This is an optimization exercise on Yosys and OpenROAD, whose aim is small area and a short achievable clock period, not a production implementation.
Where RTL was checked, it was by simulation tests only, not by an equivalence proof against the original.
The series may have gaps, and a smaller design here may also do less where the tests do not look.
Only the layout flow was run in runs 9 to 12; the RTL was not checked for function there.

Figure 1. The metal 1 layer (run 1).
Supply wires on this layer in gray.
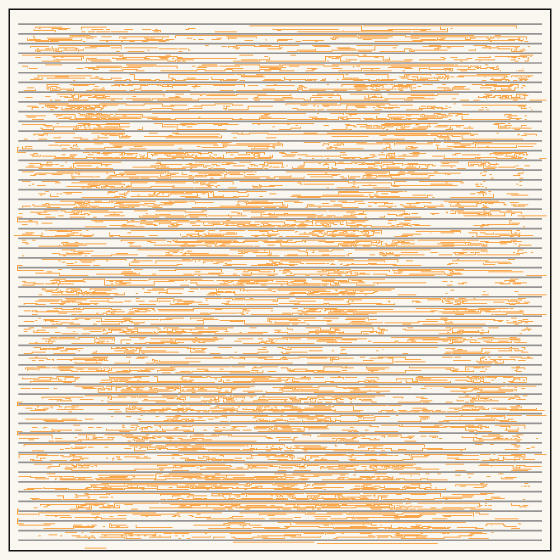
Figure 2. M2 wires (run 1).
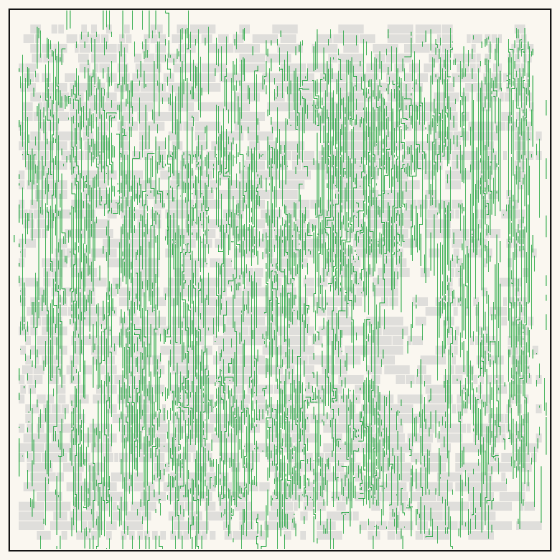
Figure 3. M3 wires (run 1).
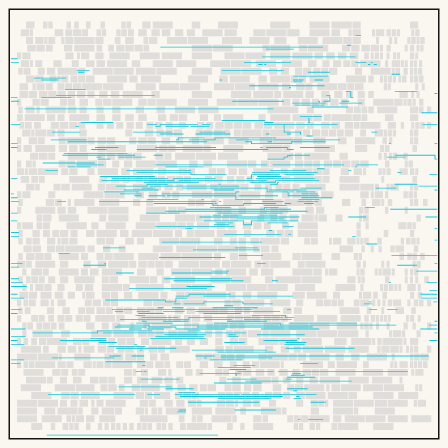
Figure 4. M4 wires (run 1).
Bar = 50 µm. Supply wires on this layer in gray.
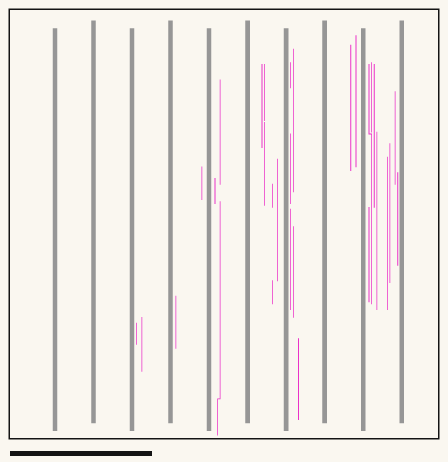
$ cat design.v
module Horner(input clk,
              input rst,
              input [31:0] x,
              input [31:0] cn,
              output wire [31:0] z);
    reg  a0_0;
    reg  a1_0;
    reg  a2_0;
    reg  a3_0;
    reg  a4_0;
    reg  a5_0;
    reg  a6_0;
    reg  a6_1;
    reg  a7_0;
    reg  a8_0;
    reg  a9_0;
    reg  a10_0;
    reg  a10_1;
    reg  a11_0;
    reg  a12_0;
    reg  a13_0;
    reg  a13_1;
    reg  a14_0;
    reg  a15_0;
    reg  a16_0;
    reg  a16_1;
    reg  a17_0;
    reg  a18_0;
    reg  a18_1;
    reg  a19_0;
    reg  a20_0;
    reg  a20_1;
    reg  a21_0;
    reg  a22_0;
    reg  a22_1;
    reg  a23_0;
    reg  a23_1;
    reg  a24_0;
    reg  a24_1;
    reg  a25_0;
    reg  a25_1;
    reg  a26_0;
    reg  a26_1;
    reg  a27_0;
    reg  a27_1;
    reg  a28_0;
    reg  a28_1;
    reg  a29_0;
    reg  a29_1;
    reg  a30_0;
    reg  a30_1;
    reg  a31_0;
    reg  a31_1;
    reg  a31_2;
    wire [31:0] acc;
    wire [31:0] cq = cn & {32{~rst}};
    assign z = acc;
    wire [31:0] am = acc & {32{~rst}};
    wire p6 = a6_0 ^ a6_1;
    wire g6 = a6_0 & a6_1;
    wire p10 = a10_0 ^ a10_1;
    wire g10 = a10_0 & a10_1;
    wire p13 = a13_0 ^ a13_1;
    wire g13 = a13_0 & a13_1;
    wire p16 = a16_0 ^ a16_1;
    wire g16 = a16_0 & a16_1;
    wire p18 = a18_0 ^ a18_1;
    wire g18 = a18_0 & a18_1;
    wire p20 = a20_0 ^ a20_1;
    wire g20 = a20_0 & a20_1;
    wire p22 = a22_0 ^ a22_1;
    wire g22 = a22_0 & a22_1;
    wire p23 = a23_0 ^ a23_1;
    wire g23 = a23_0 & a23_1;
    wire p24 = a24_0 ^ a24_1;
    wire g24 = a24_0 & a24_1;
    wire p25 = a25_0 ^ a25_1;
    wire g25 = a25_0 & a25_1;
    wire p26 = a26_0 ^ a26_1;
    wire g26 = a26_0 & a26_1;
    wire p27 = a27_0 ^ a27_1;
    wire g27 = a27_0 & a27_1;
    wire p28 = a28_0 ^ a28_1;
    wire g28 = a28_0 & a28_1;
    wire p29 = a29_0 ^ a29_1;
    wire g29 = a29_0 & a29_1;
    wire p30 = a30_0 ^ a30_1;
    wire g30 = a30_0 & a30_1;
    wire p31 = a31_0 ^ a31_1 ^ a31_2;
    wire G1_1 = 1'b0 | (a1_0 & 1'b0);
    wire G1_2 = 1'b0 | (a2_0 & 1'b0);
    wire P1_2 = a2_0 & a1_0;
    wire G1_3 = 1'b0 | (a3_0 & 1'b0);
    wire P1_3 = a3_0 & a2_0;
    wire G1_4 = 1'b0 | (a4_0 & 1'b0);
    wire P1_4 = a4_0 & a3_0;
    wire G1_5 = 1'b0 | (a5_0 & 1'b0);
    wire P1_5 = a5_0 & a4_0;
    wire G1_6 = g6 | (p6 & 1'b0);
    wire P1_6 = p6 & a5_0;
    wire G1_7 = 1'b0 | (a7_0 & g6);
    wire P1_7 = a7_0 & p6;
    wire G1_8 = 1'b0 | (a8_0 & 1'b0);
    wire P1_8 = a8_0 & a7_0;
    wire G1_9 = 1'b0 | (a9_0 & 1'b0);
    wire P1_9 = a9_0 & a8_0;
    wire G1_10 = g10 | (p10 & 1'b0);
    wire P1_10 = p10 & a9_0;
    wire G1_11 = 1'b0 | (a11_0 & g10);
    wire P1_11 = a11_0 & p10;
    wire G1_12 = 1'b0 | (a12_0 & 1'b0);
    wire P1_12 = a12_0 & a11_0;
    wire G1_13 = g13 | (p13 & 1'b0);
    wire P1_13 = p13 & a12_0;
    wire G1_14 = 1'b0 | (a14_0 & g13);
    wire P1_14 = a14_0 & p13;
    wire G1_15 = 1'b0 | (a15_0 & 1'b0);
    wire P1_15 = a15_0 & a14_0;
    wire G1_16 = g16 | (p16 & 1'b0);
    wire P1_16 = p16 & a15_0;
    wire G1_17 = 1'b0 | (a17_0 & g16);
    wire P1_17 = a17_0 & p16;
    wire G1_18 = g18 | (p18 & 1'b0);
    wire P1_18 = p18 & a17_0;
    wire G1_19 = 1'b0 | (a19_0 & g18);
    wire P1_19 = a19_0 & p18;
    wire G1_20 = g20 | (p20 & 1'b0);
    wire P1_20 = p20 & a19_0;
    wire G1_21 = 1'b0 | (a21_0 & g20);
    wire P1_21 = a21_0 & p20;
    wire G1_22 = g22 | (p22 & 1'b0);
    wire P1_22 = p22 & a21_0;
    wire G1_23 = g23 | (p23 & g22);
    wire P1_23 = p23 & p22;
    wire G1_24 = g24 | (p24 & g23);
    wire P1_24 = p24 & p23;
    wire G1_25 = g25 | (p25 & g24);
    wire P1_25 = p25 & p24;
    wire G1_26 = g26 | (p26 & g25);
    wire P1_26 = p26 & p25;
    wire G1_27 = g27 | (p27 & g26);
    wire P1_27 = p27 & p26;
    wire G1_28 = g28 | (p28 & g27);
    wire P1_28 = p28 & p27;
    wire G1_29 = g29 | (p29 & g28);
    wire P1_29 = p29 & p28;
    wire G1_30 = g30 | (p30 & g29);
    wire P1_30 = p30 & p29;
    wire G2_2 = G1_2 | (P1_2 & 1'b0);
    wire G2_3 = G1_3 | (P1_3 & G1_1);
    wire G2_4 = G1_4 | (P1_4 & G1_2);
    wire P2_4 = P1_4 & P1_2;
    wire G2_5 = G1_5 | (P1_5 & G1_3);
    wire P2_5 = P1_5 & P1_3;
    wire G2_6 = G1_6 | (P1_6 & G1_4);
    wire P2_6 = P1_6 & P1_4;
    wire G2_7 = G1_7 | (P1_7 & G1_5);
    wire P2_7 = P1_7 & P1_5;
    wire G2_8 = G1_8 | (P1_8 & G1_6);
    wire P2_8 = P1_8 & P1_6;
    wire G2_9 = G1_9 | (P1_9 & G1_7);
    wire P2_9 = P1_9 & P1_7;
    wire G2_10 = G1_10 | (P1_10 & G1_8);
    wire P2_10 = P1_10 & P1_8;
    wire G2_11 = G1_11 | (P1_11 & G1_9);
    wire P2_11 = P1_11 & P1_9;
    wire G2_12 = G1_12 | (P1_12 & G1_10);
    wire P2_12 = P1_12 & P1_10;
    wire G2_13 = G1_13 | (P1_13 & G1_11);
    wire P2_13 = P1_13 & P1_11;
    wire G2_14 = G1_14 | (P1_14 & G1_12);
    wire P2_14 = P1_14 & P1_12;
    wire G2_15 = G1_15 | (P1_15 & G1_13);
    wire P2_15 = P1_15 & P1_13;
    wire G2_16 = G1_16 | (P1_16 & G1_14);
    wire P2_16 = P1_16 & P1_14;
    wire G2_17 = G1_17 | (P1_17 & G1_15);
    wire P2_17 = P1_17 & P1_15;
    wire G2_18 = G1_18 | (P1_18 & G1_16);
    wire P2_18 = P1_18 & P1_16;
    wire G2_19 = G1_19 | (P1_19 & G1_17);
    wire P2_19 = P1_19 & P1_17;
    wire G2_20 = G1_20 | (P1_20 & G1_18);
    wire P2_20 = P1_20 & P1_18;
    wire G2_21 = G1_21 | (P1_21 & G1_19);
    wire P2_21 = P1_21 & P1_19;
    wire G2_22 = G1_22 | (P1_22 & G1_20);
    wire P2_22 = P1_22 & P1_20;
    wire G2_23 = G1_23 | (P1_23 & G1_21);
    wire P2_23 = P1_23 & P1_21;
    wire G2_24 = G1_24 | (P1_24 & G1_22);
    wire P2_24 = P1_24 & P1_22;
    wire G2_25 = G1_25 | (P1_25 & G1_23);
    wire P2_25 = P1_25 & P1_23;
    wire G2_26 = G1_26 | (P1_26 & G1_24);
    wire P2_26 = P1_26 & P1_24;
    wire G2_27 = G1_27 | (P1_27 & G1_25);
    wire P2_27 = P1_27 & P1_25;
    wire G2_28 = G1_28 | (P1_28 & G1_26);
    wire P2_28 = P1_28 & P1_26;
    wire G2_29 = G1_29 | (P1_29 & G1_27);
    wire P2_29 = P1_29 & P1_27;
    wire G2_30 = G1_30 | (P1_30 & G1_28);
    wire P2_30 = P1_30 & P1_28;
    wire G3_4 = G2_4 | (P2_4 & 1'b0);
    wire G3_5 = G2_5 | (P2_5 & G1_1);
    wire G3_6 = G2_6 | (P2_6 & G2_2);
    wire G3_7 = G2_7 | (P2_7 & G2_3);
    wire G3_8 = G2_8 | (P2_8 & G2_4);
    wire P3_8 = P2_8 & P2_4;
    wire G3_9 = G2_9 | (P2_9 & G2_5);
    wire P3_9 = P2_9 & P2_5;
    wire G3_10 = G2_10 | (P2_10 & G2_6);
    wire P3_10 = P2_10 & P2_6;
    wire G3_11 = G2_11 | (P2_11 & G2_7);
    wire P3_11 = P2_11 & P2_7;
    wire G3_12 = G2_12 | (P2_12 & G2_8);
    wire P3_12 = P2_12 & P2_8;
    wire G3_13 = G2_13 | (P2_13 & G2_9);
    wire P3_13 = P2_13 & P2_9;
    wire G3_14 = G2_14 | (P2_14 & G2_10);
    wire P3_14 = P2_14 & P2_10;
    wire G3_15 = G2_15 | (P2_15 & G2_11);
    wire P3_15 = P2_15 & P2_11;
    wire G3_16 = G2_16 | (P2_16 & G2_12);
    wire P3_16 = P2_16 & P2_12;
    wire G3_17 = G2_17 | (P2_17 & G2_13);
    wire P3_17 = P2_17 & P2_13;
    wire G3_18 = G2_18 | (P2_18 & G2_14);
    wire P3_18 = P2_18 & P2_14;
    wire G3_19 = G2_19 | (P2_19 & G2_15);
    wire P3_19 = P2_19 & P2_15;
    wire G3_20 = G2_20 | (P2_20 & G2_16);
    wire P3_20 = P2_20 & P2_16;
    wire G3_21 = G2_21 | (P2_21 & G2_17);
    wire P3_21 = P2_21 & P2_17;
    wire G3_22 = G2_22 | (P2_22 & G2_18);
    wire P3_22 = P2_22 & P2_18;
    wire G3_23 = G2_23 | (P2_23 & G2_19);
    wire P3_23 = P2_23 & P2_19;
    wire G3_24 = G2_24 | (P2_24 & G2_20);
    wire P3_24 = P2_24 & P2_20;
    wire G3_25 = G2_25 | (P2_25 & G2_21);
    wire P3_25 = P2_25 & P2_21;
    wire G3_26 = G2_26 | (P2_26 & G2_22);
    wire P3_26 = P2_26 & P2_22;
    wire G3_27 = G2_27 | (P2_27 & G2_23);
    wire P3_27 = P2_27 & P2_23;
    wire G3_28 = G2_28 | (P2_28 & G2_24);
    wire P3_28 = P2_28 & P2_24;
    wire G3_29 = G2_29 | (P2_29 & G2_25);
    wire P3_29 = P2_29 & P2_25;
    wire G3_30 = G2_30 | (P2_30 & G2_26);
    wire P3_30 = P2_30 & P2_26;
    wire G4_8 = G3_8 | (P3_8 & 1'b0);
    wire G4_9 = G3_9 | (P3_9 & G1_1);
    wire G4_10 = G3_10 | (P3_10 & G2_2);
    wire G4_11 = G3_11 | (P3_11 & G2_3);
    wire G4_12 = G3_12 | (P3_12 & G3_4);
    wire G4_13 = G3_13 | (P3_13 & G3_5);
    wire G4_14 = G3_14 | (P3_14 & G3_6);
    wire G4_15 = G3_15 | (P3_15 & G3_7);
    wire G4_16 = G3_16 | (P3_16 & G3_8);
    wire P4_16 = P3_16 & P3_8;
    wire G4_17 = G3_17 | (P3_17 & G3_9);
    wire P4_17 = P3_17 & P3_9;
    wire G4_18 = G3_18 | (P3_18 & G3_10);
    wire P4_18 = P3_18 & P3_10;
    wire G4_19 = G3_19 | (P3_19 & G3_11);
    wire P4_19 = P3_19 & P3_11;
    wire G4_20 = G3_20 | (P3_20 & G3_12);
    wire P4_20 = P3_20 & P3_12;
    wire G4_21 = G3_21 | (P3_21 & G3_13);
    wire P4_21 = P3_21 & P3_13;
    wire G4_22 = G3_22 | (P3_22 & G3_14);
    wire P4_22 = P3_22 & P3_14;
    wire G4_23 = G3_23 | (P3_23 & G3_15);
    wire P4_23 = P3_23 & P3_15;
    wire G4_24 = G3_24 | (P3_24 & G3_16);
    wire P4_24 = P3_24 & P3_16;
    wire G4_25 = G3_25 | (P3_25 & G3_17);
    wire P4_25 = P3_25 & P3_17;
    wire G4_26 = G3_26 | (P3_26 & G3_18);
    wire P4_26 = P3_26 & P3_18;
    wire G4_27 = G3_27 | (P3_27 & G3_19);
    wire P4_27 = P3_27 & P3_19;
    wire G4_28 = G3_28 | (P3_28 & G3_20);
    wire P4_28 = P3_28 & P3_20;
    wire G4_29 = G3_29 | (P3_29 & G3_21);
    wire P4_29 = P3_29 & P3_21;
    wire G4_30 = G3_30 | (P3_30 & G3_22);
    wire P4_30 = P3_30 & P3_22;
    wire G5_16 = G4_16 | (P4_16 & 1'b0);
    wire G5_17 = G4_17 | (P4_17 & G1_1);
    wire G5_18 = G4_18 | (P4_18 & G2_2);
    wire G5_19 = G4_19 | (P4_19 & G2_3);
    wire G5_20 = G4_20 | (P4_20 & G3_4);
    wire G5_21 = G4_21 | (P4_21 & G3_5);
    wire G5_22 = G4_22 | (P4_22 & G3_6);
    wire G5_23 = G4_23 | (P4_23 & G3_7);
    wire G5_24 = G4_24 | (P4_24 & G4_8);
    wire G5_25 = G4_25 | (P4_25 & G4_9);
    wire G5_26 = G4_26 | (P4_26 & G4_10);
    wire G5_27 = G4_27 | (P4_27 & G4_11);
    wire G5_28 = G4_28 | (P4_28 & G4_12);
    wire G5_29 = G4_29 | (P4_29 & G4_13);
    wire G5_30 = G4_30 | (P4_30 & G4_14);
    assign acc[0] = a0_0 ^ 1'b0;
    assign acc[1] = a1_0 ^ 1'b0;
    assign acc[2] = a2_0 ^ G1_1;
    assign acc[3] = a3_0 ^ G2_2;
    assign acc[4] = a4_0 ^ G2_3;
    assign acc[5] = a5_0 ^ G3_4;
    assign acc[6] = p6 ^ G3_5;
    assign acc[7] = a7_0 ^ G3_6;
    assign acc[8] = a8_0 ^ G3_7;
    assign acc[9] = a9_0 ^ G4_8;
    assign acc[10] = p10 ^ G4_9;
    assign acc[11] = a11_0 ^ G4_10;
    assign acc[12] = a12_0 ^ G4_11;
    assign acc[13] = p13 ^ G4_12;
    assign acc[14] = a14_0 ^ G4_13;
    assign acc[15] = a15_0 ^ G4_14;
    assign acc[16] = p16 ^ G4_15;
    assign acc[17] = a17_0 ^ G5_16;
    assign acc[18] = p18 ^ G5_17;
    assign acc[19] = a19_0 ^ G5_18;
    assign acc[20] = p20 ^ G5_19;
    assign acc[21] = a21_0 ^ G5_20;
    assign acc[22] = p22 ^ G5_21;
    assign acc[23] = p23 ^ G5_22;
    assign acc[24] = p24 ^ G5_23;
    assign acc[25] = p25 ^ G5_24;
    assign acc[26] = p26 ^ G5_25;
    assign acc[27] = p27 ^ G5_26;
    assign acc[28] = p28 ^ G5_27;
    assign acc[29] = p29 ^ G5_28;
    assign acc[30] = p30 ^ G5_29;
    assign acc[31] = p31 ^ G5_30;
    wire one0 = x[0];
    wire two0 = x[1] & ~x[0];
    wire neg0 = x[1];
    wire pp0_0 = (one0 & am[0]) ^ neg0;
    wire pp0_1 = ((one0 & am[1]) | (two0 & am[0])) ^ neg0;
    wire pp0_2 = ((one0 & am[2]) | (two0 & am[1])) ^ neg0;
    wire pp0_3 = ((one0 & am[3]) | (two0 & am[2])) ^ neg0;
    wire pp0_4 = ((one0 & am[4]) | (two0 & am[3])) ^ neg0;
    wire pp0_5 = ((one0 & am[5]) | (two0 & am[4])) ^ neg0;
    wire pp0_6 = ((one0 & am[6]) | (two0 & am[5])) ^ neg0;
    wire pp0_7 = ((one0 & am[7]) | (two0 & am[6])) ^ neg0;
    wire pp0_8 = ((one0 & am[8]) | (two0 & am[7])) ^ neg0;
    wire pp0_9 = ((one0 & am[9]) | (two0 & am[8])) ^ neg0;
    wire pp0_10 = ((one0 & am[10]) | (two0 & am[9])) ^ neg0;
    wire pp0_11 = ((one0 & am[11]) | (two0 & am[10])) ^ neg0;
    wire pp0_12 = ((one0 & am[12]) | (two0 & am[11])) ^ neg0;
    wire pp0_13 = ((one0 & am[13]) | (two0 & am[12])) ^ neg0;
    wire pp0_14 = ((one0 & am[14]) | (two0 & am[13])) ^ neg0;
    wire pp0_15 = ((one0 & am[15]) | (two0 & am[14])) ^ neg0;
    wire pp0_16 = ((one0 & am[16]) | (two0 & am[15])) ^ neg0;
    wire pp0_17 = ((one0 & am[17]) | (two0 & am[16])) ^ neg0;
    wire pp0_18 = ((one0 & am[18]) | (two0 & am[17])) ^ neg0;
    wire pp0_19 = ((one0 & am[19]) | (two0 & am[18])) ^ neg0;
    wire pp0_20 = ((one0 & am[20]) | (two0 & am[19])) ^ neg0;
    wire pp0_21 = ((one0 & am[21]) | (two0 & am[20])) ^ neg0;
    wire pp0_22 = ((one0 & am[22]) | (two0 & am[21])) ^ neg0;
    wire pp0_23 = ((one0 & am[23]) | (two0 & am[22])) ^ neg0;
    wire pp0_24 = ((one0 & am[24]) | (two0 & am[23])) ^ neg0;
    wire pp0_25 = ((one0 & am[25]) | (two0 & am[24])) ^ neg0;
    wire pp0_26 = ((one0 & am[26]) | (two0 & am[25])) ^ neg0;
    wire pp0_27 = ((one0 & am[27]) | (two0 & am[26])) ^ neg0;
    wire pp0_28 = ((one0 & am[28]) | (two0 & am[27])) ^ neg0;
    wire pp0_29 = ((one0 & am[29]) | (two0 & am[28])) ^ neg0;
    wire pp0_30 = ((one0 & am[30]) | (two0 & am[29])) ^ neg0;
    wire pp0_31 = ((one0 & am[31]) | (two0 & am[30])) ^ neg0;
    wire one1 = (x[2] ^ x[1]);
    wire two1 = ((x[3] & ~x[2] & ~x[1]) | (~x[3] & x[2] & x[1]));
    wire neg1 = x[3] & ~(x[2] & x[1]);
    wire pp1_0 = (one1 & am[0]) ^ neg1;
    wire pp1_1 = ((one1 & am[1]) | (two1 & am[0])) ^ neg1;
    wire pp1_2 = ((one1 & am[2]) | (two1 & am[1])) ^ neg1;
    wire pp1_3 = ((one1 & am[3]) | (two1 & am[2])) ^ neg1;
    wire pp1_4 = ((one1 & am[4]) | (two1 & am[3])) ^ neg1;
    wire pp1_5 = ((one1 & am[5]) | (two1 & am[4])) ^ neg1;
    wire pp1_6 = ((one1 & am[6]) | (two1 & am[5])) ^ neg1;
    wire pp1_7 = ((one1 & am[7]) | (two1 & am[6])) ^ neg1;
    wire pp1_8 = ((one1 & am[8]) | (two1 & am[7])) ^ neg1;
    wire pp1_9 = ((one1 & am[9]) | (two1 & am[8])) ^ neg1;
    wire pp1_10 = ((one1 & am[10]) | (two1 & am[9])) ^ neg1;
    wire pp1_11 = ((one1 & am[11]) | (two1 & am[10])) ^ neg1;
    wire pp1_12 = ((one1 & am[12]) | (two1 & am[11])) ^ neg1;
    wire pp1_13 = ((one1 & am[13]) | (two1 & am[12])) ^ neg1;
    wire pp1_14 = ((one1 & am[14]) | (two1 & am[13])) ^ neg1;
    wire pp1_15 = ((one1 & am[15]) | (two1 & am[14])) ^ neg1;
    wire pp1_16 = ((one1 & am[16]) | (two1 & am[15])) ^ neg1;
    wire pp1_17 = ((one1 & am[17]) | (two1 & am[16])) ^ neg1;
    wire pp1_18 = ((one1 & am[18]) | (two1 & am[17])) ^ neg1;
    wire pp1_19 = ((one1 & am[19]) | (two1 & am[18])) ^ neg1;
    wire pp1_20 = ((one1 & am[20]) | (two1 & am[19])) ^ neg1;
    wire pp1_21 = ((one1 & am[21]) | (two1 & am[20])) ^ neg1;
    wire pp1_22 = ((one1 & am[22]) | (two1 & am[21])) ^ neg1;
    wire pp1_23 = ((one1 & am[23]) | (two1 & am[22])) ^ neg1;
    wire pp1_24 = ((one1 & am[24]) | (two1 & am[23])) ^ neg1;
    wire pp1_25 = ((one1 & am[25]) | (two1 & am[24])) ^ neg1;
    wire pp1_26 = ((one1 & am[26]) | (two1 & am[25])) ^ neg1;
    wire pp1_27 = ((one1 & am[27]) | (two1 & am[26])) ^ neg1;
    wire pp1_28 = ((one1 & am[28]) | (two1 & am[27])) ^ neg1;
    wire pp1_29 = ((one1 & am[29]) | (two1 & am[28])) ^ neg1;
    wire one2 = (x[4] ^ x[3]);
    wire two2 = ((x[5] & ~x[4] & ~x[3]) | (~x[5] & x[4] & x[3]));
    wire neg2 = x[5] & ~(x[4] & x[3]);
    wire pp2_0 = (one2 & am[0]) ^ neg2;
    wire pp2_1 = ((one2 & am[1]) | (two2 & am[0])) ^ neg2;
    wire pp2_2 = ((one2 & am[2]) | (two2 & am[1])) ^ neg2;
    wire pp2_3 = ((one2 & am[3]) | (two2 & am[2])) ^ neg2;
    wire pp2_4 = ((one2 & am[4]) | (two2 & am[3])) ^ neg2;
    wire pp2_5 = ((one2 & am[5]) | (two2 & am[4])) ^ neg2;
    wire pp2_6 = ((one2 & am[6]) | (two2 & am[5])) ^ neg2;
    wire pp2_7 = ((one2 & am[7]) | (two2 & am[6])) ^ neg2;
    wire pp2_8 = ((one2 & am[8]) | (two2 & am[7])) ^ neg2;
    wire pp2_9 = ((one2 & am[9]) | (two2 & am[8])) ^ neg2;
    wire pp2_10 = ((one2 & am[10]) | (two2 & am[9])) ^ neg2;
    wire pp2_11 = ((one2 & am[11]) | (two2 & am[10])) ^ neg2;
    wire pp2_12 = ((one2 & am[12]) | (two2 & am[11])) ^ neg2;
    wire pp2_13 = ((one2 & am[13]) | (two2 & am[12])) ^ neg2;
    wire pp2_14 = ((one2 & am[14]) | (two2 & am[13])) ^ neg2;
    wire pp2_15 = ((one2 & am[15]) | (two2 & am[14])) ^ neg2;
    wire pp2_16 = ((one2 & am[16]) | (two2 & am[15])) ^ neg2;
    wire pp2_17 = ((one2 & am[17]) | (two2 & am[16])) ^ neg2;
    wire pp2_18 = ((one2 & am[18]) | (two2 & am[17])) ^ neg2;
    wire pp2_19 = ((one2 & am[19]) | (two2 & am[18])) ^ neg2;
    wire pp2_20 = ((one2 & am[20]) | (two2 & am[19])) ^ neg2;
    wire pp2_21 = ((one2 & am[21]) | (two2 & am[20])) ^ neg2;
    wire pp2_22 = ((one2 & am[22]) | (two2 & am[21])) ^ neg2;
    wire pp2_23 = ((one2 & am[23]) | (two2 & am[22])) ^ neg2;
    wire pp2_24 = ((one2 & am[24]) | (two2 & am[23])) ^ neg2;
    wire pp2_25 = ((one2 & am[25]) | (two2 & am[24])) ^ neg2;
    wire pp2_26 = ((one2 & am[26]) | (two2 & am[25])) ^ neg2;
    wire pp2_27 = ((one2 & am[27]) | (two2 & am[26])) ^ neg2;
    wire one3 = (x[6] ^ x[5]);
    wire two3 = ((x[7] & ~x[6] & ~x[5]) | (~x[7] & x[6] & x[5]));
    wire neg3 = x[7] & ~(x[6] & x[5]);
    wire pp3_0 = (one3 & am[0]) ^ neg3;
    wire pp3_1 = ((one3 & am[1]) | (two3 & am[0])) ^ neg3;
    wire pp3_2 = ((one3 & am[2]) | (two3 & am[1])) ^ neg3;
    wire pp3_3 = ((one3 & am[3]) | (two3 & am[2])) ^ neg3;
    wire pp3_4 = ((one3 & am[4]) | (two3 & am[3])) ^ neg3;
    wire pp3_5 = ((one3 & am[5]) | (two3 & am[4])) ^ neg3;
    wire pp3_6 = ((one3 & am[6]) | (two3 & am[5])) ^ neg3;
    wire pp3_7 = ((one3 & am[7]) | (two3 & am[6])) ^ neg3;
    wire pp3_8 = ((one3 & am[8]) | (two3 & am[7])) ^ neg3;
    wire pp3_9 = ((one3 & am[9]) | (two3 & am[8])) ^ neg3;
    wire pp3_10 = ((one3 & am[10]) | (two3 & am[9])) ^ neg3;
    wire pp3_11 = ((one3 & am[11]) | (two3 & am[10])) ^ neg3;
    wire pp3_12 = ((one3 & am[12]) | (two3 & am[11])) ^ neg3;
    wire pp3_13 = ((one3 & am[13]) | (two3 & am[12])) ^ neg3;
    wire pp3_14 = ((one3 & am[14]) | (two3 & am[13])) ^ neg3;
    wire pp3_15 = ((one3 & am[15]) | (two3 & am[14])) ^ neg3;
    wire pp3_16 = ((one3 & am[16]) | (two3 & am[15])) ^ neg3;
    wire pp3_17 = ((one3 & am[17]) | (two3 & am[16])) ^ neg3;
    wire pp3_18 = ((one3 & am[18]) | (two3 & am[17])) ^ neg3;
    wire pp3_19 = ((one3 & am[19]) | (two3 & am[18])) ^ neg3;
    wire pp3_20 = ((one3 & am[20]) | (two3 & am[19])) ^ neg3;
    wire pp3_21 = ((one3 & am[21]) | (two3 & am[20])) ^ neg3;
    wire pp3_22 = ((one3 & am[22]) | (two3 & am[21])) ^ neg3;
    wire pp3_23 = ((one3 & am[23]) | (two3 & am[22])) ^ neg3;
    wire pp3_24 = ((one3 & am[24]) | (two3 & am[23])) ^ neg3;
    wire pp3_25 = ((one3 & am[25]) | (two3 & am[24])) ^ neg3;
    wire one4 = (x[8] ^ x[7]);
    wire two4 = ((x[9] & ~x[8] & ~x[7]) | (~x[9] & x[8] & x[7]));
    wire neg4 = x[9] & ~(x[8] & x[7]);
    wire pp4_0 = (one4 & am[0]) ^ neg4;
    wire pp4_1 = ((one4 & am[1]) | (two4 & am[0])) ^ neg4;
    wire pp4_2 = ((one4 & am[2]) | (two4 & am[1])) ^ neg4;
    wire pp4_3 = ((one4 & am[3]) | (two4 & am[2])) ^ neg4;
    wire pp4_4 = ((one4 & am[4]) | (two4 & am[3])) ^ neg4;
    wire pp4_5 = ((one4 & am[5]) | (two4 & am[4])) ^ neg4;
    wire pp4_6 = ((one4 & am[6]) | (two4 & am[5])) ^ neg4;
    wire pp4_7 = ((one4 & am[7]) | (two4 & am[6])) ^ neg4;
    wire pp4_8 = ((one4 & am[8]) | (two4 & am[7])) ^ neg4;
    wire pp4_9 = ((one4 & am[9]) | (two4 & am[8])) ^ neg4;
    wire pp4_10 = ((one4 & am[10]) | (two4 & am[9])) ^ neg4;
    wire pp4_11 = ((one4 & am[11]) | (two4 & am[10])) ^ neg4;
    wire pp4_12 = ((one4 & am[12]) | (two4 & am[11])) ^ neg4;
    wire pp4_13 = ((one4 & am[13]) | (two4 & am[12])) ^ neg4;
    wire pp4_14 = ((one4 & am[14]) | (two4 & am[13])) ^ neg4;
    wire pp4_15 = ((one4 & am[15]) | (two4 & am[14])) ^ neg4;
    wire pp4_16 = ((one4 & am[16]) | (two4 & am[15])) ^ neg4;
    wire pp4_17 = ((one4 & am[17]) | (two4 & am[16])) ^ neg4;
    wire pp4_18 = ((one4 & am[18]) | (two4 & am[17])) ^ neg4;
    wire pp4_19 = ((one4 & am[19]) | (two4 & am[18])) ^ neg4;
    wire pp4_20 = ((one4 & am[20]) | (two4 & am[19])) ^ neg4;
    wire pp4_21 = ((one4 & am[21]) | (two4 & am[20])) ^ neg4;
    wire pp4_22 = ((one4 & am[22]) | (two4 & am[21])) ^ neg4;
    wire pp4_23 = ((one4 & am[23]) | (two4 & am[22])) ^ neg4;
    wire one5 = (x[10] ^ x[9]);
    wire two5 = ((x[11] & ~x[10] & ~x[9]) | (~x[11] & x[10] & x[9]));
    wire neg5 = x[11] & ~(x[10] & x[9]);
    wire pp5_0 = (one5 & am[0]) ^ neg5;
    wire pp5_1 = ((one5 & am[1]) | (two5 & am[0])) ^ neg5;
    wire pp5_2 = ((one5 & am[2]) | (two5 & am[1])) ^ neg5;
    wire pp5_3 = ((one5 & am[3]) | (two5 & am[2])) ^ neg5;
    wire pp5_4 = ((one5 & am[4]) | (two5 & am[3])) ^ neg5;
    wire pp5_5 = ((one5 & am[5]) | (two5 & am[4])) ^ neg5;
    wire pp5_6 = ((one5 & am[6]) | (two5 & am[5])) ^ neg5;
    wire pp5_7 = ((one5 & am[7]) | (two5 & am[6])) ^ neg5;
    wire pp5_8 = ((one5 & am[8]) | (two5 & am[7])) ^ neg5;
    wire pp5_9 = ((one5 & am[9]) | (two5 & am[8])) ^ neg5;
    wire pp5_10 = ((one5 & am[10]) | (two5 & am[9])) ^ neg5;
    wire pp5_11 = ((one5 & am[11]) | (two5 & am[10])) ^ neg5;
    wire pp5_12 = ((one5 & am[12]) | (two5 & am[11])) ^ neg5;
    wire pp5_13 = ((one5 & am[13]) | (two5 & am[12])) ^ neg5;
    wire pp5_14 = ((one5 & am[14]) | (two5 & am[13])) ^ neg5;
    wire pp5_15 = ((one5 & am[15]) | (two5 & am[14])) ^ neg5;
    wire pp5_16 = ((one5 & am[16]) | (two5 & am[15])) ^ neg5;
    wire pp5_17 = ((one5 & am[17]) | (two5 & am[16])) ^ neg5;
    wire pp5_18 = ((one5 & am[18]) | (two5 & am[17])) ^ neg5;
    wire pp5_19 = ((one5 & am[19]) | (two5 & am[18])) ^ neg5;
    wire pp5_20 = ((one5 & am[20]) | (two5 & am[19])) ^ neg5;
    wire pp5_21 = ((one5 & am[21]) | (two5 & am[20])) ^ neg5;
    wire one6 = (x[12] ^ x[11]);
    wire two6 = ((x[13] & ~x[12] & ~x[11]) | (~x[13] & x[12] & x[11]));
    wire neg6 = x[13] & ~(x[12] & x[11]);
    wire pp6_0 = (one6 & am[0]) ^ neg6;
    wire pp6_1 = ((one6 & am[1]) | (two6 & am[0])) ^ neg6;
    wire pp6_2 = ((one6 & am[2]) | (two6 & am[1])) ^ neg6;
    wire pp6_3 = ((one6 & am[3]) | (two6 & am[2])) ^ neg6;
    wire pp6_4 = ((one6 & am[4]) | (two6 & am[3])) ^ neg6;
    wire pp6_5 = ((one6 & am[5]) | (two6 & am[4])) ^ neg6;
    wire pp6_6 = ((one6 & am[6]) | (two6 & am[5])) ^ neg6;
    wire pp6_7 = ((one6 & am[7]) | (two6 & am[6])) ^ neg6;
    wire pp6_8 = ((one6 & am[8]) | (two6 & am[7])) ^ neg6;
    wire pp6_9 = ((one6 & am[9]) | (two6 & am[8])) ^ neg6;
    wire pp6_10 = ((one6 & am[10]) | (two6 & am[9])) ^ neg6;
    wire pp6_11 = ((one6 & am[11]) | (two6 & am[10])) ^ neg6;
    wire pp6_12 = ((one6 & am[12]) | (two6 & am[11])) ^ neg6;
    wire pp6_13 = ((one6 & am[13]) | (two6 & am[12])) ^ neg6;
    wire pp6_14 = ((one6 & am[14]) | (two6 & am[13])) ^ neg6;
    wire pp6_15 = ((one6 & am[15]) | (two6 & am[14])) ^ neg6;
    wire pp6_16 = ((one6 & am[16]) | (two6 & am[15])) ^ neg6;
    wire pp6_17 = ((one6 & am[17]) | (two6 & am[16])) ^ neg6;
    wire pp6_18 = ((one6 & am[18]) | (two6 & am[17])) ^ neg6;
    wire pp6_19 = ((one6 & am[19]) | (two6 & am[18])) ^ neg6;
    wire one7 = (x[14] ^ x[13]);
    wire two7 = ((x[15] & ~x[14] & ~x[13]) | (~x[15] & x[14] & x[13]));
    wire neg7 = x[15] & ~(x[14] & x[13]);
    wire pp7_0 = (one7 & am[0]) ^ neg7;
    wire pp7_1 = ((one7 & am[1]) | (two7 & am[0])) ^ neg7;
    wire pp7_2 = ((one7 & am[2]) | (two7 & am[1])) ^ neg7;
    wire pp7_3 = ((one7 & am[3]) | (two7 & am[2])) ^ neg7;
    wire pp7_4 = ((one7 & am[4]) | (two7 & am[3])) ^ neg7;
    wire pp7_5 = ((one7 & am[5]) | (two7 & am[4])) ^ neg7;
    wire pp7_6 = ((one7 & am[6]) | (two7 & am[5])) ^ neg7;
    wire pp7_7 = ((one7 & am[7]) | (two7 & am[6])) ^ neg7;
    wire pp7_8 = ((one7 & am[8]) | (two7 & am[7])) ^ neg7;
    wire pp7_9 = ((one7 & am[9]) | (two7 & am[8])) ^ neg7;
    wire pp7_10 = ((one7 & am[10]) | (two7 & am[9])) ^ neg7;
    wire pp7_11 = ((one7 & am[11]) | (two7 & am[10])) ^ neg7;
    wire pp7_12 = ((one7 & am[12]) | (two7 & am[11])) ^ neg7;
    wire pp7_13 = ((one7 & am[13]) | (two7 & am[12])) ^ neg7;
    wire pp7_14 = ((one7 & am[14]) | (two7 & am[13])) ^ neg7;
    wire pp7_15 = ((one7 & am[15]) | (two7 & am[14])) ^ neg7;
    wire pp7_16 = ((one7 & am[16]) | (two7 & am[15])) ^ neg7;
    wire pp7_17 = ((one7 & am[17]) | (two7 & am[16])) ^ neg7;
    wire one8 = (x[16] ^ x[15]);
    wire two8 = ((x[17] & ~x[16] & ~x[15]) | (~x[17] & x[16] & x[15]));
    wire neg8 = x[17] & ~(x[16] & x[15]);
    wire pp8_0 = (one8 & am[0]) ^ neg8;
    wire pp8_1 = ((one8 & am[1]) | (two8 & am[0])) ^ neg8;
    wire pp8_2 = ((one8 & am[2]) | (two8 & am[1])) ^ neg8;
    wire pp8_3 = ((one8 & am[3]) | (two8 & am[2])) ^ neg8;
    wire pp8_4 = ((one8 & am[4]) | (two8 & am[3])) ^ neg8;
    wire pp8_5 = ((one8 & am[5]) | (two8 & am[4])) ^ neg8;
    wire pp8_6 = ((one8 & am[6]) | (two8 & am[5])) ^ neg8;
    wire pp8_7 = ((one8 & am[7]) | (two8 & am[6])) ^ neg8;
    wire pp8_8 = ((one8 & am[8]) | (two8 & am[7])) ^ neg8;
    wire pp8_9 = ((one8 & am[9]) | (two8 & am[8])) ^ neg8;
    wire pp8_10 = ((one8 & am[10]) | (two8 & am[9])) ^ neg8;
    wire pp8_11 = ((one8 & am[11]) | (two8 & am[10])) ^ neg8;
    wire pp8_12 = ((one8 & am[12]) | (two8 & am[11])) ^ neg8;
    wire pp8_13 = ((one8 & am[13]) | (two8 & am[12])) ^ neg8;
    wire pp8_14 = ((one8 & am[14]) | (two8 & am[13])) ^ neg8;
    wire pp8_15 = ((one8 & am[15]) | (two8 & am[14])) ^ neg8;
    wire one9 = (x[18] ^ x[17]);
    wire two9 = ((x[19] & ~x[18] & ~x[17]) | (~x[19] & x[18] & x[17]));
    wire neg9 = x[19] & ~(x[18] & x[17]);
    wire pp9_0 = (one9 & am[0]) ^ neg9;
    wire pp9_1 = ((one9 & am[1]) | (two9 & am[0])) ^ neg9;
    wire pp9_2 = ((one9 & am[2]) | (two9 & am[1])) ^ neg9;
    wire pp9_3 = ((one9 & am[3]) | (two9 & am[2])) ^ neg9;
    wire pp9_4 = ((one9 & am[4]) | (two9 & am[3])) ^ neg9;
    wire pp9_5 = ((one9 & am[5]) | (two9 & am[4])) ^ neg9;
    wire pp9_6 = ((one9 & am[6]) | (two9 & am[5])) ^ neg9;
    wire pp9_7 = ((one9 & am[7]) | (two9 & am[6])) ^ neg9;
    wire pp9_8 = ((one9 & am[8]) | (two9 & am[7])) ^ neg9;
    wire pp9_9 = ((one9 & am[9]) | (two9 & am[8])) ^ neg9;
    wire pp9_10 = ((one9 & am[10]) | (two9 & am[9])) ^ neg9;
    wire pp9_11 = ((one9 & am[11]) | (two9 & am[10])) ^ neg9;
    wire pp9_12 = ((one9 & am[12]) | (two9 & am[11])) ^ neg9;
    wire pp9_13 = ((one9 & am[13]) | (two9 & am[12])) ^ neg9;
    wire one10 = (x[20] ^ x[19]);
    wire two10 = ((x[21] & ~x[20] & ~x[19]) | (~x[21] & x[20] & x[19]));
    wire neg10 = x[21] & ~(x[20] & x[19]);
    wire pp10_0 = (one10 & am[0]) ^ neg10;
    wire pp10_1 = ((one10 & am[1]) | (two10 & am[0])) ^ neg10;
    wire pp10_2 = ((one10 & am[2]) | (two10 & am[1])) ^ neg10;
    wire pp10_3 = ((one10 & am[3]) | (two10 & am[2])) ^ neg10;
    wire pp10_4 = ((one10 & am[4]) | (two10 & am[3])) ^ neg10;
    wire pp10_5 = ((one10 & am[5]) | (two10 & am[4])) ^ neg10;
    wire pp10_6 = ((one10 & am[6]) | (two10 & am[5])) ^ neg10;
    wire pp10_7 = ((one10 & am[7]) | (two10 & am[6])) ^ neg10;
    wire pp10_8 = ((one10 & am[8]) | (two10 & am[7])) ^ neg10;
    wire pp10_9 = ((one10 & am[9]) | (two10 & am[8])) ^ neg10;
    wire pp10_10 = ((one10 & am[10]) | (two10 & am[9])) ^ neg10;
    wire pp10_11 = ((one10 & am[11]) | (two10 & am[10])) ^ neg10;
    wire one11 = (x[22] ^ x[21]);
    wire two11 = ((x[23] & ~x[22] & ~x[21]) | (~x[23] & x[22] & x[21]));
    wire neg11 = x[23] & ~(x[22] & x[21]);
    wire pp11_0 = (one11 & am[0]) ^ neg11;
    wire pp11_1 = ((one11 & am[1]) | (two11 & am[0])) ^ neg11;
    wire pp11_2 = ((one11 & am[2]) | (two11 & am[1])) ^ neg11;
    wire pp11_3 = ((one11 & am[3]) | (two11 & am[2])) ^ neg11;
    wire pp11_4 = ((one11 & am[4]) | (two11 & am[3])) ^ neg11;
    wire pp11_5 = ((one11 & am[5]) | (two11 & am[4])) ^ neg11;
    wire pp11_6 = ((one11 & am[6]) | (two11 & am[5])) ^ neg11;
    wire pp11_7 = ((one11 & am[7]) | (two11 & am[6])) ^ neg11;
    wire pp11_8 = ((one11 & am[8]) | (two11 & am[7])) ^ neg11;
    wire pp11_9 = ((one11 & am[9]) | (two11 & am[8])) ^ neg11;
    wire one12 = (x[24] ^ x[23]);
    wire two12 = ((x[25] & ~x[24] & ~x[23]) | (~x[25] & x[24] & x[23]));
    wire neg12 = x[25] & ~(x[24] & x[23]);
    wire pp12_0 = (one12 & am[0]) ^ neg12;
    wire pp12_1 = ((one12 & am[1]) | (two12 & am[0])) ^ neg12;
    wire pp12_2 = ((one12 & am[2]) | (two12 & am[1])) ^ neg12;
    wire pp12_3 = ((one12 & am[3]) | (two12 & am[2])) ^ neg12;
    wire pp12_4 = ((one12 & am[4]) | (two12 & am[3])) ^ neg12;
    wire pp12_5 = ((one12 & am[5]) | (two12 & am[4])) ^ neg12;
    wire pp12_6 = ((one12 & am[6]) | (two12 & am[5])) ^ neg12;
    wire pp12_7 = ((one12 & am[7]) | (two12 & am[6])) ^ neg12;
    wire one13 = (x[26] ^ x[25]);
    wire two13 = ((x[27] & ~x[26] & ~x[25]) | (~x[27] & x[26] & x[25]));
    wire neg13 = x[27] & ~(x[26] & x[25]);
    wire pp13_0 = (one13 & am[0]) ^ neg13;
    wire pp13_1 = ((one13 & am[1]) | (two13 & am[0])) ^ neg13;
    wire pp13_2 = ((one13 & am[2]) | (two13 & am[1])) ^ neg13;
    wire pp13_3 = ((one13 & am[3]) | (two13 & am[2])) ^ neg13;
    wire pp13_4 = ((one13 & am[4]) | (two13 & am[3])) ^ neg13;
    wire pp13_5 = ((one13 & am[5]) | (two13 & am[4])) ^ neg13;
    wire one14 = (x[28] ^ x[27]);
    wire two14 = ((x[29] & ~x[28] & ~x[27]) | (~x[29] & x[28] & x[27]));
    wire neg14 = x[29] & ~(x[28] & x[27]);
    wire pp14_0 = (one14 & am[0]) ^ neg14;
    wire pp14_1 = ((one14 & am[1]) | (two14 & am[0])) ^ neg14;
    wire pp14_2 = ((one14 & am[2]) | (two14 & am[1])) ^ neg14;
    wire pp14_3 = ((one14 & am[3]) | (two14 & am[2])) ^ neg14;
    wire one15 = (x[30] ^ x[29]);
    wire two15 = ((x[31] & ~x[30] & ~x[29]) | (~x[31] & x[30] & x[29]));
    wire neg15 = x[31] & ~(x[30] & x[29]);
    wire pp15_0 = (one15 & am[0]) ^ neg15;
    wire pp15_1 = ((one15 & am[1]) | (two15 & am[0])) ^ neg15;
    wire fs0 = cq[0] ^ neg0 ^ pp0_0;
    wire fc0 = (cq[0] & neg0) | (cq[0] & pp0_0) | (neg0 & pp0_0);
    wire fs1 = cq[1] ^ pp0_1 ^ fc0;
    wire fc1 = (cq[1] & pp0_1) | (cq[1] & fc0) | (pp0_1 & fc0);
    wire fs2 = cq[2] ^ neg1 ^ pp1_0;
    wire fc2 = (cq[2] & neg1) | (cq[2] & pp1_0) | (neg1 & pp1_0);
    wire fs3 = pp0_2 ^ fs2 ^ fc1;
    wire fc3 = (pp0_2 & fs2) | (pp0_2 & fc1) | (fs2 & fc1);
    wire fs4 = cq[3] ^ pp1_1 ^ pp0_3;
    wire fc4 = (cq[3] & pp1_1) | (cq[3] & pp0_3) | (pp1_1 & pp0_3);
    wire fs5 = fc2 ^ fs4 ^ fc3;
    wire fc5 = (fc2 & fs4) | (fc2 & fc3) | (fs4 & fc3);
    wire fs6 = cq[4] ^ neg2 ^ pp2_0;
    wire fc6 = (cq[4] & neg2) | (cq[4] & pp2_0) | (neg2 & pp2_0);
    wire fs7 = pp1_2 ^ pp0_4 ^ fc4;
    wire fc7 = (pp1_2 & pp0_4) | (pp1_2 & fc4) | (pp0_4 & fc4);
    wire fs8 = fs6 ^ fs7 ^ fc5;
    wire fc8 = (fs6 & fs7) | (fs6 & fc5) | (fs7 & fc5);
    wire fs9 = cq[5] ^ pp2_1 ^ pp1_3;
    wire fc9 = (cq[5] & pp2_1) | (cq[5] & pp1_3) | (pp2_1 & pp1_3);
    wire fs10 = pp0_5 ^ fc6 ^ fs9;
    wire fc10 = (pp0_5 & fc6) | (pp0_5 & fs9) | (fc6 & fs9);
    wire fs11 = fc7 ^ fs10 ^ fc8;
    wire fc11 = (fc7 & fs10) | (fc7 & fc8) | (fs10 & fc8);
    wire fs12 = cq[6] ^ neg3 ^ pp3_0;
    wire fc12 = (cq[6] & neg3) | (cq[6] & pp3_0) | (neg3 & pp3_0);
    wire fs13 = pp2_2 ^ pp1_4 ^ pp0_6;
    wire fc13 = (pp2_2 & pp1_4) | (pp2_2 & pp0_6) | (pp1_4 & pp0_6);
    wire fs14 = fc9 ^ fs12 ^ fs13;
    wire fc14 = (fc9 & fs12) | (fc9 & fs13) | (fs12 & fs13);
    wire hs0 = fc10 ^ fs14;
    wire hc0 = fc10 & fs14;
    wire fs15 = cq[7] ^ pp3_1 ^ pp2_3;
    wire fc15 = (cq[7] & pp3_1) | (cq[7] & pp2_3) | (pp3_1 & pp2_3);
    wire fs16 = pp1_5 ^ pp0_7 ^ fc12;
    wire fc16 = (pp1_5 & pp0_7) | (pp1_5 & fc12) | (pp0_7 & fc12);
    wire fs17 = fc13 ^ fs15 ^ fs16;
    wire fc17 = (fc13 & fs15) | (fc13 & fs16) | (fs15 & fs16);
    wire fs18 = fc14 ^ hc0 ^ fs17;
    wire fc18 = (fc14 & hc0) | (fc14 & fs17) | (hc0 & fs17);
    wire fs19 = cq[8] ^ neg4 ^ pp4_0;
    wire fc19 = (cq[8] & neg4) | (cq[8] & pp4_0) | (neg4 & pp4_0);
    wire fs20 = pp3_2 ^ pp2_4 ^ pp1_6;
    wire fc20 = (pp3_2 & pp2_4) | (pp3_2 & pp1_6) | (pp2_4 & pp1_6);
    wire fs21 = pp0_8 ^ fc15 ^ fs19;
    wire fc21 = (pp0_8 & fc15) | (pp0_8 & fs19) | (fc15 & fs19);
    wire fs22 = fs20 ^ fc16 ^ fs21;
    wire fc22 = (fs20 & fc16) | (fs20 & fs21) | (fc16 & fs21);
    wire fs23 = fc17 ^ fs22 ^ fc18;
    wire fc23 = (fc17 & fs22) | (fc17 & fc18) | (fs22 & fc18);
    wire fs24 = cq[9] ^ pp4_1 ^ pp3_3;
    wire fc24 = (cq[9] & pp4_1) | (cq[9] & pp3_3) | (pp4_1 & pp3_3);
    wire fs25 = pp2_5 ^ pp1_7 ^ pp0_9;
    wire fc25 = (pp2_5 & pp1_7) | (pp2_5 & pp0_9) | (pp1_7 & pp0_9);
    wire fs26 = fc19 ^ fc20 ^ fs24;
    wire fc26 = (fc19 & fc20) | (fc19 & fs24) | (fc20 & fs24);
    wire fs27 = fs25 ^ fc21 ^ fs26;
    wire fc27 = (fs25 & fc21) | (fs25 & fs26) | (fc21 & fs26);
    wire fs28 = fc22 ^ fs27 ^ fc23;
    wire fc28 = (fc22 & fs27) | (fc22 & fc23) | (fs27 & fc23);
    wire fs29 = cq[10] ^ neg5 ^ pp5_0;
    wire fc29 = (cq[10] & neg5) | (cq[10] & pp5_0) | (neg5 & pp5_0);
    wire fs30 = pp4_2 ^ pp3_4 ^ pp2_6;
    wire fc30 = (pp4_2 & pp3_4) | (pp4_2 & pp2_6) | (pp3_4 & pp2_6);
    wire fs31 = pp1_8 ^ pp0_10 ^ fc24;
    wire fc31 = (pp1_8 & pp0_10) | (pp1_8 & fc24) | (pp0_10 & fc24);
    wire fs32 = fc25 ^ fs29 ^ fs30;
    wire fc32 = (fc25 & fs29) | (fc25 & fs30) | (fs29 & fs30);
    wire fs33 = fc26 ^ fs31 ^ fs32;
    wire fc33 = (fc26 & fs31) | (fc26 & fs32) | (fs31 & fs32);
    wire hs1 = fc27 ^ fs33;
    wire hc1 = fc27 & fs33;
    wire fs34 = cq[11] ^ pp5_1 ^ pp4_3;
    wire fc34 = (cq[11] & pp5_1) | (cq[11] & pp4_3) | (pp5_1 & pp4_3);
    wire fs35 = pp3_5 ^ pp2_7 ^ pp1_9;
    wire fc35 = (pp3_5 & pp2_7) | (pp3_5 & pp1_9) | (pp2_7 & pp1_9);
    wire fs36 = pp0_11 ^ fc29 ^ fc30;
    wire fc36 = (pp0_11 & fc29) | (pp0_11 & fc30) | (fc29 & fc30);
    wire fs37 = fs34 ^ fs35 ^ fc31;
    wire fc37 = (fs34 & fs35) | (fs34 & fc31) | (fs35 & fc31);
    wire fs38 = fs36 ^ fc32 ^ fs37;
    wire fc38 = (fs36 & fc32) | (fs36 & fs37) | (fc32 & fs37);
    wire fs39 = fc33 ^ hc1 ^ fs38;
    wire fc39 = (fc33 & hc1) | (fc33 & fs38) | (hc1 & fs38);
    wire fs40 = cq[12] ^ neg6 ^ pp6_0;
    wire fc40 = (cq[12] & neg6) | (cq[12] & pp6_0) | (neg6 & pp6_0);
    wire fs41 = pp5_2 ^ pp4_4 ^ pp3_6;
    wire fc41 = (pp5_2 & pp4_4) | (pp5_2 & pp3_6) | (pp4_4 & pp3_6);
    wire fs42 = pp2_8 ^ pp1_10 ^ pp0_12;
    wire fc42 = (pp2_8 & pp1_10) | (pp2_8 & pp0_12) | (pp1_10 & pp0_12);
    wire fs43 = fc34 ^ fc35 ^ fs40;
    wire fc43 = (fc34 & fc35) | (fc34 & fs40) | (fc35 & fs40);
    wire fs44 = fs41 ^ fs42 ^ fc36;
    wire fc44 = (fs41 & fs42) | (fs41 & fc36) | (fs42 & fc36);
    wire fs45 = fs43 ^ fc37 ^ fs44;
    wire fc45 = (fs43 & fc37) | (fs43 & fs44) | (fc37 & fs44);
    wire fs46 = fc38 ^ fs45 ^ fc39;
    wire fc46 = (fc38 & fs45) | (fc38 & fc39) | (fs45 & fc39);
    wire fs47 = cq[13] ^ pp6_1 ^ pp5_3;
    wire fc47 = (cq[13] & pp6_1) | (cq[13] & pp5_3) | (pp6_1 & pp5_3);
    wire fs48 = pp4_5 ^ pp3_7 ^ pp2_9;
    wire fc48 = (pp4_5 & pp3_7) | (pp4_5 & pp2_9) | (pp3_7 & pp2_9);
    wire fs49 = pp1_11 ^ pp0_13 ^ fc40;
    wire fc49 = (pp1_11 & pp0_13) | (pp1_11 & fc40) | (pp0_13 & fc40);
    wire fs50 = fc41 ^ fc42 ^ fs47;
    wire fc50 = (fc41 & fc42) | (fc41 & fs47) | (fc42 & fs47);
    wire fs51 = fs48 ^ fs49 ^ fc43;
    wire fc51 = (fs48 & fs49) | (fs48 & fc43) | (fs49 & fc43);
    wire fs52 = fs50 ^ fc44 ^ fs51;
    wire fc52 = (fs50 & fc44) | (fs50 & fs51) | (fc44 & fs51);
    wire hs2 = fc45 ^ fs52;
    wire hc2 = fc45 & fs52;
    wire fs53 = cq[14] ^ neg7 ^ pp7_0;
    wire fc53 = (cq[14] & neg7) | (cq[14] & pp7_0) | (neg7 & pp7_0);
    wire fs54 = pp6_2 ^ pp5_4 ^ pp4_6;
    wire fc54 = (pp6_2 & pp5_4) | (pp6_2 & pp4_6) | (pp5_4 & pp4_6);
    wire fs55 = pp3_8 ^ pp2_10 ^ pp1_12;
    wire fc55 = (pp3_8 & pp2_10) | (pp3_8 & pp1_12) | (pp2_10 & pp1_12);
    wire fs56 = pp0_14 ^ fc47 ^ fc48;
    wire fc56 = (pp0_14 & fc47) | (pp0_14 & fc48) | (fc47 & fc48);
    wire fs57 = fs53 ^ fs54 ^ fs55;
    wire fc57 = (fs53 & fs54) | (fs53 & fs55) | (fs54 & fs55);
    wire fs58 = fc49 ^ fc50 ^ fs56;
    wire fc58 = (fc49 & fc50) | (fc49 & fs56) | (fc50 & fs56);
    wire fs59 = fs57 ^ fc51 ^ fs58;
    wire fc59 = (fs57 & fc51) | (fs57 & fs58) | (fc51 & fs58);
    wire fs60 = fc52 ^ fs59 ^ hc2;
    wire fc60 = (fc52 & fs59) | (fc52 & hc2) | (fs59 & hc2);
    wire fs61 = cq[15] ^ pp7_1 ^ pp6_3;
    wire fc61 = (cq[15] & pp7_1) | (cq[15] & pp6_3) | (pp7_1 & pp6_3);
    wire fs62 = pp5_5 ^ pp4_7 ^ pp3_9;
    wire fc62 = (pp5_5 & pp4_7) | (pp5_5 & pp3_9) | (pp4_7 & pp3_9);
    wire fs63 = pp2_11 ^ pp1_13 ^ pp0_15;
    wire fc63 = (pp2_11 & pp1_13) | (pp2_11 & pp0_15) | (pp1_13 & pp0_15);
    wire fs64 = fc53 ^ fc54 ^ fc55;
    wire fc64 = (fc53 & fc54) | (fc53 & fc55) | (fc54 & fc55);
    wire fs65 = fs61 ^ fs62 ^ fs63;
    wire fc65 = (fs61 & fs62) | (fs61 & fs63) | (fs62 & fs63);
    wire fs66 = fc56 ^ fc57 ^ fs64;
    wire fc66 = (fc56 & fc57) | (fc56 & fs64) | (fc57 & fs64);
    wire fs67 = fs65 ^ fc58 ^ fs66;
    wire fc67 = (fs65 & fc58) | (fs65 & fs66) | (fc58 & fs66);
    wire fs68 = fc59 ^ fs67 ^ fc60;
    wire fc68 = (fc59 & fs67) | (fc59 & fc60) | (fs67 & fc60);
    wire fs69 = cq[16] ^ neg8 ^ pp8_0;
    wire fc69 = (cq[16] & neg8) | (cq[16] & pp8_0) | (neg8 & pp8_0);
    wire fs70 = pp7_2 ^ pp6_4 ^ pp5_6;
    wire fc70 = (pp7_2 & pp6_4) | (pp7_2 & pp5_6) | (pp6_4 & pp5_6);
    wire fs71 = pp4_8 ^ pp3_10 ^ pp2_12;
    wire fc71 = (pp4_8 & pp3_10) | (pp4_8 & pp2_12) | (pp3_10 & pp2_12);
    wire fs72 = pp1_14 ^ pp0_16 ^ fc61;
    wire fc72 = (pp1_14 & pp0_16) | (pp1_14 & fc61) | (pp0_16 & fc61);
    wire fs73 = fc62 ^ fs69 ^ fc63;
    wire fc73 = (fc62 & fs69) | (fc62 & fc63) | (fs69 & fc63);
    wire fs74 = fs70 ^ fs71 ^ fc64;
    wire fc74 = (fs70 & fs71) | (fs70 & fc64) | (fs71 & fc64);
    wire fs75 = fs72 ^ fc65 ^ fs73;
    wire fc75 = (fs72 & fc65) | (fs72 & fs73) | (fc65 & fs73);
    wire fs76 = fc66 ^ fs74 ^ fs75;
    wire fc76 = (fc66 & fs74) | (fc66 & fs75) | (fs74 & fs75);
    wire hs3 = fc67 ^ fs76;
    wire hc3 = fc67 & fs76;
    wire fs77 = cq[17] ^ pp8_1 ^ pp7_3;
    wire fc77 = (cq[17] & pp8_1) | (cq[17] & pp7_3) | (pp8_1 & pp7_3);
    wire fs78 = pp6_5 ^ pp5_7 ^ pp4_9;
    wire fc78 = (pp6_5 & pp5_7) | (pp6_5 & pp4_9) | (pp5_7 & pp4_9);
    wire fs79 = pp3_11 ^ pp2_13 ^ pp1_15;
    wire fc79 = (pp3_11 & pp2_13) | (pp3_11 & pp1_15) | (pp2_13 & pp1_15);
    wire fs80 = pp0_17 ^ fc69 ^ fc70;
    wire fc80 = (pp0_17 & fc69) | (pp0_17 & fc70) | (fc69 & fc70);
    wire fs81 = fc71 ^ fs77 ^ fs78;
    wire fc81 = (fc71 & fs77) | (fc71 & fs78) | (fs77 & fs78);
    wire fs82 = fs79 ^ fc72 ^ fc73;
    wire fc82 = (fs79 & fc72) | (fs79 & fc73) | (fc72 & fc73);
    wire fs83 = fs80 ^ fs81 ^ fc74;
    wire fc83 = (fs80 & fs81) | (fs80 & fc74) | (fs81 & fc74);
    wire fs84 = fc75 ^ fs82 ^ fs83;
    wire fc84 = (fc75 & fs82) | (fc75 & fs83) | (fs82 & fs83);
    wire fs85 = fc76 ^ hc3 ^ fs84;
    wire fc85 = (fc76 & hc3) | (fc76 & fs84) | (hc3 & fs84);
    wire fs86 = cq[18] ^ neg9 ^ pp9_0;
    wire fc86 = (cq[18] & neg9) | (cq[18] & pp9_0) | (neg9 & pp9_0);
    wire fs87 = pp8_2 ^ pp7_4 ^ pp6_6;
    wire fc87 = (pp8_2 & pp7_4) | (pp8_2 & pp6_6) | (pp7_4 & pp6_6);
    wire fs88 = pp5_8 ^ pp4_10 ^ pp3_12;
    wire fc88 = (pp5_8 & pp4_10) | (pp5_8 & pp3_12) | (pp4_10 & pp3_12);
    wire fs89 = pp2_14 ^ pp0_18 ^ pp1_16;
    wire fc89 = (pp2_14 & pp0_18) | (pp2_14 & pp1_16) | (pp0_18 & pp1_16);
    wire fs90 = fc77 ^ fs86 ^ fc78;
    wire fc90 = (fc77 & fs86) | (fc77 & fc78) | (fs86 & fc78);
    wire fs91 = fc79 ^ fs87 ^ fs88;
    wire fc91 = (fc79 & fs87) | (fc79 & fs88) | (fs87 & fs88);
    wire fs92 = fs89 ^ fc80 ^ fs90;
    wire fc92 = (fs89 & fc80) | (fs89 & fs90) | (fc80 & fs90);
    wire fs93 = fc81 ^ fs91 ^ fc82;
    wire fc93 = (fc81 & fs91) | (fc81 & fc82) | (fs91 & fc82);
    wire fs94 = fs92 ^ fc83 ^ fs93;
    wire fc94 = (fs92 & fc83) | (fs92 & fs93) | (fc83 & fs93);
    wire hs4 = fc84 ^ fs94;
    wire hc4 = fc84 & fs94;
    wire fs95 = cq[19] ^ pp9_1 ^ pp8_3;
    wire fc95 = (cq[19] & pp9_1) | (cq[19] & pp8_3) | (pp9_1 & pp8_3);
    wire fs96 = pp7_5 ^ pp6_7 ^ pp5_9;
    wire fc96 = (pp7_5 & pp6_7) | (pp7_5 & pp5_9) | (pp6_7 & pp5_9);
    wire fs97 = pp4_11 ^ pp3_13 ^ pp2_15;
    wire fc97 = (pp4_11 & pp3_13) | (pp4_11 & pp2_15) | (pp3_13 & pp2_15);
    wire fs98 = pp0_19 ^ pp1_17 ^ fc86;
    wire fc98 = (pp0_19 & pp1_17) | (pp0_19 & fc86) | (pp1_17 & fc86);
    wire fs99 = fc87 ^ fc88 ^ fs95;
    wire fc99 = (fc87 & fc88) | (fc87 & fs95) | (fc88 & fs95);
    wire fs100 = fs96 ^ fc89 ^ fs97;
    wire fc100 = (fs96 & fc89) | (fs96 & fs97) | (fc89 & fs97);
    wire fs101 = fs98 ^ fc90 ^ fc91;
    wire fc101 = (fs98 & fc90) | (fs98 & fc91) | (fc90 & fc91);
    wire fs102 = fs99 ^ fs100 ^ fc92;
    wire fc102 = (fs99 & fs100) | (fs99 & fc92) | (fs100 & fc92);
    wire fs103 = fs101 ^ fc93 ^ fs102;
    wire fc103 = (fs101 & fc93) | (fs101 & fs102) | (fc93 & fs102);
    wire fs104 = fc94 ^ fs103 ^ hc4;
    wire fc104 = (fc94 & fs103) | (fc94 & hc4) | (fs103 & hc4);
    wire fs105 = cq[20] ^ neg10 ^ pp10_0;
    wire fc105 = (cq[20] & neg10) | (cq[20] & pp10_0) | (neg10 & pp10_0);
    wire fs106 = pp9_2 ^ pp8_4 ^ pp7_6;
    wire fc106 = (pp9_2 & pp8_4) | (pp9_2 & pp7_6) | (pp8_4 & pp7_6);
    wire fs107 = pp6_8 ^ pp5_10 ^ pp4_12;
    wire fc107 = (pp6_8 & pp5_10) | (pp6_8 & pp4_12) | (pp5_10 & pp4_12);
    wire fs108 = pp3_14 ^ pp0_20 ^ pp1_18;
    wire fc108 = (pp3_14 & pp0_20) | (pp3_14 & pp1_18) | (pp0_20 & pp1_18);
    wire fs109 = pp2_16 ^ fc95 ^ fs105;
    wire fc109 = (pp2_16 & fc95) | (pp2_16 & fs105) | (fc95 & fs105);
    wire fs110 = fc96 ^ fc97 ^ fs106;
    wire fc110 = (fc96 & fc97) | (fc96 & fs106) | (fc97 & fs106);
    wire fs111 = fs107 ^ fs108 ^ fc98;
    wire fc111 = (fs107 & fs108) | (fs107 & fc98) | (fs108 & fc98);
    wire fs112 = fc99 ^ fs109 ^ fc100;
    wire fc112 = (fc99 & fs109) | (fc99 & fc100) | (fs109 & fc100);
    wire fs113 = fs110 ^ fs111 ^ fc101;
    wire fc113 = (fs110 & fs111) | (fs110 & fc101) | (fs111 & fc101);
    wire fs114 = fs112 ^ fc102 ^ fs113;
    wire fc114 = (fs112 & fc102) | (fs112 & fs113) | (fc102 & fs113);
    wire hs5 = fc103 ^ fs114;
    wire hc5 = fc103 & fs114;
    wire fs115 = cq[21] ^ pp10_1 ^ pp9_3;
    wire fc115 = (cq[21] & pp10_1) | (cq[21] & pp9_3) | (pp10_1 & pp9_3);
    wire fs116 = pp8_5 ^ pp7_7 ^ pp6_9;
    wire fc116 = (pp8_5 & pp7_7) | (pp8_5 & pp6_9) | (pp7_7 & pp6_9);
    wire fs117 = pp5_11 ^ pp4_13 ^ pp3_15;
    wire fc117 = (pp5_11 & pp4_13) | (pp5_11 & pp3_15) | (pp4_13 & pp3_15);
    wire fs118 = pp0_21 ^ pp1_19 ^ pp2_17;
    wire fc118 = (pp0_21 & pp1_19) | (pp0_21 & pp2_17) | (pp1_19 & pp2_17);
    wire fs119 = fc105 ^ fc106 ^ fs115;
    wire fc119 = (fc105 & fc106) | (fc105 & fs115) | (fc106 & fs115);
    wire fs120 = fc107 ^ fs116 ^ fc108;
    wire fc120 = (fc107 & fs116) | (fc107 & fc108) | (fs116 & fc108);
    wire fs121 = fs117 ^ fs118 ^ fc109;
    wire fc121 = (fs117 & fs118) | (fs117 & fc109) | (fs118 & fc109);
    wire fs122 = fc110 ^ fs119 ^ fs120;
    wire fc122 = (fc110 & fs119) | (fc110 & fs120) | (fs119 & fs120);
    wire fs123 = fc111 ^ fs121 ^ fc112;
    wire fc123 = (fc111 & fs121) | (fc111 & fc112) | (fs121 & fc112);
    wire fs124 = fs122 ^ fc113 ^ fs123;
    wire fc124 = (fs122 & fc113) | (fs122 & fs123) | (fc113 & fs123);
    wire fs125 = fc114 ^ fs124 ^ hc5;
    wire fc125 = (fc114 & fs124) | (fc114 & hc5) | (fs124 & hc5);
    wire fs126 = cq[22] ^ neg11 ^ pp11_0;
    wire fc126 = (cq[22] & neg11) | (cq[22] & pp11_0) | (neg11 & pp11_0);
    wire fs127 = pp10_2 ^ pp9_4 ^ pp8_6;
    wire fc127 = (pp10_2 & pp9_4) | (pp10_2 & pp8_6) | (pp9_4 & pp8_6);
    wire fs128 = pp7_8 ^ pp6_10 ^ pp5_12;
    wire fc128 = (pp7_8 & pp6_10) | (pp7_8 & pp5_12) | (pp6_10 & pp5_12);
    wire fs129 = pp4_14 ^ pp0_22 ^ pp1_20;
    wire fc129 = (pp4_14 & pp0_22) | (pp4_14 & pp1_20) | (pp0_22 & pp1_20);
    wire fs130 = pp2_18 ^ pp3_16 ^ fc115;
    wire fc130 = (pp2_18 & pp3_16) | (pp2_18 & fc115) | (pp3_16 & fc115);
    wire fs131 = fs126 ^ fc116 ^ fc117;
    wire fc131 = (fs126 & fc116) | (fs126 & fc117) | (fc116 & fc117);
    wire fs132 = fs127 ^ fs128 ^ fc118;
    wire fc132 = (fs127 & fs128) | (fs127 & fc118) | (fs128 & fc118);
    wire fs133 = fs129 ^ fc119 ^ fs130;
    wire fc133 = (fs129 & fc119) | (fs129 & fs130) | (fc119 & fs130);
    wire fs134 = fc120 ^ fs131 ^ fs132;
    wire fc134 = (fc120 & fs131) | (fc120 & fs132) | (fs131 & fs132);
    wire fs135 = fc121 ^ fs133 ^ fc122;
    wire fc135 = (fc121 & fs133) | (fc121 & fc122) | (fs133 & fc122);
    wire fs136 = fs134 ^ fc123 ^ fs135;
    wire fc136 = (fs134 & fc123) | (fs134 & fs135) | (fc123 & fs135);
    wire hs6 = fc124 ^ fs136;
    wire hc6 = fc124 & fs136;
    wire fs137 = cq[23] ^ pp11_1 ^ pp10_3;
    wire fc137 = (cq[23] & pp11_1) | (cq[23] & pp10_3) | (pp11_1 & pp10_3);
    wire fs138 = pp9_5 ^ pp8_7 ^ pp7_9;
    wire fc138 = (pp9_5 & pp8_7) | (pp9_5 & pp7_9) | (pp8_7 & pp7_9);
    wire fs139 = pp6_11 ^ pp5_13 ^ pp4_15;
    wire fc139 = (pp6_11 & pp5_13) | (pp6_11 & pp4_15) | (pp5_13 & pp4_15);
    wire fs140 = pp0_23 ^ pp1_21 ^ pp2_19;
    wire fc140 = (pp0_23 & pp1_21) | (pp0_23 & pp2_19) | (pp1_21 & pp2_19);
    wire fs141 = pp3_17 ^ fc126 ^ fc127;
    wire fc141 = (pp3_17 & fc126) | (pp3_17 & fc127) | (fc126 & fc127);
    wire fs142 = fs137 ^ fc128 ^ fs138;
    wire fc142 = (fs137 & fc128) | (fs137 & fs138) | (fc128 & fs138);
    wire fs143 = fc129 ^ fs139 ^ fs140;
    wire fc143 = (fc129 & fs139) | (fc129 & fs140) | (fs139 & fs140);
    wire fs144 = fc130 ^ fc131 ^ fs141;
    wire fc144 = (fc130 & fc131) | (fc130 & fs141) | (fc131 & fs141);
    wire fs145 = fc132 ^ fs142 ^ fs143;
    wire fc145 = (fc132 & fs142) | (fc132 & fs143) | (fs142 & fs143);
    wire fs146 = fc133 ^ fs144 ^ fc134;
    wire fc146 = (fc133 & fs144) | (fc133 & fc134) | (fs144 & fc134);
    wire fs147 = fs145 ^ fc135 ^ fs146;
    wire fc147 = (fs145 & fc135) | (fs145 & fs146) | (fc135 & fs146);
    wire hs7 = fc136 ^ fs147;
    wire hc7 = fc136 & fs147;
    wire fs148 = cq[24] ^ neg12 ^ pp12_0;
    wire fc148 = (cq[24] & neg12) | (cq[24] & pp12_0) | (neg12 & pp12_0);
    wire fs149 = pp11_2 ^ pp10_4 ^ pp9_6;
    wire fc149 = (pp11_2 & pp10_4) | (pp11_2 & pp9_6) | (pp10_4 & pp9_6);
    wire fs150 = pp8_8 ^ pp7_10 ^ pp6_12;
    wire fc150 = (pp8_8 & pp7_10) | (pp8_8 & pp6_12) | (pp7_10 & pp6_12);
    wire fs151 = pp5_14 ^ pp1_22 ^ pp0_24;
    wire fc151 = (pp5_14 & pp1_22) | (pp5_14 & pp0_24) | (pp1_22 & pp0_24);
    wire fs152 = pp2_20 ^ pp3_18 ^ pp4_16;
    wire fc152 = (pp2_20 & pp3_18) | (pp2_20 & pp4_16) | (pp3_18 & pp4_16);
    wire fs153 = fc137 ^ fs148 ^ fc138;
    wire fc153 = (fc137 & fs148) | (fc137 & fc138) | (fs148 & fc138);
    wire fs154 = fs149 ^ fc139 ^ fs150;
    wire fc154 = (fs149 & fc139) | (fs149 & fs150) | (fc139 & fs150);
    wire fs155 = fc140 ^ fs151 ^ fs152;
    wire fc155 = (fc140 & fs151) | (fc140 & fs152) | (fs151 & fs152);
    wire fs156 = fc141 ^ fs153 ^ fc142;
    wire fc156 = (fc141 & fs153) | (fc141 & fc142) | (fs153 & fc142);
    wire fs157 = fs154 ^ fc143 ^ fs155;
    wire fc157 = (fs154 & fc143) | (fs154 & fs155) | (fc143 & fs155);
    wire fs158 = fc144 ^ fs156 ^ fc145;
    wire fc158 = (fc144 & fs156) | (fc144 & fc145) | (fs156 & fc145);
    wire fs159 = fs157 ^ fc146 ^ fs158;
    wire fc159 = (fs157 & fc146) | (fs157 & fs158) | (fc146 & fs158);
    wire hs8 = fc147 ^ fs159;
    wire hc8 = fc147 & fs159;
    wire fs160 = cq[25] ^ pp12_1 ^ pp11_3;
    wire fc160 = (cq[25] & pp12_1) | (cq[25] & pp11_3) | (pp12_1 & pp11_3);
    wire fs161 = pp10_5 ^ pp9_7 ^ pp8_9;
    wire fc161 = (pp10_5 & pp9_7) | (pp10_5 & pp8_9) | (pp9_7 & pp8_9);
    wire fs162 = pp7_11 ^ pp6_13 ^ pp5_15;
    wire fc162 = (pp7_11 & pp6_13) | (pp7_11 & pp5_15) | (pp6_13 & pp5_15);
    wire fs163 = pp1_23 ^ pp0_25 ^ pp2_21;
    wire fc163 = (pp1_23 & pp0_25) | (pp1_23 & pp2_21) | (pp0_25 & pp2_21);
    wire fs164 = pp3_19 ^ pp4_17 ^ fc148;
    wire fc164 = (pp3_19 & pp4_17) | (pp3_19 & fc148) | (pp4_17 & fc148);
    wire fs165 = fc149 ^ fs160 ^ fc150;
    wire fc165 = (fc149 & fs160) | (fc149 & fc150) | (fs160 & fc150);
    wire fs166 = fs161 ^ fc151 ^ fs162;
    wire fc166 = (fs161 & fc151) | (fs161 & fs162) | (fc151 & fs162);
    wire fs167 = fc152 ^ fs163 ^ fs164;
    wire fc167 = (fc152 & fs163) | (fc152 & fs164) | (fs163 & fs164);
    wire fs168 = fc153 ^ fs165 ^ fc154;
    wire fc168 = (fc153 & fs165) | (fc153 & fc154) | (fs165 & fc154);
    wire fs169 = fs166 ^ fc155 ^ fs167;
    wire fc169 = (fs166 & fc155) | (fs166 & fs167) | (fc155 & fs167);
    wire fs170 = fc156 ^ fs168 ^ fc157;
    wire fc170 = (fc156 & fs168) | (fc156 & fc157) | (fs168 & fc157);
    wire fs171 = fs169 ^ fc158 ^ fs170;
    wire fc171 = (fs169 & fc158) | (fs169 & fs170) | (fc158 & fs170);
    wire hs9 = fc159 ^ fs171;
    wire hc9 = fc159 & fs171;
    wire fs172 = cq[26] ^ neg13 ^ pp13_0;
    wire fc172 = (cq[26] & neg13) | (cq[26] & pp13_0) | (neg13 & pp13_0);
    wire fs173 = pp12_2 ^ pp11_4 ^ pp10_6;
    wire fc173 = (pp12_2 & pp11_4) | (pp12_2 & pp10_6) | (pp11_4 & pp10_6);
    wire fs174 = pp9_8 ^ pp8_10 ^ pp7_12;
    wire fc174 = (pp9_8 & pp8_10) | (pp9_8 & pp7_12) | (pp8_10 & pp7_12);
    wire fs175 = pp6_14 ^ pp2_22 ^ pp1_24;
    wire fc175 = (pp6_14 & pp2_22) | (pp6_14 & pp1_24) | (pp2_22 & pp1_24);
    wire fs176 = pp0_26 ^ pp3_20 ^ pp4_18;
    wire fc176 = (pp0_26 & pp3_20) | (pp0_26 & pp4_18) | (pp3_20 & pp4_18);
    wire fs177 = pp5_16 ^ fs172 ^ fc160;
    wire fc177 = (pp5_16 & fs172) | (pp5_16 & fc160) | (fs172 & fc160);
    wire fs178 = fc161 ^ fs173 ^ fc162;
    wire fc178 = (fc161 & fs173) | (fc161 & fc162) | (fs173 & fc162);
    wire fs179 = fs174 ^ fc163 ^ fs175;
    wire fc179 = (fs174 & fc163) | (fs174 & fs175) | (fc163 & fs175);
    wire fs180 = fs176 ^ fc164 ^ fs177;
    wire fc180 = (fs176 & fc164) | (fs176 & fs177) | (fc164 & fs177);
    wire fs181 = fc165 ^ fs178 ^ fc166;
    wire fc181 = (fc165 & fs178) | (fc165 & fc166) | (fs178 & fc166);
    wire fs182 = fs179 ^ fc167 ^ fs180;
    wire fc182 = (fs179 & fc167) | (fs179 & fs180) | (fc167 & fs180);
    wire fs183 = fc168 ^ fs181 ^ fc169;
    wire fc183 = (fc168 & fs181) | (fc168 & fc169) | (fs181 & fc169);
    wire fs184 = fs182 ^ fc170 ^ fs183;
    wire fc184 = (fs182 & fc170) | (fs182 & fs183) | (fc170 & fs183);
    wire hs10 = fc171 ^ hc9;
    wire hc10 = fc171 & hc9;
    wire fs185 = cq[27] ^ pp13_1 ^ pp12_3;
    wire fc185 = (cq[27] & pp13_1) | (cq[27] & pp12_3) | (pp13_1 & pp12_3);
    wire fs186 = pp11_5 ^ pp10_7 ^ pp9_9;
    wire fc186 = (pp11_5 & pp10_7) | (pp11_5 & pp9_9) | (pp10_7 & pp9_9);
    wire fs187 = pp8_11 ^ pp7_13 ^ pp6_15;
    wire fc187 = (pp8_11 & pp7_13) | (pp8_11 & pp6_15) | (pp7_13 & pp6_15);
    wire fs188 = pp2_23 ^ pp1_25 ^ pp0_27;
    wire fc188 = (pp2_23 & pp1_25) | (pp2_23 & pp0_27) | (pp1_25 & pp0_27);
    wire fs189 = pp3_21 ^ pp4_19 ^ pp5_17;
    wire fc189 = (pp3_21 & pp4_19) | (pp3_21 & pp5_17) | (pp4_19 & pp5_17);
    wire fs190 = fc172 ^ fc173 ^ fs185;
    wire fc190 = (fc172 & fc173) | (fc172 & fs185) | (fc173 & fs185);
    wire fs191 = fc174 ^ fs186 ^ fc175;
    wire fc191 = (fc174 & fs186) | (fc174 & fc175) | (fs186 & fc175);
    wire fs192 = fs187 ^ fc176 ^ fs188;
    wire fc192 = (fs187 & fc176) | (fs187 & fs188) | (fc176 & fs188);
    wire fs193 = fs189 ^ fc177 ^ fs190;
    wire fc193 = (fs189 & fc177) | (fs189 & fs190) | (fc177 & fs190);
    wire fs194 = fc178 ^ fc179 ^ fs191;
    wire fc194 = (fc178 & fc179) | (fc178 & fs191) | (fc179 & fs191);
    wire fs195 = fs192 ^ fc180 ^ fs193;
    wire fc195 = (fs192 & fc180) | (fs192 & fs193) | (fc180 & fs193);
    wire fs196 = fc181 ^ fs194 ^ fc182;
    wire fc196 = (fc181 & fs194) | (fc181 & fc182) | (fs194 & fc182);
    wire fs197 = fs195 ^ fc183 ^ fs196;
    wire fc197 = (fs195 & fc183) | (fs195 & fs196) | (fc183 & fs196);
    wire hs11 = fc184 ^ fs197;
    wire hc11 = fc184 & fs197;
    wire fs198 = cq[28] ^ neg14 ^ pp14_0;
    wire fc198 = (cq[28] & neg14) | (cq[28] & pp14_0) | (neg14 & pp14_0);
    wire fs199 = pp13_2 ^ pp12_4 ^ pp11_6;
    wire fc199 = (pp13_2 & pp12_4) | (pp13_2 & pp11_6) | (pp12_4 & pp11_6);
    wire fs200 = pp10_8 ^ pp9_10 ^ pp8_12;
    wire fc200 = (pp10_8 & pp9_10) | (pp10_8 & pp8_12) | (pp9_10 & pp8_12);
    wire fs201 = pp7_14 ^ pp2_24 ^ pp3_22;
    wire fc201 = (pp7_14 & pp2_24) | (pp7_14 & pp3_22) | (pp2_24 & pp3_22);
    wire fs202 = pp1_26 ^ pp0_28 ^ pp4_20;
    wire fc202 = (pp1_26 & pp0_28) | (pp1_26 & pp4_20) | (pp0_28 & pp4_20);
    wire fs203 = pp5_18 ^ pp6_16 ^ fs198;
    wire fc203 = (pp5_18 & pp6_16) | (pp5_18 & fs198) | (pp6_16 & fs198);
    wire fs204 = fc185 ^ fc186 ^ fs199;
    wire fc204 = (fc185 & fc186) | (fc185 & fs199) | (fc186 & fs199);
    wire fs205 = fc187 ^ fs200 ^ fc188;
    wire fc205 = (fc187 & fs200) | (fc187 & fc188) | (fs200 & fc188);
    wire fs206 = fc189 ^ fs201 ^ fs202;
    wire fc206 = (fc189 & fs201) | (fc189 & fs202) | (fs201 & fs202);
    wire fs207 = fs203 ^ fc190 ^ fs204;
    wire fc207 = (fs203 & fc190) | (fs203 & fs204) | (fc190 & fs204);
    wire fs208 = fc191 ^ fc192 ^ fs205;
    wire fc208 = (fc191 & fc192) | (fc191 & fs205) | (fc192 & fs205);
    wire fs209 = fs206 ^ fc193 ^ fs207;
    wire fc209 = (fs206 & fc193) | (fs206 & fs207) | (fc193 & fs207);
    wire fs210 = fc194 ^ fs208 ^ fc195;
    wire fc210 = (fc194 & fs208) | (fc194 & fc195) | (fs208 & fc195);
    wire fs211 = fs209 ^ fc196 ^ fs210;
    wire fc211 = (fs209 & fc196) | (fs209 & fs210) | (fc196 & fs210);
    wire hs12 = fc197 ^ fs211;
    wire hc12 = fc197 & fs211;
    wire fs212 = cq[29] ^ pp14_1 ^ pp13_3;
    wire fc212 = (cq[29] & pp14_1) | (cq[29] & pp13_3) | (pp14_1 & pp13_3);
    wire fs213 = pp12_5 ^ pp11_7 ^ pp10_9;
    wire fc213 = (pp12_5 & pp11_7) | (pp12_5 & pp10_9) | (pp11_7 & pp10_9);
    wire fs214 = pp9_11 ^ pp8_13 ^ pp7_15;
    wire fc214 = (pp9_11 & pp8_13) | (pp9_11 & pp7_15) | (pp8_13 & pp7_15);
    wire fs215 = pp3_23 ^ pp2_25 ^ pp1_27;
    wire fc215 = (pp3_23 & pp2_25) | (pp3_23 & pp1_27) | (pp2_25 & pp1_27);
    wire fs216 = pp0_29 ^ pp4_21 ^ pp5_19;
    wire fc216 = (pp0_29 & pp4_21) | (pp0_29 & pp5_19) | (pp4_21 & pp5_19);
    wire fs217 = pp6_17 ^ fc198 ^ fs212;
    wire fc217 = (pp6_17 & fc198) | (pp6_17 & fs212) | (fc198 & fs212);
    wire fs218 = fc199 ^ fc200 ^ fs213;
    wire fc218 = (fc199 & fc200) | (fc199 & fs213) | (fc200 & fs213);
    wire fs219 = fs214 ^ fc201 ^ fc202;
    wire fc219 = (fs214 & fc201) | (fs214 & fc202) | (fc201 & fc202);
    wire fs220 = fs215 ^ fs216 ^ fc203;
    wire fc220 = (fs215 & fs216) | (fs215 & fc203) | (fs216 & fc203);
    wire fs221 = fs217 ^ fc204 ^ fc205;
    wire fc221 = (fs217 & fc204) | (fs217 & fc205) | (fc204 & fc205);
    wire fs222 = fs218 ^ fc206 ^ fs219;
    wire fc222 = (fs218 & fc206) | (fs218 & fs219) | (fc206 & fs219);
    wire fs223 = fs220 ^ fc207 ^ fc208;
    wire fc223 = (fs220 & fc207) | (fs220 & fc208) | (fc207 & fc208);
    wire fs224 = fs221 ^ fs222 ^ fc209;
    wire fc224 = (fs221 & fs222) | (fs221 & fc209) | (fs222 & fc209);
    wire fs225 = fs223 ^ fc210 ^ fs224;
    wire fc225 = (fs223 & fc210) | (fs223 & fs224) | (fc210 & fs224);
    wire hs13 = fc211 ^ fs225;
    wire hc13 = fc211 & fs225;
    wire fs226 = cq[30] ^ neg15 ^ pp15_0;
    wire fc226 = (cq[30] & neg15) | (cq[30] & pp15_0) | (neg15 & pp15_0);
    wire fs227 = pp14_2 ^ pp13_4 ^ pp12_6;
    wire fc227 = (pp14_2 & pp13_4) | (pp14_2 & pp12_6) | (pp13_4 & pp12_6);
    wire fs228 = pp11_8 ^ pp10_10 ^ pp9_12;
    wire fc228 = (pp11_8 & pp10_10) | (pp11_8 & pp9_12) | (pp10_10 & pp9_12);
    wire fs229 = pp8_14 ^ pp3_24 ^ pp2_26;
    wire fc229 = (pp8_14 & pp3_24) | (pp8_14 & pp2_26) | (pp3_24 & pp2_26);
    wire fs230 = pp4_22 ^ pp1_28 ^ pp0_30;
    wire fc230 = (pp4_22 & pp1_28) | (pp4_22 & pp0_30) | (pp1_28 & pp0_30);
    wire fs231 = pp5_20 ^ pp6_18 ^ pp7_16;
    wire fc231 = (pp5_20 & pp6_18) | (pp5_20 & pp7_16) | (pp6_18 & pp7_16);
    wire fs232 = fs226 ^ fc212 ^ fc213;
    wire fc232 = (fs226 & fc212) | (fs226 & fc213) | (fc212 & fc213);
    wire fs233 = fs227 ^ fc214 ^ fs228;
    wire fc233 = (fs227 & fc214) | (fs227 & fs228) | (fc214 & fs228);
    wire fs234 = fc215 ^ fc216 ^ fs229;
    wire fc234 = (fc215 & fc216) | (fc215 & fs229) | (fc216 & fs229);
    wire fs235 = fs230 ^ fs231 ^ fc217;
    wire fc235 = (fs230 & fs231) | (fs230 & fc217) | (fs231 & fc217);
    wire fs236 = fc218 ^ fs232 ^ fc219;
    wire fc236 = (fc218 & fs232) | (fc218 & fc219) | (fs232 & fc219);
    wire fs237 = fs233 ^ fs234 ^ fc220;
    wire fc237 = (fs233 & fs234) | (fs233 & fc220) | (fs234 & fc220);
    wire fs238 = fs235 ^ fc221 ^ fc222;
    wire fc238 = (fs235 & fc221) | (fs235 & fc222) | (fc221 & fc222);
    wire fs239 = fs236 ^ fs237 ^ fc223;
    wire fc239 = (fs236 & fs237) | (fs236 & fc223) | (fs237 & fc223);
    wire fs240 = fs238 ^ fc224 ^ fs239;
    wire fc240 = (fs238 & fc224) | (fs238 & fs239) | (fc224 & fs239);
    wire hs14 = fc225 ^ fs240;
    wire hc14 = fc225 & fs240;
    wire t0 = cq[31] ^ pp15_1;
    wire t1 = pp14_3 ^ pp13_5;
    wire t2 = pp12_7 ^ pp11_9;
    wire t3 = pp10_11 ^ pp9_13;
    wire t4 = t0 ^ pp8_15;
    wire t5 = pp3_25 ^ pp4_23;
    wire t6 = pp2_27 ^ pp1_29;
    wire t7 = pp0_31 ^ pp5_21;
    wire t8 = pp6_19 ^ pp7_17;
    wire t9 = t1 ^ t2;
    wire t10 = t3 ^ t4;
    wire t11 = t5 ^ t6;
    wire t12 = t7 ^ t8;
    wire t13 = t9 ^ t10;
    wire t14 = t11 ^ t12;
    wire t15 = t13 ^ t14;
    wire t16 = fc226 ^ fc227;
    wire t17 = fc228 ^ fc229;
    wire t18 = fc230 ^ fc231;
    wire t19 = t16 ^ t17;
    wire t20 = t18 ^ fc232;
    wire t21 = t19 ^ fc233;
    wire t22 = fc234 ^ t20;
    wire t23 = t21 ^ t22;
    wire t24 = fc235 ^ fc236;
    wire t25 = t23 ^ t24;
    wire t26 = fc237 ^ t25;
    wire t27 = fc238 ^ t26;
    wire t28 = t27 ^ fc239;
    wire t29 = t28 ^ fc240;
    always @(posedge clk) begin
        a0_0 <= fs0;
        a1_0 <= fs1;
        a2_0 <= fs3;
        a3_0 <= fs5;
        a4_0 <= fs8;
        a5_0 <= fs11;
        a6_0 <= hs0;
        a6_1 <= fc11;
        a7_0 <= fs18;
        a8_0 <= fs23;
        a9_0 <= fs28;
        a10_0 <= hs1;
        a10_1 <= fc28;
        a11_0 <= fs39;
        a12_0 <= fs46;
        a13_0 <= hs2;
        a13_1 <= fc46;
        a14_0 <= fs60;
        a15_0 <= fs68;
        a16_0 <= hs3;
        a16_1 <= fc68;
        a17_0 <= fs85;
        a18_0 <= hs4;
        a18_1 <= fc85;
        a19_0 <= fs104;
        a20_0 <= hs5;
        a20_1 <= fc104;
        a21_0 <= fs125;
        a22_0 <= hs6;
        a22_1 <= fc125;
        a23_0 <= hc6;
        a23_1 <= hs7;
        a24_0 <= hc7;
        a24_1 <= hs8;
        a25_0 <= hc8;
        a25_1 <= hs9;
        a26_0 <= fs184;
        a26_1 <= hs10;
        a27_0 <= hc10;
        a27_1 <= hs11;
        a28_0 <= hc11;
        a28_1 <= hs12;
        a29_0 <= hc12;
        a29_1 <= hs13;
        a30_0 <= hc13;
        a30_1 <= hs14;
        a31_0 <= t15;
        a31_1 <= t29;
        a31_2 <= hc14;
    end
endmodule
$ cat flow/run.sh
#!/bin/bash
set -euo pipefail
R=orfs/results/$FLOW_PLATFORM/Horner/base
bash standard.sh synth > synth.log 2>&1
cp $R/1_2_yosys.v $R/1_2_yosys.std.v
python3 flow/mapnet.py "$FLOW_DESIGN" $R/1_2_yosys.map.v > mapnet.log 2>&1
regs() { grep -o 'dfxtp_1 \\[^ ]*' "$1" | sort; }
if [[ "$(regs $R/1_2_yosys.std.v)" == "$(regs $R/1_2_yosys.map.v)" ]]; then
  echo "registers match: using the mapped netlist" >> mapnet.log
  cp $R/1_2_yosys.map.v $R/1_2_yosys.v
else
  echo "registers differ: using the standard netlist" >> mapnet.log
  python3 flow/fixinv.py $R/1_2_yosys.std.v $R/1_2_yosys.v > fixinv.log 2>&1
fi
rm -f $R/1_synth.odb $R/1_synth.sdc
# port buffers: plain buffers rather than the delay cells buffer_ports picks by default
export BUFFER_PORTS_ARGS="-buffer_cell sky130_fd_sc_hd__buf_2"
bash standard.sh finish > layout.log 2>&1
$ cat flow/fixinv.py
#!/usr/bin/env python3
"""Remove the inverters that synthesis leaves between full adders.

A full adder is self-dual: FA(~a, ~b, ~c) = (~cout, ~sum).  Each full adder
may therefore be flipped (take complemented inputs, give complemented
outputs) without changing what the circuit computes.  This chooses flips
that minimise the inverters needed, removes the plain inverters and adds
back one inverter per signal that still needs its complement.

usage: fixinv.py IN.v OUT.v
"""
import re, sys, collections, os
NOXOR = os.environ.get("NOXOR") == "1"   # debugging: flip full adders only

INV = "sky130_fd_sc_hd__inv_1"
FA = re.compile(r"sky130_fd_sc_hd__fa_\d+$")
FA_IN, FA_OUT = ("A", "B", "CIN"), ("COUT", "SUM")
OUT_PINS = {"X", "Y", "Q", "Q_N", "SUM", "COUT", "HI", "LO"}

src = open(sys.argv[1]).read()
src = re.sub(r"\(\*.*?\*\)", "", src, flags=re.S)
m = re.search(r"\bmodule\b.*?\bendmodule\b", src, re.S)
body = m.group(0)

inst_re = re.compile(r"^\s*(sky130_fd_sc_hd__\w+)\s+(\S+)\s*\((.*?)\);\s*$", re.S | re.M)
pin_re = re.compile(r"\.(\w+)\(\s*([^()]*?)\s*\)")
cells = []
for im in inst_re.finditer(body):
    pins = [(p, n) for p, n in pin_re.findall(im.group(3))]
    cells.append({"type": im.group(1), "name": im.group(2), "pins": pins, "span": im.span()})

locked = set()
for am in re.finditer(r"^\s*assign\s+(.*?);", body, re.M | re.S):
    for tok in re.findall(r"\\\S+|[A-Za-z_][\w$]*(?:\s*\[\d+\])?", am.group(1)):
        locked.add(re.sub(r"\s+", "", tok))
for dm in re.finditer(r"^\s*(input|output|inout)\b(.*?);", body, re.M | re.S):
    for tok in re.findall(r"\\\S+|[A-Za-z_][\w$]*", dm.group(2)):
        locked.add(tok)
def base(n):
    return re.sub(r"\s*\[\d+\]$", "", n)
def is_locked(n):
    return n in locked or base(n) in locked

driver = {}
for c in cells:
    for p, n in c["pins"]:
        if p in OUT_PINS:
            driver[n] = (c, p)

# removable inverters: plain inverters whose nets are not locked
removable = set()
for c in cells:
    if c["type"] == INV:
        d = dict(c["pins"])
        if not is_locked(d["Y"]) and not is_locked(d["A"]):
            removable.add(c["name"])
inv_in = {}
for c in cells:
    if c["name"] in removable:
        d = dict(c["pins"])
        inv_in[d["Y"]] = d["A"]

def trace(n):
    p = 0
    while n in inv_in:
        n = inv_in[n]; p ^= 1
    return n, p

XO = re.compile(r"sky130_fd_sc_hd__x(n?)or2_(\d+)$")
fas = [c for c in cells if FA.match(c["type"]) or (XO.match(c["type"]) and not NOXOR)]
fa_idx = {c["name"]: i for i, c in enumerate(fas)}
flip = [0] * len(fas)
lockfa = [0] * len(fas)
root_fa = {}
for i, c in enumerate(fas):
    for p, n in c["pins"]:
        if p in FA_OUT or (p in ("X", "Y") and XO.match(c["type"])):
            root_fa[n] = i
            if is_locked(n):
                lockfa[i] = 1

# consumers: (cell index, pin index, root, parity, fa index or -1)
cons = []
by_root = collections.defaultdict(list)
fa_cons = collections.defaultdict(list)
for ci, c in enumerate(cells):
    if c["name"] in removable:
        continue
    for pi, (p, n) in enumerate(c["pins"]):
        if p in OUT_PINS or n == "" or n.startswith("1'"):
            continue
        r, par = trace(n)
        j = fa_idx.get(c["name"], -1) if (p in FA_IN and FA.match(c["type"])) else -1
        k = len(cons)
        cons.append((ci, pi, r, par, j))
        by_root[r].append(k)
        if j >= 0:
            fa_cons[j].append(k)

def need(k):
    ci, pi, r, par, j = cons[k]
    q = par
    if r in root_fa:
        q ^= flip[root_fa[r]]
    if j >= 0:
        q ^= flip[j]
    return q

def root_cost(r):
    return 1 if any(need(k) for k in by_root[r]) else 0

def fa_roots(i):
    rs = set(cons[k][2] for k in fa_cons[i])
    for p, n in fas[i]["pins"]:
        if p in FA_OUT or (p in ("X", "Y") and XO.match(fas[i]["type"])):
            rs.add(n)
    return rs

import random
random.seed(1)
before = sum(root_cost(r) for r in by_root)
order = [i for i in range(len(fas)) if not lockfa[i]]
cur = before
best = (cur, list(flip))
T = 1.0
for it in range(60000):
    i = random.choice(order)
    rs = fa_roots(i)
    old = sum(root_cost(r) for r in rs)
    flip[i] ^= 1
    new = sum(root_cost(r) for r in rs)
    d = new - old
    if d <= 0 or random.random() < pow(2.718, -d / T):
        cur += d
        if cur < best[0]:
            best = (cur, list(flip))
    else:
        flip[i] ^= 1
    T = max(0.05, T * 0.9999)
flip = best[1]
improved = True
passes = 0
while improved and passes < 50:
    improved = False; passes += 1
    for i in range(len(fas)):
        if lockfa[i]:
            continue
        rs = fa_roots(i)
        old = sum(root_cost(r) for r in rs)
        flip[i] ^= 1
        new = sum(root_cost(r) for r in rs)
        if new < old:
            improved = True
        else:
            flip[i] ^= 1
after = sum(root_cost(r) for r in by_root)

# rewrite
newpins = {ci: list(c["pins"]) for ci, c in enumerate(cells)}
invnet = {}
for k in range(len(cons)):
    ci, pi, r, par, j = cons[k]
    if need(k):
        if r not in invnet:
            invnet[r] = f"fixinv_{len(invnet)}"
        net = invnet[r]
    else:
        net = r
    p, _ = newpins[ci][pi]
    newpins[ci][pi] = (p, net)
# flipped full adders need no pin change: their outputs keep their nets,
# which now carry the complement, and consumers were resolved above.

out = []
pos = 0
for ci, c in enumerate(cells):
    s, e = c["span"]
    out.append(body[pos:s])
    pos = e
    if c["name"] in removable:
        continue
    pins = ",\n".join(f"    .{p}({n})" for p, n in newpins[ci])
    ty = c["type"]
    xm = XO.match(ty)
    if xm and c["name"] in fa_idx and flip[fa_idx[c["name"]]]:
        ty = f"sky130_fd_sc_hd__x{'' if xm.group(1) else 'n'}or2_{xm.group(2)}"
        opin = "X" if xm.group(1) else "Y"     # xor2 drives X, xnor2 drives Y
        pins = ",\n".join(f"    .{opin if p in ('X', 'Y') else p}({n})" for p, n in newpins[ci])
    out.append(f"  {ty} {c['name']} (\n{pins}\n  );\n")
rest = body[pos:]
extra = []
for r, n in invnet.items():
    extra.append(f"  wire {n};\n")
for r, n in invnet.items():
    extra.append(f"  {INV} {n}_cell (\n    .A({r}),\n    .Y({n})\n  );\n")
rest = rest.replace("endmodule", "".join(extra) + "endmodule", 1)
newbody = "".join(out) + rest
open(sys.argv[2], "w").write(src[:m.start()] + newbody + src[m.end():])
print(f"fixinv: {len(fas)} full adders/xors, {sum(flip)} flipped; "
      f"{len(removable)} inverters removed, {len(invnet)} added "
      f"(cost {before} -> {after}, {passes} passes)")
$ cat flow/mapnet.py
#!/usr/bin/env python3
"""Map the generated Horner RTL (rtl/Horner1.v, written by gen/gen.py) straight
to sky130hd cells, one cell per operator of the RTL's structure: full and half
adders where the RTL has them, a22oi+xnor2 Booth selectors, a Kogge-Stone adder.
Registers keep the names and cell type the standard synthesis gives them
(\\<reg>$_DFF_P_, sky130_fd_sc_hd__dfxtp_1).

usage: mapnet.py RTL.v OUT.v"""
import re, sys

P = "sky130_fd_sc_hd__"
src = open(sys.argv[1]).read()
stmts = [s.strip() for s in re.sub(r"//[^\n]*", "", src).split(";")]

cells = []            # (type, instance, [(pin, net)])
alias = {}            # rtl name -> net
consts = {}           # rtl name -> constant value
FAST_FA = float(__import__('os').environ.get('FAST_FA', '0'))   # split full adders with less model slack (ns)
CLONE_MIN = int(__import__('os').environ.get('CLONE_MIN', '28'))   # clone digit/multiplicand drivers with this many loads (0: never)
SPLIT_ONE = True      # two gets its own b1 ^ b0 gate
OWN_ADDER = True      # build the adder of the register bits here, in alternating polarity
nets = set()
regs = []             # (name, source)
counter = [0]

def net(s):
    s = s.strip()
    while s in alias:
        s = alias[s]
    m = re.match(r"(am|cq|acc)\[(\d+)\]$", s)
    if m:
        if m.group(1) == "acc":
            return net(f"acc_{m.group(2)}")
        return f"{m.group(1)}_{m.group(2)}"
    return s

def new(prefix="n"):
    counter[0] += 1
    return f"_{prefix}{counter[0]}_"

def cell(ty, pins):
    for p, n in pins:
        if not re.match(r"(x|cn|z)\[\d+\]$|clk$|rst$", n):
            nets.add(n)
    cells.append((P + ty, f"m{len(cells)}", pins))

# --- expression parsing with constant folding ---------------------------------
def tokens(e):
    return re.findall(r"1'b[01]|[A-Za-z_][\w]*(?:\[\d+\])?|[~&|^()]", e)

def parse(e):
    toks = tokens(e); pos = [0]
    def peek():
        return toks[pos[0]] if pos[0] < len(toks) else None
    def eat():
        pos[0] += 1; return toks[pos[0] - 1]
    def prim():
        t = eat()
        if t == "~":
            return ("not", prim())
        if t == "(":
            v = orr(); assert eat() == ")"; return v
        if t == "1'b0":
            return 0
        if t == "1'b1":
            return 1
        if t in consts:
            return consts[t]
        return t
    def band():
        v = prim()
        while peek() == "&":
            eat(); v = ("and", v, prim())
        return v
    def bxor():
        v = band()
        while peek() == "^":
            eat(); v = ("xor", v, band())
        return v
    def orr():
        v = bxor()
        while peek() == "|":
            eat(); v = ("or", v, bxor())
        return v
    v = orr(); assert pos[0] == len(toks), e
    return fold(v)

def fold(v):
    if not isinstance(v, tuple):
        return v
    if v[0] == "not":
        a = fold(v[1])
        return 1 - a if isinstance(a, int) else ("not", a)
    a, b = fold(v[1]), fold(v[2])
    if v[0] == "and":
        if a == 0 or b == 0: return 0
        if a == 1: return b
        if b == 1: return a
    if v[0] == "or":
        if a == 1 or b == 1: return 1
        if a == 0: return b
        if b == 0: return a
    if v[0] == "xor":
        if a == 0: return b
        if b == 0: return a
    return (v[0], a, b)

def emit(v, out=None):
    """Generic mapping of a folded expression; returns the net holding it."""
    if isinstance(v, str):
        n = net(v)
        if out is None:
            return n
        cell("buf_1", [("A", n), ("X", out)]); return out
    assert not isinstance(v, int), "constant"
    o = out or new()
    op = v[0]
    if op == "not":
        cell("inv_1", [("A", emit(v[1])), ("Y", o)]); return o
    # a | (b & c)  -> a21o
    if op == "or" and isinstance(v[2], tuple) and v[2][0] == "and":
        cell("a21o_1", [("A1", emit(v[2][1])), ("A2", emit(v[2][2])), ("B1", emit(v[1])), ("X", o)]); return o
    ty = {"and": "and2_1", "or": "or2_1", "xor": "xor2_1"}[op]
    cell(ty, [("A", emit(v[1])), ("B", emit(v[2])), ("X", o)])
    return o

def xor_tree(ins, out):
    ins = [net(i) for i in ins]
    while len(ins) > 2:
        o = new(); cell("xor2_1", [("A", ins[0]), ("B", ins[1]), ("X", o)])
        ins = ins[2:] + [o]
    cell("xor2_1", [("A", ins[0]), ("B", ins[1]), ("X", out)])

defs = {}
order = []
for s in stmts:
    m = re.match(r"(?:wire|assign)\s+(?:\[31:0\]\s+)?([\w\[\]]+)\s*=\s*(.*)$", s, re.S)
    if m:
        defs[m.group(1)] = m.group(2).strip(); order.append(m.group(1)); continue
    m = re.match(r"(?:always @\(posedge clk\) begin\s*)?(a\d+_\d+)\s*<=\s*(\S+)$", s)
    if m:
        regs.append((m.group(1), m.group(2)))

MC = "am" if "am" in defs else "acc"
done = set()
CPA_NAMES = re.compile(r"(p\d+|g\d+|G\d+_\d+|P\d+_\d+|acc\[\d+\])$")

def build_adder():
    """acc = sum of the register bits a<k>_<i> (weight 2**k): Kogge-Stone
    carries in alternating polarity (aoi/oai, nand/nor), xor/xnor sums."""
    W = 32
    bycol = [[] for _ in range(W)]
    for r, _ in regs:
        k = int(re.match(r"a(\d+)_", r).group(1))
        bycol[k].append(r)
    inv_cache = {}
    def pol(sig, want_inv):
        n, inv = sig
        if inv == want_inv:
            return n
        if n not in inv_cache:
            o = new("iv"); cell("inv_1", [("A", n), ("Y", o)]); inv_cache[n] = o
        return inv_cache[n]
    p = [None] * W; g = [None] * W
    for k in range(W):
        rb = bycol[k]
        if not rb:
            continue
        if len(rb) == 1:
            p[k] = (rb[0], False)
        elif k == W - 1:
            o = new("p"); xor_tree(rb, o); p[k] = (o, False)
        else:
            assert len(rb) == 2
            o = new("p"); cell("xor2_1", [("A", rb[0]), ("B", rb[1]), ("X", o)]); p[k] = (o, False)
            o = new("g"); cell("nand2_1", [("A", rb[0]), ("B", rb[1]), ("Y", o)]); g[k] = (o, True)
    G = list(g); Pp = list(p)
    d = 1
    while d < W - 1:
        nG = list(G); nP = list(Pp)
        for k in range(d, W - 1):
            j = k - d
            if Pp[k] is not None and G[j] is not None:
                if G[k] is None:                 # G = P & G'
                    sigs = [Pp[k], G[j]]
                    inv = sum(s[1] for s in sigs) * 2 > len(sigs)
                    o = new("G")
                    if not inv:
                        cell("nand2_1", [("A", pol(Pp[k], False)), ("B", pol(G[j], False)), ("Y", o)]); nG[k] = (o, True)
                    else:
                        cell("nor2_1", [("A", pol(Pp[k], True)), ("B", pol(G[j], True)), ("Y", o)]); nG[k] = (o, False)
                else:                            # G = G | P & G'
                    sigs = [G[k], Pp[k], G[j]]
                    inv = sum(s[1] for s in sigs) * 2 > len(sigs)
                    o = new("G")
                    if not inv:
                        cell("a21oi_1", [("A1", pol(Pp[k], False)), ("A2", pol(G[j], False)), ("B1", pol(G[k], False)), ("Y", o)]); nG[k] = (o, True)
                    else:
                        cell("o21ai_0", [("A1", pol(Pp[k], True)), ("A2", pol(G[j], True)), ("B1", pol(G[k], True)), ("Y", o)]); nG[k] = (o, False)
            if j >= d and Pp[k] is not None:     # group propagate still needed
                if Pp[j] is None:
                    nP[k] = None
                else:
                    sigs = [Pp[k], Pp[j]]
                    inv = sum(s[1] for s in sigs) * 2 > len(sigs)
                    o = new("P")
                    if not inv:
                        cell("nand2_1", [("A", pol(Pp[k], False)), ("B", pol(Pp[j], False)), ("Y", o)]); nP[k] = (o, True)
                    else:
                        cell("nor2_1", [("A", pol(Pp[k], True)), ("B", pol(Pp[j], True)), ("Y", o)]); nP[k] = (o, False)
        G, Pp = nG, nP
        d *= 2
    for k in range(W):
        c = G[k - 1] if k > 0 else None
        if p[k] is None and c is None:
            raise SystemExit("constant sum bit")
        if c is None:
            alias[f"acc_{k}"] = pol(p[k], False)
        elif p[k] is None:
            alias[f"acc_{k}"] = pol(c, False)
        else:
            pn = pol(p[k], False)
            if c[1]:
                cell("xnor2_1", [("A", pn), ("B", c[0]), ("Y", f"z[{k}]")])
            else:
                cell("xor2_1", [("A", pn), ("B", c[0]), ("X", f"z[{k}]")])
            alias[f"acc_{k}"] = f"z[{k}]"

if OWN_ADDER:
    build_adder()
for name in order:
    if OWN_ADDER and CPA_NAMES.match(name):
        continue
    e = defs[name]
    if name in done:
        continue
    if name == "z":                       # assign z = acc
        continue
    if name in ("am", "cq"):              # X & {32{~rst}}
        srcn = e.split("&")[0].strip()
        if srcn == "acc":
            continue                       # after acc is mapped, below
        for k in range(32):
            s = net(f"acc[{k}]") if srcn == "acc" else f"cn[{k}]"
            cell("nor2b_1", [("A", "rst"), ("B_N", s), ("Y", f"{name}_{k}")])
        continue
    m = re.match(r"acc\[(\d+)\]$", name)
    if m:                                  # assign acc[k] = p ^ c
        k = int(m.group(1))
        v = parse(e)
        if isinstance(v, str):
            alias[f"acc_{k}"] = net(v)
        else:
            emit(v, f"z[{k}]"); alias[f"acc_{k}"] = f"z[{k}]"
        continue
    m = re.match(r"(fs|hs)(\d+)$", name)
    if m:                                  # full / half adder
        co = ("fc" if m.group(1) == "fs" else "hc") + m.group(2)
        ins = [t for t in tokens(e) if t not in "^"]
        if co in defs:
            if m.group(1) == "fs":
                cell("fa_1", [("A", net(ins[0])), ("B", net(ins[1])), ("CIN", net(ins[2])),
                              ("COUT", co), ("SUM", name)])
            else:
                cell("ha_1", [("A", net(ins[0])), ("B", net(ins[1])), ("COUT", co), ("SUM", name)])
            done.add(co)
        else:
            xor_tree(ins, name)
        continue
    if re.match(r"(fc|hc)\d+$", name):     # carry without its sum (never expected)
        emit(parse(e), name); continue
    m = re.match(r"one(\d+)$", name)
    if m:
        i = int(m.group(1))
        if "rst" in e:                     # reset on the Booth digits: one = ~rst & (b1 ^ b0)
            if i == 0:
                cell("nor2b_1", [("A", "rst"), ("B_N", "x[0]"), ("Y", name)])
            else:
                t = new("on")
                cell("xnor2_1", [("A", f"x[{2*i}]"), ("B", f"x[{2*i-1}]"), ("Y", t)])
                cell("nor2_1", [("A", "rst"), ("B", t), ("Y", name)])
            continue
        v = parse(e)
        if isinstance(v, str):
            alias[name] = net(v)
        else:
            cell("xor2_1", [("A", net(v[1])), ("B", net(v[2])), ("X", name)])
        continue
    m = re.match(r"two(\d+)$", name)
    if m:
        i = int(m.group(1))
        if "rst" in e:                     # two = ~rst & ...
            if i == 0:                     # ~rst & x1 & ~x0
                cell("nor3b_1", [("A", "rst"), ("B", "x[0]"), ("C_N", "x[1]"), ("Y", name)])
            else:
                b2, b1, b0 = f"x[{2*i+1}]", f"x[{2*i}]", f"x[{2*i-1}]"
                t = new("tw"); u = new("to")
                cell("xnor2_1", [("A", b2), ("B", b1), ("Y", t)])
                cell("xor2_1", [("A", b1), ("B", b0), ("X", u)])
                cell("nor3_1", [("A", "rst"), ("B", u), ("C", t), ("Y", name)])
        elif i == 0:                       # b2 & ~b1
            v = parse(e)
            cell("nor2b_1", [("A", net(v[2][1])), ("B_N", net(v[1])), ("Y", name)])
        else:                              # two = ~(b1 ^ b0) & (b2 ^ b1) = nor(one, xnor(b2, b1))
            b2, b1 = f"x[{2*i+1}]", f"x[{2*i}]"
            t = new("tw")
            cell("xnor2_1", [("A", b2), ("B", b1), ("Y", t)])
            if SPLIT_ONE:                  # own copy of b1 ^ b0, off the heavily loaded one
                u = new("to")
                cell("xor2_1", [("A", b1), ("B", f"x[{2*i-1}]"), ("X", u)])
            else:
                u = net(f"one{i}")
            cell("nor2_1", [("A", u), ("B", t), ("Y", name)])
        continue
    m = re.match(r"neg(\d+)$", name)
    if m:
        i = int(m.group(1))
        v = parse(e)
        if isinstance(v, str):
            alias[name] = net(v)
        else:                              # b2 & ~(b1 & b0)
            cell("a21boi_0", [("A1", f"x[{2*i}]"), ("A2", f"x[{2*i-1}]"), ("B1_N", f"x[{2*i+1}]"), ("Y", name)])
        continue
    m = re.match(r"pp(\d+)_(\d+)$", name)
    if m:
        i, j = int(m.group(1)), int(m.group(2))
        y = new("sel")
        if j == 0:
            cell("nand2_1", [("A", net(f"one{i}")), ("B", net(f"{MC}[0]")), ("Y", y)])
        else:
            cell("a22oi_1", [("A1", net(f"one{i}")), ("A2", net(f"{MC}[{j}]")),
                             ("B1", net(f"two{i}")), ("B2", net(f"{MC}[{j-1}]")), ("Y", y)])
        cell("xnor2_1", [("A", y), ("B", net(f"neg{i}")), ("Y", name)])
        continue
    m = re.match(r"p(\d+)$", name)
    if m:
        ins = [t for t in tokens(e) if t != "^"]
        if len(ins) > 2:
            xor_tree(ins, name); continue
    v = parse(e)
    if isinstance(v, int):
        consts[name] = v
    elif isinstance(v, str):
        alias[name] = net(v)
    else:
        emit(v, name)

if "am" in defs:
    for k in range(32):
        cell("nor2b_1", [("A", "rst"), ("B_N", net(f"acc[{k}]")), ("Y", f"am_{k}")])
for r, s in regs:
    cells.append((P + "dfxtp_1", f"\\{r}$_DFF_P_ ", [("CLK", "clk"), ("D", net(s)), ("Q", r)]))
    nets.add(r)
# outputs that ended up as aliases get a buffer
for k in range(32):
    n = net(f"acc_{k}")
    if n != f"z[{k}]":
        cell("buf_1", [("A", n), ("X", f"z[{k}]")])


# --- cloning of heavily loaded Booth digit and multiplicand drivers ------------
# one/two/neg of a Booth row and each gated multiplicand bit drive up to 32
# selectors; a driver with at least CLONE_MIN loads gets a copy of itself that
# takes the upper half of them (the selectors of the higher columns).
def clone_drivers():
    drv = {}; loads = {}
    for ci, (ty, nm, pins) in enumerate(cells):
        for pi, (p, n) in enumerate(pins):
            if p in ("X", "Y", "Q", "SUM", "COUT"):
                drv[n] = ci
            else:
                loads.setdefault(n, []).append((ci, pi))
    added = 0
    for n in list(loads):
        if not re.match(r"(one|two|neg)\d+$|am_\d+$", n) or n not in drv:
            continue
        ls = loads[n]
        if len(ls) < CLONE_MIN:
            continue
        ty, nm, pins = cells[drv[n]]
        n2 = n + "_c"
        nets.add(n2)
        cells.append((ty, nm + "_c", [(p, n2 if m == n else m) for p, m in pins]))
        for ci, pi in ls[len(ls) // 2:]:
            t2, nm2, pins2 = cells[ci]
            pins2 = list(pins2); pins2[pi] = (pins2[pi][0], n2)
            cells[ci] = (t2, nm2, pins2)
        added += 1
    print(f"mapnet: {added} drivers cloned")

if CLONE_MIN:
    clone_drivers()

DELAY = {"fa_1": {("SUM", "A"): 0.53, ("SUM", "B"): 0.51, ("SUM", "CIN"): 0.48,
                  ("COUT", "A"): 0.43, ("COUT", "B"): 0.41, ("COUT", "CIN"): 0.40},
         "ha_1": {("SUM", None): 0.27, ("COUT", None): 0.20},
         "xor2_1": 0.20, "xnor2_1": 0.20, "a22oi_1": 0.20, "nand2_1": 0.10, "nor2_1": 0.13,
         "nor2b_1": 0.20, "a21oi_1": 0.15, "o21ai_0": 0.17, "a21boi_0": 0.20, "inv_1": 0.06,
         "buf_1": 0.15, "a21o_1": 0.22, "and2_1": 0.18, "or2_1": 0.22, "dfxtp_1": 0.0}
OUTS = ("X", "Y", "Q", "SUM", "COUT")
T_IN, T_Q = 1.9, 0.65

def timing():
    drv = {}; loads = {}
    for ci, (ty, nm, pins) in enumerate(cells):
        for p, n in pins:
            if p in OUTS:
                drv[n] = (ci, p)
            else:
                loads.setdefault(n, []).append((ci, p))
    def d(ci, ip, op, n_out):
        ty = cells[ci][0][len(P):]
        t = DELAY.get(ty, 0.2)
        if isinstance(t, dict):
            t = t.get((op, ip), t.get((op, None), 0.5))
        return t + 0.03 * max(0, len(loads.get(n_out, [])) - 1)
    arr = {}
    def a(n):
        if n in arr:
            return arr[n]
        if n not in drv:
            arr[n] = T_IN; return T_IN
        ci, op = drv[n]
        ty, nm, pins = cells[ci]
        if ty.endswith("dfxtp_1"):
            arr[n] = T_Q; return T_Q
        t = max((a(m) + d(ci, p, op, n)) for p, m in pins if p not in OUTS and p != "CLK")
        arr[n] = t; return t
    import sys as _s
    _s.setrecursionlimit(100000)
    ends = [dict(pins)["D"] for ty, nm, pins in cells if ty.endswith("dfxtp_1")]
    tmax = max(a(n) for n in ends)
    req = {}
    def r(n):
        if n in req:
            return req[n]
        t = tmax if n in ends else 99.0
        for ci, p in loads.get(n, []):
            ty, nm, pins = cells[ci]
            if ty.endswith("dfxtp_1"):
                continue
            for op, m in pins:
                if op in OUTS:
                    t = min(t, r(m) - d(ci, p, op, m))
        req[n] = t; return t
    return a, r, tmax

if FAST_FA > 0:
    a, r, tmax = timing()
    newcells = []
    nfast = 0
    for ty, nm, pins in cells:
        if ty.endswith("fa_1"):
            pd = dict(pins)
            slack = min(r(pd["SUM"]) - a(pd["SUM"]), r(pd["COUT"]) - a(pd["COUT"]))
            if slack < FAST_FA:
                ins = sorted([pd["A"], pd["B"], pd["CIN"]], key=a)
                x1 = new("fx"); n1 = new("fn"); n2 = new("fn")
                for n in (x1, n1, n2):
                    nets.add(n)
                newcells.append((P + "xor2_1", nm + "x1", [("A", ins[0]), ("B", ins[1]), ("X", x1)]))
                newcells.append((P + "xor2_1", nm + "x2", [("A", x1), ("B", ins[2]), ("X", pd["SUM"])]))
                newcells.append((P + "nand2_1", nm + "n1", [("A", ins[0]), ("B", ins[1]), ("Y", n1)]))
                newcells.append((P + "nand2_1", nm + "n2", [("A", x1), ("B", ins[2]), ("Y", n2)]))
                newcells.append((P + "nand2_1", nm + "n3", [("A", n1), ("B", n2), ("Y", pd["COUT"])]))
                nfast += 1
                continue
        newcells.append((ty, nm, pins))
    cells[:] = newcells
    print(f"mapnet: model delay {tmax:.2f}, {nfast} full adders split")

o = ["module Horner(clk, rst, x, cn, z);", "  input clk;", "  input rst;", "  input [31:0] x;",
     "  input [31:0] cn;", "  output [31:0] z;"]
for n in sorted(nets):
    o.append(f"  wire {n};")
for ty, nm, pins in cells:
    o.append(f"  {ty} {nm} (" + ", ".join(f".{p}({n})" for p, n in pins) + ");")
o.append("endmodule")
open(sys.argv[2], "w").write("\n".join(o) + "\n")
print(f"mapnet: {len(cells)} cells, {len(regs)} registers")
$ cat standard.sh
#!/bin/bash
# synth_recipe.tcl (not shown) runs the flow's synth.tcl, then flattens the netlist and writes it again
# the make line also repeats each setting of config.mk as NAME=value (left out here)
make -C /OpenROAD-flow-scripts/flow DESIGN_CONFIG=/design/flow/config.mk WORK_HOME=/design/flow/orfs CLKGATE_MAP_FILE= SYNTH_SCRIPT=/design/flow/synth_recipe.tcl "${@:-finish}"
$ cat config.mk
export PLATFORM = sky130hd
export DESIGN_NAME = Horner
export DESIGN_NICKNAME = Horner
export VERILOG_FILES = /design/flow/design.v
export SDC_FILE = /design/flow/constraint.sdc
export NUM_CORES = 4
export LEC_CHECK = 0
export CAP_MARGIN = 20
export CORE_MARGIN = 2
export CORE_UTILIZATION = 60
export PLACE_DENSITY = 0.7
export SETUP_SLACK_MARGIN = 2.4
export SLEW_MARGIN = 20
$ cat constraint.sdc
create_clock -name core_clock -period 8.5 [get_ports {clk}]
set_input_delay 1.7000 -clock core_clock [delete_from_list [all_inputs] [get_ports {clk}]]
set_output_delay 1.7000 -clock core_clock [all_outputs]
set_load 0.01 [all_outputs]
==> summary.txt, run 1 <==
Worst setup path
  – Critical path class: primary input to register
  – Slowest CP cell: a21boi_2
  – CP max stage delay: 760 ps
  – Largest delay share family, worst path: adder cells
  – Worst reg2reg setup slack: 2640 ps
  – Crit path max fanout: 12
  – Worst path required time: 8700 ps
  – Crit path depth: 11
  – Arr. time, crit path: 6170 ps
  – Worst r2r src: a6_1
  – CP startpoint: x[13]
  – Cell Chain, Critical Path: buf_2 -> a21boi_2 -> buf_4 -> xnor2_1 -> fa_1 -> fa_1 -> fa_1 -> fa_1 -> fa_1 -> fa_1 -> ha_1
  – CP startpoint kind: primary input

STA
  – Setup tns final: 0 ps
  – Max Slew Vio Count: 0
  – Layout Skew: 19.4 ps
  – Period utilization: 70.3%
  – Fin worst setup slack: 2530 ps
  – Slew @ Worst Pin: 1120 ps
  – RSZ-0062 raised after global routing: true
  – Fmax: 0.167 GHz
  – Final Hold Fails: 0
  – Slew HR: 24.9%

Placed design
  – Gpl congestion: 0.966
  – Setup WS pre-CTS: 1670 ps
  – Hpwl dp: 31.8 mm

Synth
  – Synthesized area per cell: 10.0 µm²
  – Gate Count Post-Synth: 1,288
  – Synthesized area: 12,900 µm²
  – Synthesis warning total: 1
  – Net count after synthesis: 1,610

Cells and area
  – Share of post-route cells with drive strength above 1: 13.4%
  – Register area: 981 µm²
  – Area grow syn2layout: 12.6%
  – Layout filler cell count: 1,741
  – Layout Nets: 1,764
  – Area of the multi-input gates: 11,900 µm²

Route
  – Met1 wire length: 17.3 mm
  – Routed wire per std cell: 23.6 µm
  – Met3 wire len: 4.23 mm
  – Vias/cell: 6.35
  – Initial DRC Count: 1,335
  – WL met2: 18.0 mm

Clock network
  – Hold-fix buffers, CTS: 0
  – Root buffer cell: clkbuf_16
  – Post-CTS Setup Inserts: 0
  – H-tree depth: 2
  – CTS resizes: 12
  – Num CTS Buffers: 5
  – CTS tree: yes
  – Clock Tree Buf Depth: 2
  – Clock sinks: 49

Flow run
  – Max-cap violations: 0

Die
  – Top Ports: 98
  – Core area: 21,100 µm²
  – Initial Utilization: 61.3%
  – Rows: 53
  – Full die area: 22,700 µm²

GRT
  – Total track usage: 37.2%
  – First-pass GRT wire length: 63.4 mm
  – Largest net degree at the start of global routing: 46
  – Overflow after GRT: 0
  – Vias in the first global route: 10,900

Hold path
  – Hold path cells: 5
  – Hold Path Sink: a0_0

Run status
  – Outcome: complete, no violations
Back to the opening pictures, Figure 1:
nets with wire on the layer = 1,583
share of all routed wire = 43%
DR vias: 10,900
Post-Route WL: 40.5 mm
GR Util met1: 54.0%

Back to the opening pictures, Figure 2:
main direction = vertical
wire length on this layer = 18,000 µm
share of all routed wire = 44%
met2 Track Usage GR: 56.3%

Back to the opening pictures, Figure 3:
share of all routed wire = 10%
longest straight run = 87.4 µm
main direction = horizontal
met3 Track Usage GR: 8.67%

Back to the opening pictures, Figure 4:
share of all routed wire = 2.5%
wire length on this layer = 1,020 µm
main direction = vertical
nets with wire on the layer = 27
longest straight run = 69.5 µm

-- run 1: cell usage in the layout (no fill, tap or decap), drive strengths merged, types with 5 or more instances in the layout --
cell and instances:
fa 241, ha 15, buf 154, a21oi 31
inv 45, nor2b 71, xor2 91, clkbuf 5
o21ai 39, xnor2 300, nand2 77, a22oi 256
a21boi 17, nor2 50, dfxtp 49
-- run 1: stage by stage --
| stage | hold slack, ps | cell area [µm²] | cells | util, % |
|---|---|---|---|---|
| after floorplan | 945 | 13000 | 1288 | - |
| after global placement | 1070 | 14200 | 1709 | 67.5 |
| after detailed placement | 1040 | 14200 | 1709 | 67.5 |
| after CTS | 1080 | 14500 | 1717 | 68.7 |
| after global routing | 1120 | 14600 | 1718 | 69.1 |
| final | 1090 | 14600 | 1719 | 69.1 |
-- run 1: area by class of cell --
class                      instances  share of cell area [%]
sequential                        49                    6.73
clock inverter                     3                   0.472
timing repair buffer             154                    6.56
tap                              275                    2.36
antenna                            1                  0.0172
inverter                          44                    1.13
multi-input combinational       1188                    81.9
clock buffer                       5                   0.859
Figure 5. Clock routing (run 1).
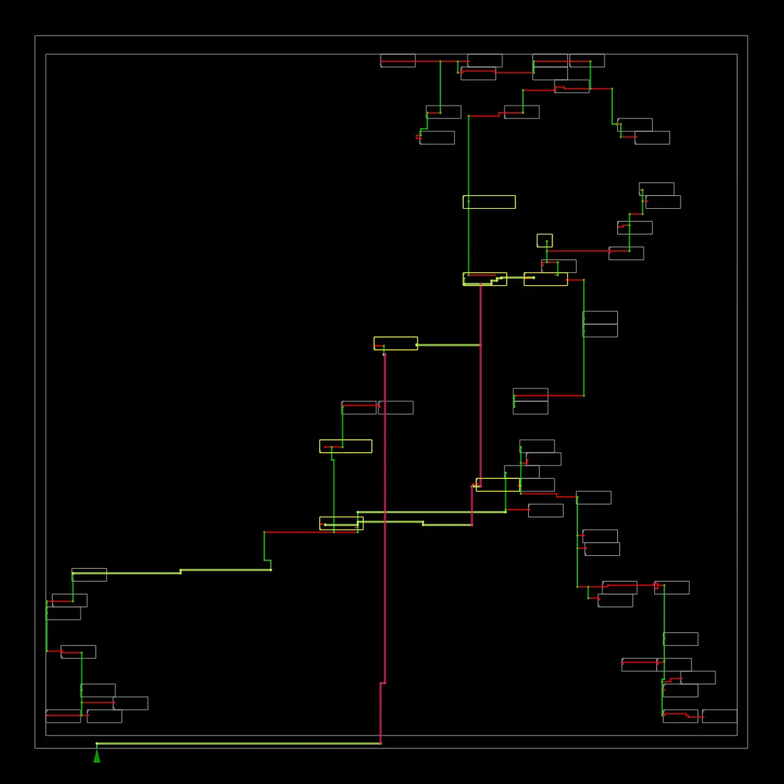

==> run 2, diff against run 1 <==
--- a/config.mk
+++ b/config.mk
@@ -11,3 +11,3 @@
 export PLACE_DENSITY = 0.7
-export SETUP_SLACK_MARGIN = 2.4
+export SETUP_SLACK_MARGIN = 2.6
 export SLEW_MARGIN = 20
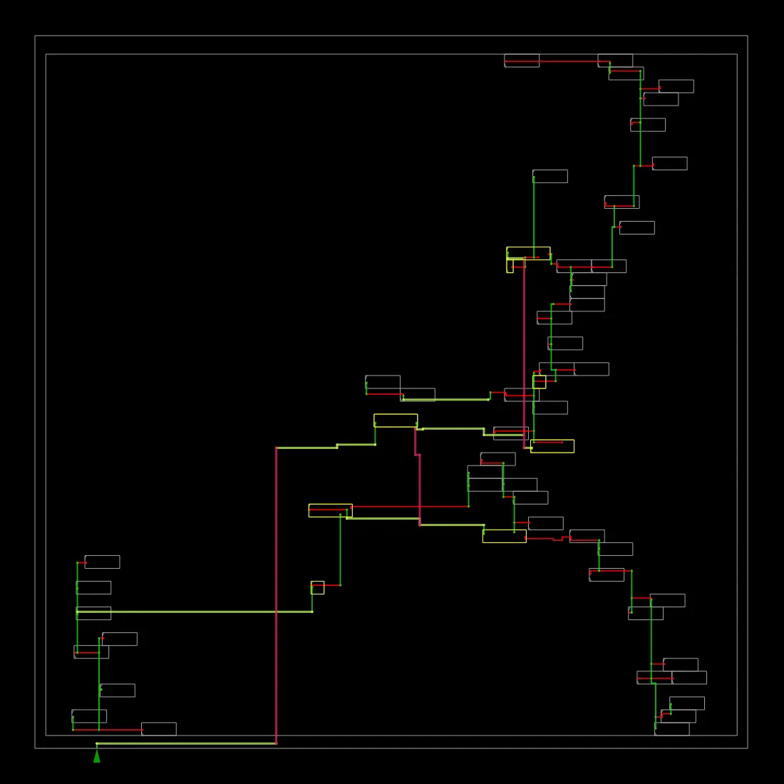
Figure 6: run 2, clock routing.
Seq cells: 49
Layout Skew: 12.7 ps

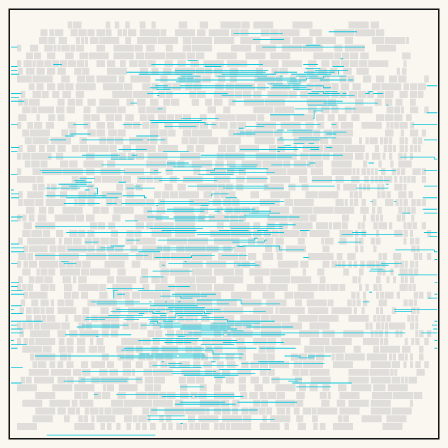
Figure 7: run 2, M3 wires.
nets with wire on the layer = 242
wire length on this layer = 4,630 µm
share of all routed wire = 12%
longest straight run = 86.9 µm
main direction = horizontal
Post-Route WL: 40.0 mm
DR vias: 10,900

==> summary.txt, run 2 <==
Run status
  – Outcome: complete, no violations

Clock network
  – H-tree depth: 2
  – Clock Tree Buf Depth: 2
  – Root buffer cell: clkbuf_16
  – Num CTS Buffers: 5
  – CTS tree: yes
  – Clock sinks: 49

Cells and area
  – Post-layout util: 69.9%
  – Commonest non-fill, non-tap cells in the layout: 300 x xnor2_1, 256 x a22oi_1, 241 x fa_1
  – Diode count: 0
  – Layout filler cell count: 1,667
  – Layout Cells excl Fill: 1,721
  – Share of post-route cells with drive strength above 1: 14.7%
  – Design Area, Final: 14,700 µm²
  – Layout Nets: 1,767
  – Area grow syn2layout: 14.0%
  – Commonest non-fill, non-tap cell in the layout: xnor2_1

Synth
  – Synthesis warning total: 1
  – Synthesized area per cell: 10.0 µm²
  – Synthesized area: 12,900 µm²
  – Net count after synthesis: 1,610
  – Gate Count Post-Synth: 1,288

GRT
  – Largest net degree at the start of global routing: 39
  – Antenna violations before repair: 0
  – First-pass GRT wire length: 62.3 mm
  – Total track usage: 36.3%
  – Overflow after GRT: 0
  – Vias in the first global route: 11,000

Die
  – Core area: 21,100 µm²
  – Full die area: 22,700 µm²
  – Initial Utilization: 61.3%
  – Rows: 53
  – Top Ports: 98

Worst setup path
  – CP startpoint kind: primary input
  – Worst path required time: 8680 ps
  – Crit path max fanout: 23
  – Critical path class: primary input to register
  – Slowest CP cell: fa_1
  – Worst r2r src: a6_1
  – Worst reg2reg setup slack: 2680 ps
  – CP max stage delay: 520 ps
  – Arr. time, crit path: 6020 ps
  – CP startpoint: x[1]
  – Cell Chain, Critical Path: buf_8 -> buf_8 -> nor2b_1 -> buf_4 -> a22oi_1 -> xnor2_1 -> fa_1 -> fa_1 -> fa_1 -> fa_1 -> fa_1 -> fa_1 -> ha_1

STA
  – Setup tns final: 0 ps
  – Final Hold Fails: 0
  – RSZ-0062 raised after global routing: true
  – Period utilization: 68.6%
  – Fmax: 0.171 GHz
  – Max Slew Vio Count: 0
  – Slew @ Worst Pin: 1090 ps
  – Slew HR: 26.7%
  – Hold slack: 1240 ps
  – Fin worst setup slack: 2670 ps

Placed design
  – Gpl congestion: 0.943
  – Placed cell count: 1,710
  – DP Area: 14,300 µm²
  – Hpwl dp: 31.2 mm
  – Setup WS pre-CTS: 1730 ps

Hold path
  – Hold Path Sink: a1_0
  – Hold path cells: 5

Route
  – Routed wire per std cell: 23.2 µm
  – Vias/cell: 6.34
  – Initial DRC Count: 1,164
  – Residual DRC: 0

Flow run
  – Max-cap violations: 0
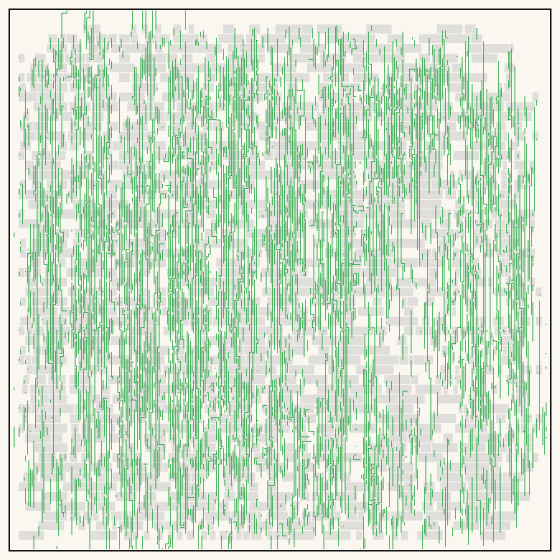
Figure 8: run 2, M2 wires.
wire length on this layer = 17,900 µm
nets with wire on the layer = 1,488
share of all routed wire = 45%
met2 Track Usage GR: 55.6%

## run 2: routing by layer
layer	GRT usage (%)	share of wire, %
met5	0	0
met2	55.6	45
met1	52.9	42
met3	8.64	12
met4	7.71	1.9
## run 2: worst max path at each step
stage	to	slack [ps]	depth (start not counted)
3_5_place_dp	a30_1	1730	13
6_report	a30_1	2670	13
3_3_place_gp	a30_1	1820	12
2_1_floorplan	a19_0	2600	10
5_1_grt	a30_1	2550	17
4_1_cts	a30_1	2570	10
## run 2: worst max-delay path: cells and delay by family
family,cells,cell delay (ps)
simple gates,1,150
buf+inv,3,720
xor+xnor,1,300
compound gates,1,120
fa+ha+maj,7,2970
## run 2: area by class of cell
class	instances	area, µm²	share of cell area [%]
clock inverters	2	15.0	0.102
repair buffers	156	977	6.63
well taps	275	344	2.34
flip-flops and latches	49	981	6.66
inverters	44	165	1.12
multi-input cells	1189	12100	82.3
clock buffers	6	129	0.875
## run 2: repair_timing
action                                  CTS  global route
buffers inserted                          0             2
endpoints found under the setup margin   34            18
gates cloned                              0             1
hold buffers                              0             0
resized for setup                        31            31
pin swaps                                 0             2
==> run 3, diff against run 2 <==
--- a/config.mk
+++ b/config.mk
@@ -11,3 +11,3 @@
 export PLACE_DENSITY = 0.7
-export SETUP_SLACK_MARGIN = 2.6
+export SETUP_SLACK_MARGIN = 2.5
 export SLEW_MARGIN = 20
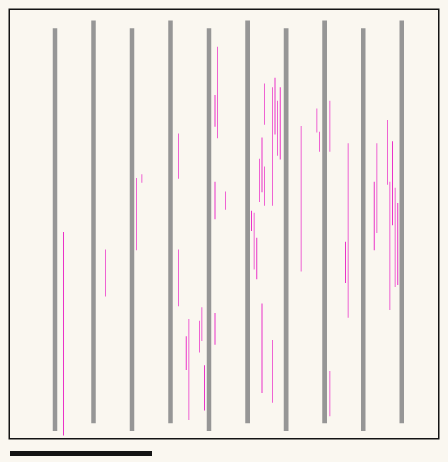
Figure 9: run 3, M4 wires.
Bar = 50 µm. Supply wires on this layer in gray.
nets with wire on the layer = 34
longest straight run = 71.4 µm
main direction = vertical
share of all routed wire = 2.3%
Post-Route WL: 41.2 mm
DR vias: 11,000

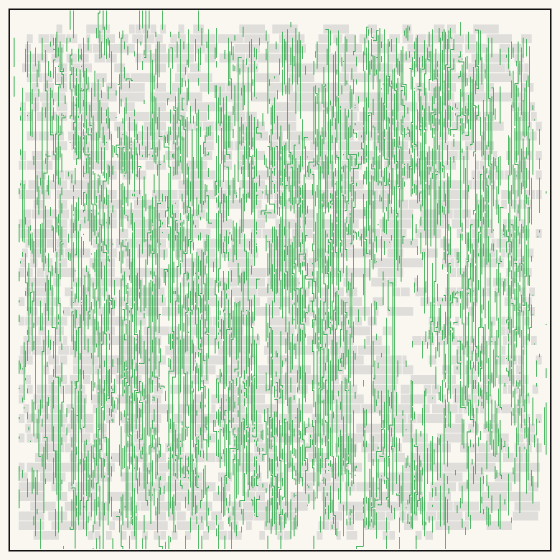
Figure 10: run 3, M2 wires.
share of all routed wire = 45%
wire length on this layer = 18,400 µm
met2 Track Usage GR: 57.8%

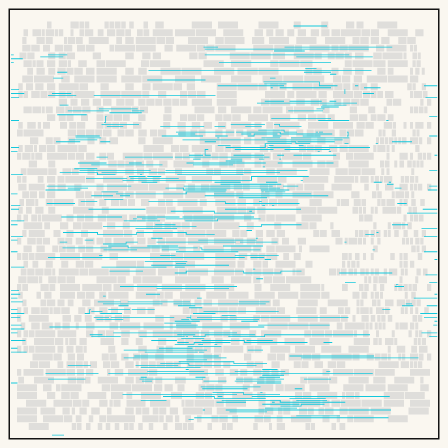
Figure 11: run 3, M3 wires.
met3 Track Usage GR: 11.3%

==> summary.txt, run 3 <==
Run status
  – Outcome: complete, no violations

Clock network
  – H-tree depth: 2
  – Root buffer cell: clkbuf_16
  – CTS resizes: 13
  – Post-CTS Setup Inserts: 0
  – Hold-fix buffers, CTS: 0
  – Clock sinks: 49
  – Num CTS Buffers: 5
  – CTS tree: yes

Worst setup path
  – Buf/Inv on CP: 3
  – Cell Chain, Critical Path: buf_6 -> buf_6 -> nor2b_1 -> buf_4 -> a22oi_1 -> xnor2_1 -> fa_1 -> fa_1 -> fa_1 -> fa_1 -> fa_1 -> fa_1 -> ha_1
  – Arr. time, crit path: 6080 ps
  – CP max stage delay: 510 ps
  – Crit path max fanout: 21
  – Worst reg2reg setup slack: 2800 ps
  – Critical path class: primary input to register
  – Largest delay share family, worst path: adder cells
  – CP startpoint: x[1]
  – CP startpoint kind: primary input
  – Slowest CP cell: fa_1
  – Crit path depth: 13
  – Worst Setup EP: a30_1
  – Worst path required time: 8700 ps
  – Worst r2r src: a22_1

Route
  – Vias/cell: 6.37
  – Initial DRC Count: 1,171
  – Residual DRC: 0
  – Routed wire per std cell: 24.0 µm

STA
  – Setup tns final: 0 ps
  – RSZ-0062 raised after global routing: true
  – Final Hold Fails: 0
  – Fin worst setup slack: 2620 ps
  – Period utilization: 69.1%
  – Slew @ Worst Pin: 1030 ps
  – Layout Skew: 11.4 ps

Placed design
  – Hpwl dp: 31.7 mm
  – Gpl congestion: 0.914
  – Placed cell count: 1,712

Cells and area
  – Register area: 981 µm²
  – Commonest non-fill, non-tap cells in the layout: 300 x xnor2_1, 256 x a22oi_1, 241 x fa_1
  – Layout Nets: 1,767
  – Commonest non-fill, non-tap cell in the layout: xnor2_1
  – Post-layout util: 69.1%
  – Diode count: 0
  – Layout Cells excl Fill: 1,721
  – Area of the multi-input gates: 12,000 µm²
  – Share of post-route cells with drive strength above 1: 13.7%
  – Layout filler cell count: 1,703

GRT
  – Vias in the first global route: 11,100
  – First-pass GRT wire length: 64.3 mm
  – Total track usage: 37.7%
  – Overflow after GRT: 0
  – Antenna violations before repair: 0

Die
  – Initial Utilization: 61.3%
  – Full die area: 22,700 µm²
  – Rows: 53
  – Core area: 21,100 µm²
  – Top Ports: 98
  – Die height: 151 µm

Flow run
  – Max-cap violations: 0

Hold path
  – Hold Path Sink: a0_0
  – Hold path cells: 5

Synth
  – Gate Count Post-Synth: 1,288
  – Net count after synthesis: 1,610
  – Synthesized area per cell: 10.0 µm²
  – Synthesized area: 12,900 µm²
==> run 3: cell types whose count changed in the layout (fill, tap and decap cells not counted), sizes merged <==
| cell | change |
|---|---|
| clkinv | +1 |
| inv | +2 |
| nor2b | -1 |
| clkinvlp | -2 |
==> run 3: routing by layer <==
metal	GRT usage (%)	share of wire (%)	vias up	routed length, µm
li1	-	-	4755	-
met1	53.2	41	5414	17000
met2	57.8	45	700	18400
met3	11.3	12	91	4880
met4	8.50	2.3	0	959
met5	0	0	-	0
==> run 3: layout make-up <==
type | instances | area share [%]
Clock buffer | 5 | 0.858
Clock inverter | 3 | 0.197
Inverter | 44 | 1.13
Multi-Input combinational cell | 1188 | 82.1
Sequential cell | 49 | 6.73
Tap cell | 275 | 2.36
Timing Repair Buffer | 157 | 6.63
==> run 3: through the flow <==
step                cell area [µm²]  hold WS (ps)
CTS                           14500          1090
global route                  14600          1130
global placement              14300          1060
floorplan                     13000           945
finish                        14600          1090
detailed placement            14300          1060
==> run 4, diff against run 3 <==
--- a/flow/mapnet.py
+++ b/flow/mapnet.py
@@ -19,2 +19,3 @@
 CLONE_MIN = int(__import__('os').environ.get('CLONE_MIN', '28'))   # clone digit/multiplicand drivers with this many loads (0: never)
+CPA = __import__('os').environ.get('CPA', 'han-carlson')   # or han-carlson
 SPLIT_ONE = True      # two gets its own b1 ^ b0 gate
@@ -177,7 +178,21 @@
     G = list(g); Pp = list(p)
-    d = 1
-    while d < W - 1:
-        nG = list(G); nP = list(Pp)
-        for k in range(d, W - 1):
-            j = k - d
+    # schedule of prefix levels: lists of (k, j) combining span k with span j
+    if CPA == "han-carlson":
+        sched = [[(k, k - 1) for k in range(1, W - 1, 2)]]
+        d = 2
+        while d < W - 1:
+            sched.append([(k, k - d) for k in range(1, W - 1, 2) if k - d >= 1])
+            d *= 2
+        sched.append([(k, k - 1) for k in range(2, W - 1, 2)])
+    else:
+        sched = []
+        d = 1
+        while d < W - 1:
+            sched.append([(k, k - d) for k in range(d, W - 1)])
+            d *= 2
+    start = list(range(W))           # lowest bit of the span G[k], Pp[k] cover
+    for lvl in sched:
+        nG = list(G); nP = list(Pp); nstart = list(start)
+        for k, j in lvl:
+            nstart[k] = start[j]
             if Pp[k] is not None and G[j] is not None:
@@ -199,3 +214,3 @@
                         cell("o21ai_0", [("A1", pol(Pp[k], True)), ("A2", pol(G[j], True)), ("B1", pol(G[k], True)), ("Y", o)]); nG[k] = (o, False)
-            if j >= d and Pp[k] is not None:     # group propagate still needed
+            if start[j] > 0 and Pp[k] is not None:   # group propagate still needed
                 if Pp[j] is None:
@@ -210,4 +225,4 @@
                         cell("nor2_1", [("A", pol(Pp[k], True)), ("B", pol(Pp[j], True)), ("Y", o)]); nP[k] = (o, False)
-        G, Pp = nG, nP
-        d *= 2
+        G, Pp, start = nG, nP, nstart
+    assert all(start[k] == 0 for k in range(W - 1)), "prefix schedule incomplete"
     for k in range(W):
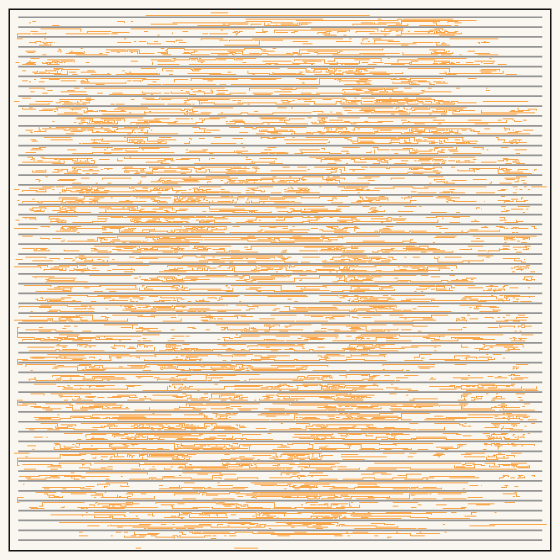
Figure 12: run 4, the metal 1 layer.
Supply wires on this layer in gray.
longest straight run = 61.6 µm
share of all routed wire = 41%
wire length on this layer = 15,800 µm
nets with wire on the layer = 1,514
main direction = horizontal
DR vias: 10,300
Post-Route WL: 38.1 mm

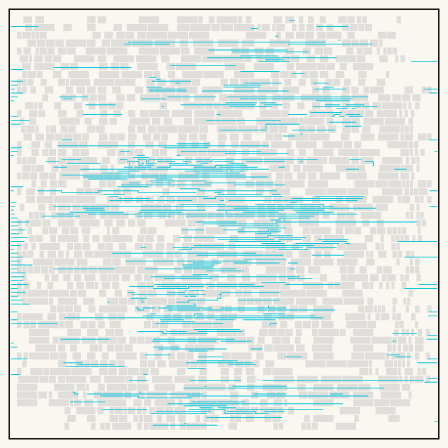
Figure 13: run 4, M3 wires.
longest straight run = 93.4 µm
main direction = horizontal
met3 Track Usage GR: 12.0%

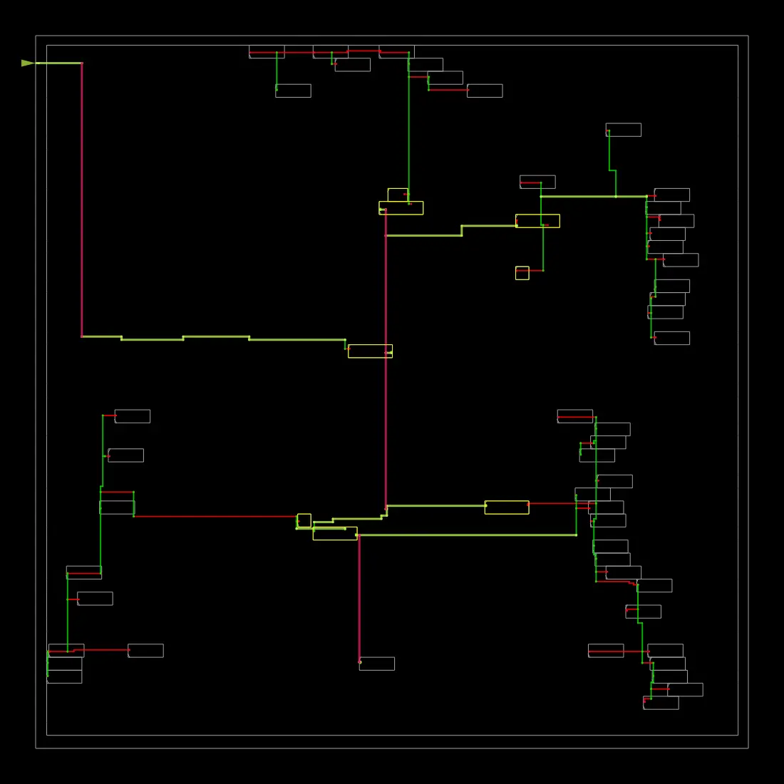
Figure 14: run 4, clock routing.
Num CTS Buffers: 5
Layout Skew: 22.4 ps
clock sinks: 49
CLK BUF: 5

==> summary.txt, run 4 <==
Worst setup path
  – Buf/Inv on CP: 2
  – Worst path required time: 8680 ps
  – Arr. time, crit path: 6100 ps
  – Largest delay share family, worst path: adder cells
  – Critical Path Sink Type: register
  – Crit path max fanout: 21
  – Most used cell, CP: fa_1
  – Critical path class: primary input to register
  – CP max stage delay: 560 ps
  – Worst reg2reg setup slack: 2780 ps
  – CP startpoint kind: primary input
  – Cell Chain, Critical Path: buf_2 -> xor2_1 -> nor2_4 -> buf_4 -> a22oi_1 -> xnor2_1 -> fa_1 -> fa_1 -> fa_1 -> fa_1 -> fa_1 -> ha_1 -> fa_1
  – Slowest CP cell: nor2_4

GRT
  – Overflow after GRT: 0
  – Largest net degree at the start of global routing: 43
  – First-pass GRT wire length: 60.1 mm
  – Antenna violations before repair: 0
  – Most Crowded Layer GR: met2
  – GR Util met1: 50.9%
  – Vias in the first global route: 10,600
  – Total track usage: 35.8%
  – Met2 Track Usage GR: 53.0%

Synth
  – Gate Count Post-Synth: 1,208
  – Synthesis warning total: 1
  – Synthesized area: 12,600 µm²
  – Net count after synthesis: 1,530
  – Synthesized area per cell: 10.4 µm²

Run status
  – Outcome: complete, no violations

Placed design
  – Gpl congestion: 0.939
  – Placed cell count: 1,636
  – Hpwl dp: 29.6 mm
  – Port Buffers: 97
  – DP Area: 14,000 µm²
  – Setup WS pre-CTS: 1800 ps

Clock network
  – Root buffer cell: clkbuf_16
  – Worst-Skew Late Latency: 320 ps
  – Post-CTS Setup Inserts: 0
  – CTS tree: yes
  – Clock Pin Slew Worst Setup and Hold Paths: 90 ps
  – H-tree depth: 2
  – Clock Tree Buf Depth: 2

Route
  – Vias/cell: 6.25
  – Routed wire per std cell: 23.2 µm
  – Top layer in use: met5
  – Pre-Repair DR Iteration Count: 6
  – Residual DRC: 0
  – Initial DRC Count: 1,249
  – DRT antenna net count: 0
  – Met1 wire length: 15.8 mm
  – Met3 wire len: 4.91 mm
  – WL met2: 16.6 mm

Cells and area
  – Post-layout util: 68.8%
  – Share of post-route cells with drive strength above 1: 15.1%
  – Area grow syn2layout: 13.8%
  – Commonest non-fill, non-tap cells in the layout: 299 x xnor2_1, 256 x a22oi_1, 241 x fa_1
  – Design Area, Final: 14,300 µm²
  – Commonest non-fill, non-tap cell in the layout: xnor2_1
  – Layout filler cell count: 1,678
  – Diode count: 0
  – Layout Cells excl Fill: 1,644
  – Layout Nets: 1,690

STA
  – Slew @ Worst Pin: 1140 ps
  – Final Hold Fails: 0
  – Final setup vio count: 0
  – Fin worst setup slack: 2590 ps
  – Fmax: 0.169 GHz
  – Max Slew Vio Count: 0
  – Fin crit period: 5910 ps
  – Slew HR: 23.2%
  – Period utilization: 69.6%
  – Hold slack: 1060 ps
  – Setup tns final: 0 ps
  – RSZ-0062 raised after global routing: false

Die
  – Die height: 149 µm
  – Full die area: 22,200 µm²
  – Top Ports: 98
  – Core area: 20,800 µm²
  – Die Wd: 149 µm
  – Rows: 53
  – Initial Utilization: 60.5%

Hold path
  – Worst Hold Class: register to register

Flow run
  – Max-cap violations: 0
-- run 4: cell types whose count changed in the layout (fill, tap and decap cells not counted), moves of 3 or more --
| cell | delta |
|---|---|
| inv_1 | -15 |
| nor2_4 | +5 |
| nor2_1 | -21 |
| xor2_2 | -3 |
| a21oi_1 | -11 |
| buf_4 | +4 |
| xnor2_2 | +3 |
| o21ai_0 | -16 |
| nand2_1 | -19 |
-- run 4: path summary, 6_finish.rpt --
| kind | end | from | depth (start not counted) |
|---|---|---|---|
| worst max-delay path | a21_0 | x[6] | 13 |
| worst min-delay path | a0_0 | a0_0 | 5 |
| worst max register to register | a30_1 | a10_1 | 18 |
| worst min register to register | a0_0 | a0_0 | 5 |
-- run 4: timing repair --
action	in CTS	in global routing
gates resized for setup	15	28
endpoints found under the setup margin	22	14
gates cloned	0	0
hold buffers	0	0
-- run 4: layout make-up --
class                           count  area (µm²)  share of cell area, %
Tap cell                          275         344                   2.40
Multi-Input combinational cell   1123       11700                   82.0
Sequential cell                    49         981                   6.84
Clock buffer                        5         125                  0.873
Timing Repair Buffer              160        1000                   6.98
Inverter                           29         109                  0.759
Clock inverter                      3        26.3                  0.183
==> run 5, diff against run 4 <==
--- a/flow/mapnet.py
+++ b/flow/mapnet.py
@@ -19,3 +19,3 @@
 CLONE_MIN = int(__import__('os').environ.get('CLONE_MIN', '28'))   # clone digit/multiplicand drivers with this many loads (0: never)
-CPA = __import__('os').environ.get('CPA', 'han-carlson')   # or han-carlson
+CPA = __import__('os').environ.get('CPA', 'brent-kung')   # or han-carlson
 SPLIT_ONE = True      # two gets its own b1 ^ b0 gate
@@ -186,2 +186,18 @@
         sched.append([(k, k - 1) for k in range(2, W - 1, 2)])
+    elif CPA == "brent-kung":
+        sched = []
+        d = 1
+        while d < W - 1:
+            sched.append([(k, k - d) for k in range(2 * d - 1, W - 1, 2 * d)])
+            d *= 2
+        d //= 2
+        while d >= 1:
+            sched.append([(k, k - d) for k in range(3 * d - 1, W - 1, 2 * d)])
+            d //= 2
+    elif CPA == "sklansky":
+        sched = []
+        d = 1
+        while d < W - 1:
+            sched.append([(k, (k // d) * d - 1) for k in range(d, W - 1) if (k // d) % 2 == 1])
+            d *= 2
     else:
==> summary.txt, run 5 <==
Run status
  – Outcome: complete, no violations

Worst setup path
  – Cell Chain, Critical Path: buf_2 -> xor2_2 -> a22oi_1 -> xnor2_1 -> fa_1 -> fa_1 -> fa_1 -> fa_1 -> fa_1 -> fa_1 -> ha_1
  – Critical path class: primary input to register
  – Worst reg2reg setup slack: 2730 ps
  – Critical Path Sink Type: register
  – Largest delay share family, worst path: adder cells
  – Worst path required time: 8710 ps
  – CP startpoint kind: primary input
  – CP max stage delay: 760 ps
  – Buf/Inv on CP: 1
  – Crit path max fanout: 14
  – Arr. time, crit path: 6110 ps

STA
  – RSZ-0062 raised after global routing: true
  – Max Slew Vio Count: 0
  – Slew HR: 29.2%
  – Final setup vio count: 0
  – Layout Skew: 8.81 ps
  – Period utilization: 69.4%
  – Fin crit period: 5900 ps
  – Setup tns final: 0 ps
  – Slew @ Worst Pin: 1060 ps
  – Final Hold Fails: 0

Die
  – Full die area: 21,900 µm²
  – Rows: 52
  – Die Wd: 148 µm
  – Die height: 148 µm

Cells and area
  – Area grow syn2layout: 13.0%
  – Layout filler cell count: 1,585
  – Seq cells: 49
  – Layout clock area frac: 0.987%
  – Plain + repair buffers: 154
  – Commonest non-fill, non-tap cells in the layout: 301 x xnor2_1, 256 x a22oi_1, 241 x fa_1
  – Register area: 981 µm²
  – Logic inverters: 25
  – Commonest non-fill, non-tap cell in the layout: xnor2_1
  – Data buffer area share: 6.63%
  – CLK BUF: 6
  – Share of post-route cells with drive strength above 1: 15.0%
  – Multi-input combinational area share: 82.3%
  – Comb_multi_in: 1,094
  – Diode count: 2
  – Layout Nets: 1,651
  – Design Area, Final: 14,100 µm²

Hold path
  – Worst Hold Class: register to register

Synth
  – Net count after synthesis: 1,497
  – Gate Count Post-Synth: 1,175
  – Synthesized area: 12,500 µm²
  – Synthesis warning total: 1

Placed design
  – Gpl congestion: 0.934
  – DP Area: 13,800 µm²
  – Port Buffers: 97

Clock network
  – CTS tree: yes
  – Post-CTS Setup Inserts: 0
  – Worst-Skew Late Latency: 310 ps
  – Num CTS Buffers: 5
  – Clock sinks: 49
  – H-tree depth: 2
  – Clock Pin Slew Worst Setup and Hold Paths: 80 ps
  – Clock Tree Buf Depth: 2

Route
  – Residual DRC: 0
  – Routed wire per std cell: 23.1 µm
  – Vias/cell: 6.32
  – DRT antenna net count: 0
  – Initial DRC Count: 1,092
  – Pre-Repair DR Iteration Count: 6

GRT
  – Largest net degree at the start of global routing: 37
  – Vias in the first global route: 10,700
  – First-pass GRT wire length: 59.5 mm
  – Total track usage: 35.4%

Flow run
  – Max-cap violations: 0
## run 5: per-stage QoR
step / worst slack [ps] / instances / util (%) / hold slack (ps)
after floorplan: 2520 / 1175 / - / 945
after global placement: 1860 / 1592 / 67.9 / 1030
after detailed placement: 1680 / 1592 / 67.9 / 1030
after CTS: 2450 / 1600 / 69.0 / 1060
after global routing: 2460 / 1602 / 69.3 / 1130
final: 2600 / 1602 / 69.3 / 1070
## run 5: repair_timing
action | 4_1_cts | 5_1_grt
hold buffers | 0 | 0
endpoints found under the setup margin | 21 | 16
gates resized for setup | 19 | 17
## run 5: final timing paths
path / endpoint / startpoint / cells past startpoint
worst max-delay path: a30_1 / x[3] / 11
worst min-delay path: a0_0 / a0_0 / 5
worst max register to register: a30_1 / a13_1 / 18
worst min register to register: a0_0 / a0_0 / 5
## run 5: per-layer routing
layer	wire, µm	track usage (%)	vias to the layer above
li1	-	-	4386
met4	1300	12.6	0
met5	0	0.227	-
met1	15200	50.3	5062
met2	16900	55.4	583
met3	3500	5.83	90
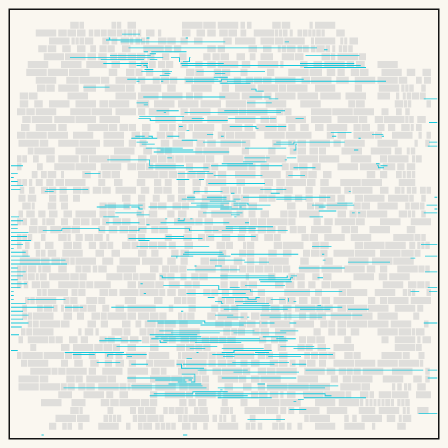
Figure 15: run 5, M3 wires.
wire length on this layer = 3,500 µm
main direction = horizontal
nets with wire on the layer = 191
share of all routed wire = 9.5%
Post-Route WL: 37.0 mm
DR vias: 10,100
met3 Track Usage GR: 5.83%

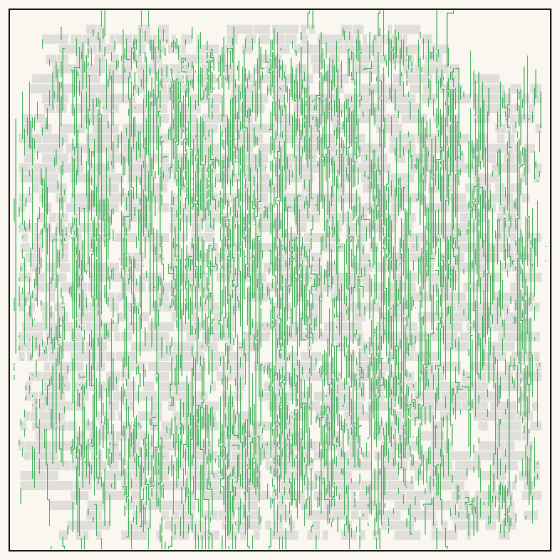
Figure 16: run 5, M2 wires.
nets with wire on the layer = 1,381
main direction = vertical
longest straight run = 64.3 µm
met2 Track Usage GR: 55.4%

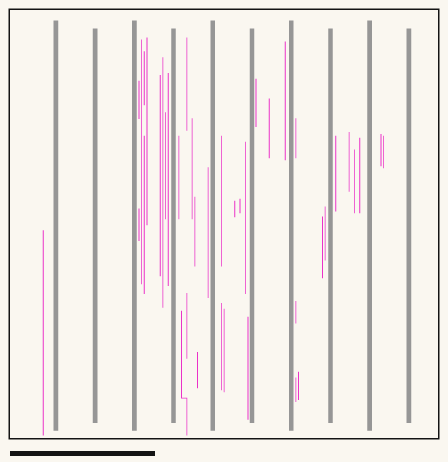
Figure 17: run 5, M4 wires.
Bar = 50 µm. Supply wires on this layer in gray.
wire length on this layer = 1,300 µm
share of all routed wire = 3.5%
nets with wire on the layer = 36

==> run 6, diff against run 5 <==
--- a/config.mk
+++ b/config.mk
@@ -11,3 +11,3 @@
 export PLACE_DENSITY = 0.7
-export SETUP_SLACK_MARGIN = 2.5
+export SETUP_SLACK_MARGIN = 2.6
 export SLEW_MARGIN = 20
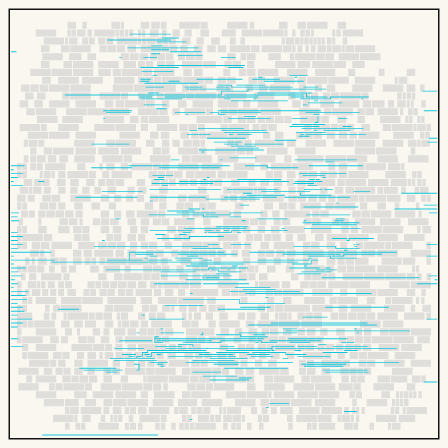
Figure 18: run 6, M3 wires.
nets with wire on the layer = 214
share of all routed wire = 10%
met3 Track Usage GR: 7.39%
Post-Route WL: 38.5 mm
DR vias: 10,400

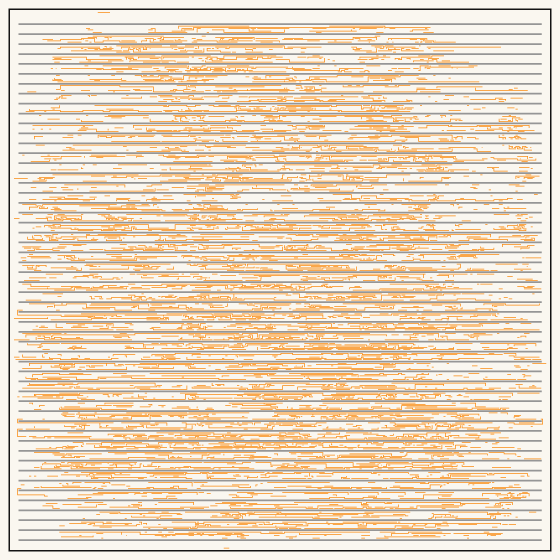
Figure 19: run 6, the metal 1 layer.
Supply wires on this layer in gray.
share of all routed wire = 41%
nets with wire on the layer = 1,498
longest straight run = 52.0 µm
wire length on this layer = 15,900 µm
GR Util met1: 50.7%

==> summary.txt, run 6 <==
Run status
  – Outcome: complete, no violations

GRT
  – Antenna violations before repair: 0
  – Largest net degree at the start of global routing: 35
  – Vias in the first global route: 10,600
  – First-pass GRT wire length: 59.7 mm
  – Most Crowded Layer GR: met2
  – Overflow after GRT: 0
  – Total track usage: 35.7%

Worst setup path
  – Worst reg2reg setup slack: 2880 ps
  – Worst r2r src: a10_1
  – Critical path class: primary input to register
  – CP startpoint kind: primary input
  – Largest delay share family, worst path: adder cells
  – R2R cell count: 20
  – Critical Path Sink Type: register
  – Worst Setup EP: a21_0
  – Slowest CP cell: nor2b_2
  – CP startpoint: rst
  – Arr. time, crit path: 6010 ps
  – Worst R2R End: a30_1
  – Most used cell, CP: fa_1
  – CP max stage delay: 530 ps
  – Crit path max fanout: 28
  – Cell Chain, Critical Path: buf_8 -> nor2b_2 -> buf_4 -> a22oi_1 -> xnor2_1 -> fa_1 -> fa_1 -> fa_1 -> fa_1 -> fa_1 -> ha_1 -> fa_1
  – Crit path depth: 12
  – Worst path required time: 8690 ps
  – Buf/Inv on CP: 2

Route
  – WL met2: 17.5 mm
  – Pre-Repair DR Iteration Count: 6
  – Initial DRC Count: 1,138
  – Residual DRC: 0
  – DRT antenna net count: 0
  – Top layer in use: met4
  – Routed wire per std cell: 23.7 µm
  – Vias/cell: 6.37
  – Met3 wire len: 3.87 mm
  – Met1 wire length: 15.9 mm

Die
  – Rows: 52
  – Full die area: 21,900 µm²
  – Top Ports: 98
  – Initial Utilization: 61.3%
  – Die height: 148 µm
  – Die Wd: 148 µm
  – Core area: 20,300 µm²

Flow run
  – Max-cap violations: 0

STA
  – Final setup vio count: 0
  – Period utilization: 68.5%
  – Slew HR: 37.0%
  – Fmax: 0.172 GHz
  – Fin crit period: 5820 ps
  – Layout Skew: 6.62 ps
  – Slew @ Worst Pin: 937 ps
  – RSZ-0062 raised after global routing: true
  – Fin worst setup slack: 2680 ps
  – Setup tns final: 0 ps
  – Max Slew Vio Count: 0
  – Final Hold Fails: 0

Clock network
  – Clock Pin Slew Worst Setup and Hold Paths: 70 ps
  – H-tree depth: 2
  – Worst-Skew Late Latency: 310 ps
  – Hold-fix buffers, CTS: 0
  – Root buffer cell: clkbuf_16
  – Clock sinks: 49
  – CTS tree: yes
  – Clock Tree Buf Depth: 2
  – Num CTS Buffers: 5

Cells and area
  – Layout Nets: 1,677
  – Area grow syn2layout: 15.9%
  – Commonest non-fill, non-tap cells in the layout: 301 x xnor2_1, 256 x a22oi_1, 241 x fa_1
  – Commonest non-fill, non-tap cell in the layout: xnor2_1
  – Share of post-route cells with drive strength above 1: 17.3%
  – Diode count: 0

Synth
  – Net count after synthesis: 1,497
  – Synthesis warning total: 1
  – Synthesized area per cell: 10.6 µm²
  – Gate Count Post-Synth: 1,175
  – Synthesized area: 12,500 µm²

Placed design
  – Port Buffers: 97
  – Setup WS pre-CTS: 1690 ps
  – Hpwl dp: 28.6 mm
  – Gpl congestion: 0.955

Hold path
  – Hold path cells: 5
  – Hold_sp: a0_0
  – Worst Hold Class: register to register
  – Hold Path Sink: a0_0
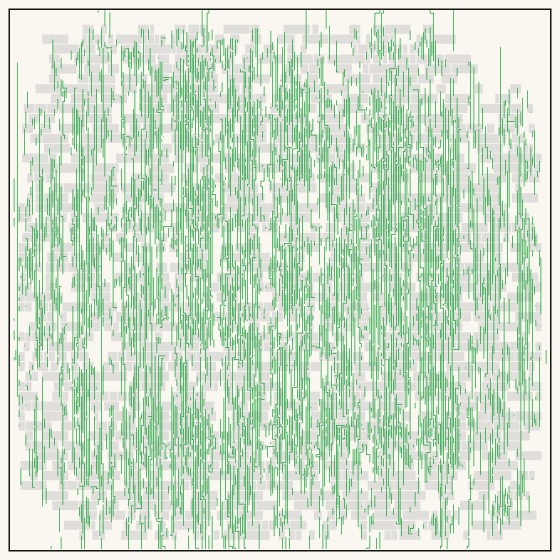
Figure 20: run 6, M2 wires.
nets with wire on the layer = 1,443
wire length on this layer = 17,500 µm
met2 Track Usage GR: 55.0%

[run 6: changes by cell type in the layout (fill, tap and decap cells not counted), sizes merged]
cell | before | now
buf | 153 | 179
diode | 2 | 0
[run 6: layout make-up]
class                           count  area (µm²)
Clock buffer                        6         129
Clock inverter                      2        10.0
Fill cell                        1587        5870
Inverter                           25        93.8
Multi-Input combinational cell   1094       11700
Sequential cell                    49         981
Tap cell                          270         338
Timing Repair Buffer              180        1170
[run 6: metrics by stage]
stage / utilization (%) / cell area, µm² / hold WS, ps / cells
floorplan: - / 12500 / 945 / 1175
global placement: 67.8 / 13800 / 1040 / 1590
detailed placement: 67.9 / 13800 / 1040 / 1590
CTS: 69.1 / 14000 / 1070 / 1598
global route: 71.1 / 14400 / 1140 / 1626
finish: 71.1 / 14400 / 1070 / 1626
[run 6: what timing repair did]
item / 4_1_cts / 5_1_grt
pin swaps: 0 / 6
cloned: 0 / 1
setup endpoints to repair: 24 / 23
setup buffers: 0 / 27
resized for setup: 23 / 32
==> run 7, diff against run 6 <==
--- a/config.mk
+++ b/config.mk
@@ -9,5 +9,5 @@
 export CORE_MARGIN = 2
-export CORE_UTILIZATION = 60
-export PLACE_DENSITY = 0.7
-export SETUP_SLACK_MARGIN = 2.6
+export CORE_UTILIZATION = 70
+export PLACE_DENSITY = 0.8
+export SETUP_SLACK_MARGIN = 2.5
 export SLEW_MARGIN = 20
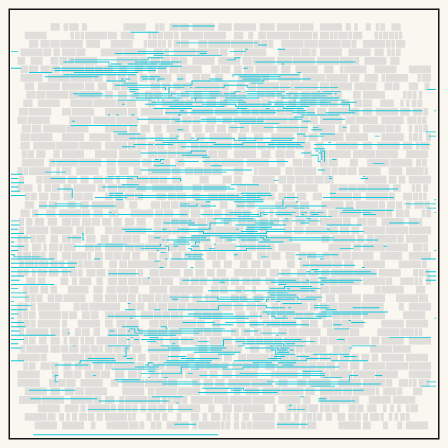
Figure 21: run 7, M3 wires.
Post-Route WL: 37.8 mm
DR vias: 10,600
met3 Track Usage GR: 10.9%

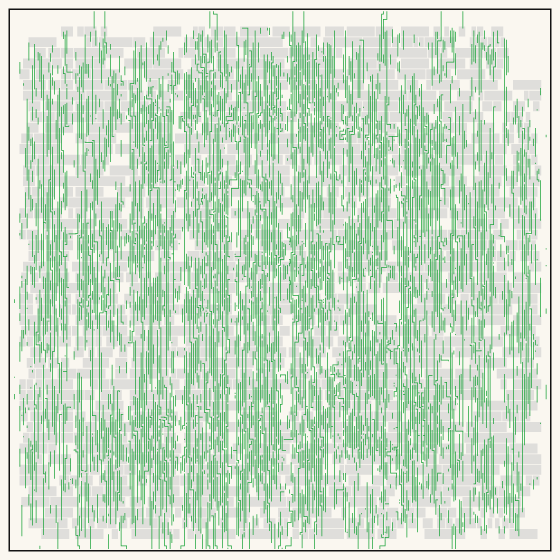
Figure 22: run 7, M2 wires.
main direction = vertical
share of all routed wire = 45%
longest straight run = 56.8 µm
nets with wire on the layer = 1,446
met2 Track Usage GR: 64.0%

==> summary.txt, run 7 <==
GRT
  – First-pass GRT wire length: 59.1 mm
  – Largest net degree at the start of global routing: 43
  – Vias in the first global route: 10,900
  – Overflow after GRT: 0
  – Total track usage: 42.0%
  – Antenna violations before repair: 2

Die
  – Top Ports: 98
  – Core area: 17,400 µm²
  – Die height: 137 µm
  – Full die area: 18,900 µm²
  – Die Wd: 137 µm
  – Initial Utilization: 71.7%
  – Rows: 48

Worst setup path
  – Cell Chain, Critical Path: clkbuf_4 -> nor2b_1 -> buf_4 -> a22oi_1 -> xnor2_1 -> fa_1 -> fa_1 -> fa_1 -> fa_1 -> fa_1 -> fa_1 -> ha_1
  – Worst reg2reg setup slack: 2760 ps
  – Critical Path Sink Type: register
  – CP startpoint kind: primary input
  – Crit path max fanout: 34
  – CP max stage delay: 580 ps
  – R2R cell count: 21
  – Most used cell, CP: fa_1
  – CP startpoint: x[0]
  – Worst r2r src: a10_0
  – Worst Setup EP: a30_1
  – Slowest CP cell: nor2b_1
  – Worst R2R End: a30_1
  – Critical path class: primary input to register
  – Worst path required time: 8710 ps
  – Arr. time, crit path: 6210 ps

STA
  – Max Slew Vio Count: 0
  – RSZ-0062 raised after global routing: true
  – Slew HR: 32.6%
  – Final Hold Fails: 0
  – Hold slack: 1090 ps
  – Period utilization: 70.6%
  – Final setup vio count: 0
  – Slew @ Worst Pin: 1010 ps
  – Layout Skew: 10.4 ps
  – Fmax: 0.167 GHz
  – Setup tns final: 0 ps
  – Fin crit period: 6000 ps
  – Fin worst setup slack: 2500 ps

Cells and area
  – Area grow syn2layout: 13.9%
  – Layout Cells excl Fill: 1,566
  – Share of post-route cells with drive strength above 1: 15.8%
  – Design Area, Final: 14,200 µm²
  – Layout filler cell count: 1,137
  – Commonest non-fill, non-tap cells in the layout: 301 x xnor2_1, 256 x a22oi_1, 241 x fa_1
  – Layout Nets: 1,662
  – Diode count: 0
  – Commonest non-fill, non-tap cell in the layout: xnor2_1
  – Post-layout util: 81.7%

Clock network
  – Clock Pin Slew Worst Setup and Hold Paths: 80 ps
  – Num CTS Buffers: 5
  – Clock Tree Buf Depth: 2
  – Worst-Skew Late Latency: 310 ps
  – Clock sinks: 49
  – Hold-fix buffers, CTS: 0
  – CTS tree: yes
  – H-tree depth: 2
  – Root buffer cell: clkbuf_16

Hold path
  – Hold_sp: a0_0
  – Hold path cells: 5
  – Worst Hold Class: register to register
  – Hold Path Sink: a0_0

Route
  – DRT antenna net count: 0
  – Routed wire per std cell: 24.1 µm
  – Pre-Repair DR Iteration Count: 7
  – Initial DRC Count: 1,586
  – Residual DRC: 0
  – Vias/cell: 6.75

Placed design
  – Gpl congestion: 0.925
  – Placed cell count: 1,548
  – Port Buffers: 97
  – DP Area: 13,700 µm²
  – Setup WS pre-CTS: 1770 ps
  – Hpwl dp: 27.9 mm

Synth
  – Synthesis warning total: 1
  – Gate Count Post-Synth: 1,175
  – Synthesized area: 12,500 µm²
  – Synthesized area per cell: 10.6 µm²
  – Net count after synthesis: 1,497

Run status
  – Outcome: complete, no violations

Flow run
  – Max-cap violations: 0
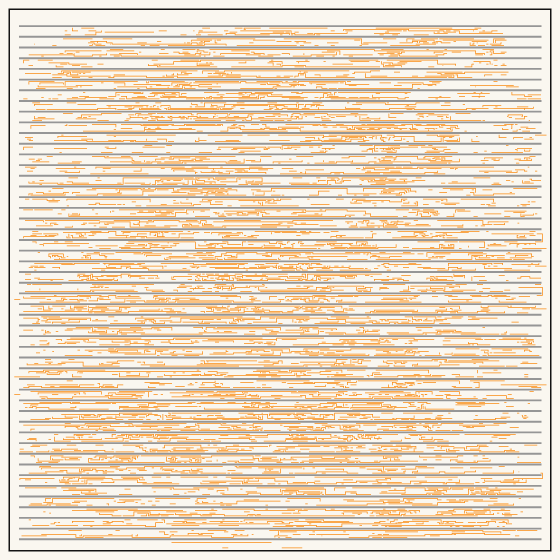
Figure 23: run 7, the metal 1 layer.
Supply wires on this layer in gray.
share of all routed wire = 37%
longest straight run = 54.3 µm
GR Util met1: 56.8%

==> run 7: layout make-up <==
| type | instances | area, µm² | area share, % |
|---|---|---|---|
| tap | 225 | 282 | 1.98 |
| inverter | 25 | 93.8 | 0.662 |
| clock buffer | 6 | 139 | 0.979 |
| timing repair buffer | 165 | 1020 | 7.22 |
| multi-input combinational | 1094 | 11600 | 82.0 |
| clock inverter | 2 | 37.5 | 0.265 |
| sequential | 49 | 981 | 6.92 |
==> run 7: routing by layer <==
layer	wire length, µm	track usage, %
met5	18	0
met4	1900	18.6
met3	4960	10.9
met2	17000	64.0
met1	13900	56.8
==> run 7: repair_timing <==
action | 4_1_cts | 5_1_grt
gates resized for setup | 16 | 26
setup endpoints to repair | 22 | 19
pin swaps | 0 | 0
buffers inserted | 0 | 10
==> run 7: critical path, delay by kind of cell <==
family | cells | cell delay [ps]
buffers and inverters | 2 | 660
adder cells (fa/ha/maj) | 7 | 2930
AND/OR/NAND/NOR | 1 | 580
AO/OA/AOI/OAI | 1 | 110
XOR/XNOR | 1 | 200
==> run 8, diff against run 7 <==
--- a/flow/mapnet.py
+++ b/flow/mapnet.py
@@ -18,3 +18,3 @@
 FAST_FA = float(__import__('os').environ.get('FAST_FA', '0'))   # split full adders with less model slack (ns)
-CLONE_MIN = int(__import__('os').environ.get('CLONE_MIN', '28'))   # clone digit/multiplicand drivers with this many loads (0: never)
+CLONE_MIN = int(__import__('os').environ.get('CLONE_MIN', '0'))   # clone digit/multiplicand drivers with this many loads (0: never)
 CPA = __import__('os').environ.get('CPA', 'brent-kung')   # or han-carlson
--- a/config.mk
+++ b/config.mk
@@ -9,4 +9,4 @@
 export CORE_MARGIN = 2
-export CORE_UTILIZATION = 70
-export PLACE_DENSITY = 0.8
+export CORE_UTILIZATION = 60
+export PLACE_DENSITY = 0.7
 export SETUP_SLACK_MARGIN = 2.5
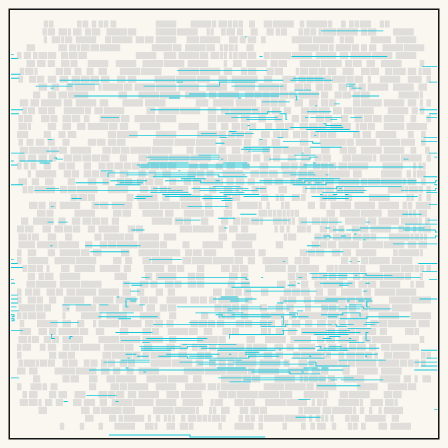
Figure 24: run 8, M3 wires.
met3 Track Usage GR: 9.23%
Post-Route WL: 38.4 mm
DR vias: 10,200

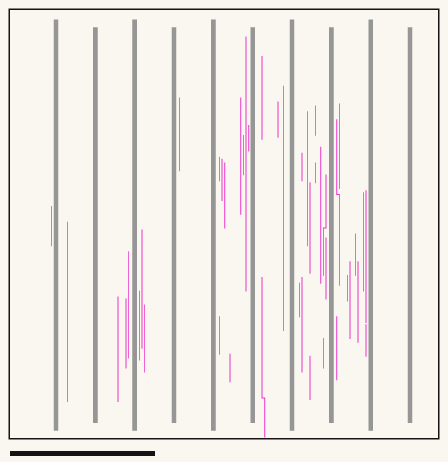
Figure 25: run 8, M4 wires.
Bar = 50 µm. Supply wires on this layer in gray.
wire length on this layer = 1,240 µm
share of all routed wire = 3.2%

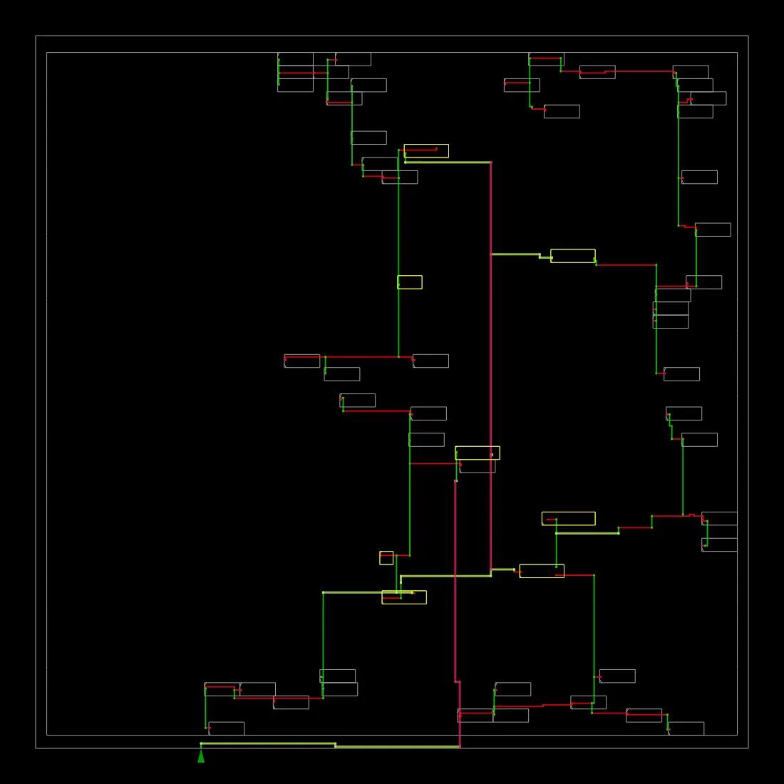
Figure 26: run 8, clock routing.
Worst-Skew Late Latency: 310 ps
CLK BUF: 6
Layout Skew: 5.24 ps

==> summary.txt, run 8 <==
Hold path
  – Worst Hold Class: register to register
  – Hold path cells: 4
  – Hold_sp: a0_0
  – Hold Path Sink: a0_0

Die
  – Core area: 20,200 µm²
  – Die Wd: 148 µm
  – Die height: 148 µm
  – Top Ports: 98
  – Initial Utilization: 61.2%
  – Tap Cells: 270
  – Rows: 52

Cells and area
  – Logic inverters: 25
  – Multi-input combinational area share: 80.7%
  – Commonest non-fill, non-tap cell in the layout: xnor2_1
  – Share of post-route cells with drive strength above 1: 17.1%
  – Layout Nets: 1,664
  – Design Area, Final: 14,400 µm²
  – Diode count: 0
  – Seq cells: 49
  – Layout filler cell count: 1,568
  – Comb_multi_in: 1,085
  – Layout clock area frac: 1.23%
  – Area grow syn2layout: 16.1%
  – Register area: 981 µm²
  – Area of the multi-input gates: 11,600 µm²
  – Sequential portion of the cell area: 6.83%
  – Data buffer area share: 8.21%

Worst setup path
  – Crit path max fanout: 14
  – Worst r2r src: a10_1
  – Critical Path Sink Type: register
  – Arr. time, crit path: 6070 ps
  – Worst R2R End: a30_1
  – Critical path class: primary input to register
  – Worst path required time: 8690 ps
  – CP startpoint kind: primary input
  – R2R cell count: 20
  – Worst reg2reg setup slack: 2730 ps

Route
  – Met3 wire len: 3.74 mm
  – DRT antenna net count: 0
  – Top layer in use: met4
  – WL met2: 18.2 mm
  – Initial DRC Count: 1,183
  – Vias/cell: 6.35
  – Met1 wire length: 15.2 mm
  – Pre-Repair DR Iteration Count: 6
  – Routed wire per std cell: 23.8 µm

Synth
  – Net count after synthesis: 1,486
  – Synthesis warning total: 1
  – Synthesized area per cell: 10.6 µm²
  – Synthesized area: 12,400 µm²
  – Gate Count Post-Synth: 1,164

STA
  – Setup tns final: 0 ps
  – Final setup vio count: 0
  – Max Slew Vio Count: 0
  – Final Hold Fails: 0
  – Slew HR: 35.3%
  – RSZ-0062 raised after global routing: true
  – Period utilization: 69.2%
  – Fmax: 0.170 GHz
  – Fin crit period: 5880 ps
  – Slew @ Worst Pin: 965 ps

Clock network
  – Num CTS Buffers: 5
  – Clock Tree Buf Depth: 2
  – Clock sinks: 49
  – Clock Pin Slew Worst Setup and Hold Paths: 70 ps
  – Root buffer cell: clkbuf_16
  – CTS tree: yes

GRT
  – Most Crowded Layer GR: met2
  – Met2 Track Usage GR: 56.9%
  – GR Util met1: 48.0%
  – Total track usage: 35.7%
  – Antenna violations before repair: 0
  – Vias in the first global route: 10,800
  – Overflow after GRT: 0
  – Largest net degree at the start of global routing: 34

Placed design
  – Gpl congestion: 0.920
  – Hpwl dp: 28.2 mm
  – Port Buffers: 97

Flow run
  – Max-cap violations: 0

Run status
  – Outcome: complete, no violations
[run 8: worst max path at each step]
stage | startpoint | end | slack (ps)
global route | a10_0 | a30_1 | 2350
global placement | rst | a26_1 | 1750
CTS | x[11] | a30_1 | 2500
finish | x[5] | a15_0 | 2620
detailed placement | a10_1 | a30_1 | 1690
floorplan | x[6] | a30_1 | 2500
[run 8: through the flow]
| stage | cells | worst slack [ps] | hold slack (ps) |
|---|---|---|---|
| 4_1_cts | 1588 | 2500 | 956 |
| 3_5_place_dp | 1580 | 1690 | 1080 |
| 6_report | 1613 | 2620 | 830 |
| 3_3_place_gp | 1580 | 1750 | 1060 |
| 2_1_floorplan | 1164 | 2500 | 974 |
| 5_1_grt | 1613 | 2350 | 867 |
[run 8: worst max-delay path: stages]
cell and delay (ps):
buf_2 180, xor2_2 700, buf_4 320, a22oi_1 130
xnor2_1 180, fa_1 460, fa_1 440, fa_1 510
fa_1 410, ha_1 210, fa_1 380, fa_1 430
[run 8: what timing repair did]
action / in CTS / in global routing
buffers inserted: 0 / 22
hold endpoints to repair: 0 / 0
gates cloned: 0 / 2
resized for setup: 21 / 29
setup endpoints to repair: 32 / 17
pin swaps: 0 / 6
## Run 9: large edit since run 8, in outline
design.v: 1253 -> 1252 lines; modules unchanged: 0
  Horner: edited, 1253 -> 1252 lines
--- a/flow/mapnet.py
+++ b/flow/mapnet.py
@@ -17,6 +17,4 @@
 consts = {}           # rtl name -> constant value
 FAST_FA = float(__import__('os').environ.get('FAST_FA', '0'))   # split full adders with less model slack (ns)
-CLONE_MIN = int(__import__('os').environ.get('CLONE_MIN', '0'))   # clone digit/multiplicand drivers with this many loads (0: never)
-CPA = __import__('os').environ.get('CPA', 'brent-kung')   # or han-carlson
 SPLIT_ONE = True      # two gets its own b1 ^ b0 gate
 OWN_ADDER = True      # build the adder of the register bits here, in alternating polarity
@@ -177,39 +175,9 @@
             o = new("g"); cell("nand2_1", [("A", rb[0]), ("B", rb[1]), ("Y", o)]); g[k] = (o, True)
     G = list(g); Pp = list(p)
-    # schedule of prefix levels: lists of (k, j) combining span k with span j
-    if CPA == "han-carlson":
-        sched = [[(k, k - 1) for k in range(1, W - 1, 2)]]
-        d = 2
-        while d < W - 1:
-            sched.append([(k, k - d) for k in range(1, W - 1, 2) if k - d >= 1])
-            d *= 2
-        sched.append([(k, k - 1) for k in range(2, W - 1, 2)])
-    elif CPA == "brent-kung":
-        sched = []
-        d = 1
-        while d < W - 1:
-            sched.append([(k, k - d) for k in range(2 * d - 1, W - 1, 2 * d)])
-            d *= 2
-        d //= 2
-        while d >= 1:
-            sched.append([(k, k - d) for k in range(3 * d - 1, W - 1, 2 * d)])
-            d //= 2
-    elif CPA == "sklansky":
-        sched = []
-        d = 1
-        while d < W - 1:
-            sched.append([(k, (k // d) * d - 1) for k in range(d, W - 1) if (k // d) % 2 == 1])
-            d *= 2
-    else:
-        sched = []
-        d = 1
-        while d < W - 1:
-            sched.append([(k, k - d) for k in range(d, W - 1)])
-            d *= 2
-    start = list(range(W))           # lowest bit of the span G[k], Pp[k] cover
-    for lvl in sched:
-        nG = list(G); nP = list(Pp); nstart = list(start)
-        for k, j in lvl:
-            nstart[k] = start[j]
+    d = 1
+    while d < W - 1:
+        nG = list(G); nP = list(Pp)
+        for k in range(d, W - 1):
+            j = k - d
             if Pp[k] is not None and G[j] is not None:
                 if G[k] is None:                 # G = P & G'
@@ -229,5 +197,5 @@
                     else:
                         cell("o21ai_0", [("A1", pol(Pp[k], True)), ("A2", pol(G[j], True)), ("B1", pol(G[k], True)), ("Y", o)]); nG[k] = (o, False)
-            if start[j] > 0 and Pp[k] is not None:   # group propagate still needed
+            if j >= d and Pp[k] is not None:     # group propagate still needed
                 if Pp[j] is None:
                     nP[k] = None
@@ -240,6 +208,6 @@
                     else:
                         cell("nor2_1", [("A", pol(Pp[k], True)), ("B", pol(Pp[j], True)), ("Y", o)]); nP[k] = (o, False)
-        G, Pp, start = nG, nP, nstart
-    assert all(start[k] == 0 for k in range(W - 1)), "prefix schedule incomplete"
+        G, Pp = nG, nP
+        d *= 2
     for k in range(W):
         c = G[k - 1] if k > 0 else None
@@ -390,37 +358,4 @@
 
 
-# --- cloning of heavily loaded Booth digit and multiplicand drivers ------------
-# one/two/neg of a Booth row and each gated multiplicand bit drive up to 32
-# selectors; a driver with at least CLONE_MIN loads gets a copy of itself that
-# takes the upper half of them (the selectors of the higher columns).
-def clone_drivers():
-    drv = {}; loads = {}
-    for ci, (ty, nm, pins) in enumerate(cells):
-        for pi, (p, n) in enumerate(pins):
-            if p in ("X", "Y", "Q", "SUM", "COUT"):
-                drv[n] = ci
-            else:
-                loads.setdefault(n, []).append((ci, pi))
-    added = 0
-    for n in list(loads):
-        if not re.match(r"(one|two|neg)\d+$|am_\d+$", n) or n not in drv:
-            continue
-        ls = loads[n]
-        if len(ls) < CLONE_MIN:
-            continue
-        ty, nm, pins = cells[drv[n]]
-        n2 = n + "_c"
-        nets.add(n2)
-        cells.append((ty, nm + "_c", [(p, n2 if m == n else m) for p, m in pins]))
-        for ci, pi in ls[len(ls) // 2:]:
-            t2, nm2, pins2 = cells[ci]
-            pins2 = list(pins2); pins2[pi] = (pins2[pi][0], n2)
-            cells[ci] = (t2, nm2, pins2)
-        added += 1
-    print(f"mapnet: {added} drivers cloned")
-
-if CLONE_MIN:
-    clone_drivers()
-
 DELAY = {"fa_1": {("SUM", "A"): 0.53, ("SUM", "B"): 0.51, ("SUM", "CIN"): 0.48,
                   ("COUT", "A"): 0.43, ("COUT", "B"): 0.41, ("COUT", "CIN"): 0.40},
==> summary.txt, run 9 <==
Run status
  – Outcome: complete, no violations

STA
  – Slew HR: 26.7%
  – Final Hold Fails: 0
  – Max Slew Vio Count: 0
  – Layout Skew: 26.2 ps
  – Final setup vio count: 0
  – Fin worst setup slack: 2570 ps
  – Slew @ Worst Pin: 1090 ps
  – Fmax: 0.169 GHz
  – RSZ-0062 raised after global routing: true
  – Hold slack: 1130 ps

Die
  – Core area: 21,000 µm²
  – Full die area: 22,400 µm²
  – Top Ports: 98
  – Initial Utilization: 60.8%

Worst setup path
  – Arr. time, crit path: 6130 ps
  – Critical Path Sink Type: register
  – Cell Chain, Critical Path: buf_4 -> nor3b_4 -> a22oi_1 -> xnor2_1 -> fa_1 -> fa_1 -> fa_1 -> fa_1 -> fa_1 -> fa_1 -> ha_1
  – Worst r2r src: a6_0
  – Crit path max fanout: 21
  – Most used cell, CP: fa_1
  – Buf/Inv on CP: 1
  – CP startpoint: x[1]
  – CP startpoint kind: primary input
  – Critical path class: primary input to register
  – Worst path required time: 8690 ps

Clock network
  – Clock Tree Buf Depth: 2
  – Root buffer cell: clkbuf_16
  – Clock sinks: 49
  – Num CTS Buffers: 5
  – Worst-Skew Late Latency: 320 ps
  – CTS tree: yes
  – H-tree depth: 2

Synth
  – Synthesized area per cell: 10.1 µm²
  – Gate Count Post-Synth: 1,261
  – Synthesized area: 12,700 µm²
  – Synthesis warning total: 1
  – Net count after synthesis: 1,583

GRT
  – Antenna violations before repair: 0
  – First-pass GRT wire length: 65.3 mm
  – Overflow after GRT: 0
  – Largest net degree at the start of global routing: 43
  – Met2 Track Usage GR: 62.9%
  – Most Crowded Layer GR: met2
  – Vias in the first global route: 11,300

Placed design
  – Gpl congestion: 0.953
  – Hpwl dp: 30.7 mm
  – Setup WS pre-CTS: 1620 ps
  – Port Buffers: 97
  – Placed cell count: 1,687

Route
  – WL met2: 19.8 mm
  – Met1 wire length: 16.3 mm
  – Vias/cell: 6.57
  – Initial DRC Count: 1,244

Cells and area
  – Diode count: 0
  – Area grow syn2layout: 15.3%
  – Commonest non-fill, non-tap cells in the layout: 306 x xnor2_1, 256 x a22oi_1, 241 x fa_1
  – Share of post-route cells with drive strength above 1: 15.7%
  – Layout Cells excl Fill: 1,712

Hold path
  – Hold_sp: a0_0
  – Worst Hold Class: register to register
==> run 9: timing repair <==
action	CTS	global route
pin swaps	3	1
cloned	1	1
hold endpoints to repair	0	0
buffers inserted	12	3
endpoints found under the setup margin	29	21
resized for setup	11	14
==> run 9: area by class of cell <==
cell class,instances,area [µm²]
flip-flops and latches,49,981
clock inverters,3,68.8
repair buffers,173,1080
multi-input cells,1163,11900
fillers,1696,6270
clock buffers,5,125
inverters,44,165
well taps,275,344
==> run 9: worst reg2reg max path, cell delays in order, from the launching register on <==
cell	delay, ps
dfxtp_1	390
nand2_1	280
inv_1	210
nand2_1	170
o21ai_1	440
xor2_4	560
buf_4	310
a22oi_1	100
xnor2_1	270
fa_1	480
fa_1	480
fa_1	430
fa_1	400
fa_1	510
fa_1	440
ha_1	300
==> run 9: final timing paths <==
path,slack [ps],end,cells after the start
worst max register to register,2620,a30_1,15
worst max-delay path,2570,a30_1,11
worst min-delay path,1130,a0_0,3
worst min register to register,1130,a0_0,3
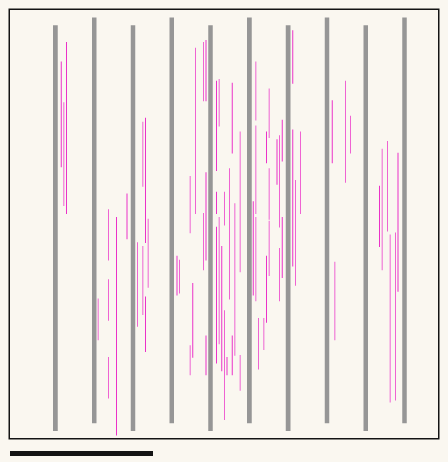
Figure 27: run 9, M4 wires.
Bar = 50 µm. Supply wires on this layer in gray.
wire length on this layer = 1,950 µm
longest straight run = 76.2 µm
share of all routed wire = 4.6%
main direction = vertical
DR vias: 11,200
Post-Route WL: 42.7 mm

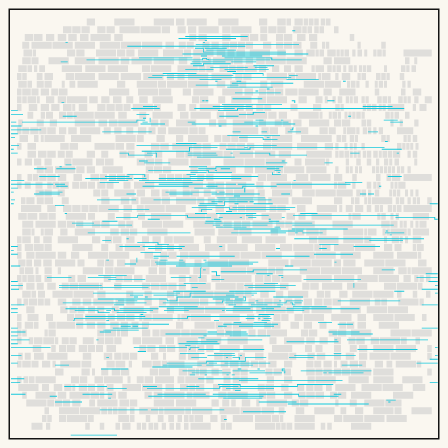
Figure 28: run 9, M3 wires.
wire length on this layer = 4,620 µm
longest straight run = 58.2 µm
met3 Track Usage GR: 7.44%

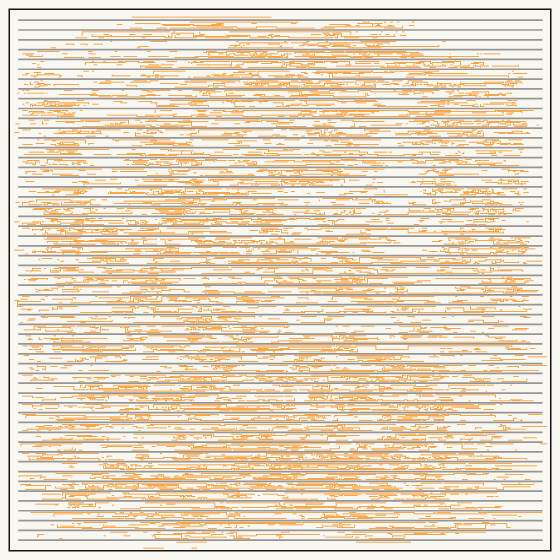
Figure 29: run 9, the metal 1 layer.
Supply wires on this layer in gray.
nets with wire on the layer = 1,580
main direction = horizontal
share of all routed wire = 38%
longest straight run = 63.5 µm
GR Util met1: 52.0%

==> run 10, diff against run 9 <==
--- a/flow/mapnet.py
+++ b/flow/mapnet.py
@@ -18,2 +18,4 @@
 FAST_FA = float(__import__('os').environ.get('FAST_FA', '0'))   # split full adders with less model slack (ns)
+CLONE_MIN = int(__import__('os').environ.get('CLONE_MIN', '28'))   # clone digit/multiplicand drivers with this many loads (0: never)
+CPA = __import__('os').environ.get('CPA', 'brent-kung')   # or han-carlson
 SPLIT_ONE = True      # two gets its own b1 ^ b0 gate
@@ -176,7 +178,37 @@
     G = list(g); Pp = list(p)
-    d = 1
-    while d < W - 1:
-        nG = list(G); nP = list(Pp)
-        for k in range(d, W - 1):
-            j = k - d
+    # schedule of prefix levels: lists of (k, j) combining span k with span j
+    if CPA == "han-carlson":
+        sched = [[(k, k - 1) for k in range(1, W - 1, 2)]]
+        d = 2
+        while d < W - 1:
+            sched.append([(k, k - d) for k in range(1, W - 1, 2) if k - d >= 1])
+            d *= 2
+        sched.append([(k, k - 1) for k in range(2, W - 1, 2)])
+    elif CPA == "brent-kung":
+        sched = []
+        d = 1
+        while d < W - 1:
+            sched.append([(k, k - d) for k in range(2 * d - 1, W - 1, 2 * d)])
+            d *= 2
+        d //= 2
+        while d >= 1:
+            sched.append([(k, k - d) for k in range(3 * d - 1, W - 1, 2 * d)])
+            d //= 2
+    elif CPA == "sklansky":
+        sched = []
+        d = 1
+        while d < W - 1:
+            sched.append([(k, (k // d) * d - 1) for k in range(d, W - 1) if (k // d) % 2 == 1])
+            d *= 2
+    else:
+        sched = []
+        d = 1
+        while d < W - 1:
+            sched.append([(k, k - d) for k in range(d, W - 1)])
+            d *= 2
+    start = list(range(W))           # lowest bit of the span G[k], Pp[k] cover
+    for lvl in sched:
+        nG = list(G); nP = list(Pp); nstart = list(start)
+        for k, j in lvl:
+            nstart[k] = start[j]
             if Pp[k] is not None and G[j] is not None:
@@ -198,3 +230,3 @@
                         cell("o21ai_0", [("A1", pol(Pp[k], True)), ("A2", pol(G[j], True)), ("B1", pol(G[k], True)), ("Y", o)]); nG[k] = (o, False)
-            if j >= d and Pp[k] is not None:     # group propagate still needed
+            if start[j] > 0 and Pp[k] is not None:   # group propagate still needed
                 if Pp[j] is None:
@@ -209,4 +241,4 @@
                         cell("nor2_1", [("A", pol(Pp[k], True)), ("B", pol(Pp[j], True)), ("Y", o)]); nP[k] = (o, False)
-        G, Pp = nG, nP
-        d *= 2
+        G, Pp, start = nG, nP, nstart
+    assert all(start[k] == 0 for k in range(W - 1)), "prefix schedule incomplete"
     for k in range(W):
@@ -359,2 +391,35 @@
 
+# --- cloning of heavily loaded Booth digit and multiplicand drivers ------------
+# one/two/neg of a Booth row and each gated multiplicand bit drive up to 32
+# selectors; a driver with at least CLONE_MIN loads gets a copy of itself that
+# takes the upper half of them (the selectors of the higher columns).
+def clone_drivers():
+    drv = {}; loads = {}
+    for ci, (ty, nm, pins) in enumerate(cells):
+        for pi, (p, n) in enumerate(pins):
+            if p in ("X", "Y", "Q", "SUM", "COUT"):
+                drv[n] = ci
+            else:
+                loads.setdefault(n, []).append((ci, pi))
+    added = 0
+    for n in list(loads):
+        if not re.match(r"(one|two|neg)\d+$|am_\d+$", n) or n not in drv:
+            continue
+        ls = loads[n]
+        if len(ls) < CLONE_MIN:
+            continue
+        ty, nm, pins = cells[drv[n]]
+        n2 = n + "_c"
+        nets.add(n2)
+        cells.append((ty, nm + "_c", [(p, n2 if m == n else m) for p, m in pins]))
+        for ci, pi in ls[len(ls) // 2:]:
+            t2, nm2, pins2 = cells[ci]
+            pins2 = list(pins2); pins2[pi] = (pins2[pi][0], n2)
+            cells[ci] = (t2, nm2, pins2)
+        added += 1
+    print(f"mapnet: {added} drivers cloned")
+
+if CLONE_MIN:
+    clone_drivers()
+
 DELAY = {"fa_1": {("SUM", "A"): 0.53, ("SUM", "B"): 0.51, ("SUM", "CIN"): 0.48,
==> summary.txt, run 10 <==
Placed design
  – Gpl congestion: 0.957
  – Placed cell count: 1,580
  – Hpwl dp: 28.4 mm
  – Port Buffers: 97

GRT
  – Antenna violations before repair: 1
  – Vias in the first global route: 10,800
  – Largest net degree at the start of global routing: 34
  – Overflow after GRT: 0
  – First-pass GRT wire length: 61.4 mm
  – Total track usage: 37.2%

Worst setup path
  – Cell Chain, Critical Path: buf_4 -> a21boi_2 -> buf_4 -> xnor2_1 -> fa_1 -> fa_1 -> fa_1 -> fa_1 -> fa_1 -> fa_1 -> ha_1
  – Largest delay share family, worst path: adder cells
  – Worst Setup EP: a30_1
  – R2R cell count: 20
  – CP startpoint kind: primary input
  – Slowest CP cell: a21boi_2
  – Buf/Inv on CP: 2
  – Worst reg2reg setup slack: 2740 ps
  – Worst r2r src: a10_1
  – Arr. time, crit path: 6120 ps
  – Critical path class: primary input to register
  – Most used cell, CP: fa_1
  – Crit path max fanout: 23
  – Critical Path Sink Type: register
  – Worst path required time: 8700 ps
  – Worst R2R End: a30_1
  – Crit path depth: 11
  – CP startpoint: x[1]
  – CP max stage delay: 590 ps

Clock network
  – H-tree depth: 2
  – Num CTS Buffers: 5
  – Clock Pin Slew Worst Setup and Hold Paths: 70 ps
  – Hold-fix buffers, CTS: 0
  – Root buffer cell: clkbuf_16
  – Worst-Skew Late Latency: 310 ps
  – CTS tree: yes
  – Clock Tree Buf Depth: 2
  – Clock sinks: 49

Synth
  – Net count after synthesis: 1,477
  – Synthesized area: 12,300 µm²
  – Synthesis warning total: 1
  – Gate Count Post-Synth: 1,155
  – Synthesized area per cell: 10.7 µm²

STA
  – Final setup vio count: 0
  – Setup tns final: 0 ps
  – Final Hold Fails: 0
  – Fmax: 0.169 GHz
  – RSZ-0062 raised after global routing: false
  – Max Slew Vio Count: 0
  – Fin crit period: 5920 ps
  – Period utilization: 69.7%
  – Slew HR: 24.2%
  – Slew @ Worst Pin: 1130 ps

Cells and area
  – Commonest non-fill, non-tap cell in the layout: xnor2_1
  – Layout filler cell count: 1,624
  – Post-layout util: 70.3%
  – Area grow syn2layout: 15.2%
  – Commonest non-fill, non-tap cells in the layout: 309 x xnor2_1, 256 x a22oi_1, 241 x fa_1
  – Register area: 981 µm²
  – Share of post-route cells with drive strength above 1: 16.8%
  – Area of the multi-input gates: 11,500 µm²
  – Layout Cells excl Fill: 1,597
  – Layout Nets: 1,647

Route
  – Initial DRC Count: 1,101
  – DRT antenna net count: 0
  – Residual DRC: 0
  – Routed wire per std cell: 24.8 µm
  – Pre-Repair DR Iteration Count: 6
  – Vias/cell: 6.49

Die
  – Top Ports: 98
  – Rows: 52
  – Die Wd: 147 µm
  – Initial Utilization: 61.0%
  – Full die area: 21,700 µm²
  – Core area: 20,200 µm²
  – Die height: 147 µm

Hold path
  – Hold path cells: 4
  – Worst Hold Class: register to register
  – Hold_sp: a0_0
  – Hold Path Sink: a0_0

Flow run
  – Max-cap violations: 0

Run status
  – Outcome: complete, no violations
-- run 10: stage by stage --
step                      cell area [µm²]  hold WS (ps)  worst slack (ps)
after floorplan                     12400          1000              2510
final                               14200           989              2580
after CTS                           14000           986              2490
after global placement              13800           954              1830
after global routing                14200          1050              2520
after detailed placement            13800           969              1730
-- run 10: tightest hold or removal path, stage by stage, from the launching register on --
cell and delay, ps:
dfxtp_1 300, buf_4 250, nand2_1 130, xnor2_1 130, fa_1 150
-- run 10: layer usage --
layer	global-route usage [%]	wire, µm	part of all wire [%]
met1	52.1	15500	39
met5	0	0	0
met2	57.1	17800	45
met4	14.9	1790	4.5
met3	7.98	4580	12
-- run 10: final cells by class --
cell class | instances | share of cell area [%]
clock buffers | 7 | 1.01
flip-flops and latches | 49 | 6.92
multi-input cells | 1076 | 81.3
clock inverters | 1 | 0.212
well taps | 270 | 2.38
diodes | 1 | 0.0177
repair buffers | 168 | 7.50
inverters | 25 | 0.662
-- run 10: timing repair --
item,in CTS,in global routing
resized for setup,13,17
gates cloned,0,2
setup buffers,2,3
setup endpoints to repair,25,16
pin swaps,3,4
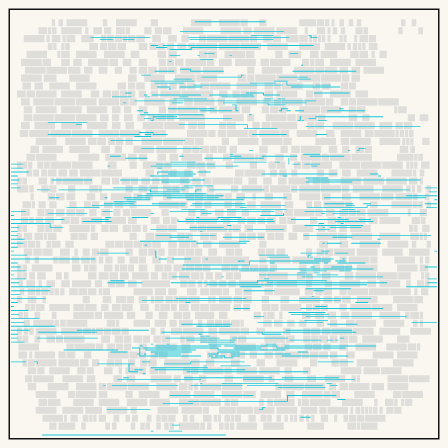
Figure 30: run 10, M3 wires.
longest straight run = 68.1 µm
nets with wire on the layer = 227
share of all routed wire = 12%
main direction = horizontal
wire length on this layer = 4,580 µm
Post-Route WL: 39.7 mm
met3 Track Usage GR: 7.98%
DR vias: 10,400

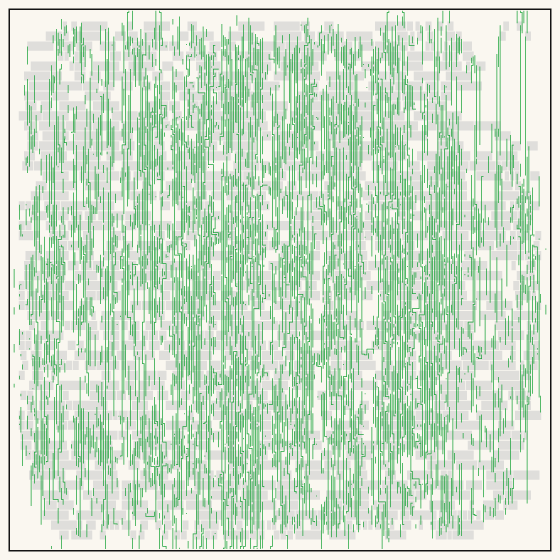
Figure 31: run 10, M2 wires.
met2 Track Usage GR: 57.1%

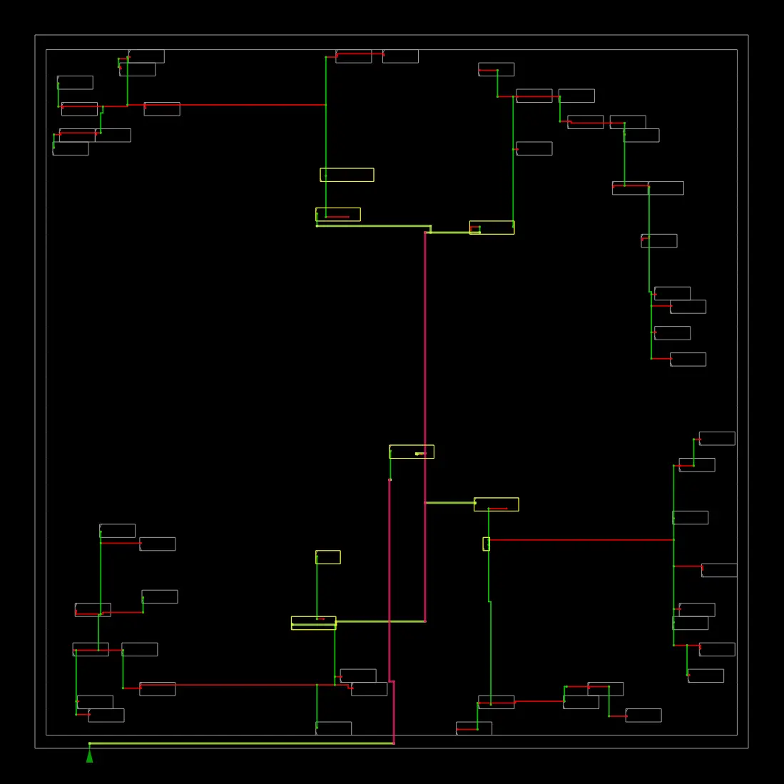
Figure 32: run 10, clock routing.
Layout Skew: 12.5 ps
CLK BUF: 7

==> run 11: too many edits to list; what changed since run 10 <==
design.v: 1252 -> 1249 lines; modules unchanged: 0
  Horner: edited, 1252 -> 1249 lines
--- a/flow/run.sh
+++ b/flow/run.sh
@@ -14,5 +14,3 @@
 fi
 rm -f $R/1_synth.odb $R/1_synth.sdc
-# port buffers: plain buffers rather than the delay cells buffer_ports picks by default
-export BUFFER_PORTS_ARGS="-buffer_cell sky130_fd_sc_hd__buf_2"
 bash standard.sh finish > layout.log 2>&1
==> flow/mapnet.py (replaced) <==
#!/usr/bin/env python3
"""Map the generated Horner RTL (rtl/Horner1.v, written by gen/gen.py) straight
to sky130hd cells, one cell per operator of the RTL's structure: full and half
adders where the RTL has them, a22oi+xnor2 Booth selectors, a Kogge-Stone adder.
Registers keep the names and cell type the standard synthesis gives them
(\\<reg>$_DFF_P_, sky130_fd_sc_hd__dfxtp_1).

usage: mapnet.py RTL.v OUT.v"""
import re, sys

P = "sky130_fd_sc_hd__"
src = open(sys.argv[1]).read()
stmts = [s.strip() for s in re.sub(r"//[^\n]*", "", src).split(";")]

cells = []            # (type, instance, [(pin, net)])
alias = {}            # rtl name -> net
consts = {}           # rtl name -> constant value
nets = set()
regs = []             # (name, source)
counter = [0]

def net(s):
    s = s.strip()
    while s in alias:
        s = alias[s]
    m = re.match(r"(am|cq|acc)\[(\d+)\]$", s)
    if m:
        if m.group(1) == "acc":
            return net(f"acc_{m.group(2)}")
        return f"{m.group(1)}_{m.group(2)}"
    return s

def new(prefix="n"):
    counter[0] += 1
    return f"_{prefix}{counter[0]}_"

def cell(ty, pins):
    for p, n in pins:
        if not re.match(r"(x|cn|z)\[\d+\]$|clk$|rst$", n):
            nets.add(n)
    cells.append((P + ty, f"m{len(cells)}", pins))

# --- expression parsing with constant folding ---------------------------------
def tokens(e):
    return re.findall(r"1'b[01]|[A-Za-z_][\w]*(?:\[\d+\])?|[~&|^()]", e)

def parse(e):
    toks = tokens(e); pos = [0]
    def peek():
        return toks[pos[0]] if pos[0] < len(toks) else None
    def eat():
        pos[0] += 1; return toks[pos[0] - 1]
    def prim():
        t = eat()
        if t == "~":
            return ("not", prim())
        if t == "(":
            v = orr(); assert eat() == ")"; return v
        if t == "1'b0":
            return 0
        if t == "1'b1":
            return 1
        if t in consts:
            return consts[t]
        return t
    def band():
        v = prim()
        while peek() == "&":
            eat(); v = ("and", v, prim())
        return v
    def bxor():
        v = band()
        while peek() == "^":
            eat(); v = ("xor", v, band())
        return v
    def orr():
        v = bxor()
        while peek() == "|":
            eat(); v = ("or", v, bxor())
        return v
    v = orr(); assert pos[0] == len(toks), e
    return fold(v)

def fold(v):
    if not isinstance(v, tuple):
        return v
    if v[0] == "not":
        a = fold(v[1])
        return 1 - a if isinstance(a, int) else ("not", a)
    a, b = fold(v[1]), fold(v[2])
    if v[0] == "and":
        if a == 0 or b == 0: return 0
        if a == 1: return b
        if b == 1: return a
    if v[0] == "or":
        if a == 1 or b == 1: return 1
        if a == 0: return b
        if b == 0: return a
    if v[0] == "xor":
        if a == 0: return b
        if b == 0: return a
    return (v[0], a, b)

def emit(v, out=None):
    """Generic mapping of a folded expression; returns the net holding it."""
    if isinstance(v, str):
        n = net(v)
        if out is None:
            return n
        cell("buf_1", [("A", n), ("X", out)]); return out
    assert not isinstance(v, int), "constant"
    o = out or new()
    op = v[0]
    if op == "not":
        cell("inv_1", [("A", emit(v[1])), ("Y", o)]); return o
    # a | (b & c)  -> a21o
    if op == "or" and isinstance(v[2], tuple) and v[2][0] == "and":
        cell("a21o_1", [("A1", emit(v[2][1])), ("A2", emit(v[2][2])), ("B1", emit(v[1])), ("X", o)]); return o
    ty = {"and": "and2_1", "or": "or2_1", "xor": "xor2_1"}[op]
    cell(ty, [("A", emit(v[1])), ("B", emit(v[2])), ("X", o)])
    return o

def xor_tree(ins, out):
    ins = [net(i) for i in ins]
    while len(ins) > 2:
        o = new(); cell("xor2_1", [("A", ins[0]), ("B", ins[1]), ("X", o)])
        ins = ins[2:] + [o]
    cell("xor2_1", [("A", ins[0]), ("B", ins[1]), ("X", out)])

defs = {}
order = []
for s in stmts:
    m = re.match(r"(?:wire|assign)\s+(?:\[31:0\]\s+)?([\w\[\]]+)\s*=\s*(.*)$", s, re.S)
    if m:
        defs[m.group(1)] = m.group(2).strip(); order.append(m.group(1)); continue
    m = re.match(r"(?:always @\(posedge clk\) begin\s*)?(a\d+_\d+)\s*<=\s*(\S+)$", s)
    if m:
        regs.append((m.group(1), m.group(2)))

done = set()
for name in order:
    e = defs[name]
    if name in done:
        continue
    if name == "z":                       # assign z = acc
        continue
    if name in ("am", "cq"):              # X & {32{~rst}}
        srcn = e.split("&")[0].strip()
        if srcn == "acc":
            continue                       # after acc is mapped, below
        for k in range(32):
            s = net(f"acc[{k}]") if srcn == "acc" else f"cn[{k}]"
            cell("nor2b_1", [("A", "rst"), ("B_N", s), ("Y", f"{name}_{k}")])
        continue
    m = re.match(r"acc\[(\d+)\]$", name)
    if m:                                  # assign acc[k] = p ^ c
        k = int(m.group(1))
        v = parse(e)
        if isinstance(v, str):
            alias[f"acc_{k}"] = net(v)
        else:
            emit(v, f"z[{k}]"); alias[f"acc_{k}"] = f"z[{k}]"
        continue
    m = re.match(r"(fs|hs)(\d+)$", name)
    if m:                                  # full / half adder
        co = ("fc" if m.group(1) == "fs" else "hc") + m.group(2)
        ins = [t for t in tokens(e) if t not in "^"]
        if co in defs:
            if m.group(1) == "fs":
                cell("fa_1", [("A", net(ins[0])), ("B", net(ins[1])), ("CIN", net(ins[2])),
                              ("COUT", co), ("SUM", name)])
            else:
                cell("ha_1", [("A", net(ins[0])), ("B", net(ins[1])), ("COUT", co), ("SUM", name)])
            done.add(co)
        else:
            xor_tree(ins, name)
        continue
    if re.match(r"(fc|hc)\d+$", name):     # carry without its sum (never expected)
        emit(parse(e), name); continue
    m = re.match(r"one(\d+)$", name)
    if m:
        v = parse(e)
        if isinstance(v, str):
            alias[name] = net(v)
        else:
            cell("xor2_1", [("A", net(v[1])), ("B", net(v[2])), ("X", name)])
        continue
    m = re.match(r"two(\d+)$", name)
    if m:
        i = int(m.group(1))
        if i == 0:                         # b2 & ~b1
            v = parse(e)
            cell("nor2b_1", [("A", net(v[2][1])), ("B_N", net(v[1])), ("Y", name)])
        else:                              # two = ~(b1 ^ b0) & (b2 ^ b1) = nor(one, xnor(b2, b1))
            b2, b1 = f"x[{2*i+1}]", f"x[{2*i}]"
            t = new("tw")
            cell("xnor2_1", [("A", b2), ("B", b1), ("Y", t)])
            cell("nor2_1", [("A", net(f"one{i}")), ("B", t), ("Y", name)])
        continue
    m = re.match(r"neg(\d+)$", name)
    if m:
        i = int(m.group(1))
        v = parse(e)
        if isinstance(v, str):
            alias[name] = net(v)
        else:                              # b2 & ~(b1 & b0)
            cell("a21boi_0", [("A1", f"x[{2*i}]"), ("A2", f"x[{2*i-1}]"), ("B1_N", f"x[{2*i+1}]"), ("Y", name)])
        continue
    m = re.match(r"pp(\d+)_(\d+)$", name)
    if m:
        i, j = int(m.group(1)), int(m.group(2))
        y = new("sel")
        if j == 0:
            cell("nand2_1", [("A", net(f"one{i}")), ("B", net("am[0]")), ("Y", y)])
        else:
            cell("a22oi_1", [("A1", net(f"one{i}")), ("A2", net(f"am[{j}]")),
                             ("B1", net(f"two{i}")), ("B2", net(f"am[{j-1}]")), ("Y", y)])
        cell("xnor2_1", [("A", y), ("B", net(f"neg{i}")), ("Y", name)])
        continue
    m = re.match(r"p(\d+)$", name)
    if m:
        ins = [t for t in tokens(e) if t != "^"]
        if len(ins) > 2:
            xor_tree(ins, name); continue
    v = parse(e)
    if isinstance(v, int):
        consts[name] = v
    elif isinstance(v, str):
        alias[name] = net(v)
    else:
        emit(v, name)

if "am" in defs:
    for k in range(32):
        cell("nor2b_1", [("A", "rst"), ("B_N", net(f"acc[{k}]")), ("Y", f"am_{k}")])
for r, s in regs:
    cells.append((P + "dfxtp_1", f"\\{r}$_DFF_P_ ", [("CLK", "clk"), ("D", net(s)), ("Q", r)]))
    nets.add(r)
# outputs that ended up as aliases get a buffer
for k in range(32):
    n = net(f"acc_{k}")
    if n != f"z[{k}]":
        cell("buf_1", [("A", n), ("X", f"z[{k}]")])

o = ["module Horner(clk, rst, x, cn, z);", "  input clk;", "  input rst;", "  input [31:0] x;",
     "  input [31:0] cn;", "  output [31:0] z;"]
for n in sorted(nets):
    o.append(f"  wire {n};")
for ty, nm, pins in cells:
    o.append(f"  {ty} {nm} (" + ", ".join(f".{p}({n})" for p, n in pins) + ");")
o.append("endmodule")
open(sys.argv[2], "w").write("\n".join(o) + "\n")
print(f"mapnet: {len(cells)} cells, {len(regs)} registers")
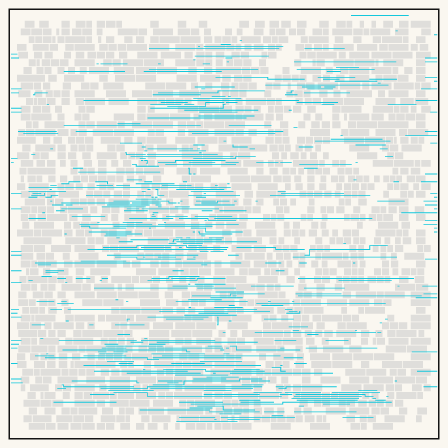
Figure 33: run 11, M3 wires.
main direction = horizontal
longest straight run = 75.4 µm
met3 Track Usage GR: 11.5%
DR vias: 11,100
Post-Route WL: 44.5 mm

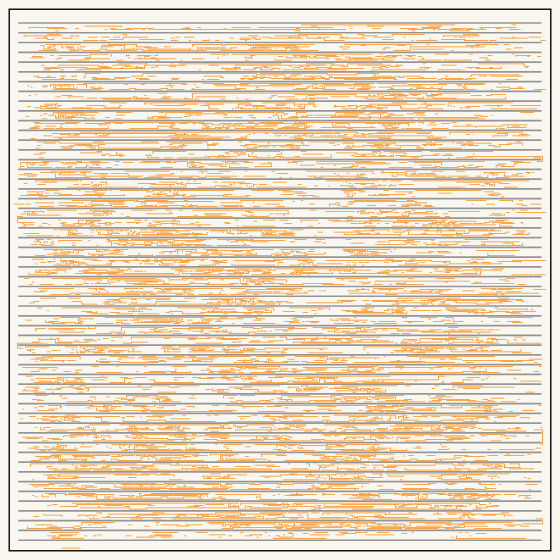
Figure 34: run 11, the metal 1 layer.
Supply wires on this layer in gray.
main direction = horizontal
nets with wire on the layer = 1,565
wire length on this layer = 16,400 µm
longest straight run = 70.4 µm
share of all routed wire = 37%
GR Util met1: 51.4%

==> summary.txt, run 11 <==
Run status
  – Outcome: complete, no violations

Die
  – Core area: 21,000 µm²
  – Top Ports: 98
  – Die Wd: 151 µm
  – Full die area: 22,700 µm²
  – Die height: 151 µm
  – Tap Cells: 275
  – Initial Utilization: 61.3%
  – Rows: 53

Cells and area
  – Register area: 961 µm²
  – Design Area, Final: 16,000 µm²
  – Data buffer area share: 13.0%
  – Commonest non-fill, non-tap cells in the layout: 282 x xnor2_1, 255 x a22oi_1, 240 x fa_1
  – Plain + repair buffers: 206
  – Sequential portion of the cell area: 6.02%
  – Layout Nets: 1,738
  – Multi-input combinational area share: 77.7%
  – Layout filler cell count: 1,511
  – Largest class: multi-input combinational cells
  – Area of the multi-input gates: 12,400 µm²
  – Logic inverters: 0
  – Comb_multi_in: 1,155
  – Commonest non-fill, non-tap cell in the layout: xnor2_1
  – Layout clock area frac: 1.11%
  – Share of post-route cells with drive strength above 1: 13.3%
  – Area grow syn2layout: 24.0%

Synth
  – Synthesized area: 12,900 µm²
  – Synthesis warning total: 1
  – Gate Count Post-Synth: 1,206
  – Net count after synthesis: 1,528
  – Synthesized area per cell: 10.7 µm²

STA
  – Final Hold Fails: 0
  – Slew HR: 51.4%
  – Max Slew Vio Count: 0
  – Setup tns final: 0 ps
  – Fin crit period: 5950 ps
  – Period utilization: 70.0%
  – Fin worst setup slack: 2550 ps
  – RSZ-0062 raised after global routing: false
  – Slew @ Worst Pin: 727 ps
  – Layout Skew: 10.3 ps

Worst setup path
  – Critical path class: primary input to register
  – CP max stage delay: 540 ps
  – CP startpoint kind: primary input
  – Buf/Inv on CP: 2
  – Largest delay share family, worst path: adder cells
  – Most used cell, CP: fa_1
  – Arr. time, crit path: 6130 ps
  – Worst r2r src: a23_1
  – Worst reg2reg setup slack: 2780 ps
  – CP startpoint: rst
  – Slowest CP cell: fa_1
  – Worst R2R End: a28_1
  – Worst Setup EP: a20_0
  – Worst path required time: 8680 ps
  – Crit path depth: 12
  – Cell Chain, Critical Path: buf_4 -> nor2b_4 -> buf_4 -> a22oi_1 -> xnor2_1 -> fa_1 -> fa_1 -> fa_1 -> fa_1 -> fa_1 -> ha_1 -> fa_1
  – Critical Path Sink Type: register

Clock network
  – Num CTS Buffers: 5
  – Clock Tree Buf Depth: 2
  – CTS tree: yes
  – Clock sinks: 48
  – H-tree depth: 2
  – Worst-Skew Late Latency: 310 ps
  – Clock Pin Slew Worst Setup and Hold Paths: 70 ps

Route
  – Met3 wire len: 5.19 mm
  – WL met2: 20.3 mm
  – Residual DRC: 0
  – Top layer in use: met4
  – Initial DRC Count: 1,192
  – DRT antenna net count: 0
  – Pre-Repair DR Iteration Count: 7
  – Routed wire per std cell: 26.3 µm
  – Met1 wire length: 16.4 mm

GRT
  – Met2 Track Usage GR: 62.5%
  – Vias in the first global route: 11,400
  – First-pass GRT wire length: 67.2 mm
  – Total track usage: 40.3%
  – Overflow after GRT: 0
  – Most Crowded Layer GR: met2
  – Antenna violations before repair: 0

Placed design
  – Hpwl dp: 30.9 mm
  – Gpl congestion: 0.930
  – DP Area: 14,800 µm²
  – Port Buffers: 97
  – Setup WS pre-CTS: 1450 ps

Hold path
  – Worst Hold Class: register to register

Flow run
  – Max-cap violations: 0
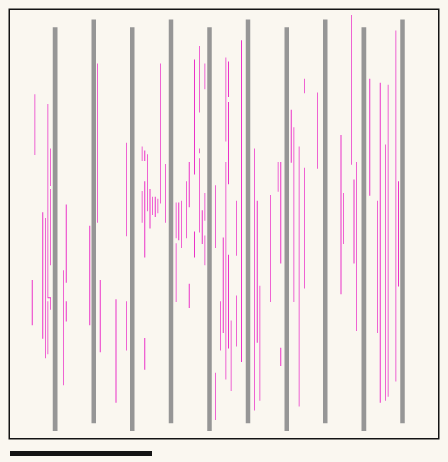
Figure 35: run 11, M4 wires.
Bar = 50 µm. Supply wires on this layer in gray.

[run 11: repair_timing]
| item | in CTS | in global routing |
|---|---|---|
| gates resized for setup | 69 | 54 |
| cloned | 4 | 2 |
| setup endpoints to repair | 37 | 19 |
| hold buffers | 0 | 0 |
| buffers inserted | 39 | 12 |
| pin swaps | 8 | 11 |
[run 11: worst register-to-register path: cells and delay by family, from the launching register on]
family / cells / cell delay (ps)
flops: 1 / 360
fa+ha+maj: 7 / 2900
compound gates: 2 / 340
simple gates: 5 / 1130
xor+xnor: 3 / 850
[run 11: worst min-delay path by stage]
stage / cells past startpoint / to / start / slack, ps
global route: 5 / a0_0 / a0_0 / 1280
floorplan: 4 / a0_0 / a0_0 / 970
detailed placement: 5 / a0_0 / a0_0 / 1180
CTS: 5 / a0_0 / a0_0 / 1200
global placement: 5 / a0_0 / a0_0 / 1150
finish: 5 / a0_0 / a0_0 / 1200
[run 11: through the flow]
step           std cells  hold WS, ps
2_1_floorplan       1206          974
3_3_place_gp        1627         1150
3_5_place_dp        1627         1180
4_1_cts             1678         1200
5_1_grt             1692         1280
6_report            1692         1200
==> run 12: too many edits to list; what changed since run 11 <==
design.v: 1249 -> 1253 lines; modules unchanged: 0
  Horner: edited, 1249 -> 1253 lines
--- a/flow/run.sh
+++ b/flow/run.sh
@@ -14,3 +14,5 @@
 fi
 rm -f $R/1_synth.odb $R/1_synth.sdc
+# port buffers: plain buffers rather than the delay cells buffer_ports picks by default
+export BUFFER_PORTS_ARGS="-buffer_cell sky130_fd_sc_hd__buf_2"
 bash standard.sh finish > layout.log 2>&1
--- a/flow/mapnet.py
+++ b/flow/mapnet.py
@@ -16,4 +16,7 @@
 alias = {}            # rtl name -> net
 consts = {}           # rtl name -> constant value
+FAST_FA = float(__import__('os').environ.get('FAST_FA', '0'))   # split full adders with less model slack (ns)
+SPLIT_ONE = True      # two gets its own b1 ^ b0 gate
+OWN_ADDER = True      # build the adder of the register bits here, in alternating polarity
 nets = set()
 regs = []             # (name, source)
@@ -139,5 +142,92 @@
 
 done = set()
+CPA_NAMES = re.compile(r"(p\d+|g\d+|G\d+_\d+|P\d+_\d+|acc\[\d+\])$")
+
+def build_adder():
+    """acc = sum of the register bits a<k>_<i> (weight 2**k): Kogge-Stone
+    carries in alternating polarity (aoi/oai, nand/nor), xor/xnor sums."""
+    W = 32
+    bycol = [[] for _ in range(W)]
+    for r, _ in regs:
+        k = int(re.match(r"a(\d+)_", r).group(1))
+        bycol[k].append(r)
+    inv_cache = {}
+    def pol(sig, want_inv):
+        n, inv = sig
+        if inv == want_inv:
+            return n
+        if n not in inv_cache:
+            o = new("iv"); cell("inv_1", [("A", n), ("Y", o)]); inv_cache[n] = o
+        return inv_cache[n]
+    p = [None] * W; g = [None] * W
+    for k in range(W):
+        rb = bycol[k]
+        if not rb:
+            continue
+        if len(rb) == 1:
+            p[k] = (rb[0], False)
+        elif k == W - 1:
+            o = new("p"); xor_tree(rb, o); p[k] = (o, False)
+        else:
+            assert len(rb) == 2
+            o = new("p"); cell("xor2_1", [("A", rb[0]), ("B", rb[1]), ("X", o)]); p[k] = (o, False)
+            o = new("g"); cell("nand2_1", [("A", rb[0]), ("B", rb[1]), ("Y", o)]); g[k] = (o, True)
+    G = list(g); Pp = list(p)
+    d = 1
+    while d < W - 1:
+        nG = list(G); nP = list(Pp)
+        for k in range(d, W - 1):
+            j = k - d
+            if Pp[k] is not None and G[j] is not None:
+                if G[k] is None:                 # G = P & G'
+                    sigs = [Pp[k], G[j]]
+                    inv = sum(s[1] for s in sigs) * 2 > len(sigs)
+                    o = new("G")
+                    if not inv:
+                        cell("nand2_1", [("A", pol(Pp[k], False)), ("B", pol(G[j], False)), ("Y", o)]); nG[k] = (o, True)
+                    else:
+                        cell("nor2_1", [("A", pol(Pp[k], True)), ("B", pol(G[j], True)), ("Y", o)]); nG[k] = (o, False)
+                else:                            # G = G | P & G'
+                    sigs = [G[k], Pp[k], G[j]]
+                    inv = sum(s[1] for s in sigs) * 2 > len(sigs)
+                    o = new("G")
+                    if not inv:
+                        cell("a21oi_1", [("A1", pol(Pp[k], False)), ("A2", pol(G[j], False)), ("B1", pol(G[k], False)), ("Y", o)]); nG[k] = (o, True)
+                    else:
+                        cell("o21ai_0", [("A1", pol(Pp[k], True)), ("A2", pol(G[j], True)), ("B1", pol(G[k], True)), ("Y", o)]); nG[k] = (o, False)
+            if j >= d and Pp[k] is not None:     # group propagate still needed
+                if Pp[j] is None:
+                    nP[k] = None
+                else:
+                    sigs = [Pp[k], Pp[j]]
+                    inv = sum(s[1] for s in sigs) * 2 > len(sigs)
+                    o = new("P")
+                    if not inv:
+                        cell("nand2_1", [("A", pol(Pp[k], False)), ("B", pol(Pp[j], False)), ("Y", o)]); nP[k] = (o, True)
+                    else:
+                        cell("nor2_1", [("A", pol(Pp[k], True)), ("B", pol(Pp[j], True)), ("Y", o)]); nP[k] = (o, False)
+        G, Pp = nG, nP
+        d *= 2
+    for k in range(W):
+        c = G[k - 1] if k > 0 else None
+        if p[k] is None and c is None:
+            raise SystemExit("constant sum bit")
+        if c is None:
+            alias[f"acc_{k}"] = pol(p[k], False)
+        elif p[k] is None:
+            alias[f"acc_{k}"] = pol(c, False)
+        else:
+            pn = pol(p[k], False)
+            if c[1]:
+                cell("xnor2_1", [("A", pn), ("B", c[0]), ("Y", f"z[{k}]")])
+            else:
+                cell("xor2_1", [("A", pn), ("B", c[0]), ("X", f"z[{k}]")])
+            alias[f"acc_{k}"] = f"z[{k}]"
+
+if OWN_ADDER:
+    build_adder()
 for name in order:
+    if OWN_ADDER and CPA_NAMES.match(name):
+        continue
     e = defs[name]
     if name in done:
@@ -196,5 +286,10 @@
             t = new("tw")
             cell("xnor2_1", [("A", b2), ("B", b1), ("Y", t)])
-            cell("nor2_1", [("A", net(f"one{i}")), ("B", t), ("Y", name)])
+            if SPLIT_ONE:                  # own copy of b1 ^ b0, off the heavily loaded one
+                u = new("to")
+                cell("xor2_1", [("A", b1), ("B", f"x[{2*i-1}]"), ("X", u)])
+            else:
+                u = net(f"one{i}")
+            cell("nor2_1", [("A", u), ("B", t), ("Y", name)])
         continue
     m = re.match(r"neg(\d+)$", name)
@@ -243,4 +338,83 @@
         cell("buf_1", [("A", n), ("X", f"z[{k}]")])
 
+
+DELAY = {"fa_1": {("SUM", "A"): 0.53, ("SUM", "B"): 0.51, ("SUM", "CIN"): 0.48,
+                  ("COUT", "A"): 0.43, ("COUT", "B"): 0.41, ("COUT", "CIN"): 0.40},
+         "ha_1": {("SUM", None): 0.27, ("COUT", None): 0.20},
+         "xor2_1": 0.20, "xnor2_1": 0.20, "a22oi_1": 0.20, "nand2_1": 0.10, "nor2_1": 0.13,
+         "nor2b_1": 0.20, "a21oi_1": 0.15, "o21ai_0": 0.17, "a21boi_0": 0.20, "inv_1": 0.06,
+         "buf_1": 0.15, "a21o_1": 0.22, "and2_1": 0.18, "or2_1": 0.22, "dfxtp_1": 0.0}
+OUTS = ("X", "Y", "Q", "SUM", "COUT")
+T_IN, T_Q = 1.9, 0.65
+
+def timing():
+    drv = {}; loads = {}
+    for ci, (ty, nm, pins) in enumerate(cells):
+        for p, n in pins:
+            if p in OUTS:
+                drv[n] = (ci, p)
+            else:
+                loads.setdefault(n, []).append((ci, p))
+    def d(ci, ip, op, n_out):
+        ty = cells[ci][0][len(P):]
+        t = DELAY.get(ty, 0.2)
+        if isinstance(t, dict):
+            t = t.get((op, ip), t.get((op, None), 0.5))
+        return t + 0.03 * max(0, len(loads.get(n_out, [])) - 1)
+    arr = {}
+    def a(n):
+        if n in arr:
+            return arr[n]
+        if n not in drv:
+            arr[n] = T_IN; return T_IN
+        ci, op = drv[n]
+        ty, nm, pins = cells[ci]
+        if ty.endswith("dfxtp_1"):
+            arr[n] = T_Q; return T_Q
+        t = max((a(m) + d(ci, p, op, n)) for p, m in pins if p not in OUTS and p != "CLK")
+        arr[n] = t; return t
+    import sys as _s
+    _s.setrecursionlimit(100000)
+    ends = [dict(pins)["D"] for ty, nm, pins in cells if ty.endswith("dfxtp_1")]
+    tmax = max(a(n) for n in ends)
+    req = {}
+    def r(n):
+        if n in req:
+            return req[n]
+        t = tmax if n in ends else 99.0
+        for ci, p in loads.get(n, []):
+            ty, nm, pins = cells[ci]
+            if ty.endswith("dfxtp_1"):
+                continue
+            for op, m in pins:
+                if op in OUTS:
+                    t = min(t, r(m) - d(ci, p, op, m))
+        req[n] = t; return t
+    return a, r, tmax
+
+if FAST_FA > 0:
+    a, r, tmax = timing()
+    newcells = []
+    nfast = 0
+    for ty, nm, pins in cells:
+        if ty.endswith("fa_1"):
+            pd = dict(pins)
+            slack = min(r(pd["SUM"]) - a(pd["SUM"]), r(pd["COUT"]) - a(pd["COUT"]))
+            if slack < FAST_FA:
+                ins = sorted([pd["A"], pd["B"], pd["CIN"]], key=a)
+                x1 = new("fx"); n1 = new("fn"); n2 = new("fn")
+                for n in (x1, n1, n2):
+                    nets.add(n)
+                newcells.append((P + "xor2_1", nm + "x1", [("A", ins[0]), ("B", ins[1]), ("X", x1)]))
+                newcells.append((P + "xor2_1", nm + "x2", [("A", x1), ("B", ins[2]), ("X", pd["SUM"])]))
+                newcells.append((P + "nand2_1", nm + "n1", [("A", ins[0]), ("B", ins[1]), ("Y", n1)]))
+                newcells.append((P + "nand2_1", nm + "n2", [("A", x1), ("B", ins[2]), ("Y", n2)]))
+                newcells.append((P + "nand2_1", nm + "n3", [("A", n1), ("B", n2), ("Y", pd["COUT"])]))
+                nfast += 1
+                continue
+        newcells.append((ty, nm, pins))
+    cells[:] = newcells
+    print(f"mapnet: model delay {tmax:.2f}, {nfast} full adders split")
+
 o = ["module Horner(clk, rst, x, cn, z);", "  input clk;", "  input rst;", "  input [31:0] x;",
      "  input [31:0] cn;", "  output [31:0] z;"]
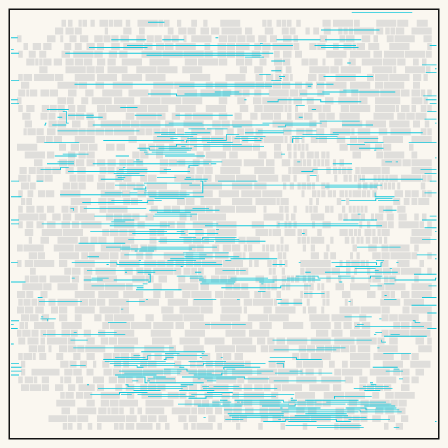
Figure 36: run 12, M3 wires.
DR vias: 11,100
met3 Track Usage GR: 11.0%
Post-Route WL: 42.9 mm

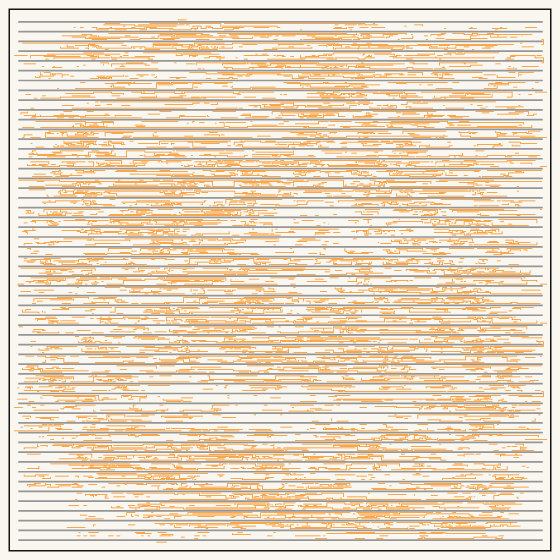
Figure 37: run 12, the metal 1 layer.
Supply wires on this layer in gray.
wire length on this layer = 16,300 µm
longest straight run = 94.3 µm
share of all routed wire = 38%
GR Util met1: 51.3%

==> summary.txt, run 12 <==
Cells and area
  – Layout filler cell count: 1,727
  – Area grow syn2layout: 14.0%
  – Seq cells: 49
  – Share of post-route cells with drive strength above 1: 14.4%
  – Commonest non-fill, non-tap cell in the layout: xnor2_1
  – Diode count: 0
  – Layout clock area frac: 1.21%
  – Largest class: multi-input combinational cells
  – Logic inverters: 43
  – Sequential portion of the cell area: 6.72%
  – CLK BUF: 6
  – Data buffer area share: 6.95%
  – Multi-input combinational area share: 81.7%
  – Commonest non-fill, non-tap cells in the layout: 299 x xnor2_1, 256 x a22oi_1, 241 x fa_1
  – Area of the multi-input gates: 11,900 µm²
  – Plain + repair buffers: 159
  – Comb_multi_in: 1,169
  – Design Area, Final: 14,600 µm²

Clock network
  – Clock sinks: 49
  – Worst-Skew Late Latency: 300 ps
  – H-tree depth: 2
  – Num CTS Buffers: 5
  – CTS tree: yes

STA
  – Period utilization: 69.8%
  – Slew @ Worst Pin: 1070 ps
  – Max Slew Vio Count: 0
  – Fin crit period: 5930 ps
  – Final setup vio count: 0
  – Hold slack: 1100 ps
  – Layout Skew: 2.29 ps
  – Setup tns final: 0 ps
  – Slew HR: 28.4%
  – Final Hold Fails: 0
  – RSZ-0062 raised after global routing: true
  – Fmax: 0.169 GHz

Worst setup path
  – CP max stage delay: 510 ps
  – CP startpoint kind: primary input
  – Most used cell, CP: fa_1
  – Buf/Inv on CP: 2
  – Worst path required time: 8690 ps
  – Critical path class: primary input to register
  – Cell Chain, Critical Path: buf_2 -> xor2_1 -> nor2_4 -> buf_4 -> a22oi_1 -> xnor2_1 -> fa_1 -> fa_1 -> fa_1 -> fa_1 -> fa_1 -> fa_1 -> ha_1
  – Arr. time, crit path: 6130 ps

Placed design
  – Gpl congestion: 1.02
  – Placed cell count: 1,692
  – Hpwl dp: 31.5 mm
  – Port Buffers: 97

Hold path
  – Worst Hold Class: register to register

Die
  – Die height: 150 µm
  – Rows: 53
  – Full die area: 22,500 µm²
  – Core area: 21,000 µm²
  – Die Wd: 150 µm
  – Initial Utilization: 61.0%
  – Top Ports: 98
  – Tap Cells: 275

GRT
  – Vias in the first global route: 11,700
  – Total track usage: 39.6%
  – Overflow after GRT: 0
  – First-pass GRT wire length: 66.5 mm

Route
  – Vias/cell: 6.49
  – Pre-Repair DR Iteration Count: 6
  – DRT antenna net count: 0
  – Residual DRC: 0

Synth
  – Gate Count Post-Synth: 1,269
  – Synthesized area: 12,800 µm²
  – Synthesized area per cell: 10.1 µm²
  – Synthesis warning total: 1
  – Net count after synthesis: 1,591

Run status
  – Outcome: complete, no violations

Flow run
  – Max-cap violations: 0
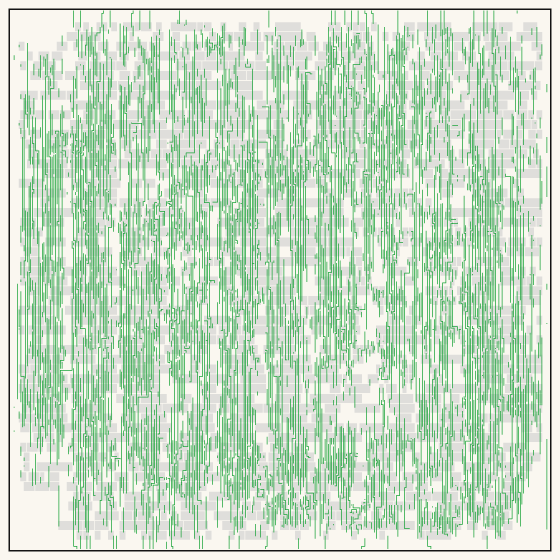
Figure 38: run 12, M2 wires.
met2 Track Usage GR: 62.6%

run 12: layer usage:
metal | wire length [µm] | vias to the layer above | global-route usage, %
li1 | - | 4695 | -
met1 | 16300 | 5455 | 51.3
met2 | 19900 | 774 | 62.6
met3 | 4850 | 127 | 11.0
met4 | 1810 | 0 | 17.0
met5 | 0 | - | 0
run 12: stage by stage:
stage	util, %	setup slack [ps]
floorplan	-	2500
global placement	67.6	1930
detailed placement	67.6	1820
CTS	68.7	2430
global route	69.5	2440
finish	69.5	2570
run 12: path summary, 6_finish.rpt:
path         cells after the start  slack, ps  start     to
max                             13       2570   x[4]  a30_1
min                              5       1100   a0_0   a0_0
max reg2reg                     17       2820  a14_0  a29_1
min reg2reg                      5       1100   a0_0   a0_0
run 12: what timing repair did:
item	CTS	global route
cloned	0	0
buffers inserted	0	2
gates resized for setup	12	28
endpoints found under the hold margin	0	0
hold buffers	0	0
setup endpoints to repair	28	14

==> notes/layouts.md <==
Pictures saved along the way, in no particular order.

The metal 1 layer.
Supply wires on this layer in gray.
(a)
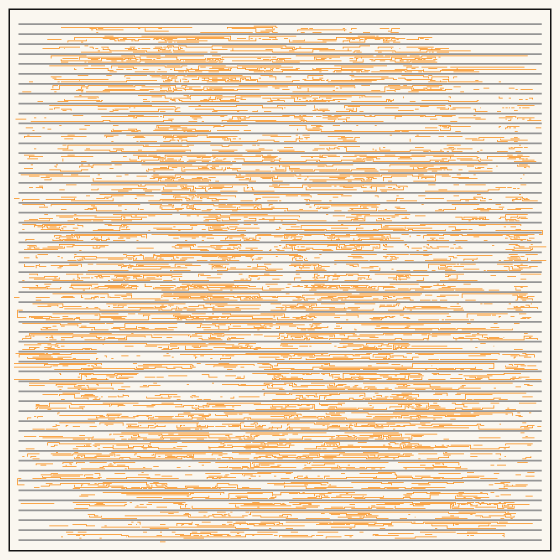
(b)
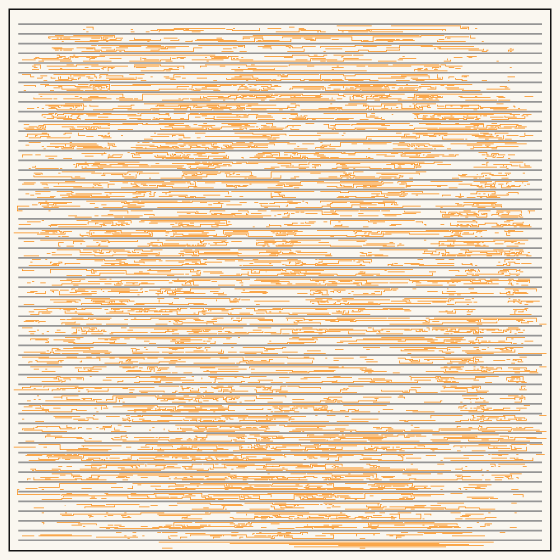
(c)
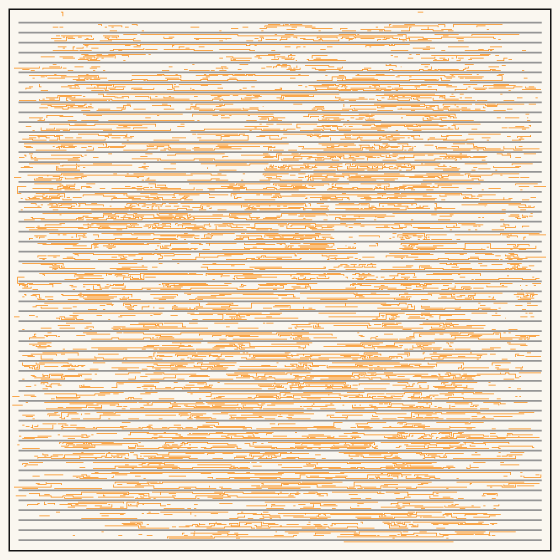
For run 8, see (c).
For run 5, see (a).
For run 2, see (b).

Key to (c):
main direction = horizontal
share of all routed wire = 40%
wire length on this layer = 15,200 µm
longest straight run = 63.5 µm

[port drivers added, routing unchanged]
The flow's constraints put no driver on any port. The routed layouts listed below were extracted and timed again, unchanged, in two steps.
Step 1 assumes that a clkbuf_16 drives the clock port and a buf_2 every other input.
Step 2, shift: input delay + t, output delay - t, t = (earliest + latest rising clock arrival at the registers) / 2. This alone moves slack from input paths to output paths.
Slacks: ideal / step 1 / step 2; pairs: ideal / step 1.
| run | t (ns) | setup WS [ns] | hold slack, ns | worst setup path after step 2 |
|---|---|---|---|---|
| run 1 | 0.351 | 2.527 / 2.554 / 2.204 | 1.089 / 1.089 / 1.089 | input to register |
| run 2 | 0.346 | 2.666 / 2.660 / 2.315 | 1.242 / 1.242 / 1.242 | input to register |
| run 3 | 0.355 | 2.625 / 2.634 / 2.279 | 1.094 / 1.094 / 1.094 | input to register |
| run 4 | 0.355 | 2.586 / 2.608 / 2.253 | 1.064 / 1.064 / 1.064 | input to register |
| run 5 | 0.355 | 2.601 / 2.626 / 2.271 | 1.068 / 1.068 / 1.068 | input to register |
| run 6 | 0.351 | 2.681 / 2.661 / 2.309 | 1.067 / 1.067 / 1.067 | input to register |
| run 7 | 0.353 | 2.497 / 2.521 / 2.168 | 1.089 / 1.089 / 1.089 | input to register |
| run 8 | 0.346 | 2.620 / 2.618 / 2.273 | 0.830 / 0.830 / 0.830 | input to register |
| run 9 | 0.354 | 2.566 / 2.583 / 2.229 | 1.134 / 1.134 / 1.134 | input to register |
| run 10 | 0.350 | 2.576 / 2.598 / 2.247 | 0.989 / 0.989 / 0.989 | input to register |
| run 11 | 0.342 | 2.552 / 2.568 / 2.227 | 1.199 / 1.199 / 1.199 | input to register |
| run 12 | 0.340 | 2.567 / 2.587 / 2.247 | 1.100 / 1.100 / 1.100 | input to register |
After both steps setup and hold are still met in every run listed. For run 6, which loses most, drivers alone change the setup slack by -0.020 ns; drivers and shift together by -0.372 ns.
